This design comes from an exercise in tuning for small area, a short achievable clock period and few clock cycles per item on the open sky130 flow, not from production work.
RTL that was checked went through simulation tests only; none was proved equivalent to the original.
The series may have gaps, and a smaller design here may also do less where the tests do not look.
For runs 1, 2, 6 and 7, only the layout was checked, not whether the RTL still works.

--- flow/run.sh ---
#!/bin/bash
# synth_recipe.tcl (not shown) runs the flow's synth.tcl, then flattens the netlist and writes it again
# the make line also repeats each setting of config.mk as NAME=value (left out here)
make -C /OpenROAD-flow-scripts/flow DESIGN_CONFIG=/design/flow/config.mk WORK_HOME=/design/flow/orfs CLKGATE_MAP_FILE= SYNTH_SCRIPT=/design/flow/synth_recipe.tcl finish
--- flow/config.mk ---
export PLATFORM = sky130hd
export DESIGN_NAME = fast_power
export DESIGN_NICKNAME = fast_power
export VERILOG_FILES = /design/flow/design.v
export SDC_FILE = /design/flow/constraint.sdc
export NUM_CORES = 4
export LEC_CHECK = 0
export ABC_AREA = 1
export CAP_MARGIN = 60
export CORE_MARGIN = 2
export CORE_UTILIZATION = 40
export SLEW_MARGIN = 75
--- flow/constraint.sdc ---
create_clock -name core_clock -period 24.0 [get_ports {clk}]
set_input_delay 4.8000 -clock core_clock [delete_from_list [all_inputs] [get_ports {clk}]]
set_output_delay 4.8000 -clock core_clock [all_outputs]
set_load 0.01 [all_outputs]
--- flow/design.v ---
module fpu_booth (
  input  [22:0] y,
  output [10:0] neg,
  output [11:0] one,
  output [11:0] two
);
  assign neg[0] = y[1];
  assign one[0] = y[0] ^ 1'b0;
  assign two[0] = (y[1] & ~y[0] & ~1'b0) | (~y[1] & y[0] & 1'b0);
  assign neg[1] = y[3];
  assign one[1] = y[2] ^ y[1];
  assign two[1] = (y[3] & ~y[2] & ~y[1]) | (~y[3] & y[2] & y[1]);
  assign neg[2] = y[5];
  assign one[2] = y[4] ^ y[3];
  assign two[2] = (y[5] & ~y[4] & ~y[3]) | (~y[5] & y[4] & y[3]);
  assign neg[3] = y[7];
  assign one[3] = y[6] ^ y[5];
  assign two[3] = (y[7] & ~y[6] & ~y[5]) | (~y[7] & y[6] & y[5]);
  assign neg[4] = y[9];
  assign one[4] = y[8] ^ y[7];
  assign two[4] = (y[9] & ~y[8] & ~y[7]) | (~y[9] & y[8] & y[7]);
  assign neg[5] = y[11];
  assign one[5] = y[10] ^ y[9];
  assign two[5] = (y[11] & ~y[10] & ~y[9]) | (~y[11] & y[10] & y[9]);
  assign neg[6] = y[13];
  assign one[6] = y[12] ^ y[11];
  assign two[6] = (y[13] & ~y[12] & ~y[11]) | (~y[13] & y[12] & y[11]);
  assign neg[7] = y[15];
  assign one[7] = y[14] ^ y[13];
  assign two[7] = (y[15] & ~y[14] & ~y[13]) | (~y[15] & y[14] & y[13]);
  assign neg[8] = y[17];
  assign one[8] = y[16] ^ y[15];
  assign two[8] = (y[17] & ~y[16] & ~y[15]) | (~y[17] & y[16] & y[15]);
  assign neg[9] = y[19];
  assign one[9] = y[18] ^ y[17];
  assign two[9] = (y[19] & ~y[18] & ~y[17]) | (~y[19] & y[18] & y[17]);
  assign neg[10] = y[21];
  assign one[10] = y[20] ^ y[19];
  assign two[10] = (y[21] & ~y[20] & ~y[19]) | (~y[21] & y[20] & y[19]);
  assign one[11] = y[22] ^ y[21];
  assign two[11] = (1'b1 & ~y[22] & ~y[21]) | (~1'b1 & y[22] & y[21]);
endmodule
module fpu_multiply (
  input  [22:0] x,
  input  [10:0] neg,
  input  [11:0] one,
  input  [11:0] two,
  output [47:0] p
);
  wire neg0 = neg[0];
  wire one0 = one[0];
  wire two0 = two[0];
  wire pp0_0 = ((one0 & x[0])) ^ neg0;
  wire pp0_1 = ((one0 & x[1]) | (two0 & x[0])) ^ neg0;
  wire pp0_2 = ((one0 & x[2]) | (two0 & x[1])) ^ neg0;
  wire pp0_3 = ((one0 & x[3]) | (two0 & x[2])) ^ neg0;
  wire pp0_4 = ((one0 & x[4]) | (two0 & x[3])) ^ neg0;
  wire pp0_5 = ((one0 & x[5]) | (two0 & x[4])) ^ neg0;
  wire pp0_6 = ((one0 & x[6]) | (two0 & x[5])) ^ neg0;
  wire pp0_7 = ((one0 & x[7]) | (two0 & x[6])) ^ neg0;
  wire pp0_8 = ((one0 & x[8]) | (two0 & x[7])) ^ neg0;
  wire pp0_9 = ((one0 & x[9]) | (two0 & x[8])) ^ neg0;
  wire pp0_10 = ((one0 & x[10]) | (two0 & x[9])) ^ neg0;
  wire pp0_11 = ((one0 & x[11]) | (two0 & x[10])) ^ neg0;
  wire pp0_12 = ((one0 & x[12]) | (two0 & x[11])) ^ neg0;
  wire pp0_13 = ((one0 & x[13]) | (two0 & x[12])) ^ neg0;
  wire pp0_14 = ((one0 & x[14]) | (two0 & x[13])) ^ neg0;
  wire pp0_15 = ((one0 & x[15]) | (two0 & x[14])) ^ neg0;
  wire pp0_16 = ((one0 & x[16]) | (two0 & x[15])) ^ neg0;
  wire pp0_17 = ((one0 & x[17]) | (two0 & x[16])) ^ neg0;
  wire pp0_18 = ((one0 & x[18]) | (two0 & x[17])) ^ neg0;
  wire pp0_19 = ((one0 & x[19]) | (two0 & x[18])) ^ neg0;
  wire pp0_20 = ((one0 & x[20]) | (two0 & x[19])) ^ neg0;
  wire pp0_21 = ((one0 & x[21]) | (two0 & x[20])) ^ neg0;
  wire pp0_22 = ((one0 & x[22]) | (two0 & x[21])) ^ neg0;
  wire pp0_23 = (one0 | (two0 & x[22])) ^ neg0;
  wire pp0_24 = (two0) ^ neg0;
  wire ns0 = ~neg0;
  wire neg1 = neg[1];
  wire one1 = one[1];
  wire two1 = two[1];
  wire pp1_0 = ((one1 & x[0])) ^ neg1;
  wire pp1_1 = ((one1 & x[1]) | (two1 & x[0])) ^ neg1;
  wire pp1_2 = ((one1 & x[2]) | (two1 & x[1])) ^ neg1;
  wire pp1_3 = ((one1 & x[3]) | (two1 & x[2])) ^ neg1;
  wire pp1_4 = ((one1 & x[4]) | (two1 & x[3])) ^ neg1;
  wire pp1_5 = ((one1 & x[5]) | (two1 & x[4])) ^ neg1;
  wire pp1_6 = ((one1 & x[6]) | (two1 & x[5])) ^ neg1;
  wire pp1_7 = ((one1 & x[7]) | (two1 & x[6])) ^ neg1;
  wire pp1_8 = ((one1 & x[8]) | (two1 & x[7])) ^ neg1;
  wire pp1_9 = ((one1 & x[9]) | (two1 & x[8])) ^ neg1;
  wire pp1_10 = ((one1 & x[10]) | (two1 & x[9])) ^ neg1;
  wire pp1_11 = ((one1 & x[11]) | (two1 & x[10])) ^ neg1;
  wire pp1_12 = ((one1 & x[12]) | (two1 & x[11])) ^ neg1;
  wire pp1_13 = ((one1 & x[13]) | (two1 & x[12])) ^ neg1;
  wire pp1_14 = ((one1 & x[14]) | (two1 & x[13])) ^ neg1;
  wire pp1_15 = ((one1 & x[15]) | (two1 & x[14])) ^ neg1;
  wire pp1_16 = ((one1 & x[16]) | (two1 & x[15])) ^ neg1;
  wire pp1_17 = ((one1 & x[17]) | (two1 & x[16])) ^ neg1;
  wire pp1_18 = ((one1 & x[18]) | (two1 & x[17])) ^ neg1;
  wire pp1_19 = ((one1 & x[19]) | (two1 & x[18])) ^ neg1;
  wire pp1_20 = ((one1 & x[20]) | (two1 & x[19])) ^ neg1;
  wire pp1_21 = ((one1 & x[21]) | (two1 & x[20])) ^ neg1;
  wire pp1_22 = ((one1 & x[22]) | (two1 & x[21])) ^ neg1;
  wire pp1_23 = (one1 | (two1 & x[22])) ^ neg1;
  wire pp1_24 = (two1) ^ neg1;
  wire ns1 = ~neg1;
  wire neg2 = neg[2];
  wire one2 = one[2];
  wire two2 = two[2];
  wire pp2_0 = ((one2 & x[0])) ^ neg2;
  wire pp2_1 = ((one2 & x[1]) | (two2 & x[0])) ^ neg2;
  wire pp2_2 = ((one2 & x[2]) | (two2 & x[1])) ^ neg2;
  wire pp2_3 = ((one2 & x[3]) | (two2 & x[2])) ^ neg2;
  wire pp2_4 = ((one2 & x[4]) | (two2 & x[3])) ^ neg2;
  wire pp2_5 = ((one2 & x[5]) | (two2 & x[4])) ^ neg2;
  wire pp2_6 = ((one2 & x[6]) | (two2 & x[5])) ^ neg2;
  wire pp2_7 = ((one2 & x[7]) | (two2 & x[6])) ^ neg2;
  wire pp2_8 = ((one2 & x[8]) | (two2 & x[7])) ^ neg2;
  wire pp2_9 = ((one2 & x[9]) | (two2 & x[8])) ^ neg2;
  wire pp2_10 = ((one2 & x[10]) | (two2 & x[9])) ^ neg2;
  wire pp2_11 = ((one2 & x[11]) | (two2 & x[10])) ^ neg2;
  wire pp2_12 = ((one2 & x[12]) | (two2 & x[11])) ^ neg2;
  wire pp2_13 = ((one2 & x[13]) | (two2 & x[12])) ^ neg2;
  wire pp2_14 = ((one2 & x[14]) | (two2 & x[13])) ^ neg2;
  wire pp2_15 = ((one2 & x[15]) | (two2 & x[14])) ^ neg2;
  wire pp2_16 = ((one2 & x[16]) | (two2 & x[15])) ^ neg2;
  wire pp2_17 = ((one2 & x[17]) | (two2 & x[16])) ^ neg2;
  wire pp2_18 = ((one2 & x[18]) | (two2 & x[17])) ^ neg2;
  wire pp2_19 = ((one2 & x[19]) | (two2 & x[18])) ^ neg2;
  wire pp2_20 = ((one2 & x[20]) | (two2 & x[19])) ^ neg2;
  wire pp2_21 = ((one2 & x[21]) | (two2 & x[20])) ^ neg2;
  wire pp2_22 = ((one2 & x[22]) | (two2 & x[21])) ^ neg2;
  wire pp2_23 = (one2 | (two2 & x[22])) ^ neg2;
  wire pp2_24 = (two2) ^ neg2;
  wire ns2 = ~neg2;
  wire neg3 = neg[3];
  wire one3 = one[3];
  wire two3 = two[3];
  wire pp3_0 = ((one3 & x[0])) ^ neg3;
  wire pp3_1 = ((one3 & x[1]) | (two3 & x[0])) ^ neg3;
  wire pp3_2 = ((one3 & x[2]) | (two3 & x[1])) ^ neg3;
  wire pp3_3 = ((one3 & x[3]) | (two3 & x[2])) ^ neg3;
  wire pp3_4 = ((one3 & x[4]) | (two3 & x[3])) ^ neg3;
  wire pp3_5 = ((one3 & x[5]) | (two3 & x[4])) ^ neg3;
  wire pp3_6 = ((one3 & x[6]) | (two3 & x[5])) ^ neg3;
  wire pp3_7 = ((one3 & x[7]) | (two3 & x[6])) ^ neg3;
  wire pp3_8 = ((one3 & x[8]) | (two3 & x[7])) ^ neg3;
  wire pp3_9 = ((one3 & x[9]) | (two3 & x[8])) ^ neg3;
  wire pp3_10 = ((one3 & x[10]) | (two3 & x[9])) ^ neg3;
  wire pp3_11 = ((one3 & x[11]) | (two3 & x[10])) ^ neg3;
  wire pp3_12 = ((one3 & x[12]) | (two3 & x[11])) ^ neg3;
  wire pp3_13 = ((one3 & x[13]) | (two3 & x[12])) ^ neg3;
  wire pp3_14 = ((one3 & x[14]) | (two3 & x[13])) ^ neg3;
  wire pp3_15 = ((one3 & x[15]) | (two3 & x[14])) ^ neg3;
  wire pp3_16 = ((one3 & x[16]) | (two3 & x[15])) ^ neg3;
  wire pp3_17 = ((one3 & x[17]) | (two3 & x[16])) ^ neg3;
  wire pp3_18 = ((one3 & x[18]) | (two3 & x[17])) ^ neg3;
  wire pp3_19 = ((one3 & x[19]) | (two3 & x[18])) ^ neg3;
  wire pp3_20 = ((one3 & x[20]) | (two3 & x[19])) ^ neg3;
  wire pp3_21 = ((one3 & x[21]) | (two3 & x[20])) ^ neg3;
  wire pp3_22 = ((one3 & x[22]) | (two3 & x[21])) ^ neg3;
  wire pp3_23 = (one3 | (two3 & x[22])) ^ neg3;
  wire pp3_24 = (two3) ^ neg3;
  wire ns3 = ~neg3;
  wire neg4 = neg[4];
  wire one4 = one[4];
  wire two4 = two[4];
  wire pp4_0 = ((one4 & x[0])) ^ neg4;
  wire pp4_1 = ((one4 & x[1]) | (two4 & x[0])) ^ neg4;
  wire pp4_2 = ((one4 & x[2]) | (two4 & x[1])) ^ neg4;
  wire pp4_3 = ((one4 & x[3]) | (two4 & x[2])) ^ neg4;
  wire pp4_4 = ((one4 & x[4]) | (two4 & x[3])) ^ neg4;
  wire pp4_5 = ((one4 & x[5]) | (two4 & x[4])) ^ neg4;
  wire pp4_6 = ((one4 & x[6]) | (two4 & x[5])) ^ neg4;
  wire pp4_7 = ((one4 & x[7]) | (two4 & x[6])) ^ neg4;
  wire pp4_8 = ((one4 & x[8]) | (two4 & x[7])) ^ neg4;
  wire pp4_9 = ((one4 & x[9]) | (two4 & x[8])) ^ neg4;
  wire pp4_10 = ((one4 & x[10]) | (two4 & x[9])) ^ neg4;
  wire pp4_11 = ((one4 & x[11]) | (two4 & x[10])) ^ neg4;
  wire pp4_12 = ((one4 & x[12]) | (two4 & x[11])) ^ neg4;
  wire pp4_13 = ((one4 & x[13]) | (two4 & x[12])) ^ neg4;
  wire pp4_14 = ((one4 & x[14]) | (two4 & x[13])) ^ neg4;
  wire pp4_15 = ((one4 & x[15]) | (two4 & x[14])) ^ neg4;
  wire pp4_16 = ((one4 & x[16]) | (two4 & x[15])) ^ neg4;
  wire pp4_17 = ((one4 & x[17]) | (two4 & x[16])) ^ neg4;
  wire pp4_18 = ((one4 & x[18]) | (two4 & x[17])) ^ neg4;
  wire pp4_19 = ((one4 & x[19]) | (two4 & x[18])) ^ neg4;
  wire pp4_20 = ((one4 & x[20]) | (two4 & x[19])) ^ neg4;
  wire pp4_21 = ((one4 & x[21]) | (two4 & x[20])) ^ neg4;
  wire pp4_22 = ((one4 & x[22]) | (two4 & x[21])) ^ neg4;
  wire pp4_23 = (one4 | (two4 & x[22])) ^ neg4;
  wire pp4_24 = (two4) ^ neg4;
  wire ns4 = ~neg4;
  wire neg5 = neg[5];
  wire one5 = one[5];
  wire two5 = two[5];
  wire pp5_0 = ((one5 & x[0])) ^ neg5;
  wire pp5_1 = ((one5 & x[1]) | (two5 & x[0])) ^ neg5;
  wire pp5_2 = ((one5 & x[2]) | (two5 & x[1])) ^ neg5;
  wire pp5_3 = ((one5 & x[3]) | (two5 & x[2])) ^ neg5;
  wire pp5_4 = ((one5 & x[4]) | (two5 & x[3])) ^ neg5;
  wire pp5_5 = ((one5 & x[5]) | (two5 & x[4])) ^ neg5;
  wire pp5_6 = ((one5 & x[6]) | (two5 & x[5])) ^ neg5;
  wire pp5_7 = ((one5 & x[7]) | (two5 & x[6])) ^ neg5;
  wire pp5_8 = ((one5 & x[8]) | (two5 & x[7])) ^ neg5;
  wire pp5_9 = ((one5 & x[9]) | (two5 & x[8])) ^ neg5;
  wire pp5_10 = ((one5 & x[10]) | (two5 & x[9])) ^ neg5;
  wire pp5_11 = ((one5 & x[11]) | (two5 & x[10])) ^ neg5;
  wire pp5_12 = ((one5 & x[12]) | (two5 & x[11])) ^ neg5;
  wire pp5_13 = ((one5 & x[13]) | (two5 & x[12])) ^ neg5;
  wire pp5_14 = ((one5 & x[14]) | (two5 & x[13])) ^ neg5;
  wire pp5_15 = ((one5 & x[15]) | (two5 & x[14])) ^ neg5;
  wire pp5_16 = ((one5 & x[16]) | (two5 & x[15])) ^ neg5;
  wire pp5_17 = ((one5 & x[17]) | (two5 & x[16])) ^ neg5;
  wire pp5_18 = ((one5 & x[18]) | (two5 & x[17])) ^ neg5;
  wire pp5_19 = ((one5 & x[19]) | (two5 & x[18])) ^ neg5;
  wire pp5_20 = ((one5 & x[20]) | (two5 & x[19])) ^ neg5;
  wire pp5_21 = ((one5 & x[21]) | (two5 & x[20])) ^ neg5;
  wire pp5_22 = ((one5 & x[22]) | (two5 & x[21])) ^ neg5;
  wire pp5_23 = (one5 | (two5 & x[22])) ^ neg5;
  wire pp5_24 = (two5) ^ neg5;
  wire ns5 = ~neg5;
  wire neg6 = neg[6];
  wire one6 = one[6];
  wire two6 = two[6];
  wire pp6_0 = ((one6 & x[0])) ^ neg6;
  wire pp6_1 = ((one6 & x[1]) | (two6 & x[0])) ^ neg6;
  wire pp6_2 = ((one6 & x[2]) | (two6 & x[1])) ^ neg6;
  wire pp6_3 = ((one6 & x[3]) | (two6 & x[2])) ^ neg6;
  wire pp6_4 = ((one6 & x[4]) | (two6 & x[3])) ^ neg6;
  wire pp6_5 = ((one6 & x[5]) | (two6 & x[4])) ^ neg6;
  wire pp6_6 = ((one6 & x[6]) | (two6 & x[5])) ^ neg6;
  wire pp6_7 = ((one6 & x[7]) | (two6 & x[6])) ^ neg6;
  wire pp6_8 = ((one6 & x[8]) | (two6 & x[7])) ^ neg6;
  wire pp6_9 = ((one6 & x[9]) | (two6 & x[8])) ^ neg6;
  wire pp6_10 = ((one6 & x[10]) | (two6 & x[9])) ^ neg6;
  wire pp6_11 = ((one6 & x[11]) | (two6 & x[10])) ^ neg6;
  wire pp6_12 = ((one6 & x[12]) | (two6 & x[11])) ^ neg6;
  wire pp6_13 = ((one6 & x[13]) | (two6 & x[12])) ^ neg6;
  wire pp6_14 = ((one6 & x[14]) | (two6 & x[13])) ^ neg6;
  wire pp6_15 = ((one6 & x[15]) | (two6 & x[14])) ^ neg6;
  wire pp6_16 = ((one6 & x[16]) | (two6 & x[15])) ^ neg6;
  wire pp6_17 = ((one6 & x[17]) | (two6 & x[16])) ^ neg6;
  wire pp6_18 = ((one6 & x[18]) | (two6 & x[17])) ^ neg6;
  wire pp6_19 = ((one6 & x[19]) | (two6 & x[18])) ^ neg6;
  wire pp6_20 = ((one6 & x[20]) | (two6 & x[19])) ^ neg6;
  wire pp6_21 = ((one6 & x[21]) | (two6 & x[20])) ^ neg6;
  wire pp6_22 = ((one6 & x[22]) | (two6 & x[21])) ^ neg6;
  wire pp6_23 = (one6 | (two6 & x[22])) ^ neg6;
  wire pp6_24 = (two6) ^ neg6;
  wire ns6 = ~neg6;
  wire neg7 = neg[7];
  wire one7 = one[7];
  wire two7 = two[7];
  wire pp7_0 = ((one7 & x[0])) ^ neg7;
  wire pp7_1 = ((one7 & x[1]) | (two7 & x[0])) ^ neg7;
  wire pp7_2 = ((one7 & x[2]) | (two7 & x[1])) ^ neg7;
  wire pp7_3 = ((one7 & x[3]) | (two7 & x[2])) ^ neg7;
  wire pp7_4 = ((one7 & x[4]) | (two7 & x[3])) ^ neg7;
  wire pp7_5 = ((one7 & x[5]) | (two7 & x[4])) ^ neg7;
  wire pp7_6 = ((one7 & x[6]) | (two7 & x[5])) ^ neg7;
  wire pp7_7 = ((one7 & x[7]) | (two7 & x[6])) ^ neg7;
  wire pp7_8 = ((one7 & x[8]) | (two7 & x[7])) ^ neg7;
  wire pp7_9 = ((one7 & x[9]) | (two7 & x[8])) ^ neg7;
  wire pp7_10 = ((one7 & x[10]) | (two7 & x[9])) ^ neg7;
  wire pp7_11 = ((one7 & x[11]) | (two7 & x[10])) ^ neg7;
  wire pp7_12 = ((one7 & x[12]) | (two7 & x[11])) ^ neg7;
  wire pp7_13 = ((one7 & x[13]) | (two7 & x[12])) ^ neg7;
  wire pp7_14 = ((one7 & x[14]) | (two7 & x[13])) ^ neg7;
  wire pp7_15 = ((one7 & x[15]) | (two7 & x[14])) ^ neg7;
  wire pp7_16 = ((one7 & x[16]) | (two7 & x[15])) ^ neg7;
  wire pp7_17 = ((one7 & x[17]) | (two7 & x[16])) ^ neg7;
  wire pp7_18 = ((one7 & x[18]) | (two7 & x[17])) ^ neg7;
  wire pp7_19 = ((one7 & x[19]) | (two7 & x[18])) ^ neg7;
  wire pp7_20 = ((one7 & x[20]) | (two7 & x[19])) ^ neg7;
  wire pp7_21 = ((one7 & x[21]) | (two7 & x[20])) ^ neg7;
  wire pp7_22 = ((one7 & x[22]) | (two7 & x[21])) ^ neg7;
  wire pp7_23 = (one7 | (two7 & x[22])) ^ neg7;
  wire pp7_24 = (two7) ^ neg7;
  wire ns7 = ~neg7;
  wire neg8 = neg[8];
  wire one8 = one[8];
  wire two8 = two[8];
  wire pp8_0 = ((one8 & x[0])) ^ neg8;
  wire pp8_1 = ((one8 & x[1]) | (two8 & x[0])) ^ neg8;
  wire pp8_2 = ((one8 & x[2]) | (two8 & x[1])) ^ neg8;
  wire pp8_3 = ((one8 & x[3]) | (two8 & x[2])) ^ neg8;
  wire pp8_4 = ((one8 & x[4]) | (two8 & x[3])) ^ neg8;
  wire pp8_5 = ((one8 & x[5]) | (two8 & x[4])) ^ neg8;
  wire pp8_6 = ((one8 & x[6]) | (two8 & x[5])) ^ neg8;
  wire pp8_7 = ((one8 & x[7]) | (two8 & x[6])) ^ neg8;
  wire pp8_8 = ((one8 & x[8]) | (two8 & x[7])) ^ neg8;
  wire pp8_9 = ((one8 & x[9]) | (two8 & x[8])) ^ neg8;
  wire pp8_10 = ((one8 & x[10]) | (two8 & x[9])) ^ neg8;
  wire pp8_11 = ((one8 & x[11]) | (two8 & x[10])) ^ neg8;
  wire pp8_12 = ((one8 & x[12]) | (two8 & x[11])) ^ neg8;
  wire pp8_13 = ((one8 & x[13]) | (two8 & x[12])) ^ neg8;
  wire pp8_14 = ((one8 & x[14]) | (two8 & x[13])) ^ neg8;
  wire pp8_15 = ((one8 & x[15]) | (two8 & x[14])) ^ neg8;
  wire pp8_16 = ((one8 & x[16]) | (two8 & x[15])) ^ neg8;
  wire pp8_17 = ((one8 & x[17]) | (two8 & x[16])) ^ neg8;
  wire pp8_18 = ((one8 & x[18]) | (two8 & x[17])) ^ neg8;
  wire pp8_19 = ((one8 & x[19]) | (two8 & x[18])) ^ neg8;
  wire pp8_20 = ((one8 & x[20]) | (two8 & x[19])) ^ neg8;
  wire pp8_21 = ((one8 & x[21]) | (two8 & x[20])) ^ neg8;
  wire pp8_22 = ((one8 & x[22]) | (two8 & x[21])) ^ neg8;
  wire pp8_23 = (one8 | (two8 & x[22])) ^ neg8;
  wire pp8_24 = (two8) ^ neg8;
  wire ns8 = ~neg8;
  wire neg9 = neg[9];
  wire one9 = one[9];
  wire two9 = two[9];
  wire pp9_0 = ((one9 & x[0])) ^ neg9;
  wire pp9_1 = ((one9 & x[1]) | (two9 & x[0])) ^ neg9;
  wire pp9_2 = ((one9 & x[2]) | (two9 & x[1])) ^ neg9;
  wire pp9_3 = ((one9 & x[3]) | (two9 & x[2])) ^ neg9;
  wire pp9_4 = ((one9 & x[4]) | (two9 & x[3])) ^ neg9;
  wire pp9_5 = ((one9 & x[5]) | (two9 & x[4])) ^ neg9;
  wire pp9_6 = ((one9 & x[6]) | (two9 & x[5])) ^ neg9;
  wire pp9_7 = ((one9 & x[7]) | (two9 & x[6])) ^ neg9;
  wire pp9_8 = ((one9 & x[8]) | (two9 & x[7])) ^ neg9;
  wire pp9_9 = ((one9 & x[9]) | (two9 & x[8])) ^ neg9;
  wire pp9_10 = ((one9 & x[10]) | (two9 & x[9])) ^ neg9;
  wire pp9_11 = ((one9 & x[11]) | (two9 & x[10])) ^ neg9;
  wire pp9_12 = ((one9 & x[12]) | (two9 & x[11])) ^ neg9;
  wire pp9_13 = ((one9 & x[13]) | (two9 & x[12])) ^ neg9;
  wire pp9_14 = ((one9 & x[14]) | (two9 & x[13])) ^ neg9;
  wire pp9_15 = ((one9 & x[15]) | (two9 & x[14])) ^ neg9;
  wire pp9_16 = ((one9 & x[16]) | (two9 & x[15])) ^ neg9;
  wire pp9_17 = ((one9 & x[17]) | (two9 & x[16])) ^ neg9;
  wire pp9_18 = ((one9 & x[18]) | (two9 & x[17])) ^ neg9;
  wire pp9_19 = ((one9 & x[19]) | (two9 & x[18])) ^ neg9;
  wire pp9_20 = ((one9 & x[20]) | (two9 & x[19])) ^ neg9;
  wire pp9_21 = ((one9 & x[21]) | (two9 & x[20])) ^ neg9;
  wire pp9_22 = ((one9 & x[22]) | (two9 & x[21])) ^ neg9;
  wire pp9_23 = (one9 | (two9 & x[22])) ^ neg9;
  wire pp9_24 = (two9) ^ neg9;
  wire ns9 = ~neg9;
  wire neg10 = neg[10];
  wire one10 = one[10];
  wire two10 = two[10];
  wire pp10_0 = ((one10 & x[0])) ^ neg10;
  wire pp10_1 = ((one10 & x[1]) | (two10 & x[0])) ^ neg10;
  wire pp10_2 = ((one10 & x[2]) | (two10 & x[1])) ^ neg10;
  wire pp10_3 = ((one10 & x[3]) | (two10 & x[2])) ^ neg10;
  wire pp10_4 = ((one10 & x[4]) | (two10 & x[3])) ^ neg10;
  wire pp10_5 = ((one10 & x[5]) | (two10 & x[4])) ^ neg10;
  wire pp10_6 = ((one10 & x[6]) | (two10 & x[5])) ^ neg10;
  wire pp10_7 = ((one10 & x[7]) | (two10 & x[6])) ^ neg10;
  wire pp10_8 = ((one10 & x[8]) | (two10 & x[7])) ^ neg10;
  wire pp10_9 = ((one10 & x[9]) | (two10 & x[8])) ^ neg10;
  wire pp10_10 = ((one10 & x[10]) | (two10 & x[9])) ^ neg10;
  wire pp10_11 = ((one10 & x[11]) | (two10 & x[10])) ^ neg10;
  wire pp10_12 = ((one10 & x[12]) | (two10 & x[11])) ^ neg10;
  wire pp10_13 = ((one10 & x[13]) | (two10 & x[12])) ^ neg10;
  wire pp10_14 = ((one10 & x[14]) | (two10 & x[13])) ^ neg10;
  wire pp10_15 = ((one10 & x[15]) | (two10 & x[14])) ^ neg10;
  wire pp10_16 = ((one10 & x[16]) | (two10 & x[15])) ^ neg10;
  wire pp10_17 = ((one10 & x[17]) | (two10 & x[16])) ^ neg10;
  wire pp10_18 = ((one10 & x[18]) | (two10 & x[17])) ^ neg10;
  wire pp10_19 = ((one10 & x[19]) | (two10 & x[18])) ^ neg10;
  wire pp10_20 = ((one10 & x[20]) | (two10 & x[19])) ^ neg10;
  wire pp10_21 = ((one10 & x[21]) | (two10 & x[20])) ^ neg10;
  wire pp10_22 = ((one10 & x[22]) | (two10 & x[21])) ^ neg10;
  wire pp10_23 = (one10 | (two10 & x[22])) ^ neg10;
  wire pp10_24 = (two10) ^ neg10;
  wire ns10 = ~neg10;
  wire neg11 = 1'b1;
  wire one11 = one[11];
  wire two11 = two[11];
  wire pp11_0 = ((one11 & x[0])) ^ neg11;
  wire pp11_1 = ((one11 & x[1]) | (two11 & x[0])) ^ neg11;
  wire pp11_2 = ((one11 & x[2]) | (two11 & x[1])) ^ neg11;
  wire pp11_3 = ((one11 & x[3]) | (two11 & x[2])) ^ neg11;
  wire pp11_4 = ((one11 & x[4]) | (two11 & x[3])) ^ neg11;
  wire pp11_5 = ((one11 & x[5]) | (two11 & x[4])) ^ neg11;
  wire pp11_6 = ((one11 & x[6]) | (two11 & x[5])) ^ neg11;
  wire pp11_7 = ((one11 & x[7]) | (two11 & x[6])) ^ neg11;
  wire pp11_8 = ((one11 & x[8]) | (two11 & x[7])) ^ neg11;
  wire pp11_9 = ((one11 & x[9]) | (two11 & x[8])) ^ neg11;
  wire pp11_10 = ((one11 & x[10]) | (two11 & x[9])) ^ neg11;
  wire pp11_11 = ((one11 & x[11]) | (two11 & x[10])) ^ neg11;
  wire pp11_12 = ((one11 & x[12]) | (two11 & x[11])) ^ neg11;
  wire pp11_13 = ((one11 & x[13]) | (two11 & x[12])) ^ neg11;
  wire pp11_14 = ((one11 & x[14]) | (two11 & x[13])) ^ neg11;
  wire pp11_15 = ((one11 & x[15]) | (two11 & x[14])) ^ neg11;
  wire pp11_16 = ((one11 & x[16]) | (two11 & x[15])) ^ neg11;
  wire pp11_17 = ((one11 & x[17]) | (two11 & x[16])) ^ neg11;
  wire pp11_18 = ((one11 & x[18]) | (two11 & x[17])) ^ neg11;
  wire pp11_19 = ((one11 & x[19]) | (two11 & x[18])) ^ neg11;
  wire pp11_20 = ((one11 & x[20]) | (two11 & x[19])) ^ neg11;
  wire pp11_21 = ((one11 & x[21]) | (two11 & x[20])) ^ neg11;
  wire pp11_22 = ((one11 & x[22]) | (two11 & x[21])) ^ neg11;
  wire pp11_23 = (one11 | (two11 & x[22])) ^ neg11;
  wire pp11_24 = (two11) ^ neg11;
  wire ns11 = ~neg11;
  wire hs0 = pp0_16 ^ pp1_14;
  wire hc0 = pp0_16 & pp1_14;
  wire hs1 = pp0_17 ^ pp1_15;
  wire hc1 = pp0_17 & pp1_15;
  wire fs2, fc2;
  assign {fc2, fs2} = {1'b0, pp0_18} + {1'b0, pp1_16} + {1'b0, pp2_14};
  wire hs3 = pp3_12 ^ pp4_10;
  wire hc3 = pp3_12 & pp4_10;
  wire fs4, fc4;
  assign {fc4, fs4} = {1'b0, pp0_19} + {1'b0, pp1_17} + {1'b0, pp2_15};
  wire hs5 = pp3_13 ^ pp4_11;
  wire hc5 = pp3_13 & pp4_11;
  wire fs6, fc6;
  assign {fc6, fs6} = {1'b0, pp0_20} + {1'b0, pp1_18} + {1'b0, pp2_16};
  wire fs7, fc7;
  assign {fc7, fs7} = {1'b0, pp3_14} + {1'b0, pp4_12} + {1'b0, pp5_10};
  wire hs8 = pp6_8 ^ pp7_6;
  wire hc8 = pp6_8 & pp7_6;
  wire fs9, fc9;
  assign {fc9, fs9} = {1'b0, pp0_21} + {1'b0, pp1_19} + {1'b0, pp2_17};
  wire fs10, fc10;
  assign {fc10, fs10} = {1'b0, pp3_15} + {1'b0, pp4_13} + {1'b0, pp5_11};
  wire hs11 = pp6_9 ^ pp7_7;
  wire hc11 = pp6_9 & pp7_7;
  wire fs12, fc12;
  assign {fc12, fs12} = {1'b0, pp0_22} + {1'b0, pp1_20} + {1'b0, pp2_18};
  wire fs13, fc13;
  assign {fc13, fs13} = {1'b0, pp3_16} + {1'b0, pp4_14} + {1'b0, pp5_12};
  wire fs14, fc14;
  assign {fc14, fs14} = {1'b0, pp6_10} + {1'b0, pp7_8} + {1'b0, pp8_6};
  wire hs15 = pp9_4 ^ pp10_2;
  wire hc15 = pp9_4 & pp10_2;
  wire fs16, fc16;
  assign {fc16, fs16} = {1'b0, pp0_23} + {1'b0, pp1_21} + {1'b0, pp2_19};
  wire fs17, fc17;
  assign {fc17, fs17} = {1'b0, pp3_17} + {1'b0, pp4_15} + {1'b0, pp5_13};
  wire fs18, fc18;
  assign {fc18, fs18} = {1'b0, pp6_11} + {1'b0, pp7_9} + {1'b0, pp8_7};
  wire hs19 = pp9_5 ^ pp10_3;
  wire hc19 = pp9_5 & pp10_3;
  wire fs20, fc20;
  assign {fc20, fs20} = {1'b0, pp0_24} + {1'b0, pp1_22} + {1'b0, pp2_20};
  wire fs21, fc21;
  assign {fc21, fs21} = {1'b0, pp3_18} + {1'b0, pp4_16} + {1'b0, pp5_14};
  wire fs22, fc22;
  assign {fc22, fs22} = {1'b0, pp6_12} + {1'b0, pp7_10} + {1'b0, pp8_8};
  wire fs23, fc23;
  assign {fc23, fs23} = {1'b0, pp9_6} + {1'b0, pp10_4} + {1'b0, pp11_2};
  wire fs24, fc24;
  assign {fc24, fs24} = {1'b0, pp1_23} + {1'b0, pp2_21} + {1'b0, pp3_19};
  wire fs25, fc25;
  assign {fc25, fs25} = {1'b0, pp4_17} + {1'b0, pp5_15} + {1'b0, pp6_13};
  wire fs26, fc26;
  assign {fc26, fs26} = {1'b0, pp7_11} + {1'b0, pp8_9} + {1'b0, pp9_7};
  wire fs27, fc27;
  assign {fc27, fs27} = {1'b0, pp10_5} + {1'b0, pp11_3} + {1'b0, x[1]};
  wire fs28, fc28;
  assign {fc28, fs28} = {1'b0, pp1_24} + {1'b0, pp2_22} + {1'b0, pp3_20};
  wire fs29, fc29;
  assign {fc29, fs29} = {1'b0, pp4_18} + {1'b0, pp5_16} + {1'b0, pp6_14};
  wire fs30, fc30;
  assign {fc30, fs30} = {1'b0, pp7_12} + {1'b0, pp8_10} + {1'b0, pp9_8};
  wire fs31, fc31;
  assign {fc31, fs31} = {1'b0, pp10_6} + {1'b0, pp11_4} + {1'b0, x[2]};
  wire fs32, fc32;
  assign {fc32, fs32} = {1'b0, ns1} + {1'b0, pp2_23} + {1'b0, pp3_21};
  wire fs33, fc33;
  assign {fc33, fs33} = {1'b0, pp4_19} + {1'b0, pp5_17} + {1'b0, pp6_15};
  wire fs34, fc34;
  assign {fc34, fs34} = {1'b0, pp7_13} + {1'b0, pp8_11} + {1'b0, pp9_9};
  wire fs35, fc35;
  assign {fc35, fs35} = {1'b0, pp10_7} + {1'b0, pp11_5} + {1'b0, x[3]};
  wire fs36, fc36;
  assign {fc36, fs36} = {1'b0, pp2_24} + {1'b0, pp3_22} + {1'b0, pp4_20};
  wire fs37, fc37;
  assign {fc37, fs37} = {1'b0, pp5_18} + {1'b0, pp6_16} + {1'b0, pp7_14};
  wire fs38, fc38;
  assign {fc38, fs38} = {1'b0, pp8_12} + {1'b0, pp9_10} + {1'b0, pp10_8};
  wire hs39 = pp11_6 ^ x[4];
  wire hc39 = pp11_6 & x[4];
  wire fs40, fc40;
  assign {fc40, fs40} = {1'b0, ns2} + {1'b0, pp3_23} + {1'b0, pp4_21};
  wire fs41, fc41;
  assign {fc41, fs41} = {1'b0, pp5_19} + {1'b0, pp6_17} + {1'b0, pp7_15};
  wire fs42, fc42;
  assign {fc42, fs42} = {1'b0, pp8_13} + {1'b0, pp9_11} + {1'b0, pp10_9};
  wire fs43, fc43;
  assign {fc43, fs43} = {1'b0, pp3_24} + {1'b0, pp4_22} + {1'b0, pp5_20};
  wire fs44, fc44;
  assign {fc44, fs44} = {1'b0, pp6_18} + {1'b0, pp7_16} + {1'b0, pp8_14};
  wire hs45 = pp9_12 ^ pp10_10;
  wire hc45 = pp9_12 & pp10_10;
  wire fs46, fc46;
  assign {fc46, fs46} = {1'b0, ns3} + {1'b0, pp4_23} + {1'b0, pp5_21};
  wire fs47, fc47;
  assign {fc47, fs47} = {1'b0, pp6_19} + {1'b0, pp7_17} + {1'b0, pp8_15};
  wire fs48, fc48;
  assign {fc48, fs48} = {1'b0, pp4_24} + {1'b0, pp5_22} + {1'b0, pp6_20};
  wire hs49 = pp7_18 ^ pp8_16;
  wire hc49 = pp7_18 & pp8_16;
  wire fs50, fc50;
  assign {fc50, fs50} = {1'b0, ns4} + {1'b0, pp5_23} + {1'b0, pp6_21};
  wire hs51 = pp5_24 ^ pp6_22;
  wire hc51 = pp5_24 & pp6_22;
  wire hs52 = pp0_10 ^ pp1_8;
  wire hc52 = pp0_10 & pp1_8;
  wire hs53 = pp0_11 ^ pp1_9;
  wire hc53 = pp0_11 & pp1_9;
  wire fs54, fc54;
  assign {fc54, fs54} = {1'b0, pp0_12} + {1'b0, pp1_10} + {1'b0, pp2_8};
  wire hs55 = pp3_6 ^ pp4_4;
  wire hc55 = pp3_6 & pp4_4;
  wire fs56, fc56;
  assign {fc56, fs56} = {1'b0, pp0_13} + {1'b0, pp1_11} + {1'b0, pp2_9};
  wire hs57 = pp3_7 ^ pp4_5;
  wire hc57 = pp3_7 & pp4_5;
  wire fs58, fc58;
  assign {fc58, fs58} = {1'b0, pp0_14} + {1'b0, pp1_12} + {1'b0, pp2_10};
  wire fs59, fc59;
  assign {fc59, fs59} = {1'b0, pp3_8} + {1'b0, pp4_6} + {1'b0, pp5_4};
  wire hs60 = pp6_2 ^ pp7_0;
  wire hc60 = pp6_2 & pp7_0;
  wire fs61, fc61;
  assign {fc61, fs61} = {1'b0, pp0_15} + {1'b0, pp1_13} + {1'b0, pp2_11};
  wire fs62, fc62;
  assign {fc62, fs62} = {1'b0, pp3_9} + {1'b0, pp4_7} + {1'b0, pp5_5};
  wire hs63 = pp6_3 ^ pp7_1;
  wire hc63 = pp6_3 & pp7_1;
  wire fs64, fc64;
  assign {fc64, fs64} = {1'b0, pp2_12} + {1'b0, pp3_10} + {1'b0, pp4_8};
  wire fs65, fc65;
  assign {fc65, fs65} = {1'b0, pp5_6} + {1'b0, pp6_4} + {1'b0, pp7_2};
  wire fs66, fc66;
  assign {fc66, fs66} = {1'b0, pp8_0} + {1'b0, neg8} + {1'b0, hs0};
  wire fs67, fc67;
  assign {fc67, fs67} = {1'b0, pp2_13} + {1'b0, pp3_11} + {1'b0, pp4_9};
  wire fs68, fc68;
  assign {fc68, fs68} = {1'b0, pp5_7} + {1'b0, pp6_5} + {1'b0, pp7_3};
  wire fs69, fc69;
  assign {fc69, fs69} = {1'b0, pp8_1} + {1'b0, hs1} + {1'b0, hc0};
  wire fs70, fc70;
  assign {fc70, fs70} = {1'b0, pp5_8} + {1'b0, pp6_6} + {1'b0, pp7_4};
  wire fs71, fc71;
  assign {fc71, fs71} = {1'b0, pp8_2} + {1'b0, pp9_0} + {1'b0, neg9};
  wire fs72, fc72;
  assign {fc72, fs72} = {1'b0, fs2} + {1'b0, hs3} + {1'b0, hc1};
  wire fs73, fc73;
  assign {fc73, fs73} = {1'b0, pp5_9} + {1'b0, pp6_7} + {1'b0, pp7_5};
  wire fs74, fc74;
  assign {fc74, fs74} = {1'b0, pp8_3} + {1'b0, pp9_1} + {1'b0, fs4};
  wire fs75, fc75;
  assign {fc75, fs75} = {1'b0, hs5} + {1'b0, fc2} + {1'b0, hc3};
  wire fs76, fc76;
  assign {fc76, fs76} = {1'b0, pp8_4} + {1'b0, pp9_2} + {1'b0, pp10_0};
  wire fs77, fc77;
  assign {fc77, fs77} = {1'b0, neg10} + {1'b0, fs6} + {1'b0, fs7};
  wire fs78, fc78;
  assign {fc78, fs78} = {1'b0, hs8} + {1'b0, fc4} + {1'b0, hc5};
  wire fs79, fc79;
  assign {fc79, fs79} = {1'b0, pp8_5} + {1'b0, pp9_3} + {1'b0, pp10_1};
  wire fs80, fc80;
  assign {fc80, fs80} = {1'b0, fs9} + {1'b0, fs10} + {1'b0, hs11};
  wire fs81, fc81;
  assign {fc81, fs81} = {1'b0, fc6} + {1'b0, fc7} + {1'b0, hc8};
  wire fs82, fc82;
  assign {fc82, fs82} = {1'b0, pp11_0} + {1'b0, neg11} + {1'b0, fs12};
  wire fs83, fc83;
  assign {fc83, fs83} = {1'b0, fs13} + {1'b0, fs14} + {1'b0, hs15};
  wire fs84, fc84;
  assign {fc84, fs84} = {1'b0, fc9} + {1'b0, fc10} + {1'b0, hc11};
  wire fs85, fc85;
  assign {fc85, fs85} = {1'b0, pp11_1} + {1'b0, fs16} + {1'b0, fs17};
  wire fs86, fc86;
  assign {fc86, fs86} = {1'b0, fs18} + {1'b0, hs19} + {1'b0, fc12};
  wire fs87, fc87;
  assign {fc87, fs87} = {1'b0, fc13} + {1'b0, fc14} + {1'b0, hc15};
  wire fs88, fc88;
  assign {fc88, fs88} = {1'b0, x[0]} + {1'b0, fs20} + {1'b0, fs21};
  wire fs89, fc89;
  assign {fc89, fs89} = {1'b0, fs22} + {1'b0, fs23} + {1'b0, fc16};
  wire fs90, fc90;
  assign {fc90, fs90} = {1'b0, fc17} + {1'b0, fc18} + {1'b0, hc19};
  wire fs91, fc91;
  assign {fc91, fs91} = {1'b0, neg0} + {1'b0, fs24} + {1'b0, fs25};
  wire fs92, fc92;
  assign {fc92, fs92} = {1'b0, fs26} + {1'b0, fs27} + {1'b0, fc20};
  wire fs93, fc93;
  assign {fc93, fs93} = {1'b0, fc21} + {1'b0, fc22} + {1'b0, fc23};
  wire fs94, fc94;
  assign {fc94, fs94} = {1'b0, neg0} + {1'b0, fs28} + {1'b0, fs29};
  wire fs95, fc95;
  assign {fc95, fs95} = {1'b0, fs30} + {1'b0, fs31} + {1'b0, fc24};
  wire fs96, fc96;
  assign {fc96, fs96} = {1'b0, fc25} + {1'b0, fc26} + {1'b0, fc27};
  wire fs97, fc97;
  assign {fc97, fs97} = {1'b0, ns0} + {1'b0, fs32} + {1'b0, fs33};
  wire fs98, fc98;
  assign {fc98, fs98} = {1'b0, fs34} + {1'b0, fs35} + {1'b0, fc28};
  wire fs99, fc99;
  assign {fc99, fs99} = {1'b0, fc29} + {1'b0, fc30} + {1'b0, fc31};
  wire fs100, fc100;
  assign {fc100, fs100} = {1'b0, 1'b1} + {1'b0, fs36} + {1'b0, fs37};
  wire fs101, fc101;
  assign {fc101, fs101} = {1'b0, fs38} + {1'b0, hs39} + {1'b0, fc32};
  wire fs102, fc102;
  assign {fc102, fs102} = {1'b0, fc33} + {1'b0, fc34} + {1'b0, fc35};
  wire fs103, fc103;
  assign {fc103, fs103} = {1'b0, pp11_7} + {1'b0, x[5]} + {1'b0, fs40};
  wire fs104, fc104;
  assign {fc104, fs104} = {1'b0, fs41} + {1'b0, fs42} + {1'b0, fc36};
  wire fs105, fc105;
  assign {fc105, fs105} = {1'b0, fc37} + {1'b0, fc38} + {1'b0, hc39};
  wire fs106, fc106;
  assign {fc106, fs106} = {1'b0, pp11_8} + {1'b0, x[6]} + {1'b0, 1'b1};
  wire fs107, fc107;
  assign {fc107, fs107} = {1'b0, fs43} + {1'b0, fs44} + {1'b0, hs45};
  wire fs108, fc108;
  assign {fc108, fs108} = {1'b0, fc40} + {1'b0, fc41} + {1'b0, fc42};
  wire fs109, fc109;
  assign {fc109, fs109} = {1'b0, pp9_13} + {1'b0, pp10_11} + {1'b0, pp11_9};
  wire fs110, fc110;
  assign {fc110, fs110} = {1'b0, x[7]} + {1'b0, fs46} + {1'b0, fs47};
  wire fs111, fc111;
  assign {fc111, fs111} = {1'b0, fc43} + {1'b0, fc44} + {1'b0, hc45};
  wire fs112, fc112;
  assign {fc112, fs112} = {1'b0, pp9_14} + {1'b0, pp10_12} + {1'b0, pp11_10};
  wire fs113, fc113;
  assign {fc113, fs113} = {1'b0, x[8]} + {1'b0, 1'b1} + {1'b0, fs48};
  wire fs114, fc114;
  assign {fc114, fs114} = {1'b0, hs49} + {1'b0, fc46} + {1'b0, fc47};
  wire fs115, fc115;
  assign {fc115, fs115} = {1'b0, pp7_19} + {1'b0, pp8_17} + {1'b0, pp9_15};
  wire fs116, fc116;
  assign {fc116, fs116} = {1'b0, pp10_13} + {1'b0, pp11_11} + {1'b0, x[9]};
  wire fs117, fc117;
  assign {fc117, fs117} = {1'b0, fs50} + {1'b0, fc48} + {1'b0, hc49};
  wire fs118, fc118;
  assign {fc118, fs118} = {1'b0, pp7_20} + {1'b0, pp8_18} + {1'b0, pp9_16};
  wire fs119, fc119;
  assign {fc119, fs119} = {1'b0, pp10_14} + {1'b0, pp11_12} + {1'b0, x[10]};
  wire fs120, fc120;
  assign {fc120, fs120} = {1'b0, 1'b1} + {1'b0, hs51} + {1'b0, fc50};
  wire fs121, fc121;
  assign {fc121, fs121} = {1'b0, ns5} + {1'b0, pp6_23} + {1'b0, pp7_21};
  wire fs122, fc122;
  assign {fc122, fs122} = {1'b0, pp8_19} + {1'b0, pp9_17} + {1'b0, pp10_15};
  wire fs123, fc123;
  assign {fc123, fs123} = {1'b0, pp11_13} + {1'b0, x[11]} + {1'b0, hc51};
  wire fs124, fc124;
  assign {fc124, fs124} = {1'b0, pp6_24} + {1'b0, pp7_22} + {1'b0, pp8_20};
  wire fs125, fc125;
  assign {fc125, fs125} = {1'b0, pp9_18} + {1'b0, pp10_16} + {1'b0, pp11_14};
  wire hs126 = x[12] ^ 1'b1;
  wire hc126 = x[12] & 1'b1;
  wire fs127, fc127;
  assign {fc127, fs127} = {1'b0, ns6} + {1'b0, pp7_23} + {1'b0, pp8_21};
  wire fs128, fc128;
  assign {fc128, fs128} = {1'b0, pp9_19} + {1'b0, pp10_17} + {1'b0, pp11_15};
  wire fs129, fc129;
  assign {fc129, fs129} = {1'b0, pp7_24} + {1'b0, pp8_22} + {1'b0, pp9_20};
  wire hs130 = pp10_18 ^ pp11_16;
  wire hc130 = pp10_18 & pp11_16;
  wire fs131, fc131;
  assign {fc131, fs131} = {1'b0, ns7} + {1'b0, pp8_23} + {1'b0, pp9_21};
  wire hs132 = pp8_24 ^ pp9_22;
  wire hc132 = pp8_24 & pp9_22;
  wire hs133 = pp0_6 ^ pp1_4;
  wire hc133 = pp0_6 & pp1_4;
  wire hs134 = pp0_7 ^ pp1_5;
  wire hc134 = pp0_7 & pp1_5;
  wire fs135, fc135;
  assign {fc135, fs135} = {1'b0, pp0_8} + {1'b0, pp1_6} + {1'b0, pp2_4};
  wire hs136 = pp3_2 ^ pp4_0;
  wire hc136 = pp3_2 & pp4_0;
  wire fs137, fc137;
  assign {fc137, fs137} = {1'b0, pp0_9} + {1'b0, pp1_7} + {1'b0, pp2_5};
  wire hs138 = pp3_3 ^ pp4_1;
  wire hc138 = pp3_3 & pp4_1;
  wire fs139, fc139;
  assign {fc139, fs139} = {1'b0, pp2_6} + {1'b0, pp3_4} + {1'b0, pp4_2};
  wire fs140, fc140;
  assign {fc140, fs140} = {1'b0, pp5_0} + {1'b0, neg5} + {1'b0, hs52};
  wire fs141, fc141;
  assign {fc141, fs141} = {1'b0, pp2_7} + {1'b0, pp3_5} + {1'b0, pp4_3};
  wire fs142, fc142;
  assign {fc142, fs142} = {1'b0, pp5_1} + {1'b0, hs53} + {1'b0, hc52};
  wire fs143, fc143;
  assign {fc143, fs143} = {1'b0, pp5_2} + {1'b0, pp6_0} + {1'b0, neg6};
  wire fs144, fc144;
  assign {fc144, fs144} = {1'b0, fs54} + {1'b0, hs55} + {1'b0, hc53};
  wire fs145, fc145;
  assign {fc145, fs145} = {1'b0, pp5_3} + {1'b0, pp6_1} + {1'b0, fs56};
  wire fs146, fc146;
  assign {fc146, fs146} = {1'b0, hs57} + {1'b0, fc54} + {1'b0, hc55};
  wire fs147, fc147;
  assign {fc147, fs147} = {1'b0, neg7} + {1'b0, fs58} + {1'b0, fs59};
  wire fs148, fc148;
  assign {fc148, fs148} = {1'b0, hs60} + {1'b0, fc56} + {1'b0, hc57};
  wire fs149, fc149;
  assign {fc149, fs149} = {1'b0, fs61} + {1'b0, fs62} + {1'b0, hs63};
  wire fs150, fc150;
  assign {fc150, fs150} = {1'b0, fc58} + {1'b0, fc59} + {1'b0, hc60};
  wire fs151, fc151;
  assign {fc151, fs151} = {1'b0, fs64} + {1'b0, fs65} + {1'b0, fs66};
  wire fs152, fc152;
  assign {fc152, fs152} = {1'b0, fc61} + {1'b0, fc62} + {1'b0, hc63};
  wire fs153, fc153;
  assign {fc153, fs153} = {1'b0, fs67} + {1'b0, fs68} + {1'b0, fs69};
  wire fs154, fc154;
  assign {fc154, fs154} = {1'b0, fc64} + {1'b0, fc65} + {1'b0, fc66};
  wire fs155, fc155;
  assign {fc155, fs155} = {1'b0, fs70} + {1'b0, fs71} + {1'b0, fs72};
  wire fs156, fc156;
  assign {fc156, fs156} = {1'b0, fc67} + {1'b0, fc68} + {1'b0, fc69};
  wire fs157, fc157;
  assign {fc157, fs157} = {1'b0, fs73} + {1'b0, fs74} + {1'b0, fs75};
  wire fs158, fc158;
  assign {fc158, fs158} = {1'b0, fc70} + {1'b0, fc71} + {1'b0, fc72};
  wire fs159, fc159;
  assign {fc159, fs159} = {1'b0, fs76} + {1'b0, fs77} + {1'b0, fs78};
  wire fs160, fc160;
  assign {fc160, fs160} = {1'b0, fc73} + {1'b0, fc74} + {1'b0, fc75};
  wire fs161, fc161;
  assign {fc161, fs161} = {1'b0, fs79} + {1'b0, fs80} + {1'b0, fs81};
  wire fs162, fc162;
  assign {fc162, fs162} = {1'b0, fc76} + {1'b0, fc77} + {1'b0, fc78};
  wire fs163, fc163;
  assign {fc163, fs163} = {1'b0, fs82} + {1'b0, fs83} + {1'b0, fs84};
  wire fs164, fc164;
  assign {fc164, fs164} = {1'b0, fc79} + {1'b0, fc80} + {1'b0, fc81};
  wire fs165, fc165;
  assign {fc165, fs165} = {1'b0, fs85} + {1'b0, fs86} + {1'b0, fs87};
  wire fs166, fc166;
  assign {fc166, fs166} = {1'b0, fc82} + {1'b0, fc83} + {1'b0, fc84};
  wire fs167, fc167;
  assign {fc167, fs167} = {1'b0, fs88} + {1'b0, fs89} + {1'b0, fs90};
  wire fs168, fc168;
  assign {fc168, fs168} = {1'b0, fc85} + {1'b0, fc86} + {1'b0, fc87};
  wire fs169, fc169;
  assign {fc169, fs169} = {1'b0, fs91} + {1'b0, fs92} + {1'b0, fs93};
  wire fs170, fc170;
  assign {fc170, fs170} = {1'b0, fc88} + {1'b0, fc89} + {1'b0, fc90};
  wire fs171, fc171;
  assign {fc171, fs171} = {1'b0, fs94} + {1'b0, fs95} + {1'b0, fs96};
  wire fs172, fc172;
  assign {fc172, fs172} = {1'b0, fc91} + {1'b0, fc92} + {1'b0, fc93};
  wire fs173, fc173;
  assign {fc173, fs173} = {1'b0, fs97} + {1'b0, fs98} + {1'b0, fs99};
  wire fs174, fc174;
  assign {fc174, fs174} = {1'b0, fc94} + {1'b0, fc95} + {1'b0, fc96};
  wire fs175, fc175;
  assign {fc175, fs175} = {1'b0, fs100} + {1'b0, fs101} + {1'b0, fs102};
  wire fs176, fc176;
  assign {fc176, fs176} = {1'b0, fc97} + {1'b0, fc98} + {1'b0, fc99};
  wire fs177, fc177;
  assign {fc177, fs177} = {1'b0, fs103} + {1'b0, fs104} + {1'b0, fs105};
  wire fs178, fc178;
  assign {fc178, fs178} = {1'b0, fc100} + {1'b0, fc101} + {1'b0, fc102};
  wire fs179, fc179;
  assign {fc179, fs179} = {1'b0, fs106} + {1'b0, fs107} + {1'b0, fs108};
  wire fs180, fc180;
  assign {fc180, fs180} = {1'b0, fc103} + {1'b0, fc104} + {1'b0, fc105};
  wire fs181, fc181;
  assign {fc181, fs181} = {1'b0, fs109} + {1'b0, fs110} + {1'b0, fs111};
  wire fs182, fc182;
  assign {fc182, fs182} = {1'b0, fc106} + {1'b0, fc107} + {1'b0, fc108};
  wire fs183, fc183;
  assign {fc183, fs183} = {1'b0, fs112} + {1'b0, fs113} + {1'b0, fs114};
  wire fs184, fc184;
  assign {fc184, fs184} = {1'b0, fc109} + {1'b0, fc110} + {1'b0, fc111};
  wire fs185, fc185;
  assign {fc185, fs185} = {1'b0, fs115} + {1'b0, fs116} + {1'b0, fs117};
  wire fs186, fc186;
  assign {fc186, fs186} = {1'b0, fc112} + {1'b0, fc113} + {1'b0, fc114};
  wire fs187, fc187;
  assign {fc187, fs187} = {1'b0, fs118} + {1'b0, fs119} + {1'b0, fs120};
  wire fs188, fc188;
  assign {fc188, fs188} = {1'b0, fc115} + {1'b0, fc116} + {1'b0, fc117};
  wire fs189, fc189;
  assign {fc189, fs189} = {1'b0, fs121} + {1'b0, fs122} + {1'b0, fs123};
  wire fs190, fc190;
  assign {fc190, fs190} = {1'b0, fc118} + {1'b0, fc119} + {1'b0, fc120};
  wire fs191, fc191;
  assign {fc191, fs191} = {1'b0, fs124} + {1'b0, fs125} + {1'b0, hs126};
  wire fs192, fc192;
  assign {fc192, fs192} = {1'b0, fc121} + {1'b0, fc122} + {1'b0, fc123};
  wire fs193, fc193;
  assign {fc193, fs193} = {1'b0, x[13]} + {1'b0, fs127} + {1'b0, fs128};
  wire fs194, fc194;
  assign {fc194, fs194} = {1'b0, fc124} + {1'b0, fc125} + {1'b0, hc126};
  wire fs195, fc195;
  assign {fc195, fs195} = {1'b0, x[14]} + {1'b0, 1'b1} + {1'b0, fs129};
  wire fs196, fc196;
  assign {fc196, fs196} = {1'b0, hs130} + {1'b0, fc127} + {1'b0, fc128};
  wire fs197, fc197;
  assign {fc197, fs197} = {1'b0, pp10_19} + {1'b0, pp11_17} + {1'b0, x[15]};
  wire fs198, fc198;
  assign {fc198, fs198} = {1'b0, fs131} + {1'b0, fc129} + {1'b0, hc130};
  wire fs199, fc199;
  assign {fc199, fs199} = {1'b0, pp10_20} + {1'b0, pp11_18} + {1'b0, x[16]};
  wire fs200, fc200;
  assign {fc200, fs200} = {1'b0, 1'b1} + {1'b0, hs132} + {1'b0, fc131};
  wire fs201, fc201;
  assign {fc201, fs201} = {1'b0, ns8} + {1'b0, pp9_23} + {1'b0, pp10_21};
  wire fs202, fc202;
  assign {fc202, fs202} = {1'b0, pp11_19} + {1'b0, x[17]} + {1'b0, hc132};
  wire fs203, fc203;
  assign {fc203, fs203} = {1'b0, pp9_24} + {1'b0, pp10_22} + {1'b0, pp11_20};
  wire hs204 = x[18] ^ 1'b1;
  wire hc204 = x[18] & 1'b1;
  wire fs205, fc205;
  assign {fc205, fs205} = {1'b0, ns9} + {1'b0, pp10_23} + {1'b0, pp11_21};
  wire hs206 = pp10_24 ^ pp11_22;
  wire hc206 = pp10_24 & pp11_22;
  wire hs207 = pp0_4 ^ pp1_2;
  wire hc207 = pp0_4 & pp1_2;
  wire hs208 = pp0_5 ^ pp1_3;
  wire hc208 = pp0_5 & pp1_3;
  wire fs209, fc209;
  assign {fc209, fs209} = {1'b0, pp2_2} + {1'b0, pp3_0} + {1'b0, neg3};
  wire fs210, fc210;
  assign {fc210, fs210} = {1'b0, pp2_3} + {1'b0, pp3_1} + {1'b0, hs134};
  wire fs211, fc211;
  assign {fc211, fs211} = {1'b0, neg4} + {1'b0, fs135} + {1'b0, hs136};
  wire fs212, fc212;
  assign {fc212, fs212} = {1'b0, fs137} + {1'b0, hs138} + {1'b0, fc135};
  wire fs213, fc213;
  assign {fc213, fs213} = {1'b0, fs139} + {1'b0, fs140} + {1'b0, fc137};
  wire fs214, fc214;
  assign {fc214, fs214} = {1'b0, fs141} + {1'b0, fs142} + {1'b0, fc139};
  wire fs215, fc215;
  assign {fc215, fs215} = {1'b0, fs143} + {1'b0, fs144} + {1'b0, fc141};
  wire fs216, fc216;
  assign {fc216, fs216} = {1'b0, fs145} + {1'b0, fs146} + {1'b0, fc143};
  wire fs217, fc217;
  assign {fc217, fs217} = {1'b0, fs147} + {1'b0, fs148} + {1'b0, fc145};
  wire fs218, fc218;
  assign {fc218, fs218} = {1'b0, fs149} + {1'b0, fs150} + {1'b0, fc147};
  wire fs219, fc219;
  assign {fc219, fs219} = {1'b0, fs151} + {1'b0, fs152} + {1'b0, fc149};
  wire fs220, fc220;
  assign {fc220, fs220} = {1'b0, fs153} + {1'b0, fs154} + {1'b0, fc151};
  wire fs221, fc221;
  assign {fc221, fs221} = {1'b0, fs155} + {1'b0, fs156} + {1'b0, fc153};
  wire fs222, fc222;
  assign {fc222, fs222} = {1'b0, fs157} + {1'b0, fs158} + {1'b0, fc155};
  wire fs223, fc223;
  assign {fc223, fs223} = {1'b0, fs159} + {1'b0, fs160} + {1'b0, fc157};
  wire fs224, fc224;
  assign {fc224, fs224} = {1'b0, fs161} + {1'b0, fs162} + {1'b0, fc159};
  wire fs225, fc225;
  assign {fc225, fs225} = {1'b0, fs163} + {1'b0, fs164} + {1'b0, fc161};
  wire fs226, fc226;
  assign {fc226, fs226} = {1'b0, fs165} + {1'b0, fs166} + {1'b0, fc163};
  wire fs227, fc227;
  assign {fc227, fs227} = {1'b0, fs167} + {1'b0, fs168} + {1'b0, fc165};
  wire fs228, fc228;
  assign {fc228, fs228} = {1'b0, fs169} + {1'b0, fs170} + {1'b0, fc167};
  wire fs229, fc229;
  assign {fc229, fs229} = {1'b0, fs171} + {1'b0, fs172} + {1'b0, fc169};
  wire fs230, fc230;
  assign {fc230, fs230} = {1'b0, fs173} + {1'b0, fs174} + {1'b0, fc171};
  wire fs231, fc231;
  assign {fc231, fs231} = {1'b0, fs175} + {1'b0, fs176} + {1'b0, fc173};
  wire fs232, fc232;
  assign {fc232, fs232} = {1'b0, fs177} + {1'b0, fs178} + {1'b0, fc175};
  wire fs233, fc233;
  assign {fc233, fs233} = {1'b0, fs179} + {1'b0, fs180} + {1'b0, fc177};
  wire fs234, fc234;
  assign {fc234, fs234} = {1'b0, fs181} + {1'b0, fs182} + {1'b0, fc179};
  wire fs235, fc235;
  assign {fc235, fs235} = {1'b0, fs183} + {1'b0, fs184} + {1'b0, fc181};
  wire fs236, fc236;
  assign {fc236, fs236} = {1'b0, fs185} + {1'b0, fs186} + {1'b0, fc183};
  wire fs237, fc237;
  assign {fc237, fs237} = {1'b0, fs187} + {1'b0, fs188} + {1'b0, fc185};
  wire fs238, fc238;
  assign {fc238, fs238} = {1'b0, fs189} + {1'b0, fs190} + {1'b0, fc187};
  wire fs239, fc239;
  assign {fc239, fs239} = {1'b0, fs191} + {1'b0, fs192} + {1'b0, fc189};
  wire fs240, fc240;
  assign {fc240, fs240} = {1'b0, fs193} + {1'b0, fs194} + {1'b0, fc191};
  wire fs241, fc241;
  assign {fc241, fs241} = {1'b0, fs195} + {1'b0, fs196} + {1'b0, fc193};
  wire fs242, fc242;
  assign {fc242, fs242} = {1'b0, fs197} + {1'b0, fs198} + {1'b0, fc195};
  wire fs243, fc243;
  assign {fc243, fs243} = {1'b0, fs199} + {1'b0, fs200} + {1'b0, fc197};
  wire fs244, fc244;
  assign {fc244, fs244} = {1'b0, fs201} + {1'b0, fs202} + {1'b0, fc199};
  wire fs245, fc245;
  assign {fc245, fs245} = {1'b0, fs203} + {1'b0, hs204} + {1'b0, fc201};
  wire fs246, fc246;
  assign {fc246, fs246} = {1'b0, x[19]} + {1'b0, fs205} + {1'b0, fc203};
  wire fs247, fc247;
  assign {fc247, fs247} = {1'b0, x[20]} + {1'b0, 1'b1} + {1'b0, hs206};
  wire fs248, fc248;
  assign {fc248, fs248} = {1'b0, ns10} + {1'b0, pp11_23} + {1'b0, x[21]};
  wire hs249 = pp11_24 ^ x[22];
  wire hc249 = pp11_24 & x[22];
  wire hs250 = pp0_2 ^ pp1_0;
  wire hc250 = pp0_2 & pp1_0;
  wire hs251 = pp0_3 ^ pp1_1;
  wire hc251 = pp0_3 & pp1_1;
  wire fs252, fc252;
  assign {fc252, fs252} = {1'b0, pp2_0} + {1'b0, neg2} + {1'b0, hs207};
  wire fs253, fc253;
  assign {fc253, fs253} = {1'b0, pp2_1} + {1'b0, hs208} + {1'b0, hc207};
  wire fs254, fc254;
  assign {fc254, fs254} = {1'b0, hs133} + {1'b0, fs209} + {1'b0, hc208};
  wire fs255, fc255;
  assign {fc255, fs255} = {1'b0, hc133} + {1'b0, fs210} + {1'b0, fc209};
  wire fs256, fc256;
  assign {fc256, fs256} = {1'b0, hc134} + {1'b0, fs211} + {1'b0, fc210};
  wire fs257, fc257;
  assign {fc257, fs257} = {1'b0, hc136} + {1'b0, fs212} + {1'b0, fc211};
  wire fs258, fc258;
  assign {fc258, fs258} = {1'b0, hc138} + {1'b0, fs213} + {1'b0, fc212};
  wire fs259, fc259;
  assign {fc259, fs259} = {1'b0, fc140} + {1'b0, fs214} + {1'b0, fc213};
  wire fs260, fc260;
  assign {fc260, fs260} = {1'b0, fc142} + {1'b0, fs215} + {1'b0, fc214};
  wire fs261, fc261;
  assign {fc261, fs261} = {1'b0, fc144} + {1'b0, fs216} + {1'b0, fc215};
  wire fs262, fc262;
  assign {fc262, fs262} = {1'b0, fc146} + {1'b0, fs217} + {1'b0, fc216};
  wire fs263, fc263;
  assign {fc263, fs263} = {1'b0, fc148} + {1'b0, fs218} + {1'b0, fc217};
  wire fs264, fc264;
  assign {fc264, fs264} = {1'b0, fc150} + {1'b0, fs219} + {1'b0, fc218};
  wire fs265, fc265;
  assign {fc265, fs265} = {1'b0, fc152} + {1'b0, fs220} + {1'b0, fc219};
  wire fs266, fc266;
  assign {fc266, fs266} = {1'b0, fc154} + {1'b0, fs221} + {1'b0, fc220};
  wire fs267, fc267;
  assign {fc267, fs267} = {1'b0, fc156} + {1'b0, fs222} + {1'b0, fc221};
  wire fs268, fc268;
  assign {fc268, fs268} = {1'b0, fc158} + {1'b0, fs223} + {1'b0, fc222};
  wire fs269, fc269;
  assign {fc269, fs269} = {1'b0, fc160} + {1'b0, fs224} + {1'b0, fc223};
  wire fs270, fc270;
  assign {fc270, fs270} = {1'b0, fc162} + {1'b0, fs225} + {1'b0, fc224};
  wire fs271, fc271;
  assign {fc271, fs271} = {1'b0, fc164} + {1'b0, fs226} + {1'b0, fc225};
  wire fs272, fc272;
  assign {fc272, fs272} = {1'b0, fc166} + {1'b0, fs227} + {1'b0, fc226};
  wire fs273, fc273;
  assign {fc273, fs273} = {1'b0, fc168} + {1'b0, fs228} + {1'b0, fc227};
  wire fs274, fc274;
  assign {fc274, fs274} = {1'b0, fc170} + {1'b0, fs229} + {1'b0, fc228};
  wire fs275, fc275;
  assign {fc275, fs275} = {1'b0, fc172} + {1'b0, fs230} + {1'b0, fc229};
  wire fs276, fc276;
  assign {fc276, fs276} = {1'b0, fc174} + {1'b0, fs231} + {1'b0, fc230};
  wire fs277, fc277;
  assign {fc277, fs277} = {1'b0, fc176} + {1'b0, fs232} + {1'b0, fc231};
  wire fs278, fc278;
  assign {fc278, fs278} = {1'b0, fc178} + {1'b0, fs233} + {1'b0, fc232};
  wire fs279, fc279;
  assign {fc279, fs279} = {1'b0, fc180} + {1'b0, fs234} + {1'b0, fc233};
  wire fs280, fc280;
  assign {fc280, fs280} = {1'b0, fc182} + {1'b0, fs235} + {1'b0, fc234};
  wire fs281, fc281;
  assign {fc281, fs281} = {1'b0, fc184} + {1'b0, fs236} + {1'b0, fc235};
  wire fs282, fc282;
  assign {fc282, fs282} = {1'b0, fc186} + {1'b0, fs237} + {1'b0, fc236};
  wire fs283, fc283;
  assign {fc283, fs283} = {1'b0, fc188} + {1'b0, fs238} + {1'b0, fc237};
  wire fs284, fc284;
  assign {fc284, fs284} = {1'b0, fc190} + {1'b0, fs239} + {1'b0, fc238};
  wire fs285, fc285;
  assign {fc285, fs285} = {1'b0, fc192} + {1'b0, fs240} + {1'b0, fc239};
  wire fs286, fc286;
  assign {fc286, fs286} = {1'b0, fc194} + {1'b0, fs241} + {1'b0, fc240};
  wire fs287, fc287;
  assign {fc287, fs287} = {1'b0, fc196} + {1'b0, fs242} + {1'b0, fc241};
  wire fs288, fc288;
  assign {fc288, fs288} = {1'b0, fc198} + {1'b0, fs243} + {1'b0, fc242};
  wire fs289, fc289;
  assign {fc289, fs289} = {1'b0, fc200} + {1'b0, fs244} + {1'b0, fc243};
  wire fs290, fc290;
  assign {fc290, fs290} = {1'b0, fc202} + {1'b0, fs245} + {1'b0, fc244};
  wire fs291, fc291;
  assign {fc291, fs291} = {1'b0, hc204} + {1'b0, fs246} + {1'b0, fc245};
  wire fs292, fc292;
  assign {fc292, fs292} = {1'b0, fc205} + {1'b0, fs247} + {1'b0, fc246};
  wire fs293, fc293;
  assign {fc293, fs293} = {1'b0, hc206} + {1'b0, fs248} + {1'b0, fc247};
  wire fs294, fc294;
  assign {fc294, fs294} = {1'b0, 1'b1} + {1'b0, hs249} + {1'b0, fc248};
  wire fs295, fc295;
  assign {fc295, fs295} = {1'b0, ns11} + {1'b0, 1'b1} + {1'b0, hc249};
  wire [47:0] ra = {fs295, fs294, fs293, fs292, fs291, fs290, fs289, fs288, fs287, fs286, fs285, fs284, fs283, fs282, fs281, fs280, fs279, fs278, fs277, fs276, fs275, fs274, fs273, fs272, fs271, fs270, fs269, fs268, fs267, fs266, fs265, fs264, fs263, fs262, fs261, fs260, fs259, fs258, fs257, fs256, fs255, fs254, fs253, fs252, hs251, neg1, pp0_1, pp0_0};
  wire [47:0] rb = {fc294, fc293, fc292, fc291, fc290, fc289, fc288, fc287, fc286, fc285, fc284, fc283, fc282, fc281, fc280, fc279, fc278, fc277, fc276, fc275, fc274, fc273, fc272, fc271, fc270, fc269, fc268, fc267, fc266, fc265, fc264, fc263, fc262, fc261, fc260, fc259, fc258, fc257, fc256, fc255, fc254, fc253, fc252, hc251, hc250, hs250, 1'b0, neg0};
  assign p = ra + rb;
endmodule
module fast_power (
    input             clk,
    input             rst,
    input             start,
    input      [31:0] base,
    input      [31:0] exponent,
    output     [31:0] result,
    output reg        done
);
  reg        busy;
  reg        r_one;    
  reg        op_r;     
  reg [31:0] e;        
  reg        b_s;
  reg  [7:0] b_e;
  reg        b_l;
  reg [22:0] b_f;
  reg        r_s;
  reg  [7:0] r_e;
  reg        r_l;
  reg [22:0] r_f;
  reg [10:0] x_neg;
  reg [11:0] x_one;
  reg [11:0] x_two;
  assign result = {r_s, r_e, r_f};
  wire b_den  = ~b_l & (|b_f);           
  wire r_den  = ~r_l & (|r_f);
  wire e_zero = ~(|e);
  wire e_last = ~(|e[31:1]);
  wire        x_s = op_r ? r_s : b_s;
  wire  [7:0] x_e = op_r ? r_e : b_e;
  wire        x_l = op_r ? r_l : b_l;
  wire [47:0] p;
  fpu_multiply mul (.x(b_f), .neg(x_neg), .one(x_one), .two(x_two), .p(p));
  wire        m_zero = ~(x_l & b_l);
  wire  [7:0] e_hi   = x_e + b_e + 8'd130;           
  wire  [7:0] e_lo   = x_e + b_e + 8'd129;
  wire  [7:0] m_e    = m_zero ? 8'd0 : (p[47] ? e_hi : e_lo);
  wire [22:0] m_f    = m_zero ? 23'd0 : (p[47] ? p[46:24] : p[45:23]);
  wire        m_s    = x_s ^ b_s;
  wire        m_l    = ~m_zero & (p[47] ? (|e_hi) : (|e_lo));
  wire cap      = ~busy & ~done;               
  wire do_bnorm = busy & b_den;
  wire do_rnorm = busy & ~b_den & op_r & r_den;
  wire do_rmul  = busy & ~b_den & op_r & ~r_den;
  wire do_step  = busy & ~b_den & ~op_r & ~e_zero;    
  wire do_copy  = do_step & e[0] & r_one;
  wire finish   = e_zero | ((do_rmul | do_step) & e_last);
  reg        b_s_n, r_s_n, b_l_n, r_l_n, op_r_n, r_one_n;
  reg  [7:0] b_e_n, r_e_n;
  reg [22:0] b_f_n, r_f_n;
  reg [31:0] e_n;
  always @(*) begin
    b_s_n = b_s;  b_e_n = b_e;  b_l_n = b_l;  b_f_n = b_f;
    r_s_n = r_s;  r_e_n = r_e;  r_l_n = r_l;  r_f_n = r_f;
    e_n = e;  op_r_n = op_r;  r_one_n = r_one;
    if (cap) begin
      e_n   = exponent;
      b_s_n = base[31];
      b_e_n = base[30:23];
      b_l_n = |base[30:23];
      b_f_n = base[22:0];
      r_s_n = 1'b0;
      r_e_n = 8'd127;
      r_l_n = 1'b1;
      r_f_n = 23'd0;
      r_one_n = 1'b1;
      op_r_n  = 1'b0;
    end
    if (do_bnorm) begin
      {b_l_n, b_f_n} = {b_f, 1'b0};
      b_e_n          = b_e - 8'd1;
    end
    if (do_rnorm) begin
      {r_l_n, r_f_n} = {r_f, 1'b0};
      r_e_n          = r_e - 8'd1;
    end
    if (do_rmul) begin
      r_s_n  = m_s;
      r_e_n  = m_e;
      r_l_n  = m_l;
      r_f_n  = m_f;
      op_r_n = 1'b0;
    end
    if (do_step) begin
      if (do_copy) begin
        r_s_n   = b_s;
        r_e_n   = b_e;
        r_l_n   = b_l;
        r_f_n   = b_f;
        r_one_n = 1'b0;
      end
      b_s_n  = m_s;
      b_e_n  = m_e;
      b_l_n  = m_l;
      b_f_n  = m_f;
      e_n    = e >> 1;
      op_r_n = e[1] & ~(r_one & ~e[0]);
    end
  end
  always @(posedge clk) begin
    b_s <= b_s_n;  b_e <= b_e_n;  b_l <= b_l_n;  b_f <= b_f_n;
    r_s <= r_s_n;  r_e <= r_e_n;  r_l <= r_l_n;  r_f <= r_f_n;
    e <= e_n;  op_r <= op_r_n;  r_one <= r_one_n;
    x_neg <= x_late ? (p[47] ? hi_neg : lo_neg) : ea_neg;
    x_one <= x_late ? (p[47] ? hi_one : lo_one) : ea_one;
    x_two <= x_late ? (p[47] ? hi_two : lo_two) : ea_two;
  end
  wire        x_late = do_step & ~op_r_n;
  reg  [22:0] x_ea;
  always @(*) begin
    if (cap)           x_ea = base[22:0];
    else if (do_bnorm) x_ea = op_r ? r_f : {b_f[21:0], 1'b0};
    else if (do_rnorm) x_ea = {r_f[21:0], 1'b0};
    else if (do_rmul)  x_ea = b_f;
    else if (do_copy)  x_ea = b_f;
    else               x_ea = r_f;
  end
  wire [10:0] ea_neg, hi_neg, lo_neg;
  wire [11:0] ea_one, hi_one, lo_one;
  wire [11:0] ea_two, hi_two, lo_two;
  fpu_booth enc_ea (.y(x_ea), .neg(ea_neg), .one(ea_one), .two(ea_two));
  fpu_booth enc_hi (.y(p[46:24]), .neg(hi_neg), .one(hi_one), .two(hi_two));
  fpu_booth enc_lo (.y(p[45:23]), .neg(lo_neg), .one(lo_one), .two(lo_two));
  always @(posedge clk) begin
    if (rst) begin
      busy <= 1'b0;
      done <= 1'b0;
    end else if (!busy) begin
      if (done) begin
        if (!start) done <= 1'b0;
      end else if (start) begin
        busy <= 1'b1;
      end
    end else if (!start) begin
      busy <= 1'b0;
    end else if (finish) begin
      busy <= 1'b0;
      done <= 1'b1;
    end
  end
endmodule
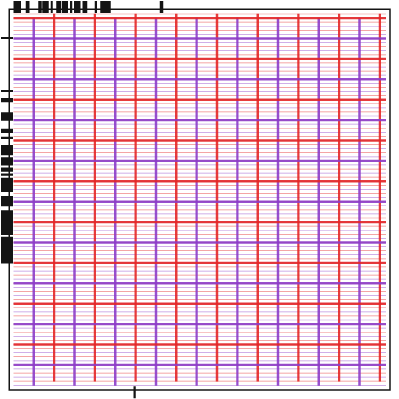
Fig. 1. PDN straps and rails (run 1).
(1.5 px per µm) Pins as bars on the die edge.
[VDD] red
[VSS] purple
signal pins: 100
met4 straps: 18
met5 straps: 18
rows: 91
Die X-Extent: 253 µm
Placeable Area: 61500 µm²

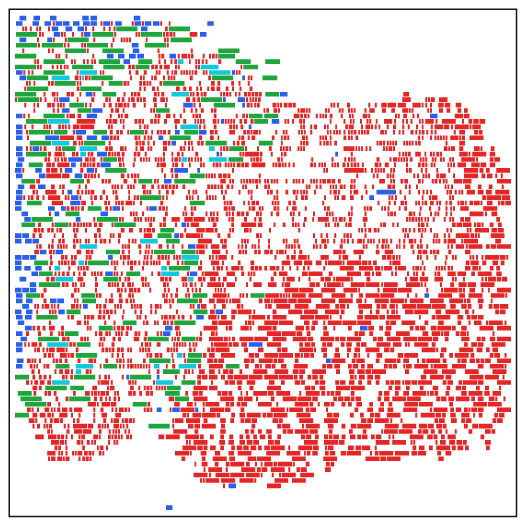
Fig. 2. Placement by cell class (run 1).
(2 px per µm)
[registers] green | cells: 137 | share of their area: 13%
[clock drivers and dummy loads] cyan | cells: 32 | share of their area: 2.3%
[remaining logic cells] red | cells: 3259 | share of their area: 78%
[remaining buffers and delay cells] blue | cells: 170 | share of their area: 6.5%
final instance area: 27600 µm²
Layout Utilization: 44.9%
site row count: 91

==> impl_metrics.ini, run 1 <==
[timing]
min_period_over_period_pct = 28.5
clock.fmax_mhz = 146
whs_ns = 0.471
hold_violations = 0
fin_setup_tns_ns = 0
worstMarginPinSlew_ns = 0.390
rsz0062_at_grt = false

[routing]
wl_um = 99600
post-route-drc-count = 0
drt_iter0_drc = 2882
ant_nets = 0
via_per_inst = 5.82
avgRoutedWirePerCell_um = 22.7
drtPass1Iterations = 6
wl_met2_um = 44400
num_vias = 25600
wl_met1_um = 41300
dr_wl_met3_um = 9260

[worst_hold_path]
holdPathStages = 2
min_from = r_one$_DFF_P_

[global_route]
grt_overflow = 0
grt_util_met3_pct = 5.43
use_met1_pct = 42.1
top_usage_layer = met2
grt_pass1_vias = 24500
grt_pass1_wl_um = 152000

[clock_tree]
cts_made_buffers = 17
clock_path_buffers = 2
htree_levels = 4
cts_setup_buffers = 0
clk_pin_slew_ns = 0.07
clk_latency_ns = 0.46
cts-root-buf = clkbuf_16

[synthesis]
synth_edf_count = 64
synth_commonest_cells = nand2_1 (902), inv_1 (489), xor2_1 (276)
yosysWarnings = 1
synth_ff_type = dfxtp_1
ys_ff_latch = 137
synth.distinct_cells = 51
postSynthCellCount = 3601
yosys.area_share.simple_pct = 24.3
synth_compound_area_share_pct = 15.2
syn-num-nets = 4016
ys_async_sr_fraction_pct = 0
synth_top_family_by_area = adder cells

[cells_and_area]
drive_gt1_share_pct = 6.00
final_nets = 4000
syn2layout_area_growth_pct = 11.3
final_common_cell = nand2_1

[place]
hpwl_um = 72200
io_buffers = 99

[status]
status = complete, no violations

[critical_path]
end_kind = flop
worstRegToRegCells = 24
cp.arrival_ns = 7.06
critPathRequiredTime_ns = 24.21
regToRegEndpoint = b_f[15]$_DFFE_PP_
worstSetupPathType = reg -> reg

[die]
ios = 100
dieArea_um2 = 64000
start_util_pct = 40.3

[flow_run]
drv_cap = 0
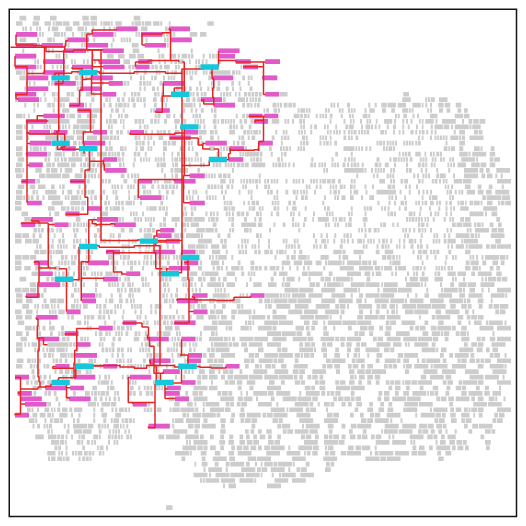
Fig. 3. Routed clock nets over the placement (run 1).
(2 px per µm)
[flip-flops] magenta | count: 137
[clock wires] red | length: 2230 µm
[clock-net drivers] cyan | count: 17
routed clock nets: 18
Fin Clk Skew: 0.0102 ns

## run 1: through the flow
stage,util (%),instances,worst slack [ns]
after CTS,44.6,4382,17.26
after global routing,44.9,4388,16.91
final,44.9,4390,17.15
after floorplan,-,3601,17.89
after global placement,42.6,4327,16.41
after detailed placement,43.6,4350,17.26
## run 1: critical path, stage by stage, from the launching register on
cell and delay (ns):
edfxtp_1 0.50, clkinv_1 0.12, buf_6 0.29, o22ai_1 0.16
xor2_1 0.18, fa_1 0.54, inv_1 0.05, fa_1 0.53
inv_1 0.05, fa_1 0.52, fa_1 0.52, fa_1 0.58
inv_1 0.06, ha_1 0.41, nand2_1 0.13, nor2_1 0.24
nand3_1 0.19, nor2_1 0.24, nand4_1 0.30, nand3_1 0.21
nand2_1 0.06, nand2_1 0.27, nand2_1 0.21, nand4_1 0.11
o21ai_0 0.08
## run 1: worst max path at each step
stage                           start           endpoint  slack (ns)  cells past startpoint
global placement    b_f[18]$_DFFE_PP_   x_one[6]$_DFF_P_       16.41                     26
CTS                 b_f[12]$_DFFE_PP_   x_one[6]$_DFF_P_       17.26                     28
finish              b_f[21]$_DFFE_PP_  b_f[15]$_DFFE_PP_       17.15                     24
detailed placement  b_f[12]$_DFFE_PP_   x_one[6]$_DFF_P_       17.26                     28
floorplan            x_neg[4]$_DFF_P_   b_e[5]$_DFFE_PP_       17.89                     26
global route        b_f[12]$_DFFE_PP_   x_one[6]$_DFF_P_       16.91                     30
## run 1: area by class of cell
type	count	area, µm²
Antenna cell	2	5.00
Clock buffer	17	425
Clock inverter	15	190
Fill cell	6456	33900
Inverter	520	2090
Multi-Input combinational cell	2739	18800
Sequential cell	137	3410
Tap cell	790	988
Timing Repair Buffer	170	1730
## run 1: state kept, by name (all words and copies together) (netlist names)
signal,count
e,32
b_f,23
r_f,23
x_one,12
x_two,12
x_neg,11
b_e,8
r_e,8
b_l,1
b_s,1
busy,1
done,1
op_r,1
r_l,1
r_one,1
r_s,1
Fig. 4: run 1, full-chip view from the flow's report step
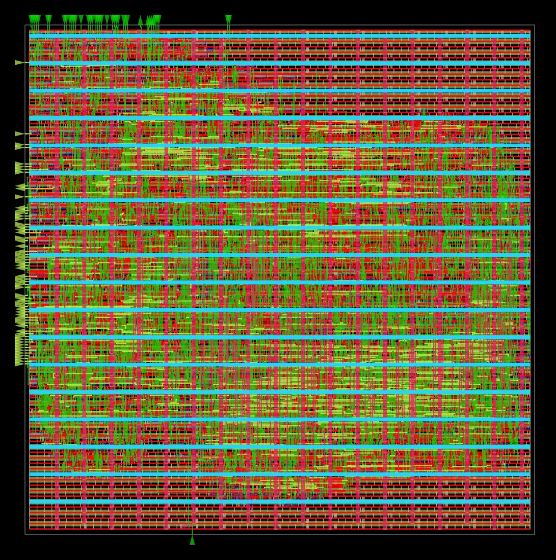

==> run 1 -> run 2 <==
--- a/flow/design.v
+++ b/flow/design.v
@@ -1,55 +1,11 @@
-module fpu_booth (
-  input  [22:0] y,
-  output [10:0] neg,
-  output [11:0] one,
-  output [11:0] two
-);
-  assign neg[0] = y[1];
-  assign one[0] = y[0] ^ 1'b0;
-  assign two[0] = (y[1] & ~y[0] & ~1'b0) | (~y[1] & y[0] & 1'b0);
-  assign neg[1] = y[3];
-  assign one[1] = y[2] ^ y[1];
-  assign two[1] = (y[3] & ~y[2] & ~y[1]) | (~y[3] & y[2] & y[1]);
-  assign neg[2] = y[5];
-  assign one[2] = y[4] ^ y[3];
-  assign two[2] = (y[5] & ~y[4] & ~y[3]) | (~y[5] & y[4] & y[3]);
-  assign neg[3] = y[7];
-  assign one[3] = y[6] ^ y[5];
-  assign two[3] = (y[7] & ~y[6] & ~y[5]) | (~y[7] & y[6] & y[5]);
-  assign neg[4] = y[9];
-  assign one[4] = y[8] ^ y[7];
-  assign two[4] = (y[9] & ~y[8] & ~y[7]) | (~y[9] & y[8] & y[7]);
-  assign neg[5] = y[11];
-  assign one[5] = y[10] ^ y[9];
-  assign two[5] = (y[11] & ~y[10] & ~y[9]) | (~y[11] & y[10] & y[9]);
-  assign neg[6] = y[13];
-  assign one[6] = y[12] ^ y[11];
-  assign two[6] = (y[13] & ~y[12] & ~y[11]) | (~y[13] & y[12] & y[11]);
-  assign neg[7] = y[15];
-  assign one[7] = y[14] ^ y[13];
-  assign two[7] = (y[15] & ~y[14] & ~y[13]) | (~y[15] & y[14] & y[13]);
-  assign neg[8] = y[17];
-  assign one[8] = y[16] ^ y[15];
-  assign two[8] = (y[17] & ~y[16] & ~y[15]) | (~y[17] & y[16] & y[15]);
-  assign neg[9] = y[19];
-  assign one[9] = y[18] ^ y[17];
-  assign two[9] = (y[19] & ~y[18] & ~y[17]) | (~y[19] & y[18] & y[17]);
-  assign neg[10] = y[21];
-  assign one[10] = y[20] ^ y[19];
-  assign two[10] = (y[21] & ~y[20] & ~y[19]) | (~y[21] & y[20] & y[19]);
-  assign one[11] = y[22] ^ y[21];
-  assign two[11] = (1'b1 & ~y[22] & ~y[21]) | (~1'b1 & y[22] & y[21]);
-endmodule
 module fpu_multiply (
   input  [22:0] x,
-  input  [10:0] neg,
-  input  [11:0] one,
-  input  [11:0] two,
+  input  [22:0] y,
   output [47:0] p
 );
-  wire neg0 = neg[0];
-  wire one0 = one[0];
-  wire two0 = two[0];
+  wire neg0 = y[1];
+  wire one0 = y[0] ^ 0;
+  wire two0 = (y[1] & ~y[0] & ~0) | (~y[1] & y[0] & 0);
   wire pp0_0 = ((one0 & x[0])) ^ neg0;
   wire pp0_1 = ((one0 & x[1]) | (two0 & x[0])) ^ neg0;
   wire pp0_2 = ((one0 & x[2]) | (two0 & x[1])) ^ neg0;
@@ -76,9 +32,9 @@
   wire pp0_23 = (one0 | (two0 & x[22])) ^ neg0;
   wire pp0_24 = (two0) ^ neg0;
   wire ns0 = ~neg0;
-  wire neg1 = neg[1];
-  wire one1 = one[1];
-  wire two1 = two[1];
+  wire neg1 = y[3];
+  wire one1 = y[2] ^ y[1];
+  wire two1 = (y[3] & ~y[2] & ~y[1]) | (~y[3] & y[2] & y[1]);
   wire pp1_0 = ((one1 & x[0])) ^ neg1;
   wire pp1_1 = ((one1 & x[1]) | (two1 & x[0])) ^ neg1;
   wire pp1_2 = ((one1 & x[2]) | (two1 & x[1])) ^ neg1;
@@ -105,9 +61,9 @@
   wire pp1_23 = (one1 | (two1 & x[22])) ^ neg1;
   wire pp1_24 = (two1) ^ neg1;
   wire ns1 = ~neg1;
-  wire neg2 = neg[2];
-  wire one2 = one[2];
-  wire two2 = two[2];
+  wire neg2 = y[5];
+  wire one2 = y[4] ^ y[3];
+  wire two2 = (y[5] & ~y[4] & ~y[3]) | (~y[5] & y[4] & y[3]);
   wire pp2_0 = ((one2 & x[0])) ^ neg2;
   wire pp2_1 = ((one2 & x[1]) | (two2 & x[0])) ^ neg2;
   wire pp2_2 = ((one2 & x[2]) | (two2 & x[1])) ^ neg2;
@@ -134,9 +90,9 @@
   wire pp2_23 = (one2 | (two2 & x[22])) ^ neg2;
   wire pp2_24 = (two2) ^ neg2;
   wire ns2 = ~neg2;
-  wire neg3 = neg[3];
-  wire one3 = one[3];
-  wire two3 = two[3];
+  wire neg3 = y[7];
+  wire one3 = y[6] ^ y[5];
+  wire two3 = (y[7] & ~y[6] & ~y[5]) | (~y[7] & y[6] & y[5]);
   wire pp3_0 = ((one3 & x[0])) ^ neg3;
   wire pp3_1 = ((one3 & x[1]) | (two3 & x[0])) ^ neg3;
   wire pp3_2 = ((one3 & x[2]) | (two3 & x[1])) ^ neg3;
@@ -163,9 +119,9 @@
   wire pp3_23 = (one3 | (two3 & x[22])) ^ neg3;
   wire pp3_24 = (two3) ^ neg3;
   wire ns3 = ~neg3;
-  wire neg4 = neg[4];
-  wire one4 = one[4];
-  wire two4 = two[4];
+  wire neg4 = y[9];
+  wire one4 = y[8] ^ y[7];
+  wire two4 = (y[9] & ~y[8] & ~y[7]) | (~y[9] & y[8] & y[7]);
   wire pp4_0 = ((one4 & x[0])) ^ neg4;
   wire pp4_1 = ((one4 & x[1]) | (two4 & x[0])) ^ neg4;
   wire pp4_2 = ((one4 & x[2]) | (two4 & x[1])) ^ neg4;
@@ -192,9 +148,9 @@
   wire pp4_23 = (one4 | (two4 & x[22])) ^ neg4;
   wire pp4_24 = (two4) ^ neg4;
   wire ns4 = ~neg4;
-  wire neg5 = neg[5];
-  wire one5 = one[5];
-  wire two5 = two[5];
+  wire neg5 = y[11];
+  wire one5 = y[10] ^ y[9];
+  wire two5 = (y[11] & ~y[10] & ~y[9]) | (~y[11] & y[10] & y[9]);
   wire pp5_0 = ((one5 & x[0])) ^ neg5;
   wire pp5_1 = ((one5 & x[1]) | (two5 & x[0])) ^ neg5;
   wire pp5_2 = ((one5 & x[2]) | (two5 & x[1])) ^ neg5;
@@ -221,9 +177,9 @@
   wire pp5_23 = (one5 | (two5 & x[22])) ^ neg5;
   wire pp5_24 = (two5) ^ neg5;
   wire ns5 = ~neg5;
-  wire neg6 = neg[6];
-  wire one6 = one[6];
-  wire two6 = two[6];
+  wire neg6 = y[13];
+  wire one6 = y[12] ^ y[11];
+  wire two6 = (y[13] & ~y[12] & ~y[11]) | (~y[13] & y[12] & y[11]);
   wire pp6_0 = ((one6 & x[0])) ^ neg6;
   wire pp6_1 = ((one6 & x[1]) | (two6 & x[0])) ^ neg6;
   wire pp6_2 = ((one6 & x[2]) | (two6 & x[1])) ^ neg6;
@@ -250,9 +206,9 @@
   wire pp6_23 = (one6 | (two6 & x[22])) ^ neg6;
   wire pp6_24 = (two6) ^ neg6;
   wire ns6 = ~neg6;
-  wire neg7 = neg[7];
-  wire one7 = one[7];
-  wire two7 = two[7];
+  wire neg7 = y[15];
+  wire one7 = y[14] ^ y[13];
+  wire two7 = (y[15] & ~y[14] & ~y[13]) | (~y[15] & y[14] & y[13]);
   wire pp7_0 = ((one7 & x[0])) ^ neg7;
   wire pp7_1 = ((one7 & x[1]) | (two7 & x[0])) ^ neg7;
   wire pp7_2 = ((one7 & x[2]) | (two7 & x[1])) ^ neg7;
@@ -279,9 +235,9 @@
   wire pp7_23 = (one7 | (two7 & x[22])) ^ neg7;
   wire pp7_24 = (two7) ^ neg7;
   wire ns7 = ~neg7;
-  wire neg8 = neg[8];
-  wire one8 = one[8];
-  wire two8 = two[8];
+  wire neg8 = y[17];
+  wire one8 = y[16] ^ y[15];
+  wire two8 = (y[17] & ~y[16] & ~y[15]) | (~y[17] & y[16] & y[15]);
   wire pp8_0 = ((one8 & x[0])) ^ neg8;
   wire pp8_1 = ((one8 & x[1]) | (two8 & x[0])) ^ neg8;
   wire pp8_2 = ((one8 & x[2]) | (two8 & x[1])) ^ neg8;
@@ -308,9 +264,9 @@
   wire pp8_23 = (one8 | (two8 & x[22])) ^ neg8;
   wire pp8_24 = (two8) ^ neg8;
   wire ns8 = ~neg8;
-  wire neg9 = neg[9];
-  wire one9 = one[9];
-  wire two9 = two[9];
+  wire neg9 = y[19];
+  wire one9 = y[18] ^ y[17];
+  wire two9 = (y[19] & ~y[18] & ~y[17]) | (~y[19] & y[18] & y[17]);
   wire pp9_0 = ((one9 & x[0])) ^ neg9;
   wire pp9_1 = ((one9 & x[1]) | (two9 & x[0])) ^ neg9;
   wire pp9_2 = ((one9 & x[2]) | (two9 & x[1])) ^ neg9;
@@ -337,9 +293,9 @@
   wire pp9_23 = (one9 | (two9 & x[22])) ^ neg9;
   wire pp9_24 = (two9) ^ neg9;
   wire ns9 = ~neg9;
-  wire neg10 = neg[10];
-  wire one10 = one[10];
-  wire two10 = two[10];
+  wire neg10 = y[21];
+  wire one10 = y[20] ^ y[19];
+  wire two10 = (y[21] & ~y[20] & ~y[19]) | (~y[21] & y[20] & y[19]);
   wire pp10_0 = ((one10 & x[0])) ^ neg10;
   wire pp10_1 = ((one10 & x[1]) | (two10 & x[0])) ^ neg10;
   wire pp10_2 = ((one10 & x[2]) | (two10 & x[1])) ^ neg10;
@@ -366,9 +322,9 @@
   wire pp10_23 = (one10 | (two10 & x[22])) ^ neg10;
   wire pp10_24 = (two10) ^ neg10;
   wire ns10 = ~neg10;
-  wire neg11 = 1'b1;
-  wire one11 = one[11];
-  wire two11 = two[11];
+  wire neg11 = 1;
+  wire one11 = y[22] ^ y[21];
+  wire two11 = (1 & ~y[22] & ~y[21]) | (~1 & y[22] & y[21]);
   wire pp11_0 = ((one11 & x[0])) ^ neg11;
   wire pp11_1 = ((one11 & x[1]) | (two11 & x[0])) ^ neg11;
   wire pp11_2 = ((one11 & x[2]) | (two11 & x[1])) ^ neg11;
@@ -989,7 +945,232 @@
   assign {fc295, fs295} = {1'b0, ns11} + {1'b0, 1'b1} + {1'b0, hc249};
   wire [47:0] ra = {fs295, fs294, fs293, fs292, fs291, fs290, fs289, fs288, fs287, fs286, fs285, fs284, fs283, fs282, fs281, fs280, fs279, fs278, fs277, fs276, fs275, fs274, fs273, fs272, fs271, fs270, fs269, fs268, fs267, fs266, fs265, fs264, fs263, fs262, fs261, fs260, fs259, fs258, fs257, fs256, fs255, fs254, fs253, fs252, hs251, neg1, pp0_1, pp0_0};
   wire [47:0] rb = {fc294, fc293, fc292, fc291, fc290, fc289, fc288, fc287, fc286, fc285, fc284, fc283, fc282, fc281, fc280, fc279, fc278, fc277, fc276, fc275, fc274, fc273, fc272, fc271, fc270, fc269, fc268, fc267, fc266, fc265, fc264, fc263, fc262, fc261, fc260, fc259, fc258, fc257, fc256, fc255, fc254, fc253, fc252, hc251, hc250, hs250, 1'b0, neg0};
-  assign p = ra + rb;
+  wire [47:0] g0 = ra & rb;
+  wire [47:0] t0 = ra ^ rb;
+  wire g1_1 = g0[1] | (t0[1] & g0[0]);
+  wire p1_1 = t0[1] & t0[0];
+  wire g1_3 = g0[3] | (t0[3] & g0[2]);
+  wire p1_3 = t0[3] & t0[2];
+  wire g1_5 = g0[5] | (t0[5] & g0[4]);
+  wire p1_5 = t0[5] & t0[4];
+  wire g1_7 = g0[7] | (t0[7] & g0[6]);
+  wire p1_7 = t0[7] & t0[6];
+  wire g1_9 = g0[9] | (t0[9] & g0[8]);
+  wire p1_9 = t0[9] & t0[8];
+  wire g1_11 = g0[11] | (t0[11] & g0[10]);
+  wire p1_11 = t0[11] & t0[10];
+  wire g1_13 = g0[13] | (t0[13] & g0[12]);
+  wire p1_13 = t0[13] & t0[12];
+  wire g1_15 = g0[15] | (t0[15] & g0[14]);
+  wire p1_15 = t0[15] & t0[14];
+  wire g1_17 = g0[17] | (t0[17] & g0[16]);
+  wire p1_17 = t0[17] & t0[16];
+  wire g1_19 = g0[19] | (t0[19] & g0[18]);
+  wire p1_19 = t0[19] & t0[18];
+  wire g1_21 = g0[21] | (t0[21] & g0[20]);
+  wire p1_21 = t0[21] & t0[20];
+  wire g1_23 = g0[23] | (t0[23] & g0[22]);
+  wire p1_23 = t0[23] & t0[22];
+  wire g1_25 = g0[25] | (t0[25] & g0[24]);
+  wire p1_25 = t0[25] & t0[24];
+  wire g1_27 = g0[27] | (t0[27] & g0[26]);
+  wire p1_27 = t0[27] & t0[26];
+  wire g1_29 = g0[29] | (t0[29] & g0[28]);
+  wire p1_29 = t0[29] & t0[28];
+  wire g1_31 = g0[31] | (t0[31] & g0[30]);
+  wire p1_31 = t0[31] & t0[30];
+  wire g1_33 = g0[33] | (t0[33] & g0[32]);
+  wire p1_33 = t0[33] & t0[32];
+  wire g1_35 = g0[35] | (t0[35] & g0[34]);
+  wire p1_35 = t0[35] & t0[34];
+  wire g1_37 = g0[37] | (t0[37] & g0[36]);
+  wire p1_37 = t0[37] & t0[36];
+  wire g1_39 = g0[39] | (t0[39] & g0[38]);
+  wire p1_39 = t0[39] & t0[38];
+  wire g1_41 = g0[41] | (t0[41] & g0[40]);
+  wire p1_41 = t0[41] & t0[40];
+  wire g1_43 = g0[43] | (t0[43] & g0[42]);
+  wire p1_43 = t0[43] & t0[42];
+  wire g1_45 = g0[45] | (t0[45] & g0[44]);
+  wire p1_45 = t0[45] & t0[44];
+  wire g1_47 = g0[47] | (t0[47] & g0[46]);
+  wire p1_47 = t0[47] & t0[46];
+  wire g2_3 = g1_3 | (p1_3 & g1_1);
+  wire p2_3 = p1_3 & p1_1;
+  wire g2_7 = g1_7 | (p1_7 & g1_5);
+  wire p2_7 = p1_7 & p1_5;
+  wire g2_11 = g1_11 | (p1_11 & g1_9);
+  wire p2_11 = p1_11 & p1_9;
+  wire g2_15 = g1_15 | (p1_15 & g1_13);
+  wire p2_15 = p1_15 & p1_13;
+  wire g2_19 = g1_19 | (p1_19 & g1_17);
+  wire p2_19 = p1_19 & p1_17;
+  wire g2_23 = g1_23 | (p1_23 & g1_21);
+  wire p2_23 = p1_23 & p1_21;
+  wire g2_27 = g1_27 | (p1_27 & g1_25);
+  wire p2_27 = p1_27 & p1_25;
+  wire g2_31 = g1_31 | (p1_31 & g1_29);
+  wire p2_31 = p1_31 & p1_29;
+  wire g2_35 = g1_35 | (p1_35 & g1_33);
+  wire p2_35 = p1_35 & p1_33;
+  wire g2_39 = g1_39 | (p1_39 & g1_37);
+  wire p2_39 = p1_39 & p1_37;
+  wire g2_43 = g1_43 | (p1_43 & g1_41);
+  wire p2_43 = p1_43 & p1_41;
+  wire g2_47 = g1_47 | (p1_47 & g1_45);
+  wire p2_47 = p1_47 & p1_45;
+  wire g3_7 = g2_7 | (p2_7 & g2_3);
+  wire p3_7 = p2_7 & p2_3;
+  wire g3_15 = g2_15 | (p2_15 & g2_11);
+  wire p3_15 = p2_15 & p2_11;
+  wire g3_23 = g2_23 | (p2_23 & g2_19);
+  wire p3_23 = p2_23 & p2_19;
+  wire g3_31 = g2_31 | (p2_31 & g2_27);
+  wire p3_31 = p2_31 & p2_27;
+  wire g3_39 = g2_39 | (p2_39 & g2_35);
+  wire p3_39 = p2_39 & p2_35;
+  wire g3_47 = g2_47 | (p2_47 & g2_43);
+  wire p3_47 = p2_47 & p2_43;
+  wire g4_15 = g3_15 | (p3_15 & g3_7);
+  wire p4_15 = p3_15 & p3_7;
+  wire g4_31 = g3_31 | (p3_31 & g3_23);
+  wire p4_31 = p3_31 & p3_23;
+  wire g4_47 = g3_47 | (p3_47 & g3_39);
+  wire p4_47 = p3_47 & p3_39;
+  wire g5_31 = g4_31 | (p4_31 & g4_15);
+  wire p5_31 = p4_31 & p4_15;
+  wire g8_47 = g4_47 | (p4_47 & g5_31);
+  wire p8_47 = p4_47 & p5_31;
+  wire g9_23 = g3_23 | (p3_23 & g4_15);
+  wire p9_23 = p3_23 & p4_15;
+  wire g9_39 = g3_39 | (p3_39 & g5_31);
+  wire p9_39 = p3_39 & p5_31;
+  wire g10_11 = g2_11 | (p2_11 & g3_7);
+  wire p10_11 = p2_11 & p3_7;
+  wire g10_19 = g2_19 | (p2_19 & g4_15);
+  wire p10_19 = p2_19 & p4_15;
+  wire g10_27 = g2_27 | (p2_27 & g9_23);
+  wire p10_27 = p2_27 & p9_23;
+  wire g10_35 = g2_35 | (p2_35 & g5_31);
+  wire p10_35 = p2_35 & p5_31;
+  wire g10_43 = g2_43 | (p2_43 & g9_39);
+  wire p10_43 = p2_43 & p9_39;
+  wire g11_5 = g1_5 | (p1_5 & g2_3);
+  wire p11_5 = p1_5 & p2_3;
+  wire g11_9 = g1_9 | (p1_9 & g3_7);
+  wire p11_9 = p1_9 & p3_7;
+  wire g11_13 = g1_13 | (p1_13 & g10_11);
+  wire p11_13 = p1_13 & p10_11;
+  wire g11_17 = g1_17 | (p1_17 & g4_15);
+  wire p11_17 = p1_17 & p4_15;
+  wire g11_21 = g1_21 | (p1_21 & g10_19);
+  wire p11_21 = p1_21 & p10_19;
+  wire g11_25 = g1_25 | (p1_25 & g9_23);
+  wire p11_25 = p1_25 & p9_23;
+  wire g11_29 = g1_29 | (p1_29 & g10_27);
+  wire p11_29 = p1_29 & p10_27;
+  wire g11_33 = g1_33 | (p1_33 & g5_31);
+  wire p11_33 = p1_33 & p5_31;
+  wire g11_37 = g1_37 | (p1_37 & g10_35);
+  wire p11_37 = p1_37 & p10_35;
+  wire g11_41 = g1_41 | (p1_41 & g9_39);
+  wire p11_41 = p1_41 & p9_39;
+  wire g11_45 = g1_45 | (p1_45 & g10_43);
+  wire p11_45 = p1_45 & p10_43;
+  wire g12_2 = g0[2] | (t0[2] & g1_1);
+  wire p12_2 = t0[2] & p1_1;
+  wire g12_4 = g0[4] | (t0[4] & g2_3);
+  wire p12_4 = t0[4] & p2_3;
+  wire g12_6 = g0[6] | (t0[6] & g11_5);
+  wire p12_6 = t0[6] & p11_5;
+  wire g12_8 = g0[8] | (t0[8] & g3_7);
+  wire p12_8 = t0[8] & p3_7;
+  wire g12_10 = g0[10] | (t0[10] & g11_9);
+  wire p12_10 = t0[10] & p11_9;
+  wire g12_12 = g0[12] | (t0[12] & g10_11);
+  wire p12_12 = t0[12] & p10_11;
+  wire g12_14 = g0[14] | (t0[14] & g11_13);
+  wire p12_14 = t0[14] & p11_13;
+  wire g12_16 = g0[16] | (t0[16] & g4_15);
+  wire p12_16 = t0[16] & p4_15;
+  wire g12_18 = g0[18] | (t0[18] & g11_17);
+  wire p12_18 = t0[18] & p11_17;
+  wire g12_20 = g0[20] | (t0[20] & g10_19);
+  wire p12_20 = t0[20] & p10_19;
+  wire g12_22 = g0[22] | (t0[22] & g11_21);
+  wire p12_22 = t0[22] & p11_21;
+  wire g12_24 = g0[24] | (t0[24] & g9_23);
+  wire p12_24 = t0[24] & p9_23;
+  wire g12_26 = g0[26] | (t0[26] & g11_25);
+  wire p12_26 = t0[26] & p11_25;
+  wire g12_28 = g0[28] | (t0[28] & g10_27);
+  wire p12_28 = t0[28] & p10_27;
+  wire g12_30 = g0[30] | (t0[30] & g11_29);
+  wire p12_30 = t0[30] & p11_29;
+  wire g12_32 = g0[32] | (t0[32] & g5_31);
+  wire p12_32 = t0[32] & p5_31;
+  wire g12_34 = g0[34] | (t0[34] & g11_33);
+  wire p12_34 = t0[34] & p11_33;
+  wire g12_36 = g0[36] | (t0[36] & g10_35);
+  wire p12_36 = t0[36] & p10_35;
+  wire g12_38 = g0[38] | (t0[38] & g11_37);
+  wire p12_38 = t0[38] & p11_37;
+  wire g12_40 = g0[40] | (t0[40] & g9_39);
+  wire p12_40 = t0[40] & p9_39;
+  wire g12_42 = g0[42] | (t0[42] & g11_41);
+  wire p12_42 = t0[42] & p11_41;
+  wire g12_44 = g0[44] | (t0[44] & g10_43);
+  wire p12_44 = t0[44] & p10_43;
+  wire g12_46 = g0[46] | (t0[46] & g11_45);
+  wire p12_46 = t0[46] & p11_45;
+  assign p[0] = t0[0];
+  assign p[1] = t0[1] ^ g0[0];
+  assign p[2] = t0[2] ^ g1_1;
+  assign p[3] = t0[3] ^ g12_2;
+  assign p[4] = t0[4] ^ g2_3;
+  assign p[5] = t0[5] ^ g12_4;
+  assign p[6] = t0[6] ^ g11_5;
+  assign p[7] = t0[7] ^ g12_6;
+  assign p[8] = t0[8] ^ g3_7;
+  assign p[9] = t0[9] ^ g12_8;
+  assign p[10] = t0[10] ^ g11_9;
+  assign p[11] = t0[11] ^ g12_10;
+  assign p[12] = t0[12] ^ g10_11;
+  assign p[13] = t0[13] ^ g12_12;
+  assign p[14] = t0[14] ^ g11_13;
+  assign p[15] = t0[15] ^ g12_14;
+  assign p[16] = t0[16] ^ g4_15;
+  assign p[17] = t0[17] ^ g12_16;
+  assign p[18] = t0[18] ^ g11_17;
+  assign p[19] = t0[19] ^ g12_18;
+  assign p[20] = t0[20] ^ g10_19;
+  assign p[21] = t0[21] ^ g12_20;
+  assign p[22] = t0[22] ^ g11_21;
+  assign p[23] = t0[23] ^ g12_22;
+  assign p[24] = t0[24] ^ g9_23;
+  assign p[25] = t0[25] ^ g12_24;
+  assign p[26] = t0[26] ^ g11_25;
+  assign p[27] = t0[27] ^ g12_26;
+  assign p[28] = t0[28] ^ g10_27;
+  assign p[29] = t0[29] ^ g12_28;
+  assign p[30] = t0[30] ^ g11_29;
+  assign p[31] = t0[31] ^ g12_30;
+  assign p[32] = t0[32] ^ g5_31;
+  assign p[33] = t0[33] ^ g12_32;
+  assign p[34] = t0[34] ^ g11_33;
+  assign p[35] = t0[35] ^ g12_34;
+  assign p[36] = t0[36] ^ g10_35;
+  assign p[37] = t0[37] ^ g12_36;
+  assign p[38] = t0[38] ^ g11_37;
+  assign p[39] = t0[39] ^ g12_38;
+  assign p[40] = t0[40] ^ g9_39;
+  assign p[41] = t0[41] ^ g12_40;
+  assign p[42] = t0[42] ^ g11_41;
+  assign p[43] = t0[43] ^ g12_42;
+  assign p[44] = t0[44] ^ g10_43;
+  assign p[45] = t0[45] ^ g12_44;
+  assign p[46] = t0[46] ^ g11_45;
+  assign p[47] = t0[47] ^ g12_46;
 endmodule
 module fast_power (
     input             clk,
@@ -1012,9 +1193,6 @@
   reg  [7:0] r_e;
   reg        r_l;
   reg [22:0] r_f;
-  reg [10:0] x_neg;
-  reg [11:0] x_one;
-  reg [11:0] x_two;
   assign result = {r_s, r_e, r_f};
   wire b_den  = ~b_l & (|b_f);           
   wire r_den  = ~r_l & (|r_f);
@@ -1023,8 +1201,9 @@
   wire        x_s = op_r ? r_s : b_s;
   wire  [7:0] x_e = op_r ? r_e : b_e;
   wire        x_l = op_r ? r_l : b_l;
+  wire [22:0] x_f = op_r ? r_f : b_f;
   wire [47:0] p;
-  fpu_multiply mul (.x(b_f), .neg(x_neg), .one(x_one), .two(x_two), .p(p));
+  fpu_multiply mul (.x(x_f), .y(b_f), .p(p));
   wire        m_zero = ~(x_l & b_l);
   wire  [7:0] e_hi   = x_e + b_e + 8'd130;           
   wire  [7:0] e_lo   = x_e + b_e + 8'd129;
@@ -1039,82 +1218,30 @@
   wire do_step  = busy & ~b_den & ~op_r & ~e_zero;    
   wire do_copy  = do_step & e[0] & r_one;
   wire finish   = e_zero | ((do_rmul | do_step) & e_last);
-  reg        b_s_n, r_s_n, b_l_n, r_l_n, op_r_n, r_one_n;
-  reg  [7:0] b_e_n, r_e_n;
-  reg [22:0] b_f_n, r_f_n;
-  reg [31:0] e_n;
-  always @(*) begin
-    b_s_n = b_s;  b_e_n = b_e;  b_l_n = b_l;  b_f_n = b_f;
-    r_s_n = r_s;  r_e_n = r_e;  r_l_n = r_l;  r_f_n = r_f;
-    e_n = e;  op_r_n = op_r;  r_one_n = r_one;
-    if (cap) begin
-      e_n   = exponent;
-      b_s_n = base[31];
-      b_e_n = base[30:23];
-      b_l_n = |base[30:23];
-      b_f_n = base[22:0];
-      r_s_n = 1'b0;
-      r_e_n = 8'd127;
-      r_l_n = 1'b1;
-      r_f_n = 23'd0;
-      r_one_n = 1'b1;
-      op_r_n  = 1'b0;
-    end
-    if (do_bnorm) begin
-      {b_l_n, b_f_n} = {b_f, 1'b0};
-      b_e_n          = b_e - 8'd1;
-    end
-    if (do_rnorm) begin
-      {r_l_n, r_f_n} = {r_f, 1'b0};
-      r_e_n          = r_e - 8'd1;
-    end
-    if (do_rmul) begin
-      r_s_n  = m_s;
-      r_e_n  = m_e;
-      r_l_n  = m_l;
-      r_f_n  = m_f;
-      op_r_n = 1'b0;
-    end
-    if (do_step) begin
-      if (do_copy) begin
-        r_s_n   = b_s;
-        r_e_n   = b_e;
-        r_l_n   = b_l;
-        r_f_n   = b_f;
-        r_one_n = 1'b0;
-      end
-      b_s_n  = m_s;
-      b_e_n  = m_e;
-      b_l_n  = m_l;
-      b_f_n  = m_f;
-      e_n    = e >> 1;
-      op_r_n = e[1] & ~(r_one & ~e[0]);
-    end
-  end
+  wire [32:0] b_v    = {b_s, b_e, b_l, b_f};
+  wire [32:0] r_v    = {r_s, r_e, r_l, r_f};
+  wire [32:0] m_v    = {m_s, m_e, m_l, m_f};
+  wire [32:0] base_v = {base[31], base[30:23], |base[30:23], base[22:0]};
+  wire [32:0] one_v  = {1'b0, 8'd127, 1'b1, 23'd0};
+  wire [32:0] b_sh   = {b_s, b_e - 8'd1, b_f, 1'b0};
+  wire [32:0] r_sh   = {r_s, r_e - 8'd1, r_f, 1'b0};
+  wire b_hold = ~(cap | do_bnorm | do_step);
+  wire r_hold = ~(cap | do_rnorm | do_rmul | do_copy);
+  wire [32:0] b_n = ({33{cap}} & base_v) | ({33{do_bnorm}} & b_sh) |
+                    ({33{do_step}} & m_v) | ({33{b_hold}} & b_v);
+  wire [32:0] r_n = ({33{cap}} & one_v) | ({33{do_rnorm}} & r_sh) |
+                    ({33{do_rmul}} & m_v) | ({33{do_copy}} & b_v) |
+                    ({33{r_hold}} & r_v);
+  wire        op_r_n  = cap ? 1'b0 :
+                        do_rmul ? 1'b0 :
+                        do_step ? (e[1] & ~(r_one & ~e[0])) : op_r;
+  wire        r_one_n = cap | (r_one & ~do_copy);
+  wire [31:0] e_n     = cap ? exponent : (do_step ? {1'b0, e[31:1]} : e);
   always @(posedge clk) begin
-    b_s <= b_s_n;  b_e <= b_e_n;  b_l <= b_l_n;  b_f <= b_f_n;
-    r_s <= r_s_n;  r_e <= r_e_n;  r_l <= r_l_n;  r_f <= r_f_n;
+    {b_s, b_e, b_l, b_f} <= b_n;
+    {r_s, r_e, r_l, r_f} <= r_n;
     e <= e_n;  op_r <= op_r_n;  r_one <= r_one_n;
-    x_neg <= x_late ? (p[47] ? hi_neg : lo_neg) : ea_neg;
-    x_one <= x_late ? (p[47] ? hi_one : lo_one) : ea_one;
-    x_two <= x_late ? (p[47] ? hi_two : lo_two) : ea_two;
-  end
-  wire        x_late = do_step & ~op_r_n;
-  reg  [22:0] x_ea;
-  always @(*) begin
-    if (cap)           x_ea = base[22:0];
-    else if (do_bnorm) x_ea = op_r ? r_f : {b_f[21:0], 1'b0};
-    else if (do_rnorm) x_ea = {r_f[21:0], 1'b0};
-    else if (do_rmul)  x_ea = b_f;
-    else if (do_copy)  x_ea = b_f;
-    else               x_ea = r_f;
   end
-  wire [10:0] ea_neg, hi_neg, lo_neg;
-  wire [11:0] ea_one, hi_one, lo_one;
-  wire [11:0] ea_two, hi_two, lo_two;
-  fpu_booth enc_ea (.y(x_ea), .neg(ea_neg), .one(ea_one), .two(ea_two));
-  fpu_booth enc_hi (.y(p[46:24]), .neg(hi_neg), .one(hi_one), .two(hi_two));
-  fpu_booth enc_lo (.y(p[45:23]), .neg(lo_neg), .one(lo_one), .two(lo_two));
   always @(posedge clk) begin
     if (rst) begin
       busy <= 1'b0;
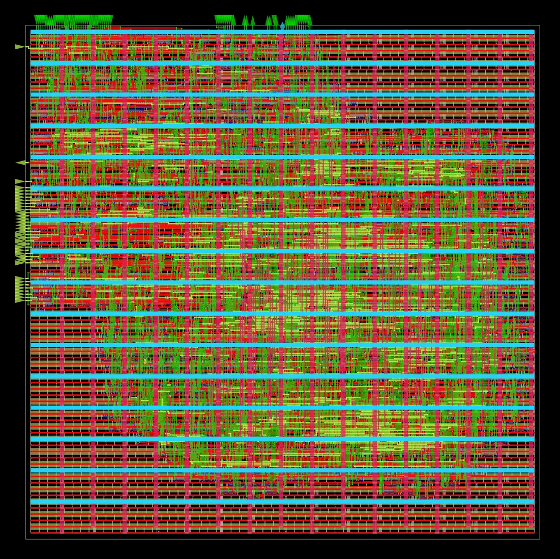
Fig. 5. Full-chip view from the flow's report step (run 2).
Layout Utilization: 45.9%
Non-Filler Instances: 3073
site row count: 80
Die X-Extent: 223 µm
I/O pin count: 100

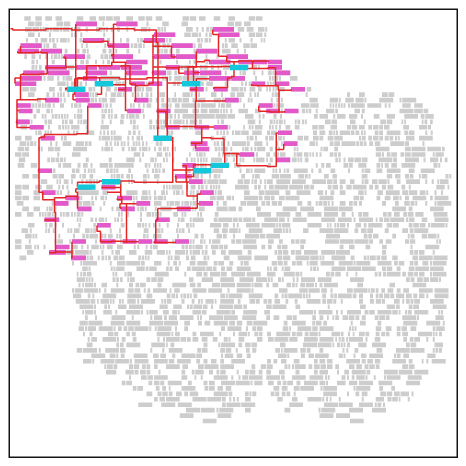
Fig. 6. Routed clock nets over the placement (run 2).
(2 px per µm)
[clock-net drivers] cyan | count: 9
[clock wires] red | length: 1500 µm
[flip-flops] magenta | count: 102
routed clock nets: 10
worst skew pair latency: 0.36 ns
Fin Clk Skew: 0.0135 ns

==> run 2 against run 1 <==
  * Still clean on timing, DRC and antenna
  * Area after synthesis is 22% lower
  * Hold slack worse by 0.0067 ns
  * Sequential cell count is 35 lower
  * Maximum frequency is 18% lower
  * Non-clock buffer count is 22 higher
  * Final cell count is 30% lower
  * Die area is 22% lower
  * Core utilization is 1.0 points higher
  * Design area is 21% lower
  * Clock skew is 0.0033 ns higher
==> impl_metrics.ini, run 2 <==
[timing]
fin_setup_tns_ns = 0
clock.fmax_mhz = 119
drv_slew = 0
setup_violations = 0
whs_ns = 0.464
min_period_over_period_pct = 35.0
rsz0062_at_grt = false
worstMarginPinSlew_ns = 0.396
hold_violations = 0

[cells_and_area]
multi_input_area_um2 = 15100
syn2layout_area_growth_pct = 13.5
antenna_cells = 0
drive_gt1_share_pct = 8.38
largest_register = e
largest_reg_flops = 32
fill_cells = 4636
final_common_cell = nand2_1
register_area_um2 = 2380
fin_area_um2 = 21800
final_cell_mix = nand2_1 (397), inv_1 (336), fa_1 (260)
final_nets = 2879

[critical_path]
crit_family = adder cells
end_kind = flop
start_kind = flop
worstRegToRegCells = 37
slowest_stage = fa_1
worstSetupPathType = reg -> reg
worst-path-stages = 37
cpPeakStageDelay_ns = 0.53
cp_num_buf_inv = 11
critPathRequiredTime_ns = 24.23
rrSetupSlack_ns = 15.60
cp.arrival_ns = 8.63

[clock_tree]
cts_setup_buffers = 0
clk_pin_slew_ns = 0.08
cts-root-buf = clkbuf_16
cts_made_buffers = 9
clock_path_buffers = 2
htree_levels = 3

[synthesis]
ys_ff_latch = 102
synth_commonest_cells = nand2_1 (401), inv_1 (347), fa_1 (260)
synth.top_cell.area_share_pct = 27.1
postSynthCellCount = 2427
synth_edf_count = 32
synth_ff_type = dfxtp_1
synth.most_common_cell = nand2_1
syn-num-nets = 2853
synth.distinct_cells = 51
seq_area_frac_synth_pct = 12.3
synth_area_um2 = 19200
yosysWarnings = 1
ys_async_sr_fraction_pct = 0

[global_route]
grt_pass1_vias = 18700
grt_pass1_wl_um = 109000
grt_overflow = 0

[routing]
via_per_inst = 5.97
ant_nets = 0
drtPass1Iterations = 6
drt_iter0_drc = 1981
post-route-drc-count = 0

[place]
io_buffers = 99
hpwl_um = 51500

[worst_hold_path]
holdPathStages = 2

[die]
start_util_pct = 40.4
dieArea_um2 = 49800

[flow_run]
drv_cap = 0

[status]
status = complete, no violations
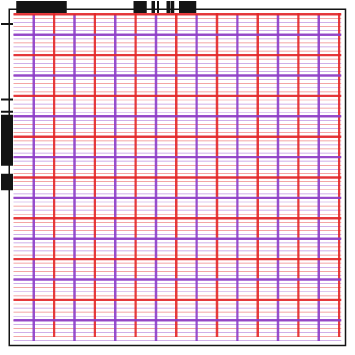
Fig. 7. PDN straps and rails (run 2).
(1.5 px per µm) Pins as bars on the die edge.
[VDD] red
[VSS] purple
met4 straps: 16
rows: 80
met5 straps: 16
signal pins: 100
Placeable Area: 47500 µm²
DIE HEIGHT: 223 µm

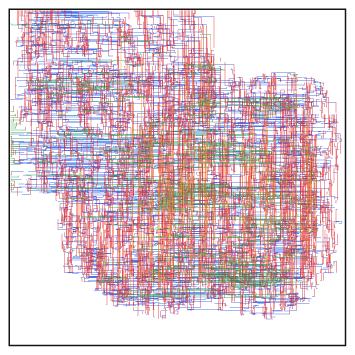
Fig. 8. Routed metal, one color a layer (run 2).
(1.5 px per µm)
[M2] red | wire length: 32.1 mm
[M3] green | wire length: 7230 µm
[M4] orange | wire length: 3630 µm
[M1] blue | wire length: 28.2 mm
drt total wl: 71200 µm
vias: 18400
Total GRT Usage: 28.7%
WL/cell: 23.2 µm

[run 2: metrics by stage]
step	cells	worst slack, ns
3_3_place_gp	3020	14.66
6_report	3073	15.60
4_1_cts	3072	15.71
2_1_floorplan	2427	16.78
3_5_place_dp	3056	15.73
5_1_grt	3073	15.06
[run 2: routing by layer]
metal	vias up	track usage (%)	wire length, µm
li1	8036	-	-
met1	8988	37.5	28200
met2	1059	45.5	32100
met3	276	5.77	7230
met4	0	13.5	3630
met5	-	0	0
[run 2: area by class of cell]
cell class              count  area share (%)
inverters                 359            6.44
well taps                 615            3.53
repair buffers            192            8.65
clock buffers              11            1.07
clock inverters             5           0.264
flip-flops and latches    102            10.9
multi-input cells        1789            69.1
[run 2: cells by family after synthesis]
logic type	share of synthesized area [%]
buffers and inverters	11.0
XOR/XNOR	12.7
adder cells (fa/ha/maj)	33.5
AO/OA/AOI/OAI	15.4
AND/OR/NAND/NOR	14.9
multiplexers	0.208
flip-flops	12.3
[run 2: final timing paths]
check,end,start
setup / recovery,r_e[1]$_DFF_P_,b_f[7]$_DFF_P_
hold reg to reg,r_one$_DFF_P_,r_one$_DFF_P_
setup reg to reg,r_e[1]$_DFF_P_,b_f[7]$_DFF_P_
hold / removal,r_one$_DFF_P_,r_one$_DFF_P_
[run 2: worst register-to-register path: cells and delay by family (launching register included)]
kind,cells,cell delay [ns]
compound gates,6,0.98
xor+xnor,1,0.17
fa+ha+maj,7,3.24
buf+inv,11,1.99
flops,1,0.40
simple gates,12,1.51
Fig. 9: run 2, placement by cell class
(2 px per µm)
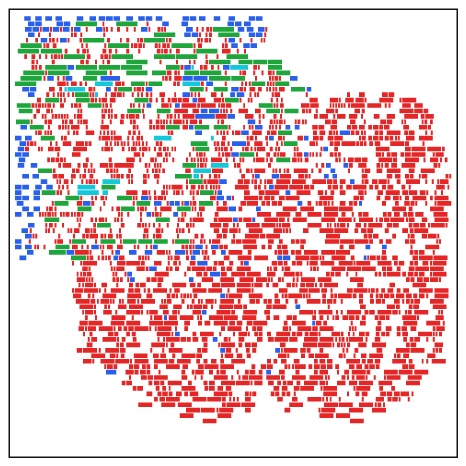

==> run 2 -> run 3 <==
--- a/flow/design.v
+++ b/flow/design.v
@@ -995,182 +995,262 @@
   wire p1_45 = t0[45] & t0[44];
   wire g1_47 = g0[47] | (t0[47] & g0[46]);
   wire p1_47 = t0[47] & t0[46];
+  wire g2_2 = g0[2] | (t0[2] & g1_1);
+  wire p2_2 = t0[2] & p1_1;
   wire g2_3 = g1_3 | (p1_3 & g1_1);
   wire p2_3 = p1_3 & p1_1;
+  wire g2_6 = g0[6] | (t0[6] & g1_5);
+  wire p2_6 = t0[6] & p1_5;
   wire g2_7 = g1_7 | (p1_7 & g1_5);
   wire p2_7 = p1_7 & p1_5;
+  wire g2_10 = g0[10] | (t0[10] & g1_9);
+  wire p2_10 = t0[10] & p1_9;
   wire g2_11 = g1_11 | (p1_11 & g1_9);
   wire p2_11 = p1_11 & p1_9;
+  wire g2_14 = g0[14] | (t0[14] & g1_13);
+  wire p2_14 = t0[14] & p1_13;
   wire g2_15 = g1_15 | (p1_15 & g1_13);
   wire p2_15 = p1_15 & p1_13;
+  wire g2_18 = g0[18] | (t0[18] & g1_17);
+  wire p2_18 = t0[18] & p1_17;
   wire g2_19 = g1_19 | (p1_19 & g1_17);
   wire p2_19 = p1_19 & p1_17;
+  wire g2_22 = g0[22] | (t0[22] & g1_21);
+  wire p2_22 = t0[22] & p1_21;
   wire g2_23 = g1_23 | (p1_23 & g1_21);
   wire p2_23 = p1_23 & p1_21;
+  wire g2_26 = g0[26] | (t0[26] & g1_25);
+  wire p2_26 = t0[26] & p1_25;
   wire g2_27 = g1_27 | (p1_27 & g1_25);
   wire p2_27 = p1_27 & p1_25;
+  wire g2_30 = g0[30] | (t0[30] & g1_29);
+  wire p2_30 = t0[30] & p1_29;
   wire g2_31 = g1_31 | (p1_31 & g1_29);
   wire p2_31 = p1_31 & p1_29;
+  wire g2_34 = g0[34] | (t0[34] & g1_33);
+  wire p2_34 = t0[34] & p1_33;
   wire g2_35 = g1_35 | (p1_35 & g1_33);
   wire p2_35 = p1_35 & p1_33;
+  wire g2_38 = g0[38] | (t0[38] & g1_37);
+  wire p2_38 = t0[38] & p1_37;
   wire g2_39 = g1_39 | (p1_39 & g1_37);
   wire p2_39 = p1_39 & p1_37;
+  wire g2_42 = g0[42] | (t0[42] & g1_41);
+  wire p2_42 = t0[42] & p1_41;
   wire g2_43 = g1_43 | (p1_43 & g1_41);
   wire p2_43 = p1_43 & p1_41;
+  wire g2_46 = g0[46] | (t0[46] & g1_45);
+  wire p2_46 = t0[46] & p1_45;
   wire g2_47 = g1_47 | (p1_47 & g1_45);
   wire p2_47 = p1_47 & p1_45;
+  wire g3_4 = g0[4] | (t0[4] & g2_3);
+  wire p3_4 = t0[4] & p2_3;
+  wire g3_5 = g1_5 | (p1_5 & g2_3);
+  wire p3_5 = p1_5 & p2_3;
+  wire g3_6 = g2_6 | (p2_6 & g2_3);
+  wire p3_6 = p2_6 & p2_3;
   wire g3_7 = g2_7 | (p2_7 & g2_3);
   wire p3_7 = p2_7 & p2_3;
+  wire g3_12 = g0[12] | (t0[12] & g2_11);
+  wire p3_12 = t0[12] & p2_11;
+  wire g3_13 = g1_13 | (p1_13 & g2_11);
+  wire p3_13 = p1_13 & p2_11;
+  wire g3_14 = g2_14 | (p2_14 & g2_11);
+  wire p3_14 = p2_14 & p2_11;
   wire g3_15 = g2_15 | (p2_15 & g2_11);
   wire p3_15 = p2_15 & p2_11;
+  wire g3_20 = g0[20] | (t0[20] & g2_19);
+  wire p3_20 = t0[20] & p2_19;
+  wire g3_21 = g1_21 | (p1_21 & g2_19);
+  wire p3_21 = p1_21 & p2_19;
+  wire g3_22 = g2_22 | (p2_22 & g2_19);
+  wire p3_22 = p2_22 & p2_19;
   wire g3_23 = g2_23 | (p2_23 & g2_19);
   wire p3_23 = p2_23 & p2_19;
+  wire g3_28 = g0[28] | (t0[28] & g2_27);
+  wire p3_28 = t0[28] & p2_27;
+  wire g3_29 = g1_29 | (p1_29 & g2_27);
+  wire p3_29 = p1_29 & p2_27;
+  wire g3_30 = g2_30 | (p2_30 & g2_27);
+  wire p3_30 = p2_30 & p2_27;
   wire g3_31 = g2_31 | (p2_31 & g2_27);
   wire p3_31 = p2_31 & p2_27;
+  wire g3_36 = g0[36] | (t0[36] & g2_35);
+  wire p3_36 = t0[36] & p2_35;
+  wire g3_37 = g1_37 | (p1_37 & g2_35);
+  wire p3_37 = p1_37 & p2_35;
+  wire g3_38 = g2_38 | (p2_38 & g2_35);
+  wire p3_38 = p2_38 & p2_35;
   wire g3_39 = g2_39 | (p2_39 & g2_35);
   wire p3_39 = p2_39 & p2_35;
+  wire g3_44 = g0[44] | (t0[44] & g2_43);
+  wire p3_44 = t0[44] & p2_43;
+  wire g3_45 = g1_45 | (p1_45 & g2_43);
+  wire p3_45 = p1_45 & p2_43;
+  wire g3_46 = g2_46 | (p2_46 & g2_43);
+  wire p3_46 = p2_46 & p2_43;
   wire g3_47 = g2_47 | (p2_47 & g2_43);
   wire p3_47 = p2_47 & p2_43;
+  wire g4_8 = g0[8] | (t0[8] & g3_7);
+  wire p4_8 = t0[8] & p3_7;
+  wire g4_9 = g1_9 | (p1_9 & g3_7);
+  wire p4_9 = p1_9 & p3_7;
+  wire g4_10 = g2_10 | (p2_10 & g3_7);
+  wire p4_10 = p2_10 & p3_7;
+  wire g4_11 = g2_11 | (p2_11 & g3_7);
+  wire p4_11 = p2_11 & p3_7;
+  wire g4_12 = g3_12 | (p3_12 & g3_7);
+  wire p4_12 = p3_12 & p3_7;
+  wire g4_13 = g3_13 | (p3_13 & g3_7);
+  wire p4_13 = p3_13 & p3_7;
+  wire g4_14 = g3_14 | (p3_14 & g3_7);
+  wire p4_14 = p3_14 & p3_7;
   wire g4_15 = g3_15 | (p3_15 & g3_7);
   wire p4_15 = p3_15 & p3_7;
+  wire g4_24 = g0[24] | (t0[24] & g3_23);
+  wire p4_24 = t0[24] & p3_23;
+  wire g4_25 = g1_25 | (p1_25 & g3_23);
+  wire p4_25 = p1_25 & p3_23;
+  wire g4_26 = g2_26 | (p2_26 & g3_23);
+  wire p4_26 = p2_26 & p3_23;
+  wire g4_27 = g2_27 | (p2_27 & g3_23);
+  wire p4_27 = p2_27 & p3_23;
+  wire g4_28 = g3_28 | (p3_28 & g3_23);
+  wire p4_28 = p3_28 & p3_23;
+  wire g4_29 = g3_29 | (p3_29 & g3_23);
+  wire p4_29 = p3_29 & p3_23;
+  wire g4_30 = g3_30 | (p3_30 & g3_23);
+  wire p4_30 = p3_30 & p3_23;
   wire g4_31 = g3_31 | (p3_31 & g3_23);
   wire p4_31 = p3_31 & p3_23;
+  wire g4_40 = g0[40] | (t0[40] & g3_39);
+  wire p4_40 = t0[40] & p3_39;
+  wire g4_41 = g1_41 | (p1_41 & g3_39);
+  wire p4_41 = p1_41 & p3_39;
+  wire g4_42 = g2_42 | (p2_42 & g3_39);
+  wire p4_42 = p2_42 & p3_39;
+  wire g4_43 = g2_43 | (p2_43 & g3_39);
+  wire p4_43 = p2_43 & p3_39;
+  wire g4_44 = g3_44 | (p3_44 & g3_39);
+  wire p4_44 = p3_44 & p3_39;
+  wire g4_45 = g3_45 | (p3_45 & g3_39);
+  wire p4_45 = p3_45 & p3_39;
+  wire g4_46 = g3_46 | (p3_46 & g3_39);
+  wire p4_46 = p3_46 & p3_39;
   wire g4_47 = g3_47 | (p3_47 & g3_39);
   wire p4_47 = p3_47 & p3_39;
+  wire g5_16 = g0[16] | (t0[16] & g4_15);
+  wire p5_16 = t0[16] & p4_15;
+  wire g5_17 = g1_17 | (p1_17 & g4_15);
+  wire p5_17 = p1_17 & p4_15;
+  wire g5_18 = g2_18 | (p2_18 & g4_15);
+  wire p5_18 = p2_18 & p4_15;
+  wire g5_19 = g2_19 | (p2_19 & g4_15);
+  wire p5_19 = p2_19 & p4_15;
+  wire g5_20 = g3_20 | (p3_20 & g4_15);
+  wire p5_20 = p3_20 & p4_15;
+  wire g5_21 = g3_21 | (p3_21 & g4_15);
+  wire p5_21 = p3_21 & p4_15;
+  wire g5_22 = g3_22 | (p3_22 & g4_15);
+  wire p5_22 = p3_22 & p4_15;
+  wire g5_23 = g3_23 | (p3_23 & g4_15);
+  wire p5_23 = p3_23 & p4_15;
+  wire g5_24 = g4_24 | (p4_24 & g4_15);
+  wire p5_24 = p4_24 & p4_15;
+  wire g5_25 = g4_25 | (p4_25 & g4_15);
+  wire p5_25 = p4_25 & p4_15;
+  wire g5_26 = g4_26 | (p4_26 & g4_15);
+  wire p5_26 = p4_26 & p4_15;
+  wire g5_27 = g4_27 | (p4_27 & g4_15);
+  wire p5_27 = p4_27 & p4_15;
+  wire g5_28 = g4_28 | (p4_28 & g4_15);
+  wire p5_28 = p4_28 & p4_15;
+  wire g5_29 = g4_29 | (p4_29 & g4_15);
+  wire p5_29 = p4_29 & p4_15;
+  wire g5_30 = g4_30 | (p4_30 & g4_15);
+  wire p5_30 = p4_30 & p4_15;
   wire g5_31 = g4_31 | (p4_31 & g4_15);
   wire p5_31 = p4_31 & p4_15;
-  wire g8_47 = g4_47 | (p4_47 & g5_31);
-  wire p8_47 = p4_47 & p5_31;
-  wire g9_23 = g3_23 | (p3_23 & g4_15);
-  wire p9_23 = p3_23 & p4_15;
-  wire g9_39 = g3_39 | (p3_39 & g5_31);
-  wire p9_39 = p3_39 & p5_31;
-  wire g10_11 = g2_11 | (p2_11 & g3_7);
-  wire p10_11 = p2_11 & p3_7;
-  wire g10_19 = g2_19 | (p2_19 & g4_15);
-  wire p10_19 = p2_19 & p4_15;
-  wire g10_27 = g2_27 | (p2_27 & g9_23);
-  wire p10_27 = p2_27 & p9_23;
-  wire g10_35 = g2_35 | (p2_35 & g5_31);
-  wire p10_35 = p2_35 & p5_31;
-  wire g10_43 = g2_43 | (p2_43 & g9_39);
-  wire p10_43 = p2_43 & p9_39;
-  wire g11_5 = g1_5 | (p1_5 & g2_3);
-  wire p11_5 = p1_5 & p2_3;
-  wire g11_9 = g1_9 | (p1_9 & g3_7);
-  wire p11_9 = p1_9 & p3_7;
-  wire g11_13 = g1_13 | (p1_13 & g10_11);
-  wire p11_13 = p1_13 & p10_11;
-  wire g11_17 = g1_17 | (p1_17 & g4_15);
-  wire p11_17 = p1_17 & p4_15;
-  wire g11_21 = g1_21 | (p1_21 & g10_19);
-  wire p11_21 = p1_21 & p10_19;
-  wire g11_25 = g1_25 | (p1_25 & g9_23);
-  wire p11_25 = p1_25 & p9_23;
-  wire g11_29 = g1_29 | (p1_29 & g10_27);
-  wire p11_29 = p1_29 & p10_27;
-  wire g11_33 = g1_33 | (p1_33 & g5_31);
-  wire p11_33 = p1_33 & p5_31;
-  wire g11_37 = g1_37 | (p1_37 & g10_35);
-  wire p11_37 = p1_37 & p10_35;
-  wire g11_41 = g1_41 | (p1_41 & g9_39);
-  wire p11_41 = p1_41 & p9_39;
-  wire g11_45 = g1_45 | (p1_45 & g10_43);
-  wire p11_45 = p1_45 & p10_43;
-  wire g12_2 = g0[2] | (t0[2] & g1_1);
-  wire p12_2 = t0[2] & p1_1;
-  wire g12_4 = g0[4] | (t0[4] & g2_3);
-  wire p12_4 = t0[4] & p2_3;
-  wire g12_6 = g0[6] | (t0[6] & g11_5);
-  wire p12_6 = t0[6] & p11_5;
-  wire g12_8 = g0[8] | (t0[8] & g3_7);
-  wire p12_8 = t0[8] & p3_7;
-  wire g12_10 = g0[10] | (t0[10] & g11_9);
-  wire p12_10 = t0[10] & p11_9;
-  wire g12_12 = g0[12] | (t0[12] & g10_11);
-  wire p12_12 = t0[12] & p10_11;
-  wire g12_14 = g0[14] | (t0[14] & g11_13);
-  wire p12_14 = t0[14] & p11_13;
-  wire g12_16 = g0[16] | (t0[16] & g4_15);
-  wire p12_16 = t0[16] & p4_15;
-  wire g12_18 = g0[18] | (t0[18] & g11_17);
-  wire p12_18 = t0[18] & p11_17;
-  wire g12_20 = g0[20] | (t0[20] & g10_19);
-  wire p12_20 = t0[20] & p10_19;
-  wire g12_22 = g0[22] | (t0[22] & g11_21);
-  wire p12_22 = t0[22] & p11_21;
-  wire g12_24 = g0[24] | (t0[24] & g9_23);
-  wire p12_24 = t0[24] & p9_23;
-  wire g12_26 = g0[26] | (t0[26] & g11_25);
-  wire p12_26 = t0[26] & p11_25;
-  wire g12_28 = g0[28] | (t0[28] & g10_27);
-  wire p12_28 = t0[28] & p10_27;
-  wire g12_30 = g0[30] | (t0[30] & g11_29);
-  wire p12_30 = t0[30] & p11_29;
-  wire g12_32 = g0[32] | (t0[32] & g5_31);
-  wire p12_32 = t0[32] & p5_31;
-  wire g12_34 = g0[34] | (t0[34] & g11_33);
-  wire p12_34 = t0[34] & p11_33;
-  wire g12_36 = g0[36] | (t0[36] & g10_35);
-  wire p12_36 = t0[36] & p10_35;
-  wire g12_38 = g0[38] | (t0[38] & g11_37);
-  wire p12_38 = t0[38] & p11_37;
-  wire g12_40 = g0[40] | (t0[40] & g9_39);
-  wire p12_40 = t0[40] & p9_39;
-  wire g12_42 = g0[42] | (t0[42] & g11_41);
-  wire p12_42 = t0[42] & p11_41;
-  wire g12_44 = g0[44] | (t0[44] & g10_43);
-  wire p12_44 = t0[44] & p10_43;
-  wire g12_46 = g0[46] | (t0[46] & g11_45);
-  wire p12_46 = t0[46] & p11_45;
+  wire g6_32 = g0[32] | (t0[32] & g5_31);
+  wire p6_32 = t0[32] & p5_31;
+  wire g6_33 = g1_33 | (p1_33 & g5_31);
+  wire p6_33 = p1_33 & p5_31;
+  wire g6_34 = g2_34 | (p2_34 & g5_31);
+  wire p6_34 = p2_34 & p5_31;
+  wire g6_35 = g2_35 | (p2_35 & g5_31);
+  wire p6_35 = p2_35 & p5_31;
+  wire g6_36 = g3_36 | (p3_36 & g5_31);
+  wire p6_36 = p3_36 & p5_31;
+  wire g6_37 = g3_37 | (p3_37 & g5_31);
+  wire p6_37 = p3_37 & p5_31;
+  wire g6_38 = g3_38 | (p3_38 & g5_31);
+  wire p6_38 = p3_38 & p5_31;
+  wire g6_39 = g3_39 | (p3_39 & g5_31);
+  wire p6_39 = p3_39 & p5_31;
+  wire g6_40 = g4_40 | (p4_40 & g5_31);
+  wire p6_40 = p4_40 & p5_31;
+  wire g6_41 = g4_41 | (p4_41 & g5_31);
+  wire p6_41 = p4_41 & p5_31;
+  wire g6_42 = g4_42 | (p4_42 & g5_31);
+  wire p6_42 = p4_42 & p5_31;
+  wire g6_43 = g4_43 | (p4_43 & g5_31);
+  wire p6_43 = p4_43 & p5_31;
+  wire g6_44 = g4_44 | (p4_44 & g5_31);
+  wire p6_44 = p4_44 & p5_31;
+  wire g6_45 = g4_45 | (p4_45 & g5_31);
+  wire p6_45 = p4_45 & p5_31;
+  wire g6_46 = g4_46 | (p4_46 & g5_31);
+  wire p6_46 = p4_46 & p5_31;
+  wire g6_47 = g4_47 | (p4_47 & g5_31);
+  wire p6_47 = p4_47 & p5_31;
   assign p[0] = t0[0];
   assign p[1] = t0[1] ^ g0[0];
   assign p[2] = t0[2] ^ g1_1;
-  assign p[3] = t0[3] ^ g12_2;
+  assign p[3] = t0[3] ^ g2_2;
   assign p[4] = t0[4] ^ g2_3;
-  assign p[5] = t0[5] ^ g12_4;
-  assign p[6] = t0[6] ^ g11_5;
-  assign p[7] = t0[7] ^ g12_6;
+  assign p[5] = t0[5] ^ g3_4;
+  assign p[6] = t0[6] ^ g3_5;
+  assign p[7] = t0[7] ^ g3_6;
   assign p[8] = t0[8] ^ g3_7;
-  assign p[9] = t0[9] ^ g12_8;
-  assign p[10] = t0[10] ^ g11_9;
-  assign p[11] = t0[11] ^ g12_10;
-  assign p[12] = t0[12] ^ g10_11;
-  assign p[13] = t0[13] ^ g12_12;
-  assign p[14] = t0[14] ^ g11_13;
-  assign p[15] = t0[15] ^ g12_14;
+  assign p[9] = t0[9] ^ g4_8;
+  assign p[10] = t0[10] ^ g4_9;
+  assign p[11] = t0[11] ^ g4_10;
+  assign p[12] = t0[12] ^ g4_11;
+  assign p[13] = t0[13] ^ g4_12;
+  assign p[14] = t0[14] ^ g4_13;
+  assign p[15] = t0[15] ^ g4_14;
   assign p[16] = t0[16] ^ g4_15;
-  assign p[17] = t0[17] ^ g12_16;
-  assign p[18] = t0[18] ^ g11_17;
-  assign p[19] = t0[19] ^ g12_18;
-  assign p[20] = t0[20] ^ g10_19;
-  assign p[21] = t0[21] ^ g12_20;
-  assign p[22] = t0[22] ^ g11_21;
-  assign p[23] = t0[23] ^ g12_22;
-  assign p[24] = t0[24] ^ g9_23;
-  assign p[25] = t0[25] ^ g12_24;
-  assign p[26] = t0[26] ^ g11_25;
-  assign p[27] = t0[27] ^ g12_26;
-  assign p[28] = t0[28] ^ g10_27;
-  assign p[29] = t0[29] ^ g12_28;
-  assign p[30] = t0[30] ^ g11_29;
-  assign p[31] = t0[31] ^ g12_30;
+  assign p[17] = t0[17] ^ g5_16;
+  assign p[18] = t0[18] ^ g5_17;
+  assign p[19] = t0[19] ^ g5_18;
+  assign p[20] = t0[20] ^ g5_19;
+  assign p[21] = t0[21] ^ g5_20;
+  assign p[22] = t0[22] ^ g5_21;
+  assign p[23] = t0[23] ^ g5_22;
+  assign p[24] = t0[24] ^ g5_23;
+  assign p[25] = t0[25] ^ g5_24;
+  assign p[26] = t0[26] ^ g5_25;
+  assign p[27] = t0[27] ^ g5_26;
+  assign p[28] = t0[28] ^ g5_27;
+  assign p[29] = t0[29] ^ g5_28;
+  assign p[30] = t0[30] ^ g5_29;
+  assign p[31] = t0[31] ^ g5_30;
   assign p[32] = t0[32] ^ g5_31;
-  assign p[33] = t0[33] ^ g12_32;
-  assign p[34] = t0[34] ^ g11_33;
-  assign p[35] = t0[35] ^ g12_34;
-  assign p[36] = t0[36] ^ g10_35;
-  assign p[37] = t0[37] ^ g12_36;
-  assign p[38] = t0[38] ^ g11_37;
-  assign p[39] = t0[39] ^ g12_38;
-  assign p[40] = t0[40] ^ g9_39;
-  assign p[41] = t0[41] ^ g12_40;
-  assign p[42] = t0[42] ^ g11_41;
-  assign p[43] = t0[43] ^ g12_42;
-  assign p[44] = t0[44] ^ g10_43;
-  assign p[45] = t0[45] ^ g12_44;
-  assign p[46] = t0[46] ^ g11_45;
-  assign p[47] = t0[47] ^ g12_46;
+  assign p[33] = t0[33] ^ g6_32;
+  assign p[34] = t0[34] ^ g6_33;
+  assign p[35] = t0[35] ^ g6_34;
+  assign p[36] = t0[36] ^ g6_35;
+  assign p[37] = t0[37] ^ g6_36;
+  assign p[38] = t0[38] ^ g6_37;
+  assign p[39] = t0[39] ^ g6_38;
+  assign p[40] = t0[40] ^ g6_39;
+  assign p[41] = t0[41] ^ g6_40;
+  assign p[42] = t0[42] ^ g6_41;
+  assign p[43] = t0[43] ^ g6_42;
+  assign p[44] = t0[44] ^ g6_43;
+  assign p[45] = t0[45] ^ g6_44;
+  assign p[46] = t0[46] ^ g6_45;
+  assign p[47] = t0[47] ^ g6_46;
 endmodule
 module fast_power (
     input             clk,
--- a/flow/config.mk
+++ b/flow/config.mk
@@ -9,4 +9,4 @@
 export CAP_MARGIN = 60
 export CORE_MARGIN = 2
 export CORE_UTILIZATION = 40
-export SLEW_MARGIN = 75
+export SLEW_MARGIN = 65
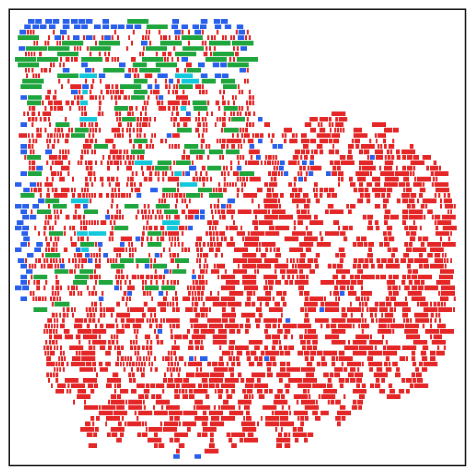
Fig. 10. Placement by cell class (run 3).
(2 px per µm)
[registers] green | cells: 102 | share of their area: 11%
[clock drivers and dummy loads] cyan | cells: 16 | share of their area: 1.5%
[remaining logic cells] red | cells: 2407 | share of their area: 81%
[remaining buffers and delay cells] blue | cells: 157 | share of their area: 6.8%
final instance area: 22000 µm²
site row count: 81

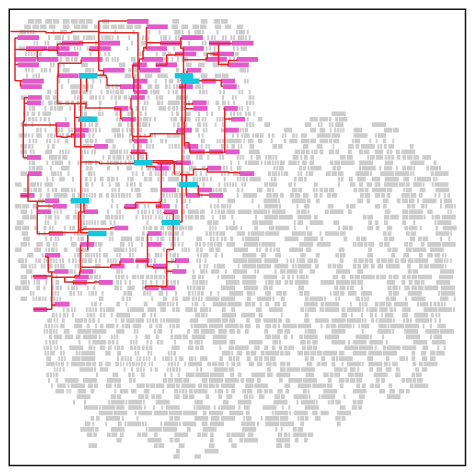
Fig. 11. Routed clock nets over the placement (run 3).
(2 px per µm)
[flip-flops] magenta | count: 102
[clock-net drivers] cyan | count: 9
[clock wires] red | length: 1540 µm
routed clock nets: 10
Fin Clk Skew: 0.0124 ns
worst skew pair latency: 0.37 ns

==> run 3 against run 2 <==
  * Clock skew fell by 0.0012 ns
  * Non-clock buffer count fell by 35
  * Maximum frequency rose by 7.8%
  * Via count rose by 3.6%
  * Final cell count rose by 8.9%
  * Synthesized cell count rose by 11%
  * Sequential cell count did not move
  * Core utilization fell by 0.97 points
  * Wire length fell by 0.83%
  * Still clean on timing, DRC and antenna
  * Register-to-register slack improved by 0.61 ns
==> impl_metrics.ini, run 3 <==
[synthesis]
ys_ff_latch = 102
seq_area_frac_synth_pct = 11.8
synth.most_common_cell = nand2_1
yosysWarnings = 1
synth.top_cell.area_share_pct = 25.0
ys_async_sr_fraction_pct = 0
synth.distinct_cells = 48
synth_commonest_cells = nand2_1 (605), inv_1 (378), xor2_1 (271)
yosysTopAreaCell = fa_1
synth.area.top_cells = fa_1 (25%), xor2_1 (12%), nand2_1 (11%), o22ai_1 (8.3%), inv_1 (7.1%)
postSynthCellCount = 2688
synth_ff_type = dfxtp_1
synth_edf_count = 32
syn-num-nets = 3104
synth_area_um2 = 20000
syn_avg_cell_area_um2 = 7.42

[timing]
clock.fmax_mhz = 128
layout_min_cycle_time_ns = 7.79
setup_violations = 0
relSlewSlack_pct = 65.7
worstMarginPinSlew_ns = 0.514
whs_ns = 0.519
hold_violations = 0
drv_slew = 0
min_period_over_period_pct = 32.5
fin_setup_tns_ns = 0
rsz0062_at_grt = false

[critical_path]
worstSetupPathType = reg -> reg
cp.arrival_ns = 8.05
start_kind = flop
crit_family = adder cells
slowest_stage = fa_1
startpoint = b_f[15]$_DFF_P_
cp_num_buf_inv = 5
r2r_start = b_f[15]$_DFF_P_
worst-path-stages = 28
crit_end = b_f[10]$_DFF_P_
cpMostUsedCell = nand2_1
worstPathMaxFanout = 32
rrSetupSlack_ns = 16.21
end_kind = flop
worstRegToRegCells = 28
cpPeakStageDelay_ns = 0.62
critPathRequiredTime_ns = 24.26
regToRegEndpoint = b_f[10]$_DFF_P_

[clock_tree]
cts-root-buf = clkbuf_16
cts_hold_buf = 0
clk_pin_slew_ns = 0.08
cts_made_buffers = 9
cts_setup_buffers = 0
cts_tree = yes
cts_resized = 0
clock_path_buffers = 2
htree_levels = 3
clock-sinks = 102

[cells_and_area]
drive_gt1_share_pct = 5.89
final_nets = 3093
antenna_cells = 0
largest_register = e
final_cell_mix = nand2_1 (601), inv_1 (365), xor2_1 (270)
final_common_cell = nand2_1
syn2layout_area_growth_pct = 10.4
largest_reg_flops = 32

[flow_run]
drv_cap = 0

[routing]
post-route-drc-count = 0
via_per_inst = 5.69
ant_nets = 0
drt_iter0_drc = 1783
drtPass1Iterations = 5

[place]
io_buffers = 99
hpwl_um = 50400
place.gp.congestion = 0.952

[die]
core_area_um2 = 49100
dieArea_um2 = 51700
start_util_pct = 40.7
ios = 100

[worst_hold_path]
min_from = r_s$_DFF_P_
holdCritPathClass = reg -> reg

[global_route]
grt_max_degree = 71
grt_antenna_before_repair = 0
grt_pass1_wl_um = 109000
grt_overflow = 0
grt_pass1_vias = 19300

[status]
status = complete, no violations
Testbench counts for the RTL of run 3, summed over its fixed seeds: cycles 59,928, items 2,400.
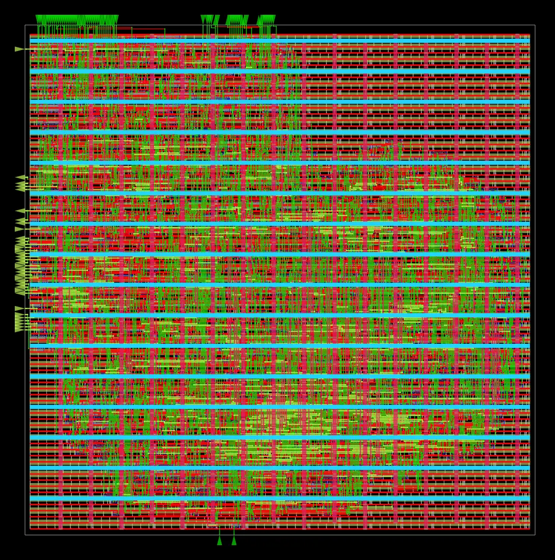
Fig. 12. Full-chip view from the flow's report step (run 3).
Die X-Extent: 227 µm
Layout Utilization: 44.9%
Non-Filler Instances: 3346
DIE HEIGHT: 227 µm

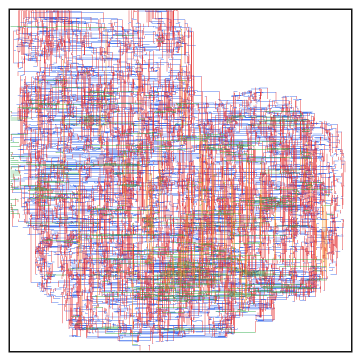
Fig. 13. Routed metal, one color a layer (run 3).
(1.5 px per µm)
[M1] blue | wire length: 29.7 mm
[M2] red | wire length: 32.6 mm
[M3] green | wire length: 5140 µm
[M4] orange | wire length: 3100 µm
Total GRT Usage: 27.6%
WL/cell: 21.1 µm
drt total wl: 70600 µm
vias: 19000

## run 3: cell count changes after synthesis, sizes merged, moves of 8 or more
cell	before	now
xor2	259	271
o22ai	258	266
nor2	95	141
buf	60	40
inv	355	386
clkbuf	117	139
a211oi	10	1
nand3	42	84
xnor2	20	11
o2111ai	20	0
fa	260	249
o21ai	127	73
nand2	403	616
## run 3: area by class of cell
| cell class | instances | area (µm²) |
|---|---|---|
| clock inverters | 7 | 83.8 |
| flip-flops and latches | 102 | 2370 |
| fillers | 5024 | 27000 |
| clock buffers | 9 | 225 |
| repair buffers | 157 | 1450 |
| inverters | 397 | 1550 |
| well taps | 664 | 831 |
| multi-input cells | 2010 | 15500 |
## run 3: per-layer routing
metal  global-route usage, %  vias to the layer above  wire length, µm
met5                       0                        -                0
met4                    12.4                        0             3100
li1                        -                     8660                -
met2                    45.0                      909            32600
met3                    3.30                      178             5140
met1                    36.7                     9282            29700
## run 3: stage by stage
stage	std cells	worst slack [ns]	util, %	cell area (µm²)
5_1_grt	3346	15.82	44.9	22000
6_report	3346	16.21	44.9	22000
3_5_place_dp	3330	16.45	44.2	21700
3_3_place_gp	3323	15.78	43.9	21500
4_1_cts	3346	16.42	44.9	22000
2_1_floorplan	2688	17.21	-	20000
## run 3: cells by family after synthesis
kind of cell / count (synthesis) / synth area share [%]
compound gates: 427 / 12.7
xor+xnor: 282 / 12.4
fa+ha+maj: 349 / 31.3
buf+inv: 576 / 11.6
flops: 102 / 11.8
mux: 2 / 0.100
simple gates: 950 / 20.2
## run 3: worst min-delay path by stage
| stage | cells after the start | end | slack (ns) |
|---|---|---|---|
| CTS | 2 | r_s$_DFF_P_ | 0.52 |
| finish | 2 | r_s$_DFF_P_ | 0.52 |
| global placement | 2 | r_s$_DFF_P_ | 0.49 |
| floorplan | 2 | r_s$_DFF_P_ | 0.47 |
| global route | 1 | b_s$_DFF_P_ | 0.56 |
| detailed placement | 2 | r_s$_DFF_P_ | 0.50 |
==> run 3 -> run 4 <==
--- a/flow/config.mk
+++ b/flow/config.mk
@@ -9,4 +9,4 @@
 export CAP_MARGIN = 60
 export CORE_MARGIN = 2
 export CORE_UTILIZATION = 40
-export SLEW_MARGIN = 65
+export SLEW_MARGIN = 80
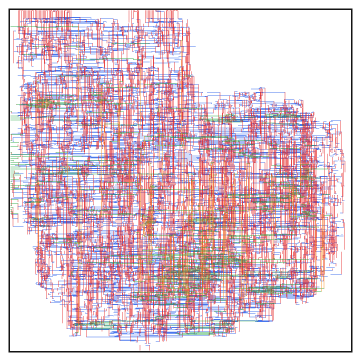
Fig. 14. Routed metal, one color a layer (run 4).
(1.5 px per µm)
[M3] green | wire length: 5200 µm
[M2] red | wire length: 33.0 mm
[M4] orange | wire length: 2960 µm
[M1] blue | wire length: 30.0 mm
WL/cell: 21.1 µm
drt total wl: 71200 µm
vias: 19300
Total GRT Usage: 27.8%

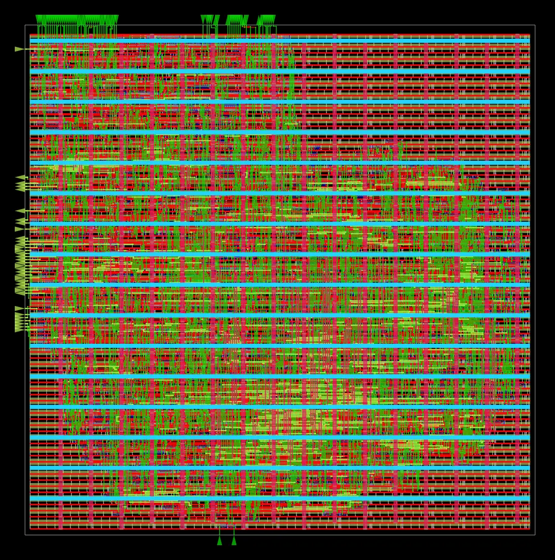
Fig. 15. Full-chip view from the flow's report step (run 4).
Non-Filler Instances: 3380
final instance area: 23000 µm²
Die ar.: 51700 µm²
Layout Utilization: 46.8%

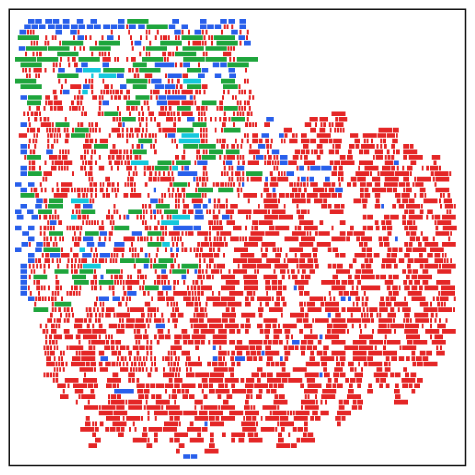
Fig. 16. Placement by cell class (run 4).
(2 px per µm)
[remaining buffers and delay cells] blue | cells: 191 | share of their area: 8.8%
[clock drivers and dummy loads] cyan | cells: 16 | share of their area: 1.4%
[remaining logic cells] red | cells: 2407 | share of their area: 79%
[registers] green | cells: 102 | share of their area: 11%
Seq/total area: 10.5%
Placeable Area: 49100 µm²

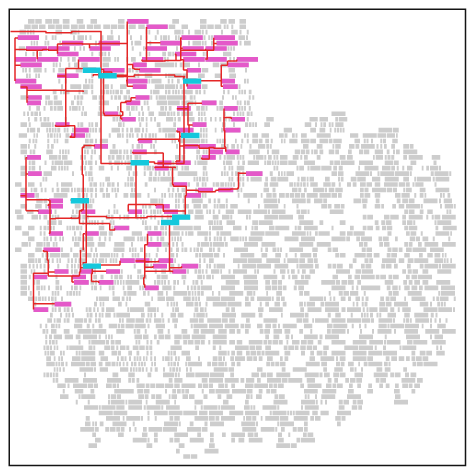
Fig. 17. Routed clock nets over the placement (run 4).
(2 px per µm)
[clock wires] red | length: 1530 µm
[flip-flops] magenta | count: 102
[clock-net drivers] cyan | count: 9
routed clock nets: 10
Fin Clk Skew: 0.00931 ns
worst skew pair latency: 0.36 ns

==> run 4 against run 3 <==
  * Still clean
  * Critical path depth is 3 higher
  * Clock-buffer cell count up 1
  * Synthesized cell count unchanged
  * Sequential cell count unchanged
  * Critical path type unchanged
  * Critical endpoint is now r_f[6]$_DFF_P_
  * Largest cell class unchanged
  * Highest routed layer unchanged
==> impl_metrics.ini, run 4 <==
[status]
status = complete, no violations

[cells_and_area]
final_nets = 3127
syn2layout_area_growth_pct = 15.2
final_cell_mix = nand2_1 (599), inv_1 (365), o22ai_1 (265)
antenna_cells = 0
final_common_cell = nand2_1
largest_reg_flops = 32
register_area_um2 = 2410
drive_gt1_share_pct = 9.17
largest_register = e
multi_input_area_um2 = 15900
fill_cells = 4931

[critical_path]
start_kind = flop
worstSetupPathType = reg -> reg
slowest_stage = fa_1
rrSetupSlack_ns = 16.76
cp.arrival_ns = 7.49
worstPathMaxFanout = 31
end_kind = flop
critPathRequiredTime_ns = 24.25
cpMostUsedCell = nand2_1
cpPeakStageDelay_ns = 0.59

[global_route]
grt_max_degree = 40
grt_pass1_vias = 19500
grt_overflow = 0
grt_pass1_wl_um = 110000
grt_antenna_before_repair = 0

[synthesis]
synth_edf_count = 32
synth.most_common_cell = nand2_1
synth_commonest_cells = nand2_1 (605), inv_1 (378), xor2_1 (271)
ys_ff_latch = 102
synth_fa_ha_area_share_pct = 31.3
synth_compound_area_share_pct = 12.7
yosys.area_share.simple_pct = 20.2
synth_area_um2 = 20000
synthMuxAreaShare_pct = 0.100
yosysWarnings = 1
synth.area.top_cells = fa_1 (25%), xor2_1 (12%), nand2_1 (11%), o22ai_1 (8.3%), inv_1 (7.1%)
syn_avg_cell_area_um2 = 7.42
yosysTopAreaCell = fa_1
synth-xor-area-share_pct = 12.4
postSynthCellCount = 2688
synth.top_cell.area_share_pct = 25.0
synth.distinct_cells = 48
syn-num-nets = 3104
synth_ff_type = dfxtp_1
seq_area_frac_synth_pct = 11.8
ys_async_sr_fraction_pct = 0
synth_top_family_by_area = adder cells

[die]
start_util_pct = 40.7
die_y_um = 227
placementRows = 81
ios = 100
die_x_um = 227

[timing]
clock.fmax_mhz = 138
relSlewSlack_pct = 79.3
setup_violations = 0
fin_setup_tns_ns = 0
hold_violations = 0
rsz0062_at_grt = false
drv_slew = 0
layout_min_cycle_time_ns = 7.24
worstMarginPinSlew_ns = 0.311
min_period_over_period_pct = 30.2
setup_ws_ns = 16.76

[place]
place.gp.congestion = 0.952
hpwl_um = 51400
dpl_cell_area_um2 = 22400
dp_slack_ns = 16.94
place_inst = 3359
io_buffers = 99

[worst_hold_path]
holdCritPathClass = reg -> reg

[flow_run]
drv_cap = 0

[clock_tree]
htree_levels = 3
clock-sinks = 102
cts_hold_buf = 0
clk_pin_slew_ns = 0.07
cts-root-buf = clkbuf_16
cts_made_buffers = 9
clock_path_buffers = 2
cts_tree = yes
cts_setup_buffers = 0
cts_resized = 0

[routing]
ant_nets = 0
drtPass1Iterations = 5
post-route-drc-count = 0
via_per_inst = 5.72
drt_iter0_drc = 1790
run 4: cell counts after synthesis:
No cell type changed its count.
run 4: final cells by class:
class                           count  share of cell area, %
Inverter                          397                   7.06
Clock inverter                      6                  0.332
Timing Repair Buffer              191                   8.51
Multi-Input combinational cell   2010                   69.0
Clock buffer                       10                  0.997
Sequential cell                   102                   10.5
Tap cell                          664                   3.62
run 4: stage by stage:
step / hold WS (ns) / util (%)
after floorplan: 0.468 / -
after global placement: 0.487 / 43.9
after detailed placement: 0.492 / 45.7
after CTS: 0.502 / 46.4
after global routing: 0.552 / 46.8
final: 0.498 / 46.8
run 4: final timing paths:
kind | start | to | cells after the start
worst max-delay path | op_r$_SDFFE_PP0P_ | r_f[6]$_DFF_P_ | 31
worst min-delay path | r_s$_DFF_P_ | r_s$_DFF_P_ | 2
worst max register to register | op_r$_SDFFE_PP0P_ | r_f[6]$_DFF_P_ | 31
worst min register to register | r_s$_DFF_P_ | r_s$_DFF_P_ | 2
run 4: metal layers:
metal	global-route usage [%]	vias up	routed length, µm
li1	-	8719	-
met1	37.2	9498	30000
met2	45.4	929	33000
met3	3.45	199	5200
met4	11.7	0	2960
met5	0	-	0
run 4: logic make-up after synthesis:
group,after synthesis
AND/OR/NAND/NOR,950
buffers and inverters,576
AO/OA/AOI/OAI,427
adder cells (fa/ha/maj),349
XOR/XNOR,282
flip-flops,102
multiplexers,2
run 4: worst max-delay path: cells and delay by family, from the launching register on:
family          cells  cell delay (ns)
fa+ha+maj           6             2.99
simple gates       14             1.86
buf+inv             8             1.36
flops               1             0.50
compound gates      2             0.19
xor+xnor            1             0.18
==> run 4 -> run 5 <==
--- a/flow/config.mk
+++ b/flow/config.mk
@@ -9,4 +9,4 @@
 export CAP_MARGIN = 60
 export CORE_MARGIN = 2
 export CORE_UTILIZATION = 40
-export SLEW_MARGIN = 80
+export SLEW_MARGIN = 75
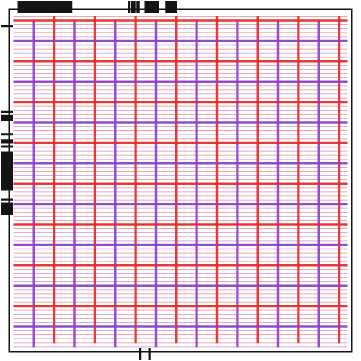
Fig. 18. PDN straps and rails (run 5).
(1.5 px per µm) Pins as bars on the die edge.
[VSS] purple
[VDD] red
signal pins: 100
met5 straps: 16
rows: 81
met1 rails: 82

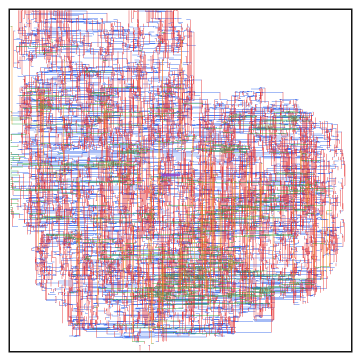
Fig. 19. Routed metal, one color a layer (run 5).
(1.5 px per µm)
[M4] orange | wire length: 3310 µm
[M2] red | wire length: 32.4 mm
[M1] blue | wire length: 29.6 mm
[M5] purple | wire length: 11.0 µm
[M3] green | wire length: 5380 µm
Total GRT Usage: 27.6%
WL/cell: 21.0 µm
drt total wl: 70700 µm

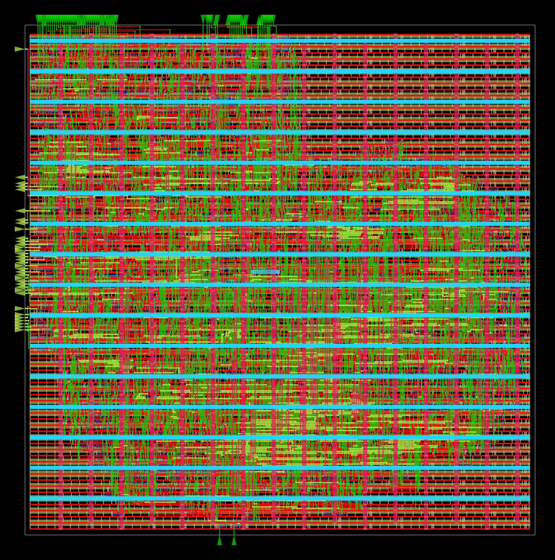
Fig. 20. Full-chip view from the flow's report step (run 5).
Non-Filler Instances: 3362
final instance area: 22500 µm²
Layout Utilization: 45.8%

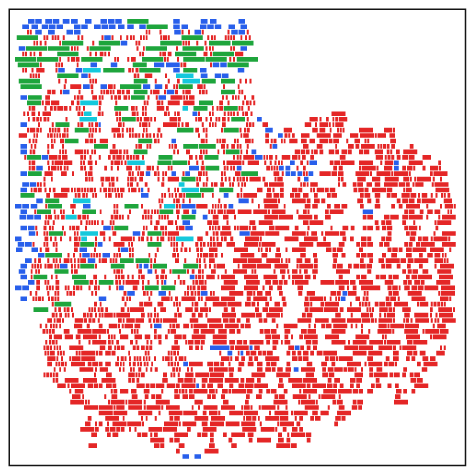
Fig. 21. Placement by cell class (run 5).
(2 px per µm)
[clock drivers and dummy loads] cyan | cells: 16 | share of their area: 1.5%
[remaining logic cells] red | cells: 2407 | share of their area: 80%
[remaining buffers and delay cells] blue | cells: 173 | share of their area: 7.8%
[registers] green | cells: 102 | share of their area: 11%
Seq/total area: 10.6%

==> run 5 against run 4 <==
  * Register-to-register slack worse by 0.10 ns
  * Area after synthesis unchanged
  * Via count is 0.58% lower
  * Critical path depth decreased by 3
  * Setup slack worse by 0.10 ns
  * Maximum frequency is 1.4% lower
  * Synthesized cell count unchanged
  * Clock skew up 0.0011 ns
  * Final cell count fell by 0.53%
  * Largest cell class unchanged
==> impl_metrics.ini, run 5 <==
[status]
status = complete, no violations

[clock_tree]
cts_made_buffers = 9
clk_pin_slew_ns = 0.08
cts_tree = yes
clk_latency_ns = 0.37
cts_setup_buffers = 0
cts_hold_buf = 0
cts_resized = 0
clock-sinks = 102
cts-root-buf = clkbuf_16
clock_path_buffers = 2
htree_levels = 3

[synthesis]
seq_area_frac_synth_pct = 11.8
syn_avg_cell_area_um2 = 7.42
synth_edf_count = 32
yosysWarnings = 1
synth.most_common_cell = nand2_1
postSynthCellCount = 2688
ys_async_sr_fraction_pct = 0
synth.top_cell.area_share_pct = 25.0
synth_area_um2 = 20000
synth.distinct_cells = 48
ys_ff_latch = 102
synth_commonest_cells = nand2_1 (605), inv_1 (378), xor2_1 (271)
yosysTopAreaCell = fa_1
synth_ff_type = dfxtp_1
syn-num-nets = 3104
synth.area.top_cells = fa_1 (25%), xor2_1 (12%), nand2_1 (11%), o22ai_1 (8.3%), inv_1 (7.1%)

[timing]
worstMarginPinSlew_ns = 0.396
fin_setup_tns_ns = 0
layout_min_cycle_time_ns = 7.34
rsz0062_at_grt = false
drv_slew = 0
setup_violations = 0
skew_ns = 0.0104
relSlewSlack_pct = 73.4
clock.fmax_mhz = 136
min_period_over_period_pct = 30.6
hold_violations = 0

[place]
place.gp.congestion = 0.952
place_inst = 3344
io_buffers = 99
hpwl_um = 51100

[cells_and_area]
final_nets = 3109
syn2layout_area_growth_pct = 12.6
final_cell_mix = nand2_1 (601), inv_1 (365), xor2_1 (270)
register_area_um2 = 2390
fill_cells = 4963
final_common_cell = nand2_1
multi_input_area_um2 = 15600
antenna_cells = 0
largest_reg_flops = 32
drive_gt1_share_pct = 7.08
largest_register = e

[die]
dieArea_um2 = 51700
die_y_um = 227
placementRows = 81
core_area_um2 = 49100
die_x_um = 227
start_util_pct = 40.7
ios = 100

[global_route]
grt_max_degree = 40
grt_antenna_before_repair = 1
grt_pass1_wl_um = 110000
grt_pass1_vias = 19300
grt_overflow = 0

[critical_path]
cpPeakStageDelay_ns = 0.55
slowest_stage = fa_1
critPathRequiredTime_ns = 24.26
start_kind = flop
cp.arrival_ns = 7.60
worstPathMaxFanout = 31
cpMostUsedCell = fa_1
rrSetupSlack_ns = 16.66
worstSetupPathType = reg -> reg
end_kind = flop

[routing]
drt_iter0_drc = 1852
drtPass1Iterations = 8
via_per_inst = 5.72
num_vias = 19200
post-route-drc-count = 0
ant_nets = 0

[worst_hold_path]
holdCritPathClass = reg -> reg

[flow_run]
drv_cap = 0
run 5: cell counts after synthesis:
No cell type changed its count.
run 5: layout make-up:
type	count	share of cell area (%)
Multi-Input combinational cell	2010	69.7
Sequential cell	102	10.6
Timing Repair Buffer	173	7.55
Inverter	397	7.00
Tap cell	664	3.70
Clock buffer	10	1.11
Clock inverter	6	0.312
run 5: cell families (layout without fill, tap and decap cells):
family / Yosys count / after routing / share of synthesized area, %
simple gates: 950 / 950 / 20.2
buf+inv: 576 / 586 / 11.6
compound gates: 427 / 427 / 12.7
fa+ha+maj: 349 / 349 / 31.3
xor+xnor: 282 / 282 / 12.4
flops: 102 / 102 / 11.8
mux: 2 / 2 / 0.100
run 5: path summary, 6_finish.rpt:
path | start | to | depth (start not counted)
max | op_r$_SDFFE_PP0P_ | b_f[9]$_DFF_P_ | 28
min | r_s$_DFF_P_ | r_s$_DFF_P_ | 2
max reg2reg | op_r$_SDFFE_PP0P_ | b_f[9]$_DFF_P_ | 28
min reg2reg | r_s$_DFF_P_ | r_s$_DFF_P_ | 2
run 5: metrics by stage:
stage | setup slack (ns) | cell area, µm² | hold WS [ns] | util (%)
finish | 16.66 | 22500 | 0.525 | 45.8
global route | 16.32 | 22500 | 0.567 | 45.8
CTS | 16.82 | 22400 | 0.513 | 45.6
detailed placement | 16.86 | 22000 | 0.502 | 44.9
global placement | 15.78 | 21500 | 0.487 | 43.9
floorplan | 17.21 | 20000 | 0.468 | -
run 5: worst max-delay path: cells and delay by family, from the launching register on:
kind / cells / cell delay, ns
xor gates and xnor gates: 2 / 0.47
DFF: 1 / 0.51
buffers and inverters: 8 / 1.28
AOI/OAI and AO/OA: 3 / 0.59
and+or+nand+nor: 8 / 1.04
adders and majority gates: 7 / 3.30
run 5: layer usage:
| metal | wire length (µm) | share of wire (%) | global-route usage (%) |
|---|---|---|---|
| met2 | 32400 | 46 | 44.7 |
| met4 | 3310 | 4.7 | 12.8 |
| met1 | 29600 | 42 | 37.0 |
| met3 | 5380 | 7.6 | 3.03 |
| met5 | 11 | 0.016 | 0 |
Fig. 22: run 5, routed clock nets over the placement
(2 px per µm)
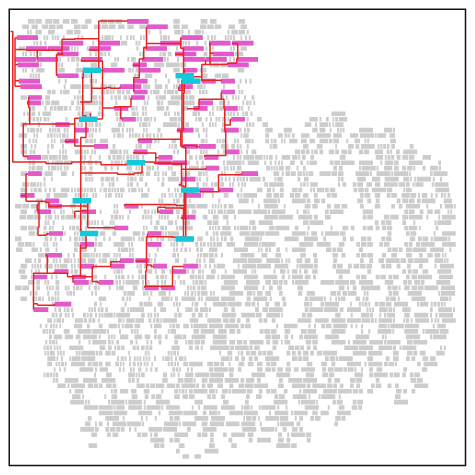

==> run 5 -> run 6 <==
--- a/flow/design.v
+++ b/flow/design.v
@@ -1273,6 +1273,7 @@
   reg  [7:0] r_e;
   reg        r_l;
   reg [22:0] r_f;
+  reg [22:0] x_f;
   assign result = {r_s, r_e, r_f};
   wire b_den  = ~b_l & (|b_f);           
   wire r_den  = ~r_l & (|r_f);
@@ -1281,9 +1282,8 @@
   wire        x_s = op_r ? r_s : b_s;
   wire  [7:0] x_e = op_r ? r_e : b_e;
   wire        x_l = op_r ? r_l : b_l;
-  wire [22:0] x_f = op_r ? r_f : b_f;
   wire [47:0] p;
-  fpu_multiply mul (.x(x_f), .y(b_f), .p(p));
+  fpu_multiply mul (.x(b_f), .y(x_f), .p(p));
   wire        m_zero = ~(x_l & b_l);
   wire  [7:0] e_hi   = x_e + b_e + 8'd130;           
   wire  [7:0] e_lo   = x_e + b_e + 8'd129;
@@ -1317,10 +1317,20 @@
                         do_step ? (e[1] & ~(r_one & ~e[0])) : op_r;
   wire        r_one_n = cap | (r_one & ~do_copy);
   wire [31:0] e_n     = cap ? exponent : (do_step ? {1'b0, e[31:1]} : e);
+  wire x_m   = do_step & ~op_r_n;                       
+  wire x_bsh = do_bnorm & ~op_r;
+  wire x_rsh = do_rnorm;
+  wire x_b   = do_rmul | (do_step & op_r_n & do_copy);
+  wire x_cap = cap;
+  wire x_r   = ~(x_m | x_bsh | x_rsh | x_b | x_cap);
+  wire [22:0] x_n = ({23{x_cap}} & base[22:0]) | ({23{x_bsh}} & {b_f[21:0], 1'b0}) |
+                    ({23{x_rsh}} & {r_f[21:0], 1'b0}) | ({23{x_b}} & b_f) |
+                    ({23{x_r}} & r_f) | ({23{x_m}} & m_f);
   always @(posedge clk) begin
     {b_s, b_e, b_l, b_f} <= b_n;
     {r_s, r_e, r_l, r_f} <= r_n;
     e <= e_n;  op_r <= op_r_n;  r_one <= r_one_n;
+    x_f <= x_n;
   end
   always @(posedge clk) begin
     if (rst) begin
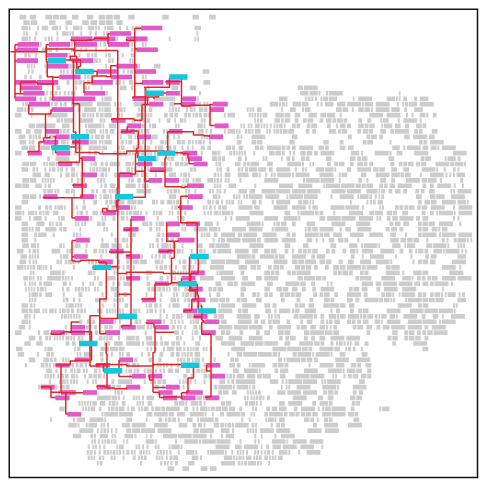
Fig. 23. Routed clock nets over the placement (run 6).
(2 px per µm)
[clock-net drivers] cyan | count: 17
[flip-flops] magenta | count: 125
[clock wires] red | length: 2010 µm
routed clock nets: 18
Fin Clk Skew: 0.00851 ns

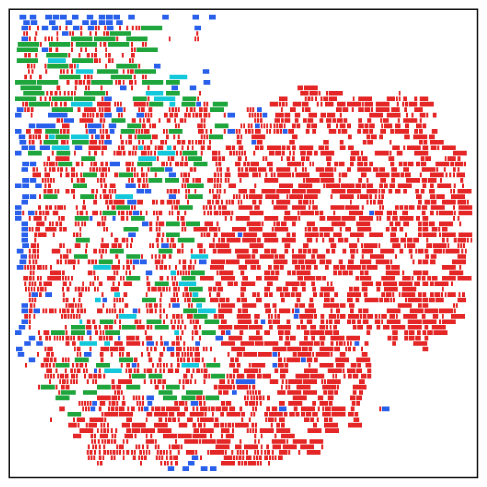
Fig. 24. Placement by cell class (run 6).
(2 px per µm)
[clock drivers and dummy loads] cyan | cells: 32 | share of their area: 2.6%
[remaining buffers and delay cells] blue | cells: 166 | share of their area: 7.3%
[registers] green | cells: 125 | share of their area: 12%
[remaining logic cells] red | cells: 2505 | share of their area: 78%
site row count: 84
Seq/total area: 12.0%
final instance area: 23800 µm²
Layout Utilization: 45.5%
Placeable Area: 52300 µm²

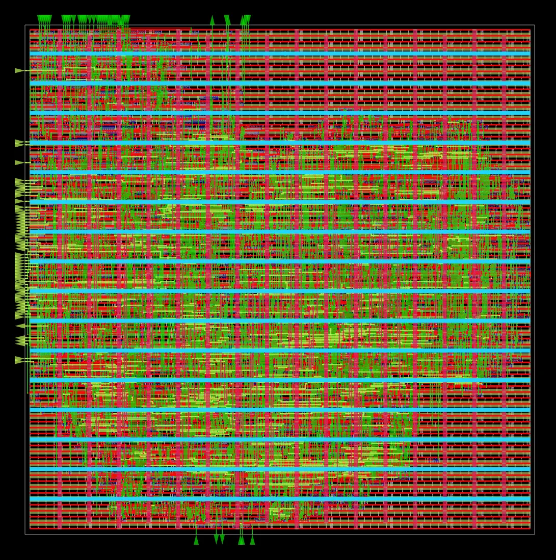
Fig. 25. Full-chip view from the flow's report step (run 6).
DIE HEIGHT: 233 µm
Die ar.: 54500 µm²
drt total wl: 76700 µm
Non-Filler Instances: 3516

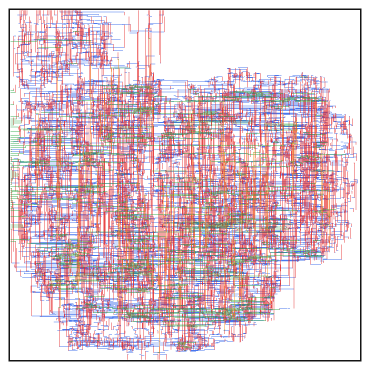
Fig. 26. Routed metal, one color a layer (run 6).
(1.5 px per µm)
[M2] red | wire length: 35.7 mm
[M4] orange | wire length: 3390 µm
[M3] green | wire length: 7050 µm
[M1] blue | wire length: 30.6 mm
WL/cell: 21.8 µm
vias: 20700
Total GRT Usage: 28.4%

==> run 6 against run 5 <==
  * Still clean
  * Non-clock buffer count fell by 7
  * Hold slack lost 0.020 ns
  * Wire length increased by 8.5%
  * Clock-buffer cell count up 7
  * Setup slack improved by 0.021 ns
  * Maximum frequency up 0.28%
  * Critical path type unchanged
  * Critical endpoint is now r_f[17]$_DFF_P_
  * Highest routed layer is now met4
==> impl_metrics.ini, run 6 <==
[clock_tree]
clk_latency_ns = 0.45
htree_levels = 4
cts_resized = 0
cts-root-buf = clkbuf_16
cts_tree = yes
cts_hold_buf = 0
cts_setup_buffers = 0
cts_made_buffers = 17
clock-sinks = 125
clk_pin_slew_ns = 0.06
clock_path_buffers = 2

[routing]
post-route-drc-count = 0
drtPass1Iterations = 7
drt_iter0_drc = 2161
ant_nets = 0
via_per_inst = 5.88

[synthesis]
synth.distinct_cells = 45
seq_area_frac_synth_pct = 13.4
postSynthCellCount = 2826
synth.most_common_cell = nand2_1
yosysWarnings = 1
synth_edf_count = 32
syn-num-nets = 3242
synth_commonest_cells = nand2_1 (548), inv_1 (402), o22ai_1 (307)
ys_ff_latch = 125
ys_async_sr_fraction_pct = 0
syn_avg_cell_area_um2 = 7.45
synth_ff_type = dfxtp_1
synth_area_um2 = 21100
yosysTopAreaCell = fa_1
synth.top_cell.area_share_pct = 23.7
synth.area.top_cells = fa_1 (24%), xor2_1 (11%), nand2_1 (9.8%), o22ai_1 (9.1%), dfxtp_1 (8.8%)

[worst_hold_path]
hold_path_end = r_one$_DFF_P_
min_from = r_one$_DFF_P_
holdPathStages = 2
holdCritPathClass = reg -> reg

[place]
dp_slack_ns = 16.82
place.gp.congestion = 0.938
dpl_cell_area_um2 = 23200
io_buffers = 99
place_inst = 3484
hpwl_um = 54900

[critical_path]
cp.arrival_ns = 7.66
worstSetupPathType = reg -> reg
cpPeakStageDelay_ns = 0.56
critPathRequiredTime_ns = 24.34
end_kind = flop
worstRegToRegCells = 28
worstPathMaxFanout = 19
crit_family = adder cells
start_kind = flop
cp_num_buf_inv = 7
rrSetupSlack_ns = 16.68
r2r_start = x_f[13]$_DFF_P_
slowest_stage = fa_1
regToRegEndpoint = r_f[17]$_DFF_P_

[cells_and_area]
final_cell_mix = nand2_1 (538), inv_1 (393), o22ai_1 (307)
largest_reg_flops = 32
final_nets = 3231
antenna_cells = 0
final_common_cell = nand2_1
largest_register = e
drive_gt1_share_pct = 6.82
syn2layout_area_growth_pct = 13.2
fill_cells = 5259

[die]
die_x_um = 233
ios = 100
start_util_pct = 40.2

[flow_run]
drv_cap = 0

[timing]
whs_ns = 0.505
setup_ws_ns = 16.68
hold_violations = 0
relSlewSlack_pct = 74.2
drv_slew = 0
rsz0062_at_grt = false
fin_setup_tns_ns = 0
worstMarginPinSlew_ns = 0.386
layout_min_cycle_time_ns = 7.32
clock.fmax_mhz = 137
setup_violations = 0
min_period_over_period_pct = 30.5

[global_route]
grt_pass1_vias = 20900
grt_antenna_before_repair = 0
gr-usage-met2_pct = 46.7
grt_overflow = 0
use_met1_pct = 36.3
grt_max_degree = 52
top_usage_layer = met2
grt_pass1_wl_um = 119000
grt_util_met3_pct = 5.46

[status]
status = complete, no violations
==> run 6: worst max path at each step <==
stage | startpoint | to | slack [ns] | cells past startpoint
global route | x_f[13]$_DFF_P_ | x_f[6]$_DFF_P_ | 16.39 | 28
finish | x_f[13]$_DFF_P_ | r_f[17]$_DFF_P_ | 16.68 | 28
CTS | x_f[13]$_DFF_P_ | x_f[3]$_DFF_P_ | 16.77 | 28
global placement | x_f[9]$_DFF_P_ | b_f[20]$_DFF_P_ | 15.76 | 25
detailed placement | x_f[13]$_DFF_P_ | x_f[3]$_DFF_P_ | 16.82 | 28
floorplan | x_f[21]$_DFF_P_ | r_f[10]$_DFF_P_ | 17.29 | 26
==> run 6: final cells by class <==
class                      instances  area, µm²  share of cell area [%]
inverter                         431       1710                    7.16
sequential                       125       2850                    12.0
clock buffer                      17        425                    1.79
clock inverter                    15        161                   0.678
multi-input combinational       2074      16100                    67.7
timing repair buffer             166       1690                    7.08
tap                              688        861                    3.61
==> run 6: tightest hold or removal path: stages, from the launching register on <==
cell and delay, ns:
dfxtp_1 0.35, nand2_1 0.08, nand2_1 0.04
==> run 6: cell families after synthesis <==
| kind of cell | share of synthesized area, % |
|---|---|
| multiplexers | 0.143 |
| buffers and inverters | 11.5 |
| XOR/XNOR | 11.6 |
| AND/OR/NAND/NOR | 19.0 |
| flip-flops | 13.4 |
| adder cells (fa/ha/maj) | 29.6 |
| AO/OA/AOI/OAI | 14.7 |
==> run 6: routing by layer <==
layer / vias up / share of wire, %
li1: 9254 / -
met1: 10000 / 40
met2: 1165 / 47
met3: 218 / 9.2
met4: 0 / 4.4
met5: - / 0
Fig. 27: run 6, PDN straps and rails
(1.5 px per µm) Pins as bars on the die edge.
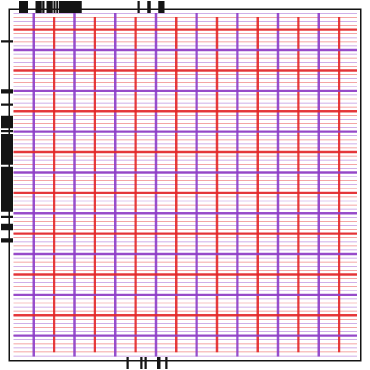

==> run 6 -> run 7 <==
--- a/flow/design.v
+++ b/flow/design.v
@@ -1264,6 +1264,7 @@
   reg        busy;
   reg        r_one;    
   reg        op_r;     
+  reg        op_b;     
   reg [31:0] e;        
   reg        b_s;
   reg  [7:0] b_e;
@@ -1273,7 +1274,6 @@
   reg  [7:0] r_e;
   reg        r_l;
   reg [22:0] r_f;
-  reg [22:0] x_f;
   assign result = {r_s, r_e, r_f};
   wire b_den  = ~b_l & (|b_f);           
   wire r_den  = ~r_l & (|r_f);
@@ -1282,15 +1282,17 @@
   wire        x_s = op_r ? r_s : b_s;
   wire  [7:0] x_e = op_r ? r_e : b_e;
   wire        x_l = op_r ? r_l : b_l;
+  wire [22:0] x_f = ({23{op_r}} & r_f) | ({23{op_b}} & b_f);
   wire [47:0] p;
-  fpu_multiply mul (.x(b_f), .y(x_f), .p(p));
+  fpu_multiply mul (.x(x_f), .y(b_f), .p(p));
   wire        m_zero = ~(x_l & b_l);
   wire  [7:0] e_hi   = x_e + b_e + 8'd130;           
   wire  [7:0] e_lo   = x_e + b_e + 8'd129;
-  wire  [7:0] m_e    = m_zero ? 8'd0 : (p[47] ? e_hi : e_lo);
-  wire [22:0] m_f    = m_zero ? 23'd0 : (p[47] ? p[46:24] : p[45:23]);
+  wire        l_hi   = |e_hi;
+  wire        l_lo   = |e_lo;
   wire        m_s    = x_s ^ b_s;
-  wire        m_l    = ~m_zero & (p[47] ? (|e_hi) : (|e_lo));
+  wire [32:0] m_v    = p[47] ? {m_s, e_hi, l_hi, p[46:24]} : {m_s, e_lo, l_lo, p[45:23]};
+  wire [32:0] z_v    = {m_s, 32'd0};
   wire cap      = ~busy & ~done;               
   wire do_bnorm = busy & b_den;
   wire do_rnorm = busy & ~b_den & op_r & r_den;
@@ -1300,37 +1302,28 @@
   wire finish   = e_zero | ((do_rmul | do_step) & e_last);
   wire [32:0] b_v    = {b_s, b_e, b_l, b_f};
   wire [32:0] r_v    = {r_s, r_e, r_l, r_f};
-  wire [32:0] m_v    = {m_s, m_e, m_l, m_f};
   wire [32:0] base_v = {base[31], base[30:23], |base[30:23], base[22:0]};
   wire [32:0] one_v  = {1'b0, 8'd127, 1'b1, 23'd0};
   wire [32:0] b_sh   = {b_s, b_e - 8'd1, b_f, 1'b0};
   wire [32:0] r_sh   = {r_s, r_e - 8'd1, r_f, 1'b0};
   wire b_hold = ~(cap | do_bnorm | do_step);
   wire r_hold = ~(cap | do_rnorm | do_rmul | do_copy);
-  wire [32:0] b_n = ({33{cap}} & base_v) | ({33{do_bnorm}} & b_sh) |
-                    ({33{do_step}} & m_v) | ({33{b_hold}} & b_v);
-  wire [32:0] r_n = ({33{cap}} & one_v) | ({33{do_rnorm}} & r_sh) |
-                    ({33{do_rmul}} & m_v) | ({33{do_copy}} & b_v) |
-                    ({33{r_hold}} & r_v);
+  wire [32:0] b_alt = ({33{cap}} & base_v) | ({33{do_bnorm}} & b_sh) |
+                      ({33{do_step}} & z_v) | ({33{b_hold}} & b_v);
+  wire [32:0] r_alt = ({33{cap}} & one_v) | ({33{do_rnorm}} & r_sh) |
+                      ({33{do_rmul}} & z_v) | ({33{do_copy}} & b_v) |
+                      ({33{r_hold}} & r_v);
+  wire [32:0] b_n = (do_step & ~m_zero) ? m_v : b_alt;
+  wire [32:0] r_n = (do_rmul & ~m_zero) ? m_v : r_alt;
   wire        op_r_n  = cap ? 1'b0 :
                         do_rmul ? 1'b0 :
                         do_step ? (e[1] & ~(r_one & ~e[0])) : op_r;
   wire        r_one_n = cap | (r_one & ~do_copy);
   wire [31:0] e_n     = cap ? exponent : (do_step ? {1'b0, e[31:1]} : e);
-  wire x_m   = do_step & ~op_r_n;                       
-  wire x_bsh = do_bnorm & ~op_r;
-  wire x_rsh = do_rnorm;
-  wire x_b   = do_rmul | (do_step & op_r_n & do_copy);
-  wire x_cap = cap;
-  wire x_r   = ~(x_m | x_bsh | x_rsh | x_b | x_cap);
-  wire [22:0] x_n = ({23{x_cap}} & base[22:0]) | ({23{x_bsh}} & {b_f[21:0], 1'b0}) |
-                    ({23{x_rsh}} & {r_f[21:0], 1'b0}) | ({23{x_b}} & b_f) |
-                    ({23{x_r}} & r_f) | ({23{x_m}} & m_f);
   always @(posedge clk) begin
     {b_s, b_e, b_l, b_f} <= b_n;
     {r_s, r_e, r_l, r_f} <= r_n;
-    e <= e_n;  op_r <= op_r_n;  r_one <= r_one_n;
-    x_f <= x_n;
+    e <= e_n;  op_r <= op_r_n;  op_b <= ~op_r_n;  r_one <= r_one_n;
   end
   always @(posedge clk) begin
     if (rst) begin
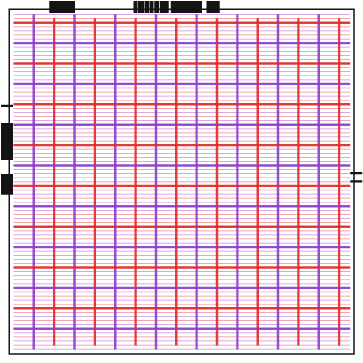
Fig. 28. PDN straps and rails (run 7).
(1.5 px per µm) Pins as bars on the die edge.
[VDD] red
[VSS] purple
met4 straps: 16
met5 straps: 16
rows: 82
signal pins: 100
Die X-Extent: 229 µm
DIE HEIGHT: 229 µm
Placeable Area: 50100 µm²

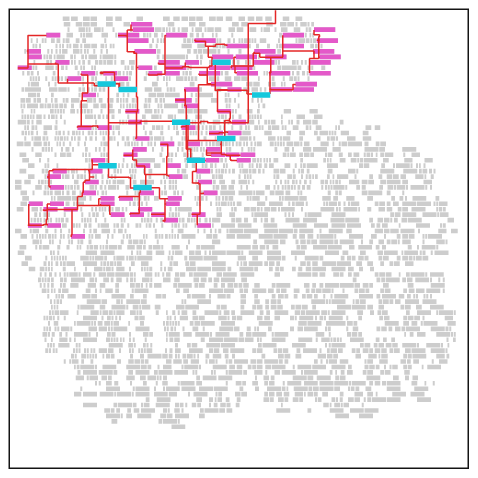
Fig. 29. Routed clock nets over the placement (run 7).
(2 px per µm)
[clock wires] red | length: 1330 µm
[flip-flops] magenta | count: 103
[clock-net drivers] cyan | count: 9
routed clock nets: 10
Fin Clk Skew: 0.0142 ns

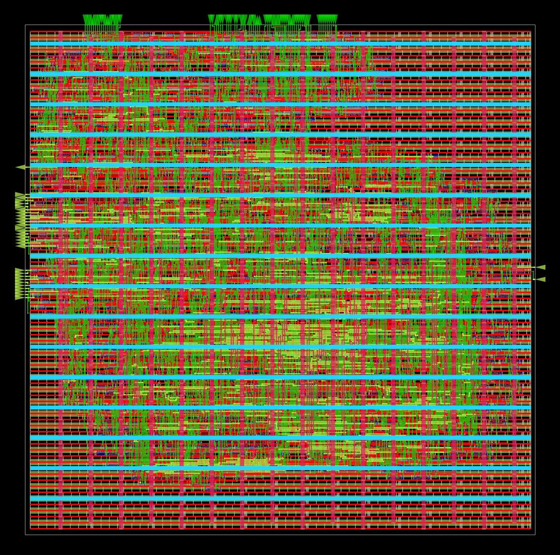
Fig. 30. Full-chip view from the flow's report step (run 7).
site row count: 82
drt total wl: 71000 µm
Non-Filler Instances: 3400
final instance area: 22600 µm²
Layout Utilization: 45.2%

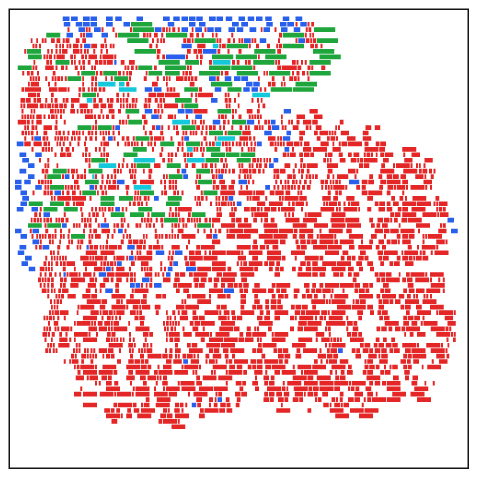
Fig. 31. Placement by cell class (run 7).
(2 px per µm)
[registers] green | cells: 103 | share of their area: 11%
[clock drivers and dummy loads] cyan | cells: 16 | share of their area: 1.4%
[remaining buffers and delay cells] blue | cells: 164 | share of their area: 7.4%
[remaining logic cells] red | cells: 2445 | share of their area: 80%
Seq/total area: 10.6%

==> run 7 against run 6 <==
  * Still clean
  * Sequential cell count down 22
  * Area after synthesis down 4.0%
  * Maximum frequency down 1.5%
  * Critical path depth up 1
  * Setup slack worse by 0.11 ns
  * Global-route usage down 1.4 points
  * Highest routed layer unchanged
==> impl_metrics.ini, run 7 <==
[flow_run]
drv_cap = 0

[routing]
drt_iter0_drc = 2198
num_vias = 19500
via_per_inst = 5.73
drtPass1Iterations = 8
ant_nets = 0

[global_route]
grt_pass1_wl_um = 111000
grt.total_usage_pct = 27.0
grt_antenna_before_repair = 0

[clock_tree]
clock-sinks = 103
clk_latency_ns = 0.36
cts_hold_buf = 0
cts-root-buf = clkbuf_16
clk_pin_slew_ns = 0.07
cts_resized = 0
cts_tree = yes

[place]
io_buffers = 99
place_inst = 3380
place.gp.congestion = 0.920
hpwl_um = 49500

[cells_and_area]
largest_register = e
final_cell_mix = nand2_1 (502), inv_1 (444), o22ai_1 (281)
fill_cells = 5079
final_nets = 3139
register_area_um2 = 2390
drive_gt1_share_pct = 6.23

[die]
start_util_pct = 40.4
ios = 100

[synthesis]
synth.area.top_cells = fa_1 (24%), xor2_1 (12%), nand2_1 (9.4%), o22ai_1 (9.0%), inv_1 (8.3%)
ys_ff_latch = 103
synth_fa_ha_area_share_pct = 30.7
syn_avg_cell_area_um2 = 7.43
syn-num-nets = 3137
yosys.area_share.simple_pct = 17.7
postSynthCellCount = 2721
synth_ff_type = dfxtp_1
yosysWarnings = 1
yosysTopAreaCell = fa_1
synth.distinct_cells = 49
synth-xor-area-share_pct = 12.4
synth_compound_area_share_pct = 14.3

[timing]
worstMarginPinSlew_ns = 0.397
layout_min_cycle_time_ns = 7.43
whs_ns = 0.464
min_period_over_period_pct = 31.0
drv_slew = 0
rsz0062_at_grt = false
setup_ws_ns = 16.57
clock.fmax_mhz = 135

[critical_path]
cpPeakStageDelay_ns = 0.65
crit_family = adder cells
worstPathMaxFanout = 32
end_kind = flop
worstSetupPathType = reg -> reg
start_kind = flop

[status]
status = complete, no violations

[worst_hold_path]
holdCritPathClass = reg -> reg
holdPathStages = 2
==> run 7: path summary, 6_finish.rpt <==
check / startpoint / endpoint / slack [ns]
worst max-delay path: b_f[13]$_DFF_P_ / r_f[8]$_DFF_P_ / 16.57
worst min-delay path: r_one$_DFF_P_ / r_one$_DFF_P_ / 0.46
worst max register to register: b_f[13]$_DFF_P_ / r_f[8]$_DFF_P_ / 16.57
worst min register to register: r_one$_DFF_P_ / r_one$_DFF_P_ / 0.46
==> run 7: area by class of cell <==
class	instances	share of cell area, %
timing repair buffer	164	7.13
tap	672	3.72
sequential	103	10.6
inverter	476	8.44
clock buffer	10	1.01
clock inverter	6	0.326
multi-input combinational	1969	68.8
==> run 7: metal layers <==
| metal | vias up | part of all wire, % | global-route usage [%] | wire, µm |
|---|---|---|---|---|
| li1 | 8740 | - | - | - |
| met1 | 9389 | 40 | 35.3 | 28600 |
| met2 | 1113 | 46 | 44.1 | 32500 |
| met3 | 233 | 9.6 | 4.63 | 6810 |
| met4 | 0 | 4.3 | 11.1 | 3030 |
| met5 | - | 0 | 0 | 0 |
==> run 7: worst register-to-register path: cells and delay by family, from the launching register on <==
family                   cells  cell delay [ns]
adder cells (fa/ha/maj)      6             2.86
flip-flops                   1             0.30
AND/OR/NAND/NOR             12             1.91
buffers and inverters        6             1.41
XOR/XNOR                     1             0.19
AO/OA/AOI/OAI                4             0.64
==> run 7: logic make-up after synthesis <==
logic type               Yosys count
AND/OR/NAND/NOR                  836
multiplexers                       3
AO/OA/AOI/OAI                    494
flip-flops                       103
XOR/XNOR                         287
adder cells (fa/ha/maj)          349
buffers and inverters            649
Fig. 32: run 7, routed metal, one color a layer
(1.5 px per µm)
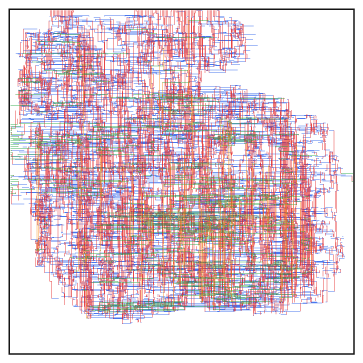

==> run 7 -> run 8 <==
--- a/flow/design.v
+++ b/flow/design.v
@@ -1264,7 +1264,6 @@
   reg        busy;
   reg        r_one;    
   reg        op_r;     
-  reg        op_b;     
   reg [31:0] e;        
   reg        b_s;
   reg  [7:0] b_e;
@@ -1282,17 +1281,16 @@
   wire        x_s = op_r ? r_s : b_s;
   wire  [7:0] x_e = op_r ? r_e : b_e;
   wire        x_l = op_r ? r_l : b_l;
-  wire [22:0] x_f = ({23{op_r}} & r_f) | ({23{op_b}} & b_f);
+  wire [22:0] x_f = op_r ? r_f : b_f;
   wire [47:0] p;
   fpu_multiply mul (.x(x_f), .y(b_f), .p(p));
   wire        m_zero = ~(x_l & b_l);
   wire  [7:0] e_hi   = x_e + b_e + 8'd130;           
   wire  [7:0] e_lo   = x_e + b_e + 8'd129;
-  wire        l_hi   = |e_hi;
-  wire        l_lo   = |e_lo;
+  wire  [7:0] m_e    = m_zero ? 8'd0 : (p[47] ? e_hi : e_lo);
+  wire [22:0] m_f    = m_zero ? 23'd0 : (p[47] ? p[46:24] : p[45:23]);
   wire        m_s    = x_s ^ b_s;
-  wire [32:0] m_v    = p[47] ? {m_s, e_hi, l_hi, p[46:24]} : {m_s, e_lo, l_lo, p[45:23]};
-  wire [32:0] z_v    = {m_s, 32'd0};
+  wire        m_l    = ~m_zero & (p[47] ? (|e_hi) : (|e_lo));
   wire cap      = ~busy & ~done;               
   wire do_bnorm = busy & b_den;
   wire do_rnorm = busy & ~b_den & op_r & r_den;
@@ -1302,19 +1300,18 @@
   wire finish   = e_zero | ((do_rmul | do_step) & e_last);
   wire [32:0] b_v    = {b_s, b_e, b_l, b_f};
   wire [32:0] r_v    = {r_s, r_e, r_l, r_f};
+  wire [32:0] m_v    = {m_s, m_e, m_l, m_f};
   wire [32:0] base_v = {base[31], base[30:23], |base[30:23], base[22:0]};
   wire [32:0] one_v  = {1'b0, 8'd127, 1'b1, 23'd0};
   wire [32:0] b_sh   = {b_s, b_e - 8'd1, b_f, 1'b0};
   wire [32:0] r_sh   = {r_s, r_e - 8'd1, r_f, 1'b0};
   wire b_hold = ~(cap | do_bnorm | do_step);
   wire r_hold = ~(cap | do_rnorm | do_rmul | do_copy);
-  wire [32:0] b_alt = ({33{cap}} & base_v) | ({33{do_bnorm}} & b_sh) |
-                      ({33{do_step}} & z_v) | ({33{b_hold}} & b_v);
-  wire [32:0] r_alt = ({33{cap}} & one_v) | ({33{do_rnorm}} & r_sh) |
-                      ({33{do_rmul}} & z_v) | ({33{do_copy}} & b_v) |
-                      ({33{r_hold}} & r_v);
-  wire [32:0] b_n = (do_step & ~m_zero) ? m_v : b_alt;
-  wire [32:0] r_n = (do_rmul & ~m_zero) ? m_v : r_alt;
+  wire [32:0] b_n = ({33{cap}} & base_v) | ({33{do_bnorm}} & b_sh) |
+                    ({33{do_step}} & m_v) | ({33{b_hold}} & b_v);
+  wire [32:0] r_n = ({33{cap}} & one_v) | ({33{do_rnorm}} & r_sh) |
+                    ({33{do_rmul}} & m_v) | ({33{do_copy}} & b_v) |
+                    ({33{r_hold}} & r_v);
   wire        op_r_n  = cap ? 1'b0 :
                         do_rmul ? 1'b0 :
                         do_step ? (e[1] & ~(r_one & ~e[0])) : op_r;
@@ -1323,7 +1320,7 @@
   always @(posedge clk) begin
     {b_s, b_e, b_l, b_f} <= b_n;
     {r_s, r_e, r_l, r_f} <= r_n;
-    e <= e_n;  op_r <= op_r_n;  op_b <= ~op_r_n;  r_one <= r_one_n;
+    e <= e_n;  op_r <= op_r_n;  r_one <= r_one_n;
   end
   always @(posedge clk) begin
     if (rst) begin
==> flow/flow/run.sh (new file) <==
#!/bin/bash
# Standard layout with two changes: the port buffers are buf_1 cells instead
# of the default delay buffers, and after the standard synthesis the netlist's
# inverters around full adders are removed by flow/fa_polarity.py (a full
# adder with all inputs inverted gives both outputs inverted). Each tool's
# output goes to a log file of its own here.
set -euo pipefail
export BUFFER_PORTS_ARGS="-buffer_cell sky130_fd_sc_hd__buf_1"
bash standard.sh synth > synth.log 2>&1
R=orfs/results/sky130hd/fast_power/base
cp $R/1_2_yosys.v 1_2_yosys.standard.v
python3 flow/fa_polarity.py 1_2_yosys.standard.v $R/1_2_yosys.v > fa_polarity.log 2>&1
rm -f $R/1_synth.odb $R/1_synth.sdc
bash standard.sh > layout.log 2>&1
==> flow/flow/fa_polarity.py (new file) <==
#!/usr/bin/env python3
"""Remove inverters around full adders in a mapped sky130hd netlist.

A full adder is self-dual: fa(~a, ~b, ~c) gives ~sum and ~carry. Yosys maps
adders with inverters on many of their inputs and outputs. This script looks
through inverters and buffers to the signal that drives them (its "root"),
chooses for each full adder whether it computes its outputs true or inverted
(all three inputs then taken inverted), and takes xor2/xnor2 inputs in
whichever polarity is at hand (swapping xor2 and xnor2 as the parity needs).
Then it builds one inverter for each root whose inverse is still needed.
Registers, ports and every other cell are kept as they are.

usage: fa_polarity.py in.v out.v
"""
import re
import sys

src = open(sys.argv[1]).read()

m = re.search(r'^\s*sky130_fd_sc_hd__\w+\s+\S+\s*\(', src, re.M)
head = src[:m.start()]
body = src[m.start():]
end = body.rindex('endmodule')
tail = body[end:]
body = body[:end]

inst_re = re.compile(r'\s*(sky130_fd_sc_hd__\w+)\s+(\S+)\s*\((.*?)\);', re.S)
pin_re = re.compile(r'\.(\w+)\(\s*([^()]*?)\s*\)')
insts = []
pos = 0
for im in inst_re.finditer(body):
    assert body[pos:im.start()].strip() == '', body[pos:im.start()][:200]
    pos = im.end()
    typ, name, pins = im.group(1), im.group(2), im.group(3)
    insts.append([typ, name, dict(pin_re.findall(pins))])
assert body[pos:].strip() == ''

OUTS = {'X', 'Y', 'Q', 'Q_N', 'SUM', 'COUT', 'HI', 'LO'}

def base(t):
    return t[len('sky130_fd_sc_hd__'):]

def is_inv(t):
    b = base(t)
    return re.fullmatch(r'(clk)?inv_\d+', b) is not None

def is_buf(t):
    b = base(t)
    return re.fullmatch(r'(clk)?buf_\d+', b) is not None

def is_fa(t):
    return re.fullmatch(r'fa_\d+', base(t)) is not None

def is_xor(t):
    return re.fullmatch(r'x(n)?or2_\d+', base(t)) is not None

# ports: nets named in the module header as inputs/outputs
ports_out = set()
ports_in = set()
for d, rng, names in re.findall(r'^\s*(input|output)\s+(\[\d+:\d+\])?\s*([^;]+);', head, re.M):
    for n in names.split(','):
        n = n.strip()
        if rng:
            hi, lo = map(int, rng[1:-1].split(':'))
            bits = ['%s[%d]' % (n, i) for i in range(min(hi, lo), max(hi, lo) + 1)]
        else:
            bits = [n]
        (ports_out if d == 'output' else ports_in).update(bits)

driver = {}
for k, (t, n, pins) in enumerate(insts):
    for p, net in pins.items():
        if p in OUTS:
            assert net not in driver, net
            driver[net] = (k, p)

# transparent cells: inverters and buffers not driving an output port
transp = set()
for k, (t, n, pins) in enumerate(insts):
    if (is_inv(t) or is_buf(t)):
        out = pins.get('Y', pins.get('X'))
        if out not in ports_out:
            transp.add(k)

def root_of(net):
    """(root net, polarity) of a net seen through transparent cells."""
    pol = 0
    while net in driver and driver[net][0] in transp:
        k = driver[net][0]
        t, _, pins = insts[k]
        if is_inv(t):
            pol ^= 1
        net = pins['A']
    return net, pol

fa_ids = [k for k, (t, n, p) in enumerate(insts) if is_fa(t)]
xor_ids = [k for k, (t, n, p) in enumerate(insts) if is_xor(t)]
fa_of_root = {}
for k in fa_ids:
    pins = insts[k][2]
    fa_of_root[pins['SUM']] = k
    fa_of_root[pins['COUT']] = k
xor_out = {insts[k][2]['X' if 'X' in insts[k][2] else 'Y'] for k in xor_ids}

# consumers: (root, needed polarity, kind, fa index or None)
# kind 'fix' needs the polarity; 'fa' toggles with the adder's flip;
# 'any' (xor inputs) takes either.
cons = {}
for k, (t, n, pins) in enumerate(insts):
    if k in transp:
        continue
    for p, net in pins.items():
        if p in OUTS or net == '' or net.startswith("1'b"):
            continue
        r, pol = root_of(net)
        if is_fa(t):
            kind = 'fa'
        elif is_xor(t):
            kind = 'any'
        else:
            kind = 'fix'
        cons.setdefault(r, []).append((pol, kind, k))
for net in ports_out:
    if net in driver and driver[net][0] in transp:
        raise SystemExit('output port driven by a transparent cell')

flip = {k: 0 for k in fa_ids}

def produced(r):
    k = fa_of_root.get(r)
    return flip[k] if k is not None else 0

def root_cost(r):
    need = set()
    for pol, kind, k in cons.get(r, []):
        if kind == 'any':
            continue
        if kind == 'fa':
            pol ^= flip[k]
        need.add(pol)
    if r in xor_out:
        return 0 if len(need) <= 1 else 1
    return 1 if (need - {produced(r)}) else 0

roots_of_fa = {}
for r, lst in cons.items():
    for pol, kind, k in lst:
        if kind == 'fa':
            roots_of_fa.setdefault(k, set()).add(r)
for k in fa_ids:
    pins = insts[k][2]
    roots_of_fa.setdefault(k, set()).update([pins['SUM'], pins['COUT']])

def total():
    return sum(root_cost(r) for r in cons)

before = total()
improved = True
rounds = 0
while improved and rounds < 50:
    improved = False
    rounds += 1
    for k in fa_ids:
        rs = roots_of_fa[k]
        c0 = sum(root_cost(r) for r in rs)
        flip[k] ^= 1
        c1 = sum(root_cost(r) for r in rs)
        if c1 < c0:
            improved = True
        else:
            flip[k] ^= 1
after = total()

# choose the polarity each xor output carries (the one its fixed users want)
xpol = {}
for r in xor_out:
    need = set()
    for pol, kind, k in cons.get(r, []):
        if kind == 'any':
            continue
        if kind == 'fa':
            pol ^= flip[k]
        need.add(pol)
    xpol[r] = 1 if need == {1} else 0

def avail(r):
    return xpol[r] if r in xpol else produced(r)

# rebuild
inv_net = {}
new_insts = []
counter = [0]

def get(r, pol):
    """net carrying root r at polarity pol (relative to the original)."""
    if pol == avail(r):
        return r
    if r not in inv_net:
        counter[0] += 1
        net = 'fapol_n%d' % counter[0]
        inv_net[r] = net
        new_insts.append(['sky130_fd_sc_hd__inv_1', 'fapol_i%d' % counter[0], {'A': r, 'Y': net}])
    return inv_net[r]

out_insts = []
for k, (t, n, pins) in enumerate(insts):
    if k in transp:
        continue
    newp = {}
    if is_xor(t):
        par = 0 if base(t).startswith('xor') else 1
        for p, net in pins.items():
            if p in OUTS:
                continue
            r, pol = root_of(net)
            newp[p] = r
            par ^= pol ^ avail(r)
        o = 'X' if 'X' in pins else 'Y'
        par ^= xpol[pins[o]]
        newp[o] = pins[o]
        drive = re.search(r'_(\d+)$', t).group(1)
        nt = 'sky130_fd_sc_hd__%s2_%s' % ('xnor' if par else 'xor', drive)
        onew = 'Y' if par else 'X'
        newp = {('A' if p == 'A' else 'B' if p == 'B' else onew): v for p, v in newp.items()}
        out_insts.append([nt, n, newp])
        continue
    f = flip.get(k, 0) if is_fa(t) else 0
    for p, net in pins.items():
        if p in OUTS or net == '' or net.startswith("1'b"):
            newp[p] = net
            continue
        r, pol = root_of(net)
        newp[p] = get(r, pol ^ f)
    out_insts.append([t, n, newp])
out_insts += new_insts

# wires: keep the header's declarations, add the new nets
decl = set(re.findall(r'^\s*wire\s+(?:\[\d+:\d+\]\s*)?(\S+?)\s*;', head, re.M))
extra = [v for v in inv_net.values() if v not in decl]
lines = [head.rstrip('\n')]
for v in extra:
    lines.append('  wire %s;' % v)
for t, n, pins in out_insts:
    pl = ',\n'.join('    .%s(%s%s)' % (p, v, ' ' if v.startswith('\\') else '')
                    for p, v in pins.items())
    lines.append('  %s %s (\n%s\n  );' % (t, n, pl))
lines.append(tail)
open(sys.argv[2], 'w').write('\n'.join(lines))
ninv0 = sum(1 for k in transp if is_inv(insts[k][0]))
nbuf0 = sum(1 for k in transp if is_buf(insts[k][0]))
print('inverters removed %d, buffers removed %d, inverters added %d; '
      'roots needing an inverse %d -> %d; adders flipped %d in %d rounds'
      % (ninv0, nbuf0, len(new_insts), before, after, sum(flip.values()), rounds))
==> flow/standard.sh (new file) <==
#!/bin/bash
# synth_recipe.tcl (not shown) runs the flow's synth.tcl, then flattens the netlist and writes it again
# the make line also repeats each setting of config.mk as NAME=value (left out here)
make -C /OpenROAD-flow-scripts/flow DESIGN_CONFIG=/design/flow/config.mk WORK_HOME=/design/flow/orfs CLKGATE_MAP_FILE= SYNTH_SCRIPT=/design/flow/synth_recipe.tcl "${@:-finish}"
removed: flow/run.sh
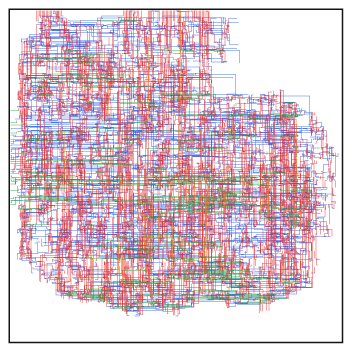
Fig. 33. Routed metal, one color a layer (run 8).
(1.5 px per µm)
[M2] red | wire length: 31.4 mm
[M1] blue | wire length: 27.8 mm
[M3] green | wire length: 6530 µm
[M4] orange | wire length: 1920 µm
Total GRT Usage: 27.5%
drt total wl: 67700 µm

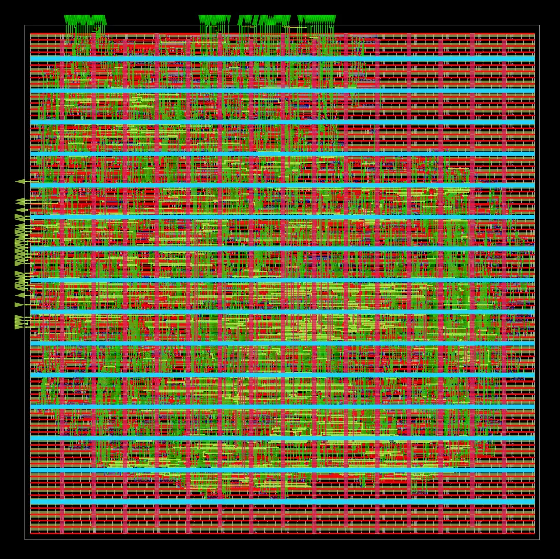
Fig. 34. Full-chip view from the flow's report step (run 8).
Die ar.: 48900 µm²
DIE HEIGHT: 221 µm
Die X-Extent: 221 µm

==> run 8 against run 7 <==
  * Non-clock buffer count increased by 20
  * Final cell count decreased by 4.8%
  * Hold slack improved by 0.054 ns
  * Core utilization increased by 1.1 points
  * Critical path type unchanged
==> impl_metrics.ini, run 8 <==
[status]
status = complete, no violations

[synthesis]
synth_area_um2 = 18900
yosysWarnings = 1
syn_avg_cell_area_um2 = 7.75
postSynthCellCount = 2432
syn-num-nets = 2848

[cells_and_area]
antenna_cells = 0
final_common_cell = nand2_1
largest_register = e
largest_reg_flops = 32
final_cell_mix = nand2_1 (604), inv_1 (308), o22ai_1 (266)
drive_gt1_share_pct = 6.88
syn2layout_area_growth_pct = 14.2
instances_no_fill = 3238
final_nets = 3042

[routing]
post-route-drc-count = 0
ant_nets = 0
via_per_inst = 5.81
drtPass1Iterations = 6
num_vias = 18800
drt_iter0_drc = 1815
avgRoutedWirePerCell_um = 20.9

[global_route]
grt_antenna_before_repair = 1
grt_pass1_vias = 19200
grt_pass1_wl_um = 108000
grt_overflow = 0
grt_max_degree = 41

[worst_hold_path]
holdCritPathClass = reg -> reg
min_from = r_s$_DFF_P_
holdPathStages = 2
hold_path_end = r_s$_DFF_P_

[clock_tree]
clk_latency_ns = 0.36
clk_pin_slew_ns = 0.08
clock-sinks = 102
cts_resized = 0
clock_path_buffers = 2
cts-root-buf = clkbuf_16
cts_tree = yes
cts_setup_buffers = 0
htree_levels = 3
cts_hold_buf = 0
cts_made_buffers = 9

[flow_run]
drv_cap = 0

[critical_path]
slowest_stage = fa_1
r2r_start = op_r$_SDFFE_PP0P_
cpPeakStageDelay_ns = 0.54
regToRegEndpoint = b_f[9]$_DFF_P_
worstSetupPathType = reg -> reg
end_kind = flop
cp.arrival_ns = 7.59
worstPathMaxFanout = 26
rrSetupSlack_ns = 16.66
critPathRequiredTime_ns = 24.25
worstRegToRegCells = 32
start_kind = flop

[timing]
min_period_over_period_pct = 30.6
drv_slew = 0
hold_violations = 0
setup_violations = 0
rsz0062_at_grt = false
clock.fmax_mhz = 136
relSlewSlack_pct = 74.3
worstMarginPinSlew_ns = 0.385
layout_min_cycle_time_ns = 7.34
fin_setup_tns_ns = 0

[place]
io_buffers = 99
place.gp.congestion = 0.913
place_inst = 3218
hpwl_um = 47600

[die]
ios = 100
start_util_pct = 40.5
placementRows = 79
Testbench counts for the RTL of run 8, summed over its fixed seeds: cycles 59,928, items 2,400.
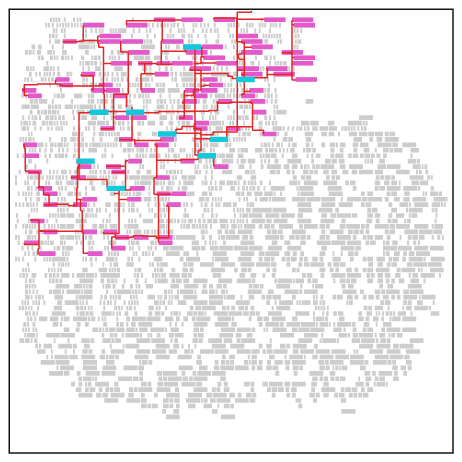
Fig. 35. Routed clock nets over the placement (run 8).
(2 px per µm)
[clock wires] red | length: 1440 µm
[flip-flops] magenta | count: 102
[clock-net drivers] cyan | count: 9
routed clock nets: 10
Fin Clk Skew: 0.0114 ns

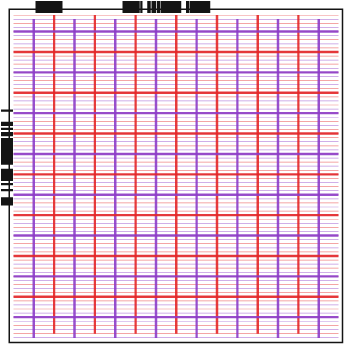
Fig. 36. PDN straps and rails (run 8).
(1.5 px per µm) Pins as bars on the die edge.
[VDD] red
[VSS] purple
met5 straps: 15
rows: 79
signal pins: 100
met4 straps: 15
Placeable Area: 46600 µm²

==> run 8: how the worst max path moves through the flow <==
| stage | start | endpoint | slack, ns | cells after the start |
|---|---|---|---|---|
| finish | op_r$_SDFFE_PP0P_ | b_f[9]$_DFF_P_ | 16.66 | 32 |
| detailed placement | op_r$_SDFFE_PP0P_ | b_f[9]$_DFF_P_ | 16.76 | 32 |
| global placement | b_f[9]$_DFF_P_ | b_f[3]$_DFF_P_ | 16.32 | 27 |
| floorplan | b_f[3]$_DFF_P_ | b_e[0]$_DFF_P_ | 16.38 | 27 |
| CTS | op_r$_SDFFE_PP0P_ | b_f[9]$_DFF_P_ | 16.73 | 32 |
| global route | op_r$_SDFFE_PP0P_ | b_e[5]$_DFF_P_ | 16.29 | 33 |
==> run 8: layer usage <==
metal / routed length [µm] / vias to the layer above / GRT usage (%)
li1: - / 8566 / -
met1: 27800 / 9136 / 36.7
met2: 31400 / 976 / 45.1
met3: 6530 / 145 / 5.82
met4: 1920 / 0 / 7.82
met5: 0 / - / 0
==> run 8: worst max-delay path, delay by kind of cell, from the launching register on <==
kind	cells	cell delay, ns
simple gates	9	0.95
flops	1	0.34
fa+ha+maj	7	3.28
buf+inv	10	1.70
xor+xnor	2	0.43
compound gates	4	0.48
==> run 8: cell type report <==
| class | instances | area [µm²] |
|---|---|---|
| timing repair buffer | 184 | 1320 |
| clock buffer | 9 | 225 |
| multi-input combinational | 2010 | 15600 |
| sequential | 102 | 2390 |
| tap | 607 | 759 |
| fill | 4639 | 25000 |
| clock inverter | 7 | 57.6 |
| inverter | 319 | 1220 |
==> run 8: metrics by stage <==
step / worst slack (ns) / hold slack (ns) / cell area (µm²) / util, %
global route: 16.29 / 0.566 / 21500 / 46.2
CTS: 16.73 / 0.518 / 21400 / 45.9
global placement: 16.32 / 0.488 / 20600 / 44.2
detailed placement: 16.76 / 0.509 / 21100 / 45.3
floorplan: 16.38 / 0.469 / 18900 / -
finish: 16.66 / 0.518 / 21500 / 46.2
Fig. 37: run 8, placement by cell class
(2 px per µm)
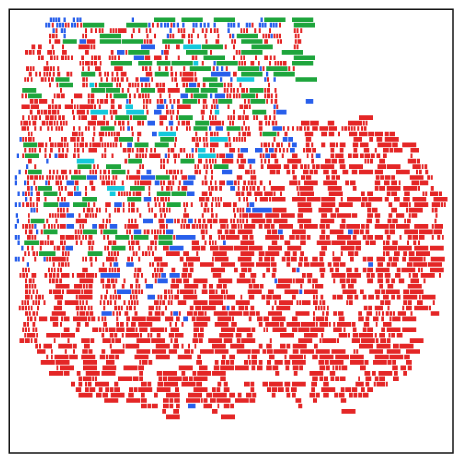

==> run 8 -> run 9 <==
--- a/flow/flow/fa_polarity.py
+++ b/flow/flow/fa_polarity.py
@@ -54,6 +54,9 @@
 def is_xor(t):
     return re.fullmatch(r'x(n)?or2_\d+', base(t)) is not None
 
+def is_ha(t):
+    return re.fullmatch(r'ha_\d+', base(t)) is not None
+
 # ports: nets named in the module header as inputs/outputs
 ports_out = set()
 ports_in = set()
@@ -101,6 +104,10 @@
     fa_of_root[pins['SUM']] = k
     fa_of_root[pins['COUT']] = k
 xor_out = {insts[k][2]['X' if 'X' in insts[k][2] else 'Y'] for k in xor_ids}
+ha_ids = [k for k, (t, n, p) in enumerate(insts) if is_ha(t)]
+for k in ha_ids:
+    xor_out.add(insts[k][2]['SUM'])
+    xor_out.add(insts[k][2]['COUT'])
 
 # consumers: (root, needed polarity, kind, fa index or None)
 # kind 'fix' needs the polarity; 'fa' toggles with the adder's flip;
@@ -115,7 +122,7 @@
         r, pol = root_of(net)
         if is_fa(t):
             kind = 'fa'
-        elif is_xor(t):
+        elif is_xor(t) or is_ha(t):
             kind = 'any'
         else:
             kind = 'fix'
@@ -224,6 +231,37 @@
         newp = {('A' if p == 'A' else 'B' if p == 'B' else onew): v for p, v in newp.items()}
         out_insts.append([nt, n, newp])
         continue
+    if is_ha(t):
+        # half adder: sum as xor2/xnor2, carry as a two-input gate, each
+        # taking its inputs and giving its output in the polarity at hand
+        d = {}
+        ins = {}
+        for p in ('A', 'B'):
+            r, pol = root_of(pins[p])
+            ins[p] = r
+            d[p] = pol ^ avail(r)
+        so, co = pins['SUM'], pins['COUT']
+        par = d['A'] ^ d['B'] ^ xpol[so]
+        if par:
+            out_insts.append(['sky130_fd_sc_hd__xnor2_1', n + '_hs', {'A': ins['A'], 'B': ins['B'], 'Y': so}])
+        else:
+            out_insts.append(['sky130_fd_sc_hd__xor2_1', n + '_hs', {'A': ins['A'], 'B': ins['B'], 'X': so}])
+        po = xpol[co]
+        a, b = ins['A'], ins['B']
+        if d['A'] == 0 and d['B'] == 1:
+            a, b = b, a
+            da, db = 1, 0
+        else:
+            da, db = d['A'], d['B']
+        if (da, db) == (0, 0):
+            cell = ('nand2_1', {'A': a, 'B': b, 'Y': co}) if po else ('and2_0', {'A': a, 'B': b, 'X': co})
+        elif (da, db) == (1, 1):
+            cell = ('or2_0', {'A': a, 'B': b, 'X': co}) if po else ('nor2_1', {'A': a, 'B': b, 'Y': co})
+        else:
+            # a holds the inverted input
+            cell = ('nand2b_1', {'A_N': a, 'B': b, 'Y': co}) if po else ('nor2b_1', {'A': a, 'B_N': b, 'Y': co})
+        out_insts.append(['sky130_fd_sc_hd__' + cell[0], n + '_hc', cell[1]])
+        continue
     f = flip.get(k, 0) if is_fa(t) else 0
     for p, net in pins.items():
         if p in OUTS or net == '' or net.startswith("1'b"):
@@ -251,3 +289,4 @@
 print('inverters removed %d, buffers removed %d, inverters added %d; '
       'roots needing an inverse %d -> %d; adders flipped %d in %d rounds'
       % (ninv0, nbuf0, len(new_insts), before, after, sum(flip.values()), rounds))
+print('half adders split %d' % len(ha_ids))
--- a/flow/config.mk
+++ b/flow/config.mk
@@ -9,4 +9,4 @@
 export CAP_MARGIN = 60
 export CORE_MARGIN = 2
 export CORE_UTILIZATION = 40
-export SLEW_MARGIN = 75
+export SLEW_MARGIN = 70
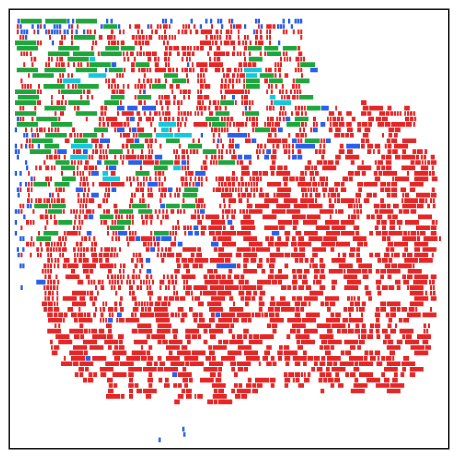
Fig. 38. Placement by cell class (run 9).
(2 px per µm)
[registers] green | cells: 102 | share of their area: 12%
[clock drivers and dummy loads] cyan | cells: 16 | share of their area: 1.6%
[remaining logic cells] red | cells: 2305 | share of their area: 81%
[remaining buffers and delay cells] blue | cells: 171 | share of their area: 5.4%
Placeable Area: 45500 µm²
Seq/total area: 11.3%
final instance area: 21000 µm²

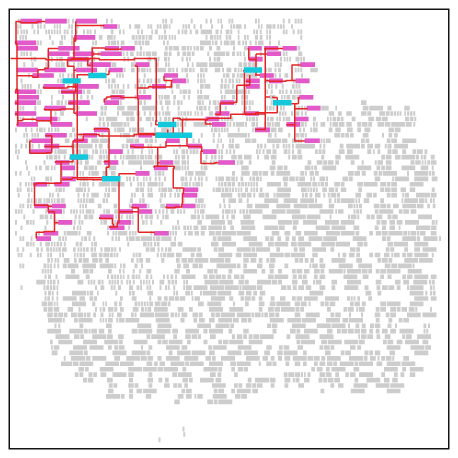
Fig. 39. Routed clock nets over the placement (run 9).
(2 px per µm)
[clock-net drivers] cyan | count: 9
[flip-flops] magenta | count: 102
[clock wires] red | length: 1410 µm
routed clock nets: 10
Fin Clk Skew: 0.0161 ns

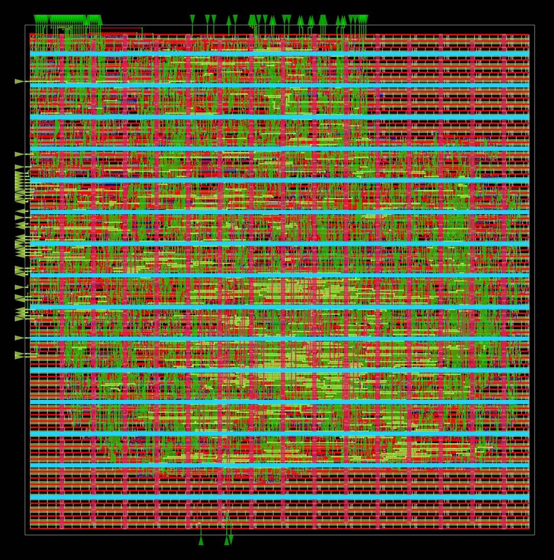
Fig. 40. Full-chip view from the flow's report step (run 9).
Die X-Extent: 219 µm
DIE HEIGHT: 219 µm
Layout Utilization: 46.2%
Non-Filler Instances: 3195

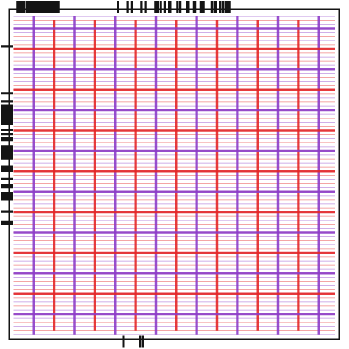
Fig. 41. PDN straps and rails (run 9).
(1.5 px per µm) Pins as bars on the die edge.
[VSS] purple
[VDD] red
met1 rails: 79
met4 straps: 15
met5 straps: 15

==> run 9 against run 8 <==
  * Still clean
  * Clock skew rose by 0.0047 ns
  * Hold slack got worse by 0.011 ns
  * First-iteration DRC count rose by 0.83%
  * Synthesized cell count fell by 0.99%
  * Critical path depth fell by 2
  * Register-to-register slack got worse by 0.04 ns
  * Sequential cell count did not move
  * Sequential share of layout area rose by 0.26 points
  * Largest cell class unchanged
  * Highest routed layer unchanged
==> impl_metrics.ini, run 9 <==
[status]
status = complete, no violations

[critical_path]
worstPathMaxFanout = 34
rrSetupSlack_ns = 16.62
start_kind = flop
cpPeakStageDelay_ns = 0.59
critPathRequiredTime_ns = 24.25
cp.arrival_ns = 7.63
slowest_stage = fa_1
end_kind = flop

[cells_and_area]
syn2layout_area_growth_pct = 13.5
final_nets = 2905
final_common_cell = nand2_1
largest_reg_flops = 32
fill_cells = 4611
final_cell_mix = nand2_1 (620), o22ai_1 (266), fa_1 (249)
drive_gt1_share_pct = 6.52

[die]
placementRows = 78
ios = 100
start_util_pct = 40.7
dieArea_um2 = 48000

[global_route]
grt_overflow = 0
grt_pass1_wl_um = 106000
grt_pass1_vias = 19000
grt_max_degree = 71

[clock_tree]
cts_tree = yes
clock_path_buffers = 2
clock-sinks = 102
clk_latency_ns = 0.36
cts_setup_buffers = 0
cts_hold_buf = 0
cts-root-buf = clkbuf_16
clk_pin_slew_ns = 0.08
htree_levels = 3

[synthesis]
syn_avg_cell_area_um2 = 7.68
postSynthCellCount = 2408
syn-num-nets = 2724

[timing]
setup_violations = 0
rsz0062_at_grt = false
relSlewSlack_pct = 68.7
drv_slew = 0
hold_violations = 0
worstMarginPinSlew_ns = 0.470
clock.fmax_mhz = 136
min_period_over_period_pct = 30.7

[worst_hold_path]
holdCritPathClass = reg -> reg

[routing]
wl_um = 67700
avgRoutedWirePerCell_um = 21.2
dr_wl_met3_um = 5810
wl_met2_um = 31600
num_vias = 18900
wl_met1_um = 28000
highest_layer = met4
ant_nets = 0
drt_iter0_drc = 1830
post-route-drc-count = 0
drtPass1Iterations = 6

[flow_run]
drv_cap = 0

[place]
hpwl_um = 46600
place.gp.congestion = 0.901
place_inst = 3174
dpl_cell_area_um2 = 20500
io_buffers = 99
## run 9: path summary, 6_finish.rpt
kind,from,end,cells past startpoint
hold / removal,r_s$_DFF_P_,r_s$_DFF_P_,2
setup / recovery,op_r$_SDFFE_PP0P_,r_e[6]$_DFF_P_,30
setup reg to reg,op_r$_SDFFE_PP0P_,r_e[6]$_DFF_P_,30
hold reg to reg,r_s$_DFF_P_,r_s$_DFF_P_,2
## run 9: routing by layer
layer  global-route usage (%)  vias to the layer above
met2                     46.4                      972
met4                     10.8                        0
met3                     4.44                      174
met5                        0                        -
li1                         -                     8485
met1                     38.2                     9222
## run 9: final cells by class
type	count	area [µm²]	share of cell area, %
multi-input cells	2107	15700	74.7
well taps	600	751	3.58
flip-flops and latches	102	2380	11.3
diodes	1	2.50	0.0119
clock inverters	7	95.1	0.453
inverters	198	766	3.65
clock buffers	9	225	1.07
repair buffers	171	1100	5.23
## run 9: through the flow
stage	utilization (%)	hold slack (ns)	setup WS (ns)
2_1_floorplan	-	0.469	16.41
3_3_place_gp	44.3	0.487	16.36
3_5_place_dp	45.1	0.494	16.79
4_1_cts	45.8	0.512	16.75
5_1_grt	46.2	0.537	16.21
6_report	46.2	0.508	16.62
## run 9: worst max-delay path, delay by kind of cell (launching register included)
kind	cells	cell delay, ns
buf+inv	7	1.43
compound gates	4	0.73
flops	1	0.52
fa+ha+maj	5	2.53
simple gates	12	1.56
xor+xnor	2	0.44
Fig. 42: run 9, routed metal, one color a layer
(1.5 px per µm)
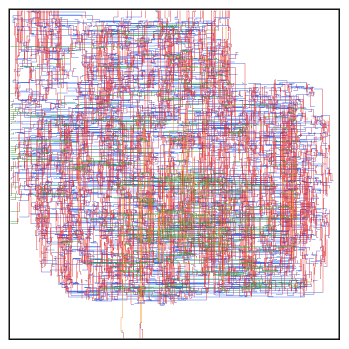

==> run 9 -> run 10 <==
--- a/flow/config.mk
+++ b/flow/config.mk
@@ -9,4 +9,5 @@
 export CAP_MARGIN = 60
 export CORE_MARGIN = 2
 export CORE_UTILIZATION = 40
-export SLEW_MARGIN = 70
+export CTS_BUF_LIST = sky130_fd_sc_hd__clkbuf_8
+export SLEW_MARGIN = 75
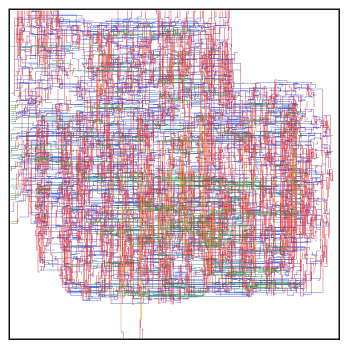
Fig. 43. Routed metal, one color a layer (run 10).
(1.5 px per µm)
[M3] green | wire length: 5740 µm
[M4] orange | wire length: 2500 µm
[M1] blue | wire length: 27.8 mm
[M2] red | wire length: 31.4 mm
WL/cell: 21.0 µm
drt total wl: 67400 µm

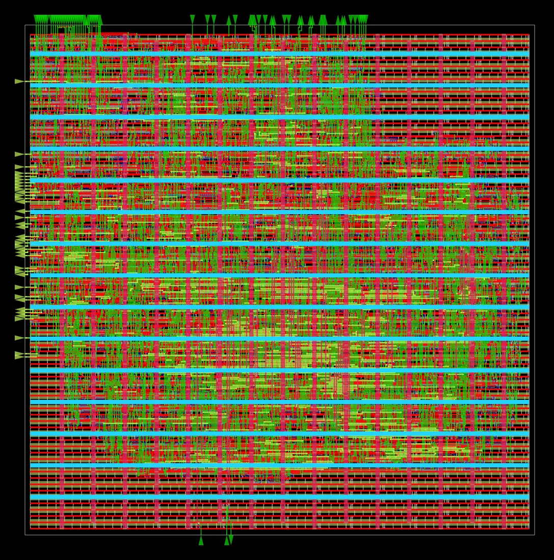
Fig. 44. Full-chip view from the flow's report step (run 10).
Layout Utilization: 46.7%
Non-Filler Instances: 3209
final instance area: 21300 µm²
site row count: 78
Die ar.: 48000 µm²

==> run 10 against run 9 <==
  * Still clean on timing, DRC and antenna
  * Clock-buffer cell count stayed put
  * Design area up 1.3%
  * Area after synthesis is the same
  * Wire length is 0.43% lower
  * Final cell count grew 0.44%
==> impl_metrics.ini, run 10 <==
[critical_path]
end_kind = flop
cp.arrival_ns = 7.50
regToRegEndpoint = b_f[10]$_DFF_P_
crit_end = b_f[10]$_DFF_P_
slowest_stage = fa_1
cpPeakStageDelay_ns = 0.62
r2r_start = op_r$_SDFFE_PP0P_
worstPathMaxFanout = 19
worstSetupPathType = reg -> reg
rrSetupSlack_ns = 16.79
startpoint = op_r$_SDFFE_PP0P_
start_kind = flop
worstRegToRegCells = 29
critPathRequiredTime_ns = 24.30

[clock_tree]
clk_pin_slew_ns = 0.11
cts_resized = 0
htree_levels = 3
cts_tree = yes
clock_path_buffers = 2
cts-root-buf = clkbuf_8
cts_hold_buf = 0
cts_setup_buffers = 0
clock-sinks = 102

[cells_and_area]
antenna_cells = 0
largest_register = e
largest_reg_flops = 32
final_common_cell = nand2_1
final_nets = 2920
fill_cells = 4594
syn2layout_area_growth_pct = 14.9
drive_gt1_share_pct = 8.05
final_cell_mix = nand2_1 (620), o22ai_1 (266), fa_1 (249)

[place]
io_buffers = 99
place.gp.congestion = 0.901
hpwl_um = 47100

[die]
start_util_pct = 40.7
die_y_um = 219
ios = 100
core_area_um2 = 45500
die_x_um = 219

[timing]
setup_violations = 0
worstMarginPinSlew_ns = 0.380
rsz0062_at_grt = false
clock.fmax_mhz = 139
hold_violations = 0
min_period_over_period_pct = 30.0
drv_slew = 0
relSlewSlack_pct = 74.7

[global_route]
grt_max_degree = 47
grt_pass1_vias = 18900
grt_pass1_wl_um = 106000
grt_overflow = 0
grt.total_usage_pct = 28.3

[routing]
drtPass1Iterations = 6
drt_iter0_drc = 1601
post-route-drc-count = 0
ant_nets = 0
num_vias = 18900

[synthesis]
postSynthCellCount = 2408
syn-num-nets = 2724
syn_avg_cell_area_um2 = 7.68

[worst_hold_path]
min_from = r_s$_DFF_P_
holdCritPathClass = reg -> reg
holdPathStages = 2

[status]
status = complete, no violations

[flow_run]
drv_cap = 0
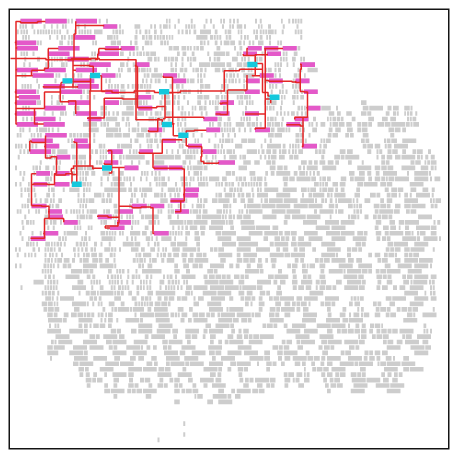
Fig. 45. Routed clock nets over the placement (run 10).
(2 px per µm)
[flip-flops] magenta | count: 102
[clock-net drivers] cyan | count: 9
[clock wires] red | length: 1420 µm
routed clock nets: 10
Fin Clk Skew: 0.0178 ns
worst skew pair latency: 0.39 ns

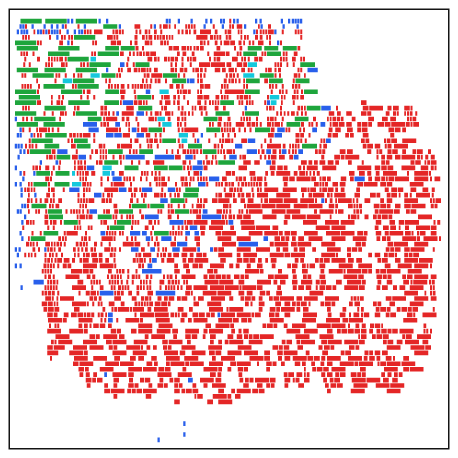
Fig. 46. Placement by cell class (run 10).
(2 px per µm)
[remaining logic cells] red | cells: 2305 | share of their area: 81%
[remaining buffers and delay cells] blue | cells: 186 | share of their area: 6.6%
[registers] green | cells: 102 | share of their area: 12%
[clock drivers and dummy loads] cyan | cells: 16 | share of their area: 0.95%
Seq/total area: 11.2%

[run 10: worst min-delay path by stage]
stage	end
4_1_cts	r_s$_DFF_P_
2_1_floorplan	r_s$_DFF_P_
6_report	r_s$_DFF_P_
3_3_place_gp	r_s$_DFF_P_
3_5_place_dp	r_s$_DFF_P_
5_1_grt	r_s$_DFF_P_
[run 10: final cells by class]
cell class              instances  area, µm²  area share, %
repair buffers                186       1360           6.39
multi-input cells            2107      15800           74.3
clock buffers                   9        124          0.583
flip-flops and latches        102       2380           11.2
clock inverters                 7       70.1          0.330
well taps                     600        751           3.53
inverters                     198        768           3.61
[run 10: stage by stage]
stage          hold WS (ns)  area [µm²]  worst slack (ns)  instances  util, %
4_1_cts               0.525       21000             16.84       3200     46.1
2_1_floorplan         0.469       18500             16.41       2408        -
3_5_place_dp          0.499       20800             16.87       3184     45.7
5_1_grt               0.556       21300             16.40       3209     46.7
3_3_place_gp          0.487       20200             16.36       3160     44.3
6_report              0.518       21300             16.79       3209     46.7
[run 10: layer usage]
metal  global-route usage [%]  vias up  wire (µm)  part of all wire [%]
li1                         -     8513          -                     -
met1                     38.1     9202      27800                    41
met2                     45.7      979      31400                    47
met3                     4.59      185       5740                   8.5
met4                     11.0        0       2500                   3.7
met5                        0        -          0                     0
[run 10: worst max-delay path: cells and delay by family (launching register included)]
family	cells	cell delay, ns
AND/OR/NAND/NOR	9	1.08
buffers and inverters	7	1.34
flip-flops	1	0.54
AO/OA/AOI/OAI	4	0.43
adder cells (fa/ha/maj)	6	2.97
XOR/XNOR	3	0.72
==> run 10 -> run 11 <==
--- a/flow/config.mk
+++ b/flow/config.mk
@@ -9,5 +9,6 @@
 export CAP_MARGIN = 60
 export CORE_MARGIN = 2
 export CORE_UTILIZATION = 40
-export CTS_BUF_LIST = sky130_fd_sc_hd__clkbuf_8
+export GPL_ROUTABILITY_DRIVEN = 0
+export GPL_TIMING_DRIVEN = 1
 export SLEW_MARGIN = 75
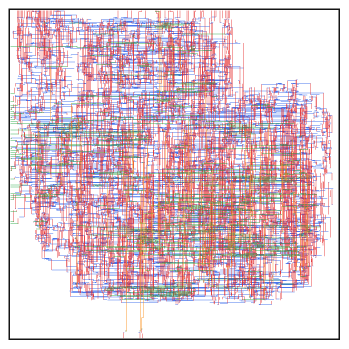
Fig. 47. Routed metal, one color a layer (run 11).
(1.5 px per µm)
[M4] orange | wire length: 2920 µm
[M2] red | wire length: 31.7 mm
[M3] green | wire length: 6220 µm
[M1] blue | wire length: 27.2 mm
WL/cell: 21.2 µm
drt total wl: 68000 µm

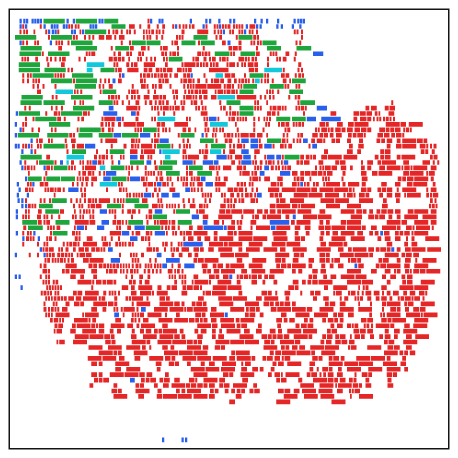
Fig. 48. Placement by cell class (run 11).
(2 px per µm)
[remaining logic cells] red | cells: 2305 | share of their area: 81%
[registers] green | cells: 102 | share of their area: 12%
[clock drivers and dummy loads] cyan | cells: 16 | share of their area: 1.4%
[remaining buffers and delay cells] blue | cells: 184 | share of their area: 6.3%
Seq/total area: 11.2%
final instance area: 21300 µm²
Layout Utilization: 46.9%

==> run 11 against run 10 <==
  * Register-to-register slack got worse by 0.18 ns
  * Critical path depth decreased by 1
  * Final cell count about the same
  * Setup slack got worse by 0.18 ns
  * Highest routed layer unchanged
  * Maximum frequency decreased by 2.4%
==> impl_metrics.ini, run 11 <==
[routing]
drt_iter0_drc = 1820
num_vias = 18800
via_per_inst = 5.87
ant_nets = 0
post-route-drc-count = 0
drtPass1Iterations = 6

[clock_tree]
cts_made_buffers = 9
cts-root-buf = clkbuf_16
clk_pin_slew_ns = 0.07
cts_tree = yes
cts_hold_buf = 0
clock-sinks = 102
htree_levels = 3
cts_resized = 0
cts_setup_buffers = 0
clock_path_buffers = 2

[die]
start_util_pct = 40.7
ios = 100
placementRows = 78
die_x_um = 219
dieArea_um2 = 48000
core_area_um2 = 45500
die_y_um = 219

[timing]
fin_setup_tns_ns = 0
rsz0062_at_grt = false
clock.fmax_mhz = 135
setup_violations = 0
whs_ns = 0.508
hold_violations = 0
worstMarginPinSlew_ns = 0.402
skew_ns = 0.0149
drv_slew = 0
min_period_over_period_pct = 30.8
relSlewSlack_pct = 73.2
layout_min_cycle_time_ns = 7.38

[cells_and_area]
antenna_cells = 0
final_common_cell = nand2_1
final_nets = 2918
syn2layout_area_growth_pct = 15.2
largest_reg_flops = 32
largest_register = e
final_cell_mix = nand2_1 (620), o22ai_1 (266), fa_1 (249)
fill_cells = 4552
drive_gt1_share_pct = 8.02

[critical_path]
critPathRequiredTime_ns = 24.25
startpoint = b_f[8]$_DFF_P_
end_kind = flop
r2r_start = b_f[8]$_DFF_P_
crit_family = adder cells
worstPathMaxFanout = 16
cp.arrival_ns = 7.64
slowest_stage = fa_1
start_kind = flop
cpPeakStageDelay_ns = 0.62
rrSetupSlack_ns = 16.62
cp_num_buf_inv = 7
worstSetupPathType = reg -> reg
cpMostUsedCell = fa_1

[worst_hold_path]
min_from = r_s$_DFF_P_
holdCritPathClass = reg -> reg

[global_route]
grt_overflow = 0
grt_pass1_vias = 19100
grt_pass1_wl_um = 107000
grt_antenna_before_repair = 0
grt.total_usage_pct = 28.6
grt_max_degree = 45

[place]
hpwl_um = 47700
dpl_cell_area_um2 = 20800
io_buffers = 99

[flow_run]
drv_cap = 0

[synthesis]
synth_area_um2 = 18500
syn-num-nets = 2724
yosysWarnings = 1
syn_avg_cell_area_um2 = 7.68
postSynthCellCount = 2408

[status]
status = complete, no violations
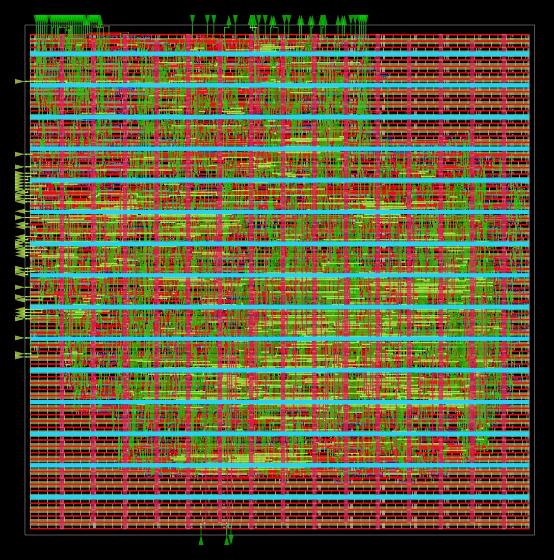
Fig. 49. Full-chip view from the flow's report step (run 11).
Non-Filler Instances: 3207

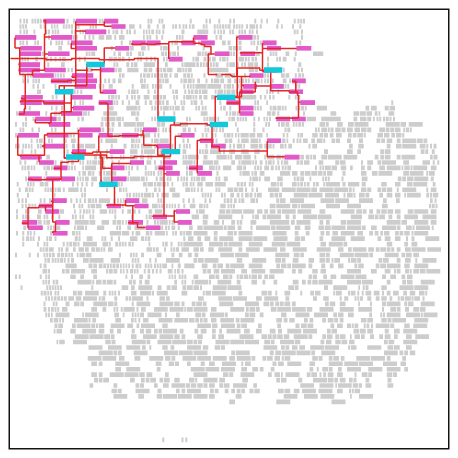
Fig. 50. Routed clock nets over the placement (run 11).
(2 px per µm)
[clock-net drivers] cyan | count: 9
[clock wires] red | length: 1400 µm
[flip-flops] magenta | count: 102
routed clock nets: 10
worst skew pair latency: 0.36 ns

==> run 11: cell type report <==
class / instances / area, µm² / area share, %
multi-input combinational: 2107 / 15800 / 74.2
sequential: 102 / 2390 / 11.2
timing repair buffer: 184 / 1290 / 6.08
inverter: 198 / 768 / 3.60
tap: 600 / 751 / 3.52
clock buffer: 10 / 229 / 1.07
clock inverter: 6 / 61.3 / 0.288
==> run 11: per-layer routing <==
layer | track usage [%] | wire length (µm)
met3 | 4.62 | 6220
met1 | 37.3 | 27200
met4 | 12.1 | 2920
met5 | 0 | 0
met2 | 47.0 | 31700
==> run 11: tightest hold or removal path: cells and delay by family (launching register included) <==
kind | cells | cell delay [ns]
simple gates | 2 | 0.12
flops | 1 | 0.34
==> run 11: final timing paths <==
check | depth (start not counted) | endpoint
worst min-delay path | 2 | r_s$_DFF_P_
worst max register to register | 28 | r_f[10]$_DFF_P_
worst min register to register | 2 | r_s$_DFF_P_
worst max-delay path | 28 | r_f[10]$_DFF_P_
==> run 11: stage by stage <==
| step | std cells | setup slack [ns] | utilization, % |
|---|---|---|---|
| floorplan | 2408 | 16.41 | - |
| global placement | 3161 | 16.25 | 44.4 |
| detailed placement | 3188 | 16.72 | 45.8 |
| CTS | 3204 | 16.68 | 46.5 |
| global route | 3207 | 16.29 | 46.9 |
| finish | 3207 | 16.62 | 46.9 |
==> run 11 -> run 12 <==
--- a/flow/config.mk
+++ b/flow/config.mk
@@ -9,6 +9,4 @@
 export CAP_MARGIN = 60
 export CORE_MARGIN = 2
 export CORE_UTILIZATION = 40
-export GPL_ROUTABILITY_DRIVEN = 0
-export GPL_TIMING_DRIVEN = 1
-export SLEW_MARGIN = 75
+export SLEW_MARGIN = 80
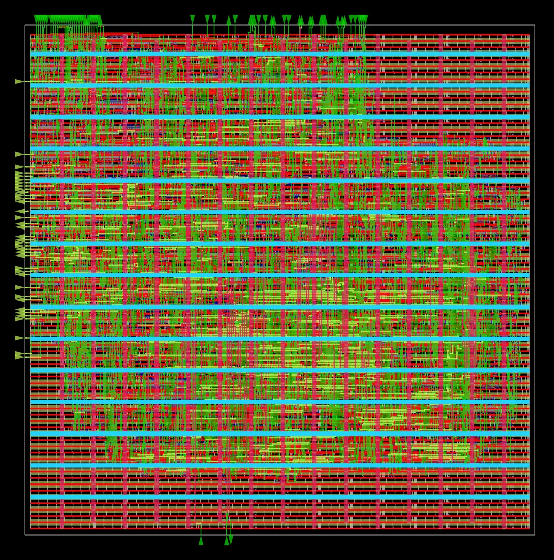
Fig. 51. Full-chip view from the flow's report step (run 12).
Layout Utilization: 48.9%
drt total wl: 67900 µm
Non-Filler Instances: 3231

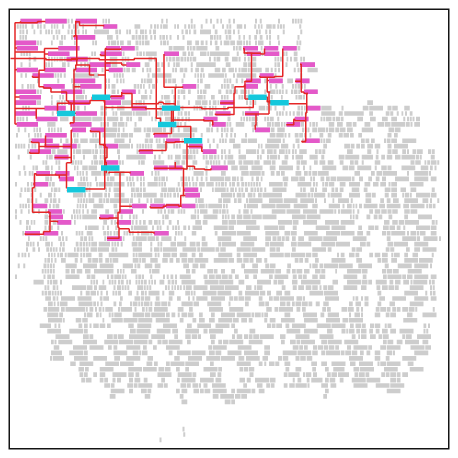
Fig. 52. Routed clock nets over the placement (run 12).
(2 px per µm)
[clock-net drivers] cyan | count: 9
[clock wires] red | length: 1440 µm
[flip-flops] magenta | count: 102
routed clock nets: 10
Fin Clk Skew: 0.0115 ns

==> run 12 against run 11 <==
  * Critical path depth is 1 higher
  * Wire length shrank 0.13%
  * Setup slack gained 0.29 ns
==> impl_metrics.ini, run 12 <==
[place]
io_buffers = 99
hpwl_um = 48900
dpl_cell_area_um2 = 21600
place.gp.congestion = 0.901

[timing]
drv_slew = 0
worstMarginPinSlew_ns = 0.310
min_period_over_period_pct = 29.6
rsz0062_at_grt = false
layout_min_cycle_time_ns = 7.09
clock.fmax_mhz = 141
setup_violations = 0
fin_setup_tns_ns = 0
hold_violations = 0
relSlewSlack_pct = 79.4

[worst_hold_path]
holdCritPathClass = reg -> reg
holdPathStages = 2
min_from = r_s$_DFF_P_
hold_path_end = r_s$_DFF_P_

[routing]
post-route-drc-count = 0
ant_nets = 0
drt_iter0_drc = 1994
drtPass1Iterations = 6
via_per_inst = 5.87

[global_route]
grt_pass1_wl_um = 108000
grt_max_degree = 47
grt_pass1_vias = 19500
grt_overflow = 0
grt_antenna_before_repair = 0

[critical_path]
start_kind = flop
end_kind = flop
r2r_start = op_r$_SDFFE_PP0P_
cp.arrival_ns = 7.35
worstSetupPathType = reg -> reg
rrSetupSlack_ns = 16.91
regToRegEndpoint = r_f[10]$_DFF_P_
worstPathMaxFanout = 19
critPathRequiredTime_ns = 24.25
cpPeakStageDelay_ns = 0.58
slowest_stage = fa_1
startpoint = op_r$_SDFFE_PP0P_
worstRegToRegCells = 29

[die]
dieArea_um2 = 48000
start_util_pct = 40.7
die_y_um = 219
die_x_um = 219
core_area_um2 = 45500
ios = 100
placementRows = 78

[clock_tree]
cts_tree = yes
cts_setup_buffers = 0
clock_path_buffers = 2
clk_latency_ns = 0.36
htree_levels = 3
clock-sinks = 102
cts_hold_buf = 0
cts_resized = 0
clk_pin_slew_ns = 0.08
cts-root-buf = clkbuf_16
cts_made_buffers = 9

[cells_and_area]
syn2layout_area_growth_pct = 20.3
largest_register = e
final_nets = 2942
fill_cells = 4456
drive_gt1_share_pct = 11.3
final_common_cell = nand2_1
final_cell_mix = nand2_1 (617), o22ai_1 (266), fa_1 (248)
antenna_cells = 0
largest_reg_flops = 32

[synthesis]
yosysWarnings = 1
postSynthCellCount = 2408
syn-num-nets = 2724
syn_avg_cell_area_um2 = 7.68
synth_area_um2 = 18500

[status]
status = complete, no violations

[flow_run]
drv_cap = 0
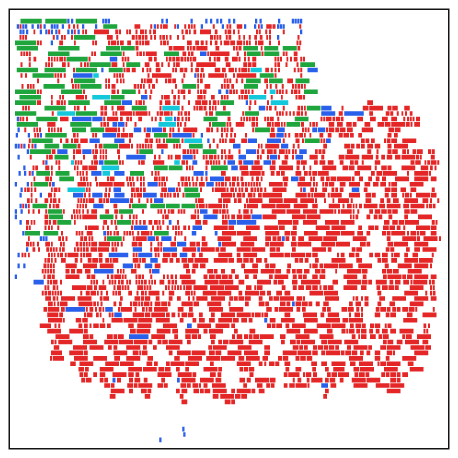
Fig. 53. Placement by cell class (run 12).
(2 px per µm)
[remaining logic cells] red | cells: 2305 | share of their area: 79%
[clock drivers and dummy loads] cyan | cells: 16 | share of their area: 1.4%
[registers] green | cells: 102 | share of their area: 11%
[remaining buffers and delay cells] blue | cells: 208 | share of their area: 8.3%
Seq/total area: 10.8%
final instance area: 22300 µm²

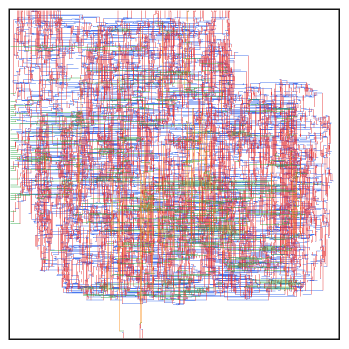
Fig. 54. Routed metal, one color a layer (run 12).
(1.5 px per µm)
[M1] blue | wire length: 27.6 mm
[M3] green | wire length: 6080 µm
[M2] red | wire length: 31.8 mm
[M4] orange | wire length: 2460 µm
WL/cell: 21.0 µm
vias: 19000
Total GRT Usage: 28.7%

## run 12: critical path: cells and delay by family (launching register included)
family	cells	cell delay, ns
AO/OA/AOI/OAI	4	0.43
adder cells (fa/ha/maj)	6	2.99
flip-flops	1	0.47
AND/OR/NAND/NOR	9	1.17
buffers and inverters	7	1.26
XOR/XNOR	3	0.63
## run 12: worst max-delay path by stage
| stage | endpoint | slack [ns] | cells past startpoint |
|---|---|---|---|
| floorplan | b_e[0]$_DFF_P_ | 16.41 | 25 |
| global placement | r_e[2]$_DFF_P_ | 16.36 | 24 |
| finish | r_f[10]$_DFF_P_ | 16.91 | 29 |
| global route | r_f[9]$_DFF_P_ | 16.52 | 29 |
| CTS | b_f[10]$_DFF_P_ | 17.03 | 29 |
| detailed placement | b_f[10]$_DFF_P_ | 17.05 | 29 |
## run 12: stage by stage
stage | std cells | setup slack [ns] | hold slack [ns]
after CTS | 3226 | 17.03 | 0.516
final | 3231 | 16.91 | 0.510
after floorplan | 2408 | 16.41 | 0.469
after detailed placement | 3210 | 17.05 | 0.495
after global placement | 3160 | 16.36 | 0.487
after global routing | 3231 | 16.52 | 0.545
## run 12: layout make-up
cell class / instances / area, µm² / share of cell area (%)
multi-input combinational: 2107 / 16200 / 72.9
sequential: 102 / 2400 / 10.8
timing repair buffer: 208 / 1800 / 8.07
inverter: 198 / 791 / 3.55
tap: 600 / 751 / 3.37
clock buffer: 9 / 225 / 1.01
clock inverter: 7 / 70.1 / 0.315
## run 12: routing by layer
| metal | global-route usage [%] | routed length (µm) | up-vias |
|---|---|---|---|
| met3 | 4.12 | 6080 | 184 |
| met2 | 46.7 | 31800 | 977 |
| li1 | - | - | 8545 |
| met4 | 10.9 | 2460 | 0 |
| met1 | 38.7 | 27600 | 9255 |
| met5 | 0 | 0 | - |
==> run 12 -> run 13 <==
--- a/flow/config.mk
+++ b/flow/config.mk
@@ -8,5 +8,6 @@
 export ABC_AREA = 1
 export CAP_MARGIN = 60
 export CORE_MARGIN = 2
-export CORE_UTILIZATION = 40
-export SLEW_MARGIN = 80
+export CORE_UTILIZATION = 60
+export PLACE_DENSITY = 0.75
+export SLEW_MARGIN = 75
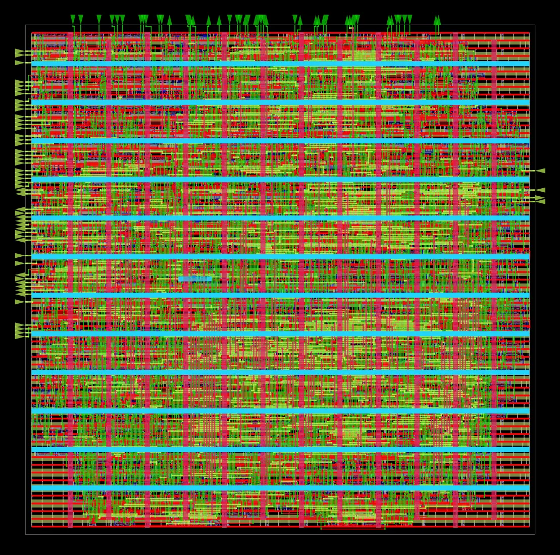
Fig. 55. Full-chip view from the flow's report step (run 13).
DIE HEIGHT: 180 µm
final instance area: 21000 µm²
site row count: 64
Layout Utilization: 68.9%

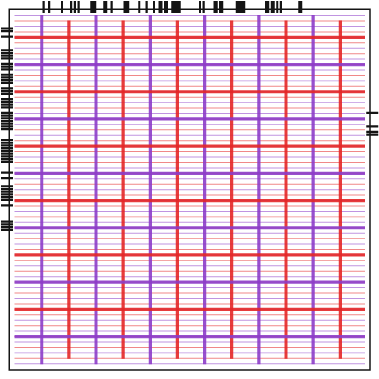
Fig. 56. PDN straps and rails (run 13).
(2 px per µm) Pins as bars on the die edge.
[VSS] purple
[VDD] red
signal pins: 100
rows: 64
met1 rails: 65
met4 straps: 12
Placeable Area: 30500 µm²
Die X-Extent: 180 µm

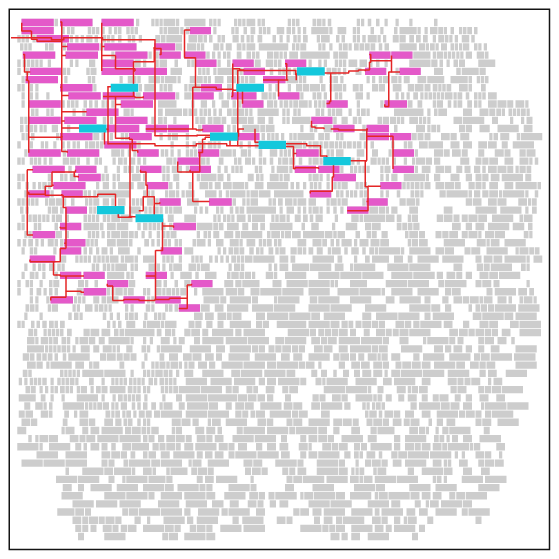
Fig. 57. Routed clock nets over the placement (run 13).
(3 px per µm)
[clock-net drivers] cyan | count: 9
[flip-flops] magenta | count: 102
[clock wires] red | length: 1220 µm
routed clock nets: 10
Fin Clk Skew: 0.0125 ns

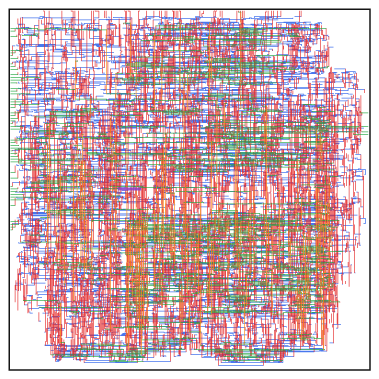
Fig. 58. Routed metal, one color a layer (run 13).
(2 px per µm)
[M4] orange | wire length: 3830 µm
[M3] green | wire length: 8740 µm
[M1] blue | wire length: 22.8 mm
[M5] purple | wire length: 10.1 µm
[M2] red | wire length: 28.9 mm
vias: 19500
Total GRT Usage: 39.7%
drt total wl: 64300 µm
WL/cell: 21.5 µm

==> run 13 against run 12 <==
  * Maximum frequency is 2.6% lower
  * Via count is 2.6% higher
  * Clock-buffer cell count stayed put
  * Synthesized cell count stayed put
  * Die area is 33% lower
  * Non-clock buffer count is 36 lower
  * Design area is 5.6% lower
  * First-iteration DRC count is 14% higher
==> impl_metrics.ini, run 13 <==
[timing]
worstMarginPinSlew_ns = 0.417
layout_min_cycle_time_ns = 7.28
relSlewSlack_pct = 72.2
fin_setup_tns_ns = 0
min_period_over_period_pct = 30.4
whs_ns = 0.508
hold_violations = 0
setup_violations = 0
rsz0062_at_grt = false
clock.fmax_mhz = 137
drv_slew = 0

[critical_path]
slowest_stage = fa_1
critPathRequiredTime_ns = 24.25
start_kind = flop
worstPathMaxFanout = 33
worstSetupPathType = reg -> reg
cp.arrival_ns = 7.53
cpPeakStageDelay_ns = 0.61
r2r_start = op_r$_SDFFE_PP0P_
end_kind = flop
startpoint = op_r$_SDFFE_PP0P_

[clock_tree]
clock_path_buffers = 2
clock-sinks = 102
cts-root-buf = clkbuf_16
cts_hold_buf = 0
cts_setup_buffers = 0
htree_levels = 3
cts_tree = yes
clk_pin_slew_ns = 0.08
cts_made_buffers = 9
cts_resized = 0
clk_latency_ns = 0.36

[die]
ios = 100
start_util_pct = 60.6
dieArea_um2 = 32300

[global_route]
grt_max_degree = 46
grt_pass1_vias = 19300
grt_antenna_before_repair = 1
grt_pass1_wl_um = 102000
grt_overflow = 0

[flow_run]
drv_cap = 0

[routing]
post-route-drc-count = 0
drtPass1Iterations = 8
via_per_inst = 6.50
drt_iter0_drc = 2270
ant_nets = 0

[cells_and_area]
largest_reg_flops = 32
drive_gt1_share_pct = 7.82
final_nets = 2906
antenna_cells = 0
final_common_cell = nand2_1
largest_register = e
fill_cells = 2585
final_cell_mix = nand2_1 (622), o22ai_1 (266), fa_1 (249)
syn2layout_area_growth_pct = 13.6
instances_no_fill = 2991

[worst_hold_path]
min_from = r_s$_DFF_P_
holdCritPathClass = reg -> reg

[status]
status = complete, no violations

[synthesis]
syn-num-nets = 2724
synth_area_um2 = 18500
yosysWarnings = 1
postSynthCellCount = 2408
syn_avg_cell_area_um2 = 7.68

[place]
dpl_cell_area_um2 = 20500
io_buffers = 99
place_inst = 2972
place.gp.congestion = 0.962
hpwl_um = 44600
[run 13: per-layer routing]
metal / track usage (%) / part of all wire [%] / up-vias
met3: 9.89 / 14 / 359
met4: 19.4 / 6.0 / 2
met2: 62.5 / 45 / 1510
met5: 0 / 0.016 / -
met1: 51.4 / 35 / 9088
li1: - / - / 8494
[run 13: critical path, delay by kind of cell, from the launching register on]
kind / cells / cell delay (ns)
buffers and inverters: 8 / 1.51
AO/OA/AOI/OAI: 4 / 0.37
adder cells (fa/ha/maj): 6 / 2.97
AND/OR/NAND/NOR: 9 / 1.08
XOR/XNOR: 3 / 0.70
flip-flops: 1 / 0.51
[run 13: stage by stage]
stage	worst slack (ns)	util [%]
2_1_floorplan	16.41	-
3_3_place_gp	16.43	65.2
3_5_place_dp	16.90	67.1
4_1_cts	16.88	68.2
5_1_grt	16.41	68.9
6_report	16.72	68.9
[run 13: cell type report]
| class | count | area [µm²] | share of cell area, % |
|---|---|---|---|
| inverter | 198 | 778 | 3.70 |
| clock inverter | 7 | 95.1 | 0.453 |
| timing repair buffer | 172 | 1200 | 5.72 |
| clock buffer | 9 | 225 | 1.07 |
| tap | 396 | 495 | 2.36 |
| multi-input combinational | 2107 | 15800 | 75.3 |
| sequential | 102 | 2390 | 11.4 |
[run 13: worst paths after layout]
kind                          to  slack [ns]  cells after the start
hold / removal       r_s$_DFF_P_        0.51                      2
hold reg to reg      r_s$_DFF_P_        0.51                      2
setup reg to reg  r_f[9]$_DFF_P_       16.72                     30
setup / recovery  r_f[9]$_DFF_P_       16.72                     30
Fig. 59: run 13, placement by cell class
(3 px per µm)
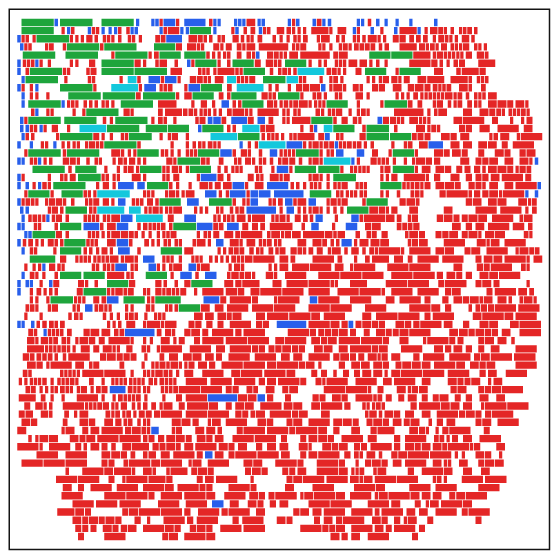

==> run 13 -> run 14 <==
--- a/flow/config.mk
+++ b/flow/config.mk
@@ -6,8 +6,7 @@
 export NUM_CORES = 4
 export LEC_CHECK = 0
 export ABC_AREA = 1
-export CAP_MARGIN = 60
+export CAP_MARGIN = 40
 export CORE_MARGIN = 2
-export CORE_UTILIZATION = 60
-export PLACE_DENSITY = 0.75
+export CORE_UTILIZATION = 40
 export SLEW_MARGIN = 75
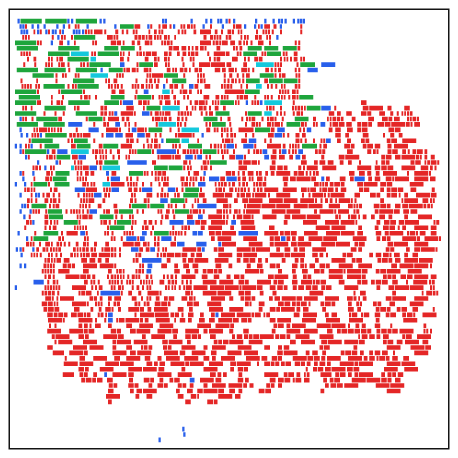
Fig. 60. Placement by cell class (run 14).
(2 px per µm)
[clock drivers and dummy loads] cyan | cells: 16 | share of their area: 1.4%
[registers] green | cells: 102 | share of their area: 12%
[remaining buffers and delay cells] blue | cells: 185 | share of their area: 6.5%
[remaining logic cells] red | cells: 2305 | share of their area: 81%
site row count: 78
Layout Utilization: 47.0%
Seq/total area: 11.2%
final instance area: 21400 µm²

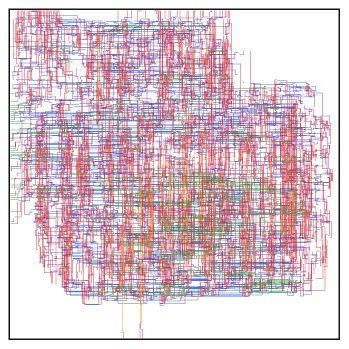
Fig. 61. Routed metal, one color a layer (run 14).
(1.5 px per µm)
[M3] green | wire length: 5960 µm
[M1] blue | wire length: 27.5 mm
[M4] orange | wire length: 2480 µm
[M2] red | wire length: 31.4 mm
Total GRT Usage: 28.3%
drt total wl: 67400 µm

==> run 14 against run 13 <==
  * Final cell count increased by 7.3%
  * Area after synthesis unchanged
  * Wire length increased by 4.9%
  * Clock skew increased by 0.0059 ns
==> impl_metrics.ini, run 14 <==
[routing]
post-route-drc-count = 0
num_vias = 18800
ant_nets = 0
drt_iter0_drc = 1683
avgRoutedWirePerCell_um = 21.0
via_per_inst = 5.87
drtPass1Iterations = 6

[critical_path]
worst-path-stages = 29
rrSetupSlack_ns = 16.74
r2r_start = op_r$_SDFFE_PP0P_
crit_end = b_f[9]$_DFF_P_
slowest_stage = fa_1
start_kind = flop
critPathRequiredTime_ns = 24.25
cp_num_buf_inv = 7
crit_family = adder cells
end_kind = flop
worstPathMaxFanout = 19
cp.arrival_ns = 7.51
cpPeakStageDelay_ns = 0.62
worstSetupPathType = reg -> reg
regToRegEndpoint = b_f[9]$_DFF_P_
worstRegToRegCells = 29
startpoint = op_r$_SDFFE_PP0P_

[clock_tree]
clock-sinks = 102
htree_levels = 3
clock_path_buffers = 2
cts_hold_buf = 0
cts-root-buf = clkbuf_16
cts_resized = 0
cts_tree = yes
cts_made_buffers = 9
cts_setup_buffers = 0
clk_pin_slew_ns = 0.08

[timing]
fin_setup_tns_ns = 0
min_period_over_period_pct = 30.2
clock.fmax_mhz = 138
worstMarginPinSlew_ns = 0.379
relSlewSlack_pct = 74.8
drv_slew = 0
setup_violations = 0
layout_min_cycle_time_ns = 7.26
rsz0062_at_grt = false
hold_violations = 0
whs_ns = 0.516

[die]
core_area_um2 = 45500
ios = 100
start_util_pct = 40.7
dieArea_um2 = 48000

[global_route]
grt_pass1_wl_um = 106000
grt_pass1_vias = 18900
grt_max_degree = 47
grt_overflow = 0
grt_antenna_before_repair = 0

[cells_and_area]
antenna_cells = 0
drive_gt1_share_pct = 8.13
largest_register = e
final_cell_mix = nand2_1 (620), o22ai_1 (266), fa_1 (249)
final_common_cell = nand2_1
fill_cells = 4622
syn2layout_area_growth_pct = 15.5
final_nets = 2919
largest_reg_flops = 32

[status]
status = complete, no violations

[place]
dpl_cell_area_um2 = 20800
hpwl_um = 47100
io_buffers = 99
place.gp.congestion = 0.901

[synthesis]
syn-num-nets = 2724
synth_area_um2 = 18500
yosysWarnings = 1
postSynthCellCount = 2408
syn_avg_cell_area_um2 = 7.68

[worst_hold_path]
holdCritPathClass = reg -> reg

[flow_run]
drv_cap = 0
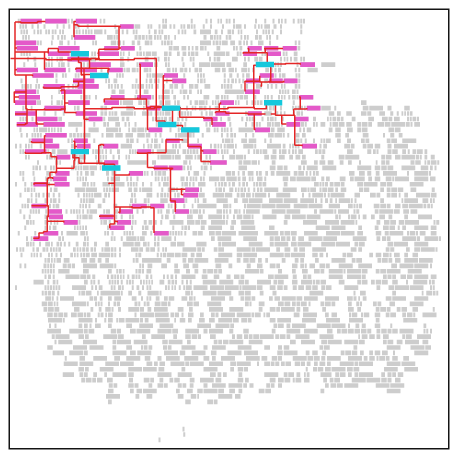
Fig. 62. Routed clock nets over the placement (run 14).
(2 px per µm)
[clock-net drivers] cyan | count: 9
[flip-flops] magenta | count: 102
[clock wires] red | length: 1400 µm
routed clock nets: 10
Fin Clk Skew: 0.0184 ns
worst skew pair latency: 0.37 ns

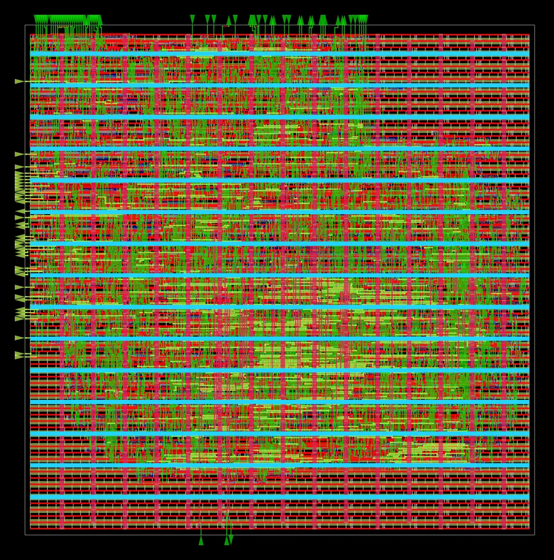
Fig. 63. Full-chip view from the flow's report step (run 14).
Die X-Extent: 219 µm
Non-Filler Instances: 3208

-- run 14: final cells by class --
class                      instances  area [µm²]  share of cell area [%]
clock inverter                     7        67.6                   0.316
timing repair buffer             185        1340                    6.26
tap                              600         751                    3.51
clock buffer                       9         225                    1.05
sequential                       102        2380                    11.2
multi-input combinational       2107       15800                    74.1
inverter                         198         768                    3.60
-- run 14: per-layer routing --
| layer | vias to the layer above | track usage [%] | share of wire [%] |
|---|---|---|---|
| li1 | 8518 | - | - |
| met1 | 9202 | 37.8 | 41 |
| met2 | 936 | 46.0 | 47 |
| met3 | 170 | 4.67 | 8.8 |
| met4 | 0 | 10.8 | 3.7 |
| met5 | - | 0 | 0 |
-- run 14: worst min path at each step --
stage	startpoint	end	slack (ns)	cells after the start
detailed placement	b_s$_DFF_P_	r_s$_DFF_P_	0.51	2
floorplan	r_s$_DFF_P_	r_s$_DFF_P_	0.47	2
global placement	r_s$_DFF_P_	r_s$_DFF_P_	0.49	2
CTS	b_s$_DFF_P_	r_s$_DFF_P_	0.52	2
finish	b_s$_DFF_P_	r_s$_DFF_P_	0.52	2
global route	b_s$_DFF_P_	r_s$_DFF_P_	0.56	2
-- run 14: worst register-to-register path: cells and delay by family, from the launching register on --
kind	cells	cell delay (ns)
AO/OA/AOI/OAI	4	0.44
XOR/XNOR	3	0.71
adder cells (fa/ha/maj)	6	2.97
buffers and inverters	7	1.36
flip-flops	1	0.54
AND/OR/NAND/NOR	9	1.11
-- run 14: per-stage QoR --
| stage | setup WS [ns] | utilization, % | cells |
|---|---|---|---|
| floorplan | 16.41 | - | 2408 |
| global placement | 16.36 | 44.3 | 3160 |
| detailed placement | 16.85 | 45.7 | 3184 |
| CTS | 16.82 | 46.3 | 3200 |
| global route | 16.41 | 47.0 | 3208 |
| finish | 16.74 | 47.0 | 3208 |

==> separate check: timing with driven ports <==
How much do the figures lean on ideal ports? The routed layouts below were timed once more, with nothing changed but the port constraints. Step 1 sets driving cells, clkbuf_16 on the clock port and buf_2 on the other inputs (assumed; they add their load-dependent delay and slew). Step 2, shift: input delay + t, output delay - t, t = (earliest + latest rising clock arrival at the registers) / 2. This alone moves slack from input paths to output paths. a / b / c = ideal / step 1 / step 2; a / b = the first two.
run	t (ns)	setup slack, ns	worst setup path after step 2	worst data-port slew with drivers (ns)	pins driven straight from the clock port
run 1	0.505	17.151 / 17.151 / 17.151	register to register	0.05	1
run 2	0.399	15.602 / 15.602 / 15.602	register to register	0.09	1
run 3	0.407	16.209 / 16.209 / 16.209	register to register	0.08	1
run 4	0.404	16.763 / 16.763 / 16.763	register to register	0.08	1
run 5	0.404	16.659 / 16.659 / 16.659	register to register	0.07	1
run 6	0.492	16.679 / 16.679 / 16.679	register to register	0.06	1
run 7	0.398	16.567 / 16.567 / 16.567	register to register	0.05	1
run 8	0.401	16.665 / 16.665 / 16.665	register to register	0.05	1
run 9	0.397	16.620 / 16.620 / 16.620	register to register	0.04	1
run 10	0.425	16.795 / 16.795 / 16.795	register to register	0.06	1
run 11	0.399	16.616 / 16.616 / 16.616	register to register	0.05	1
run 12	0.398	16.907 / 16.907 / 16.907	register to register	0.06	1
run 13	0.395	16.716 / 16.716 / 16.716	register to register	0.04	1
run 14	0.402	16.742 / 16.742 / 16.742	register to register	0.05	1
After both steps setup and hold are still met in every run listed.
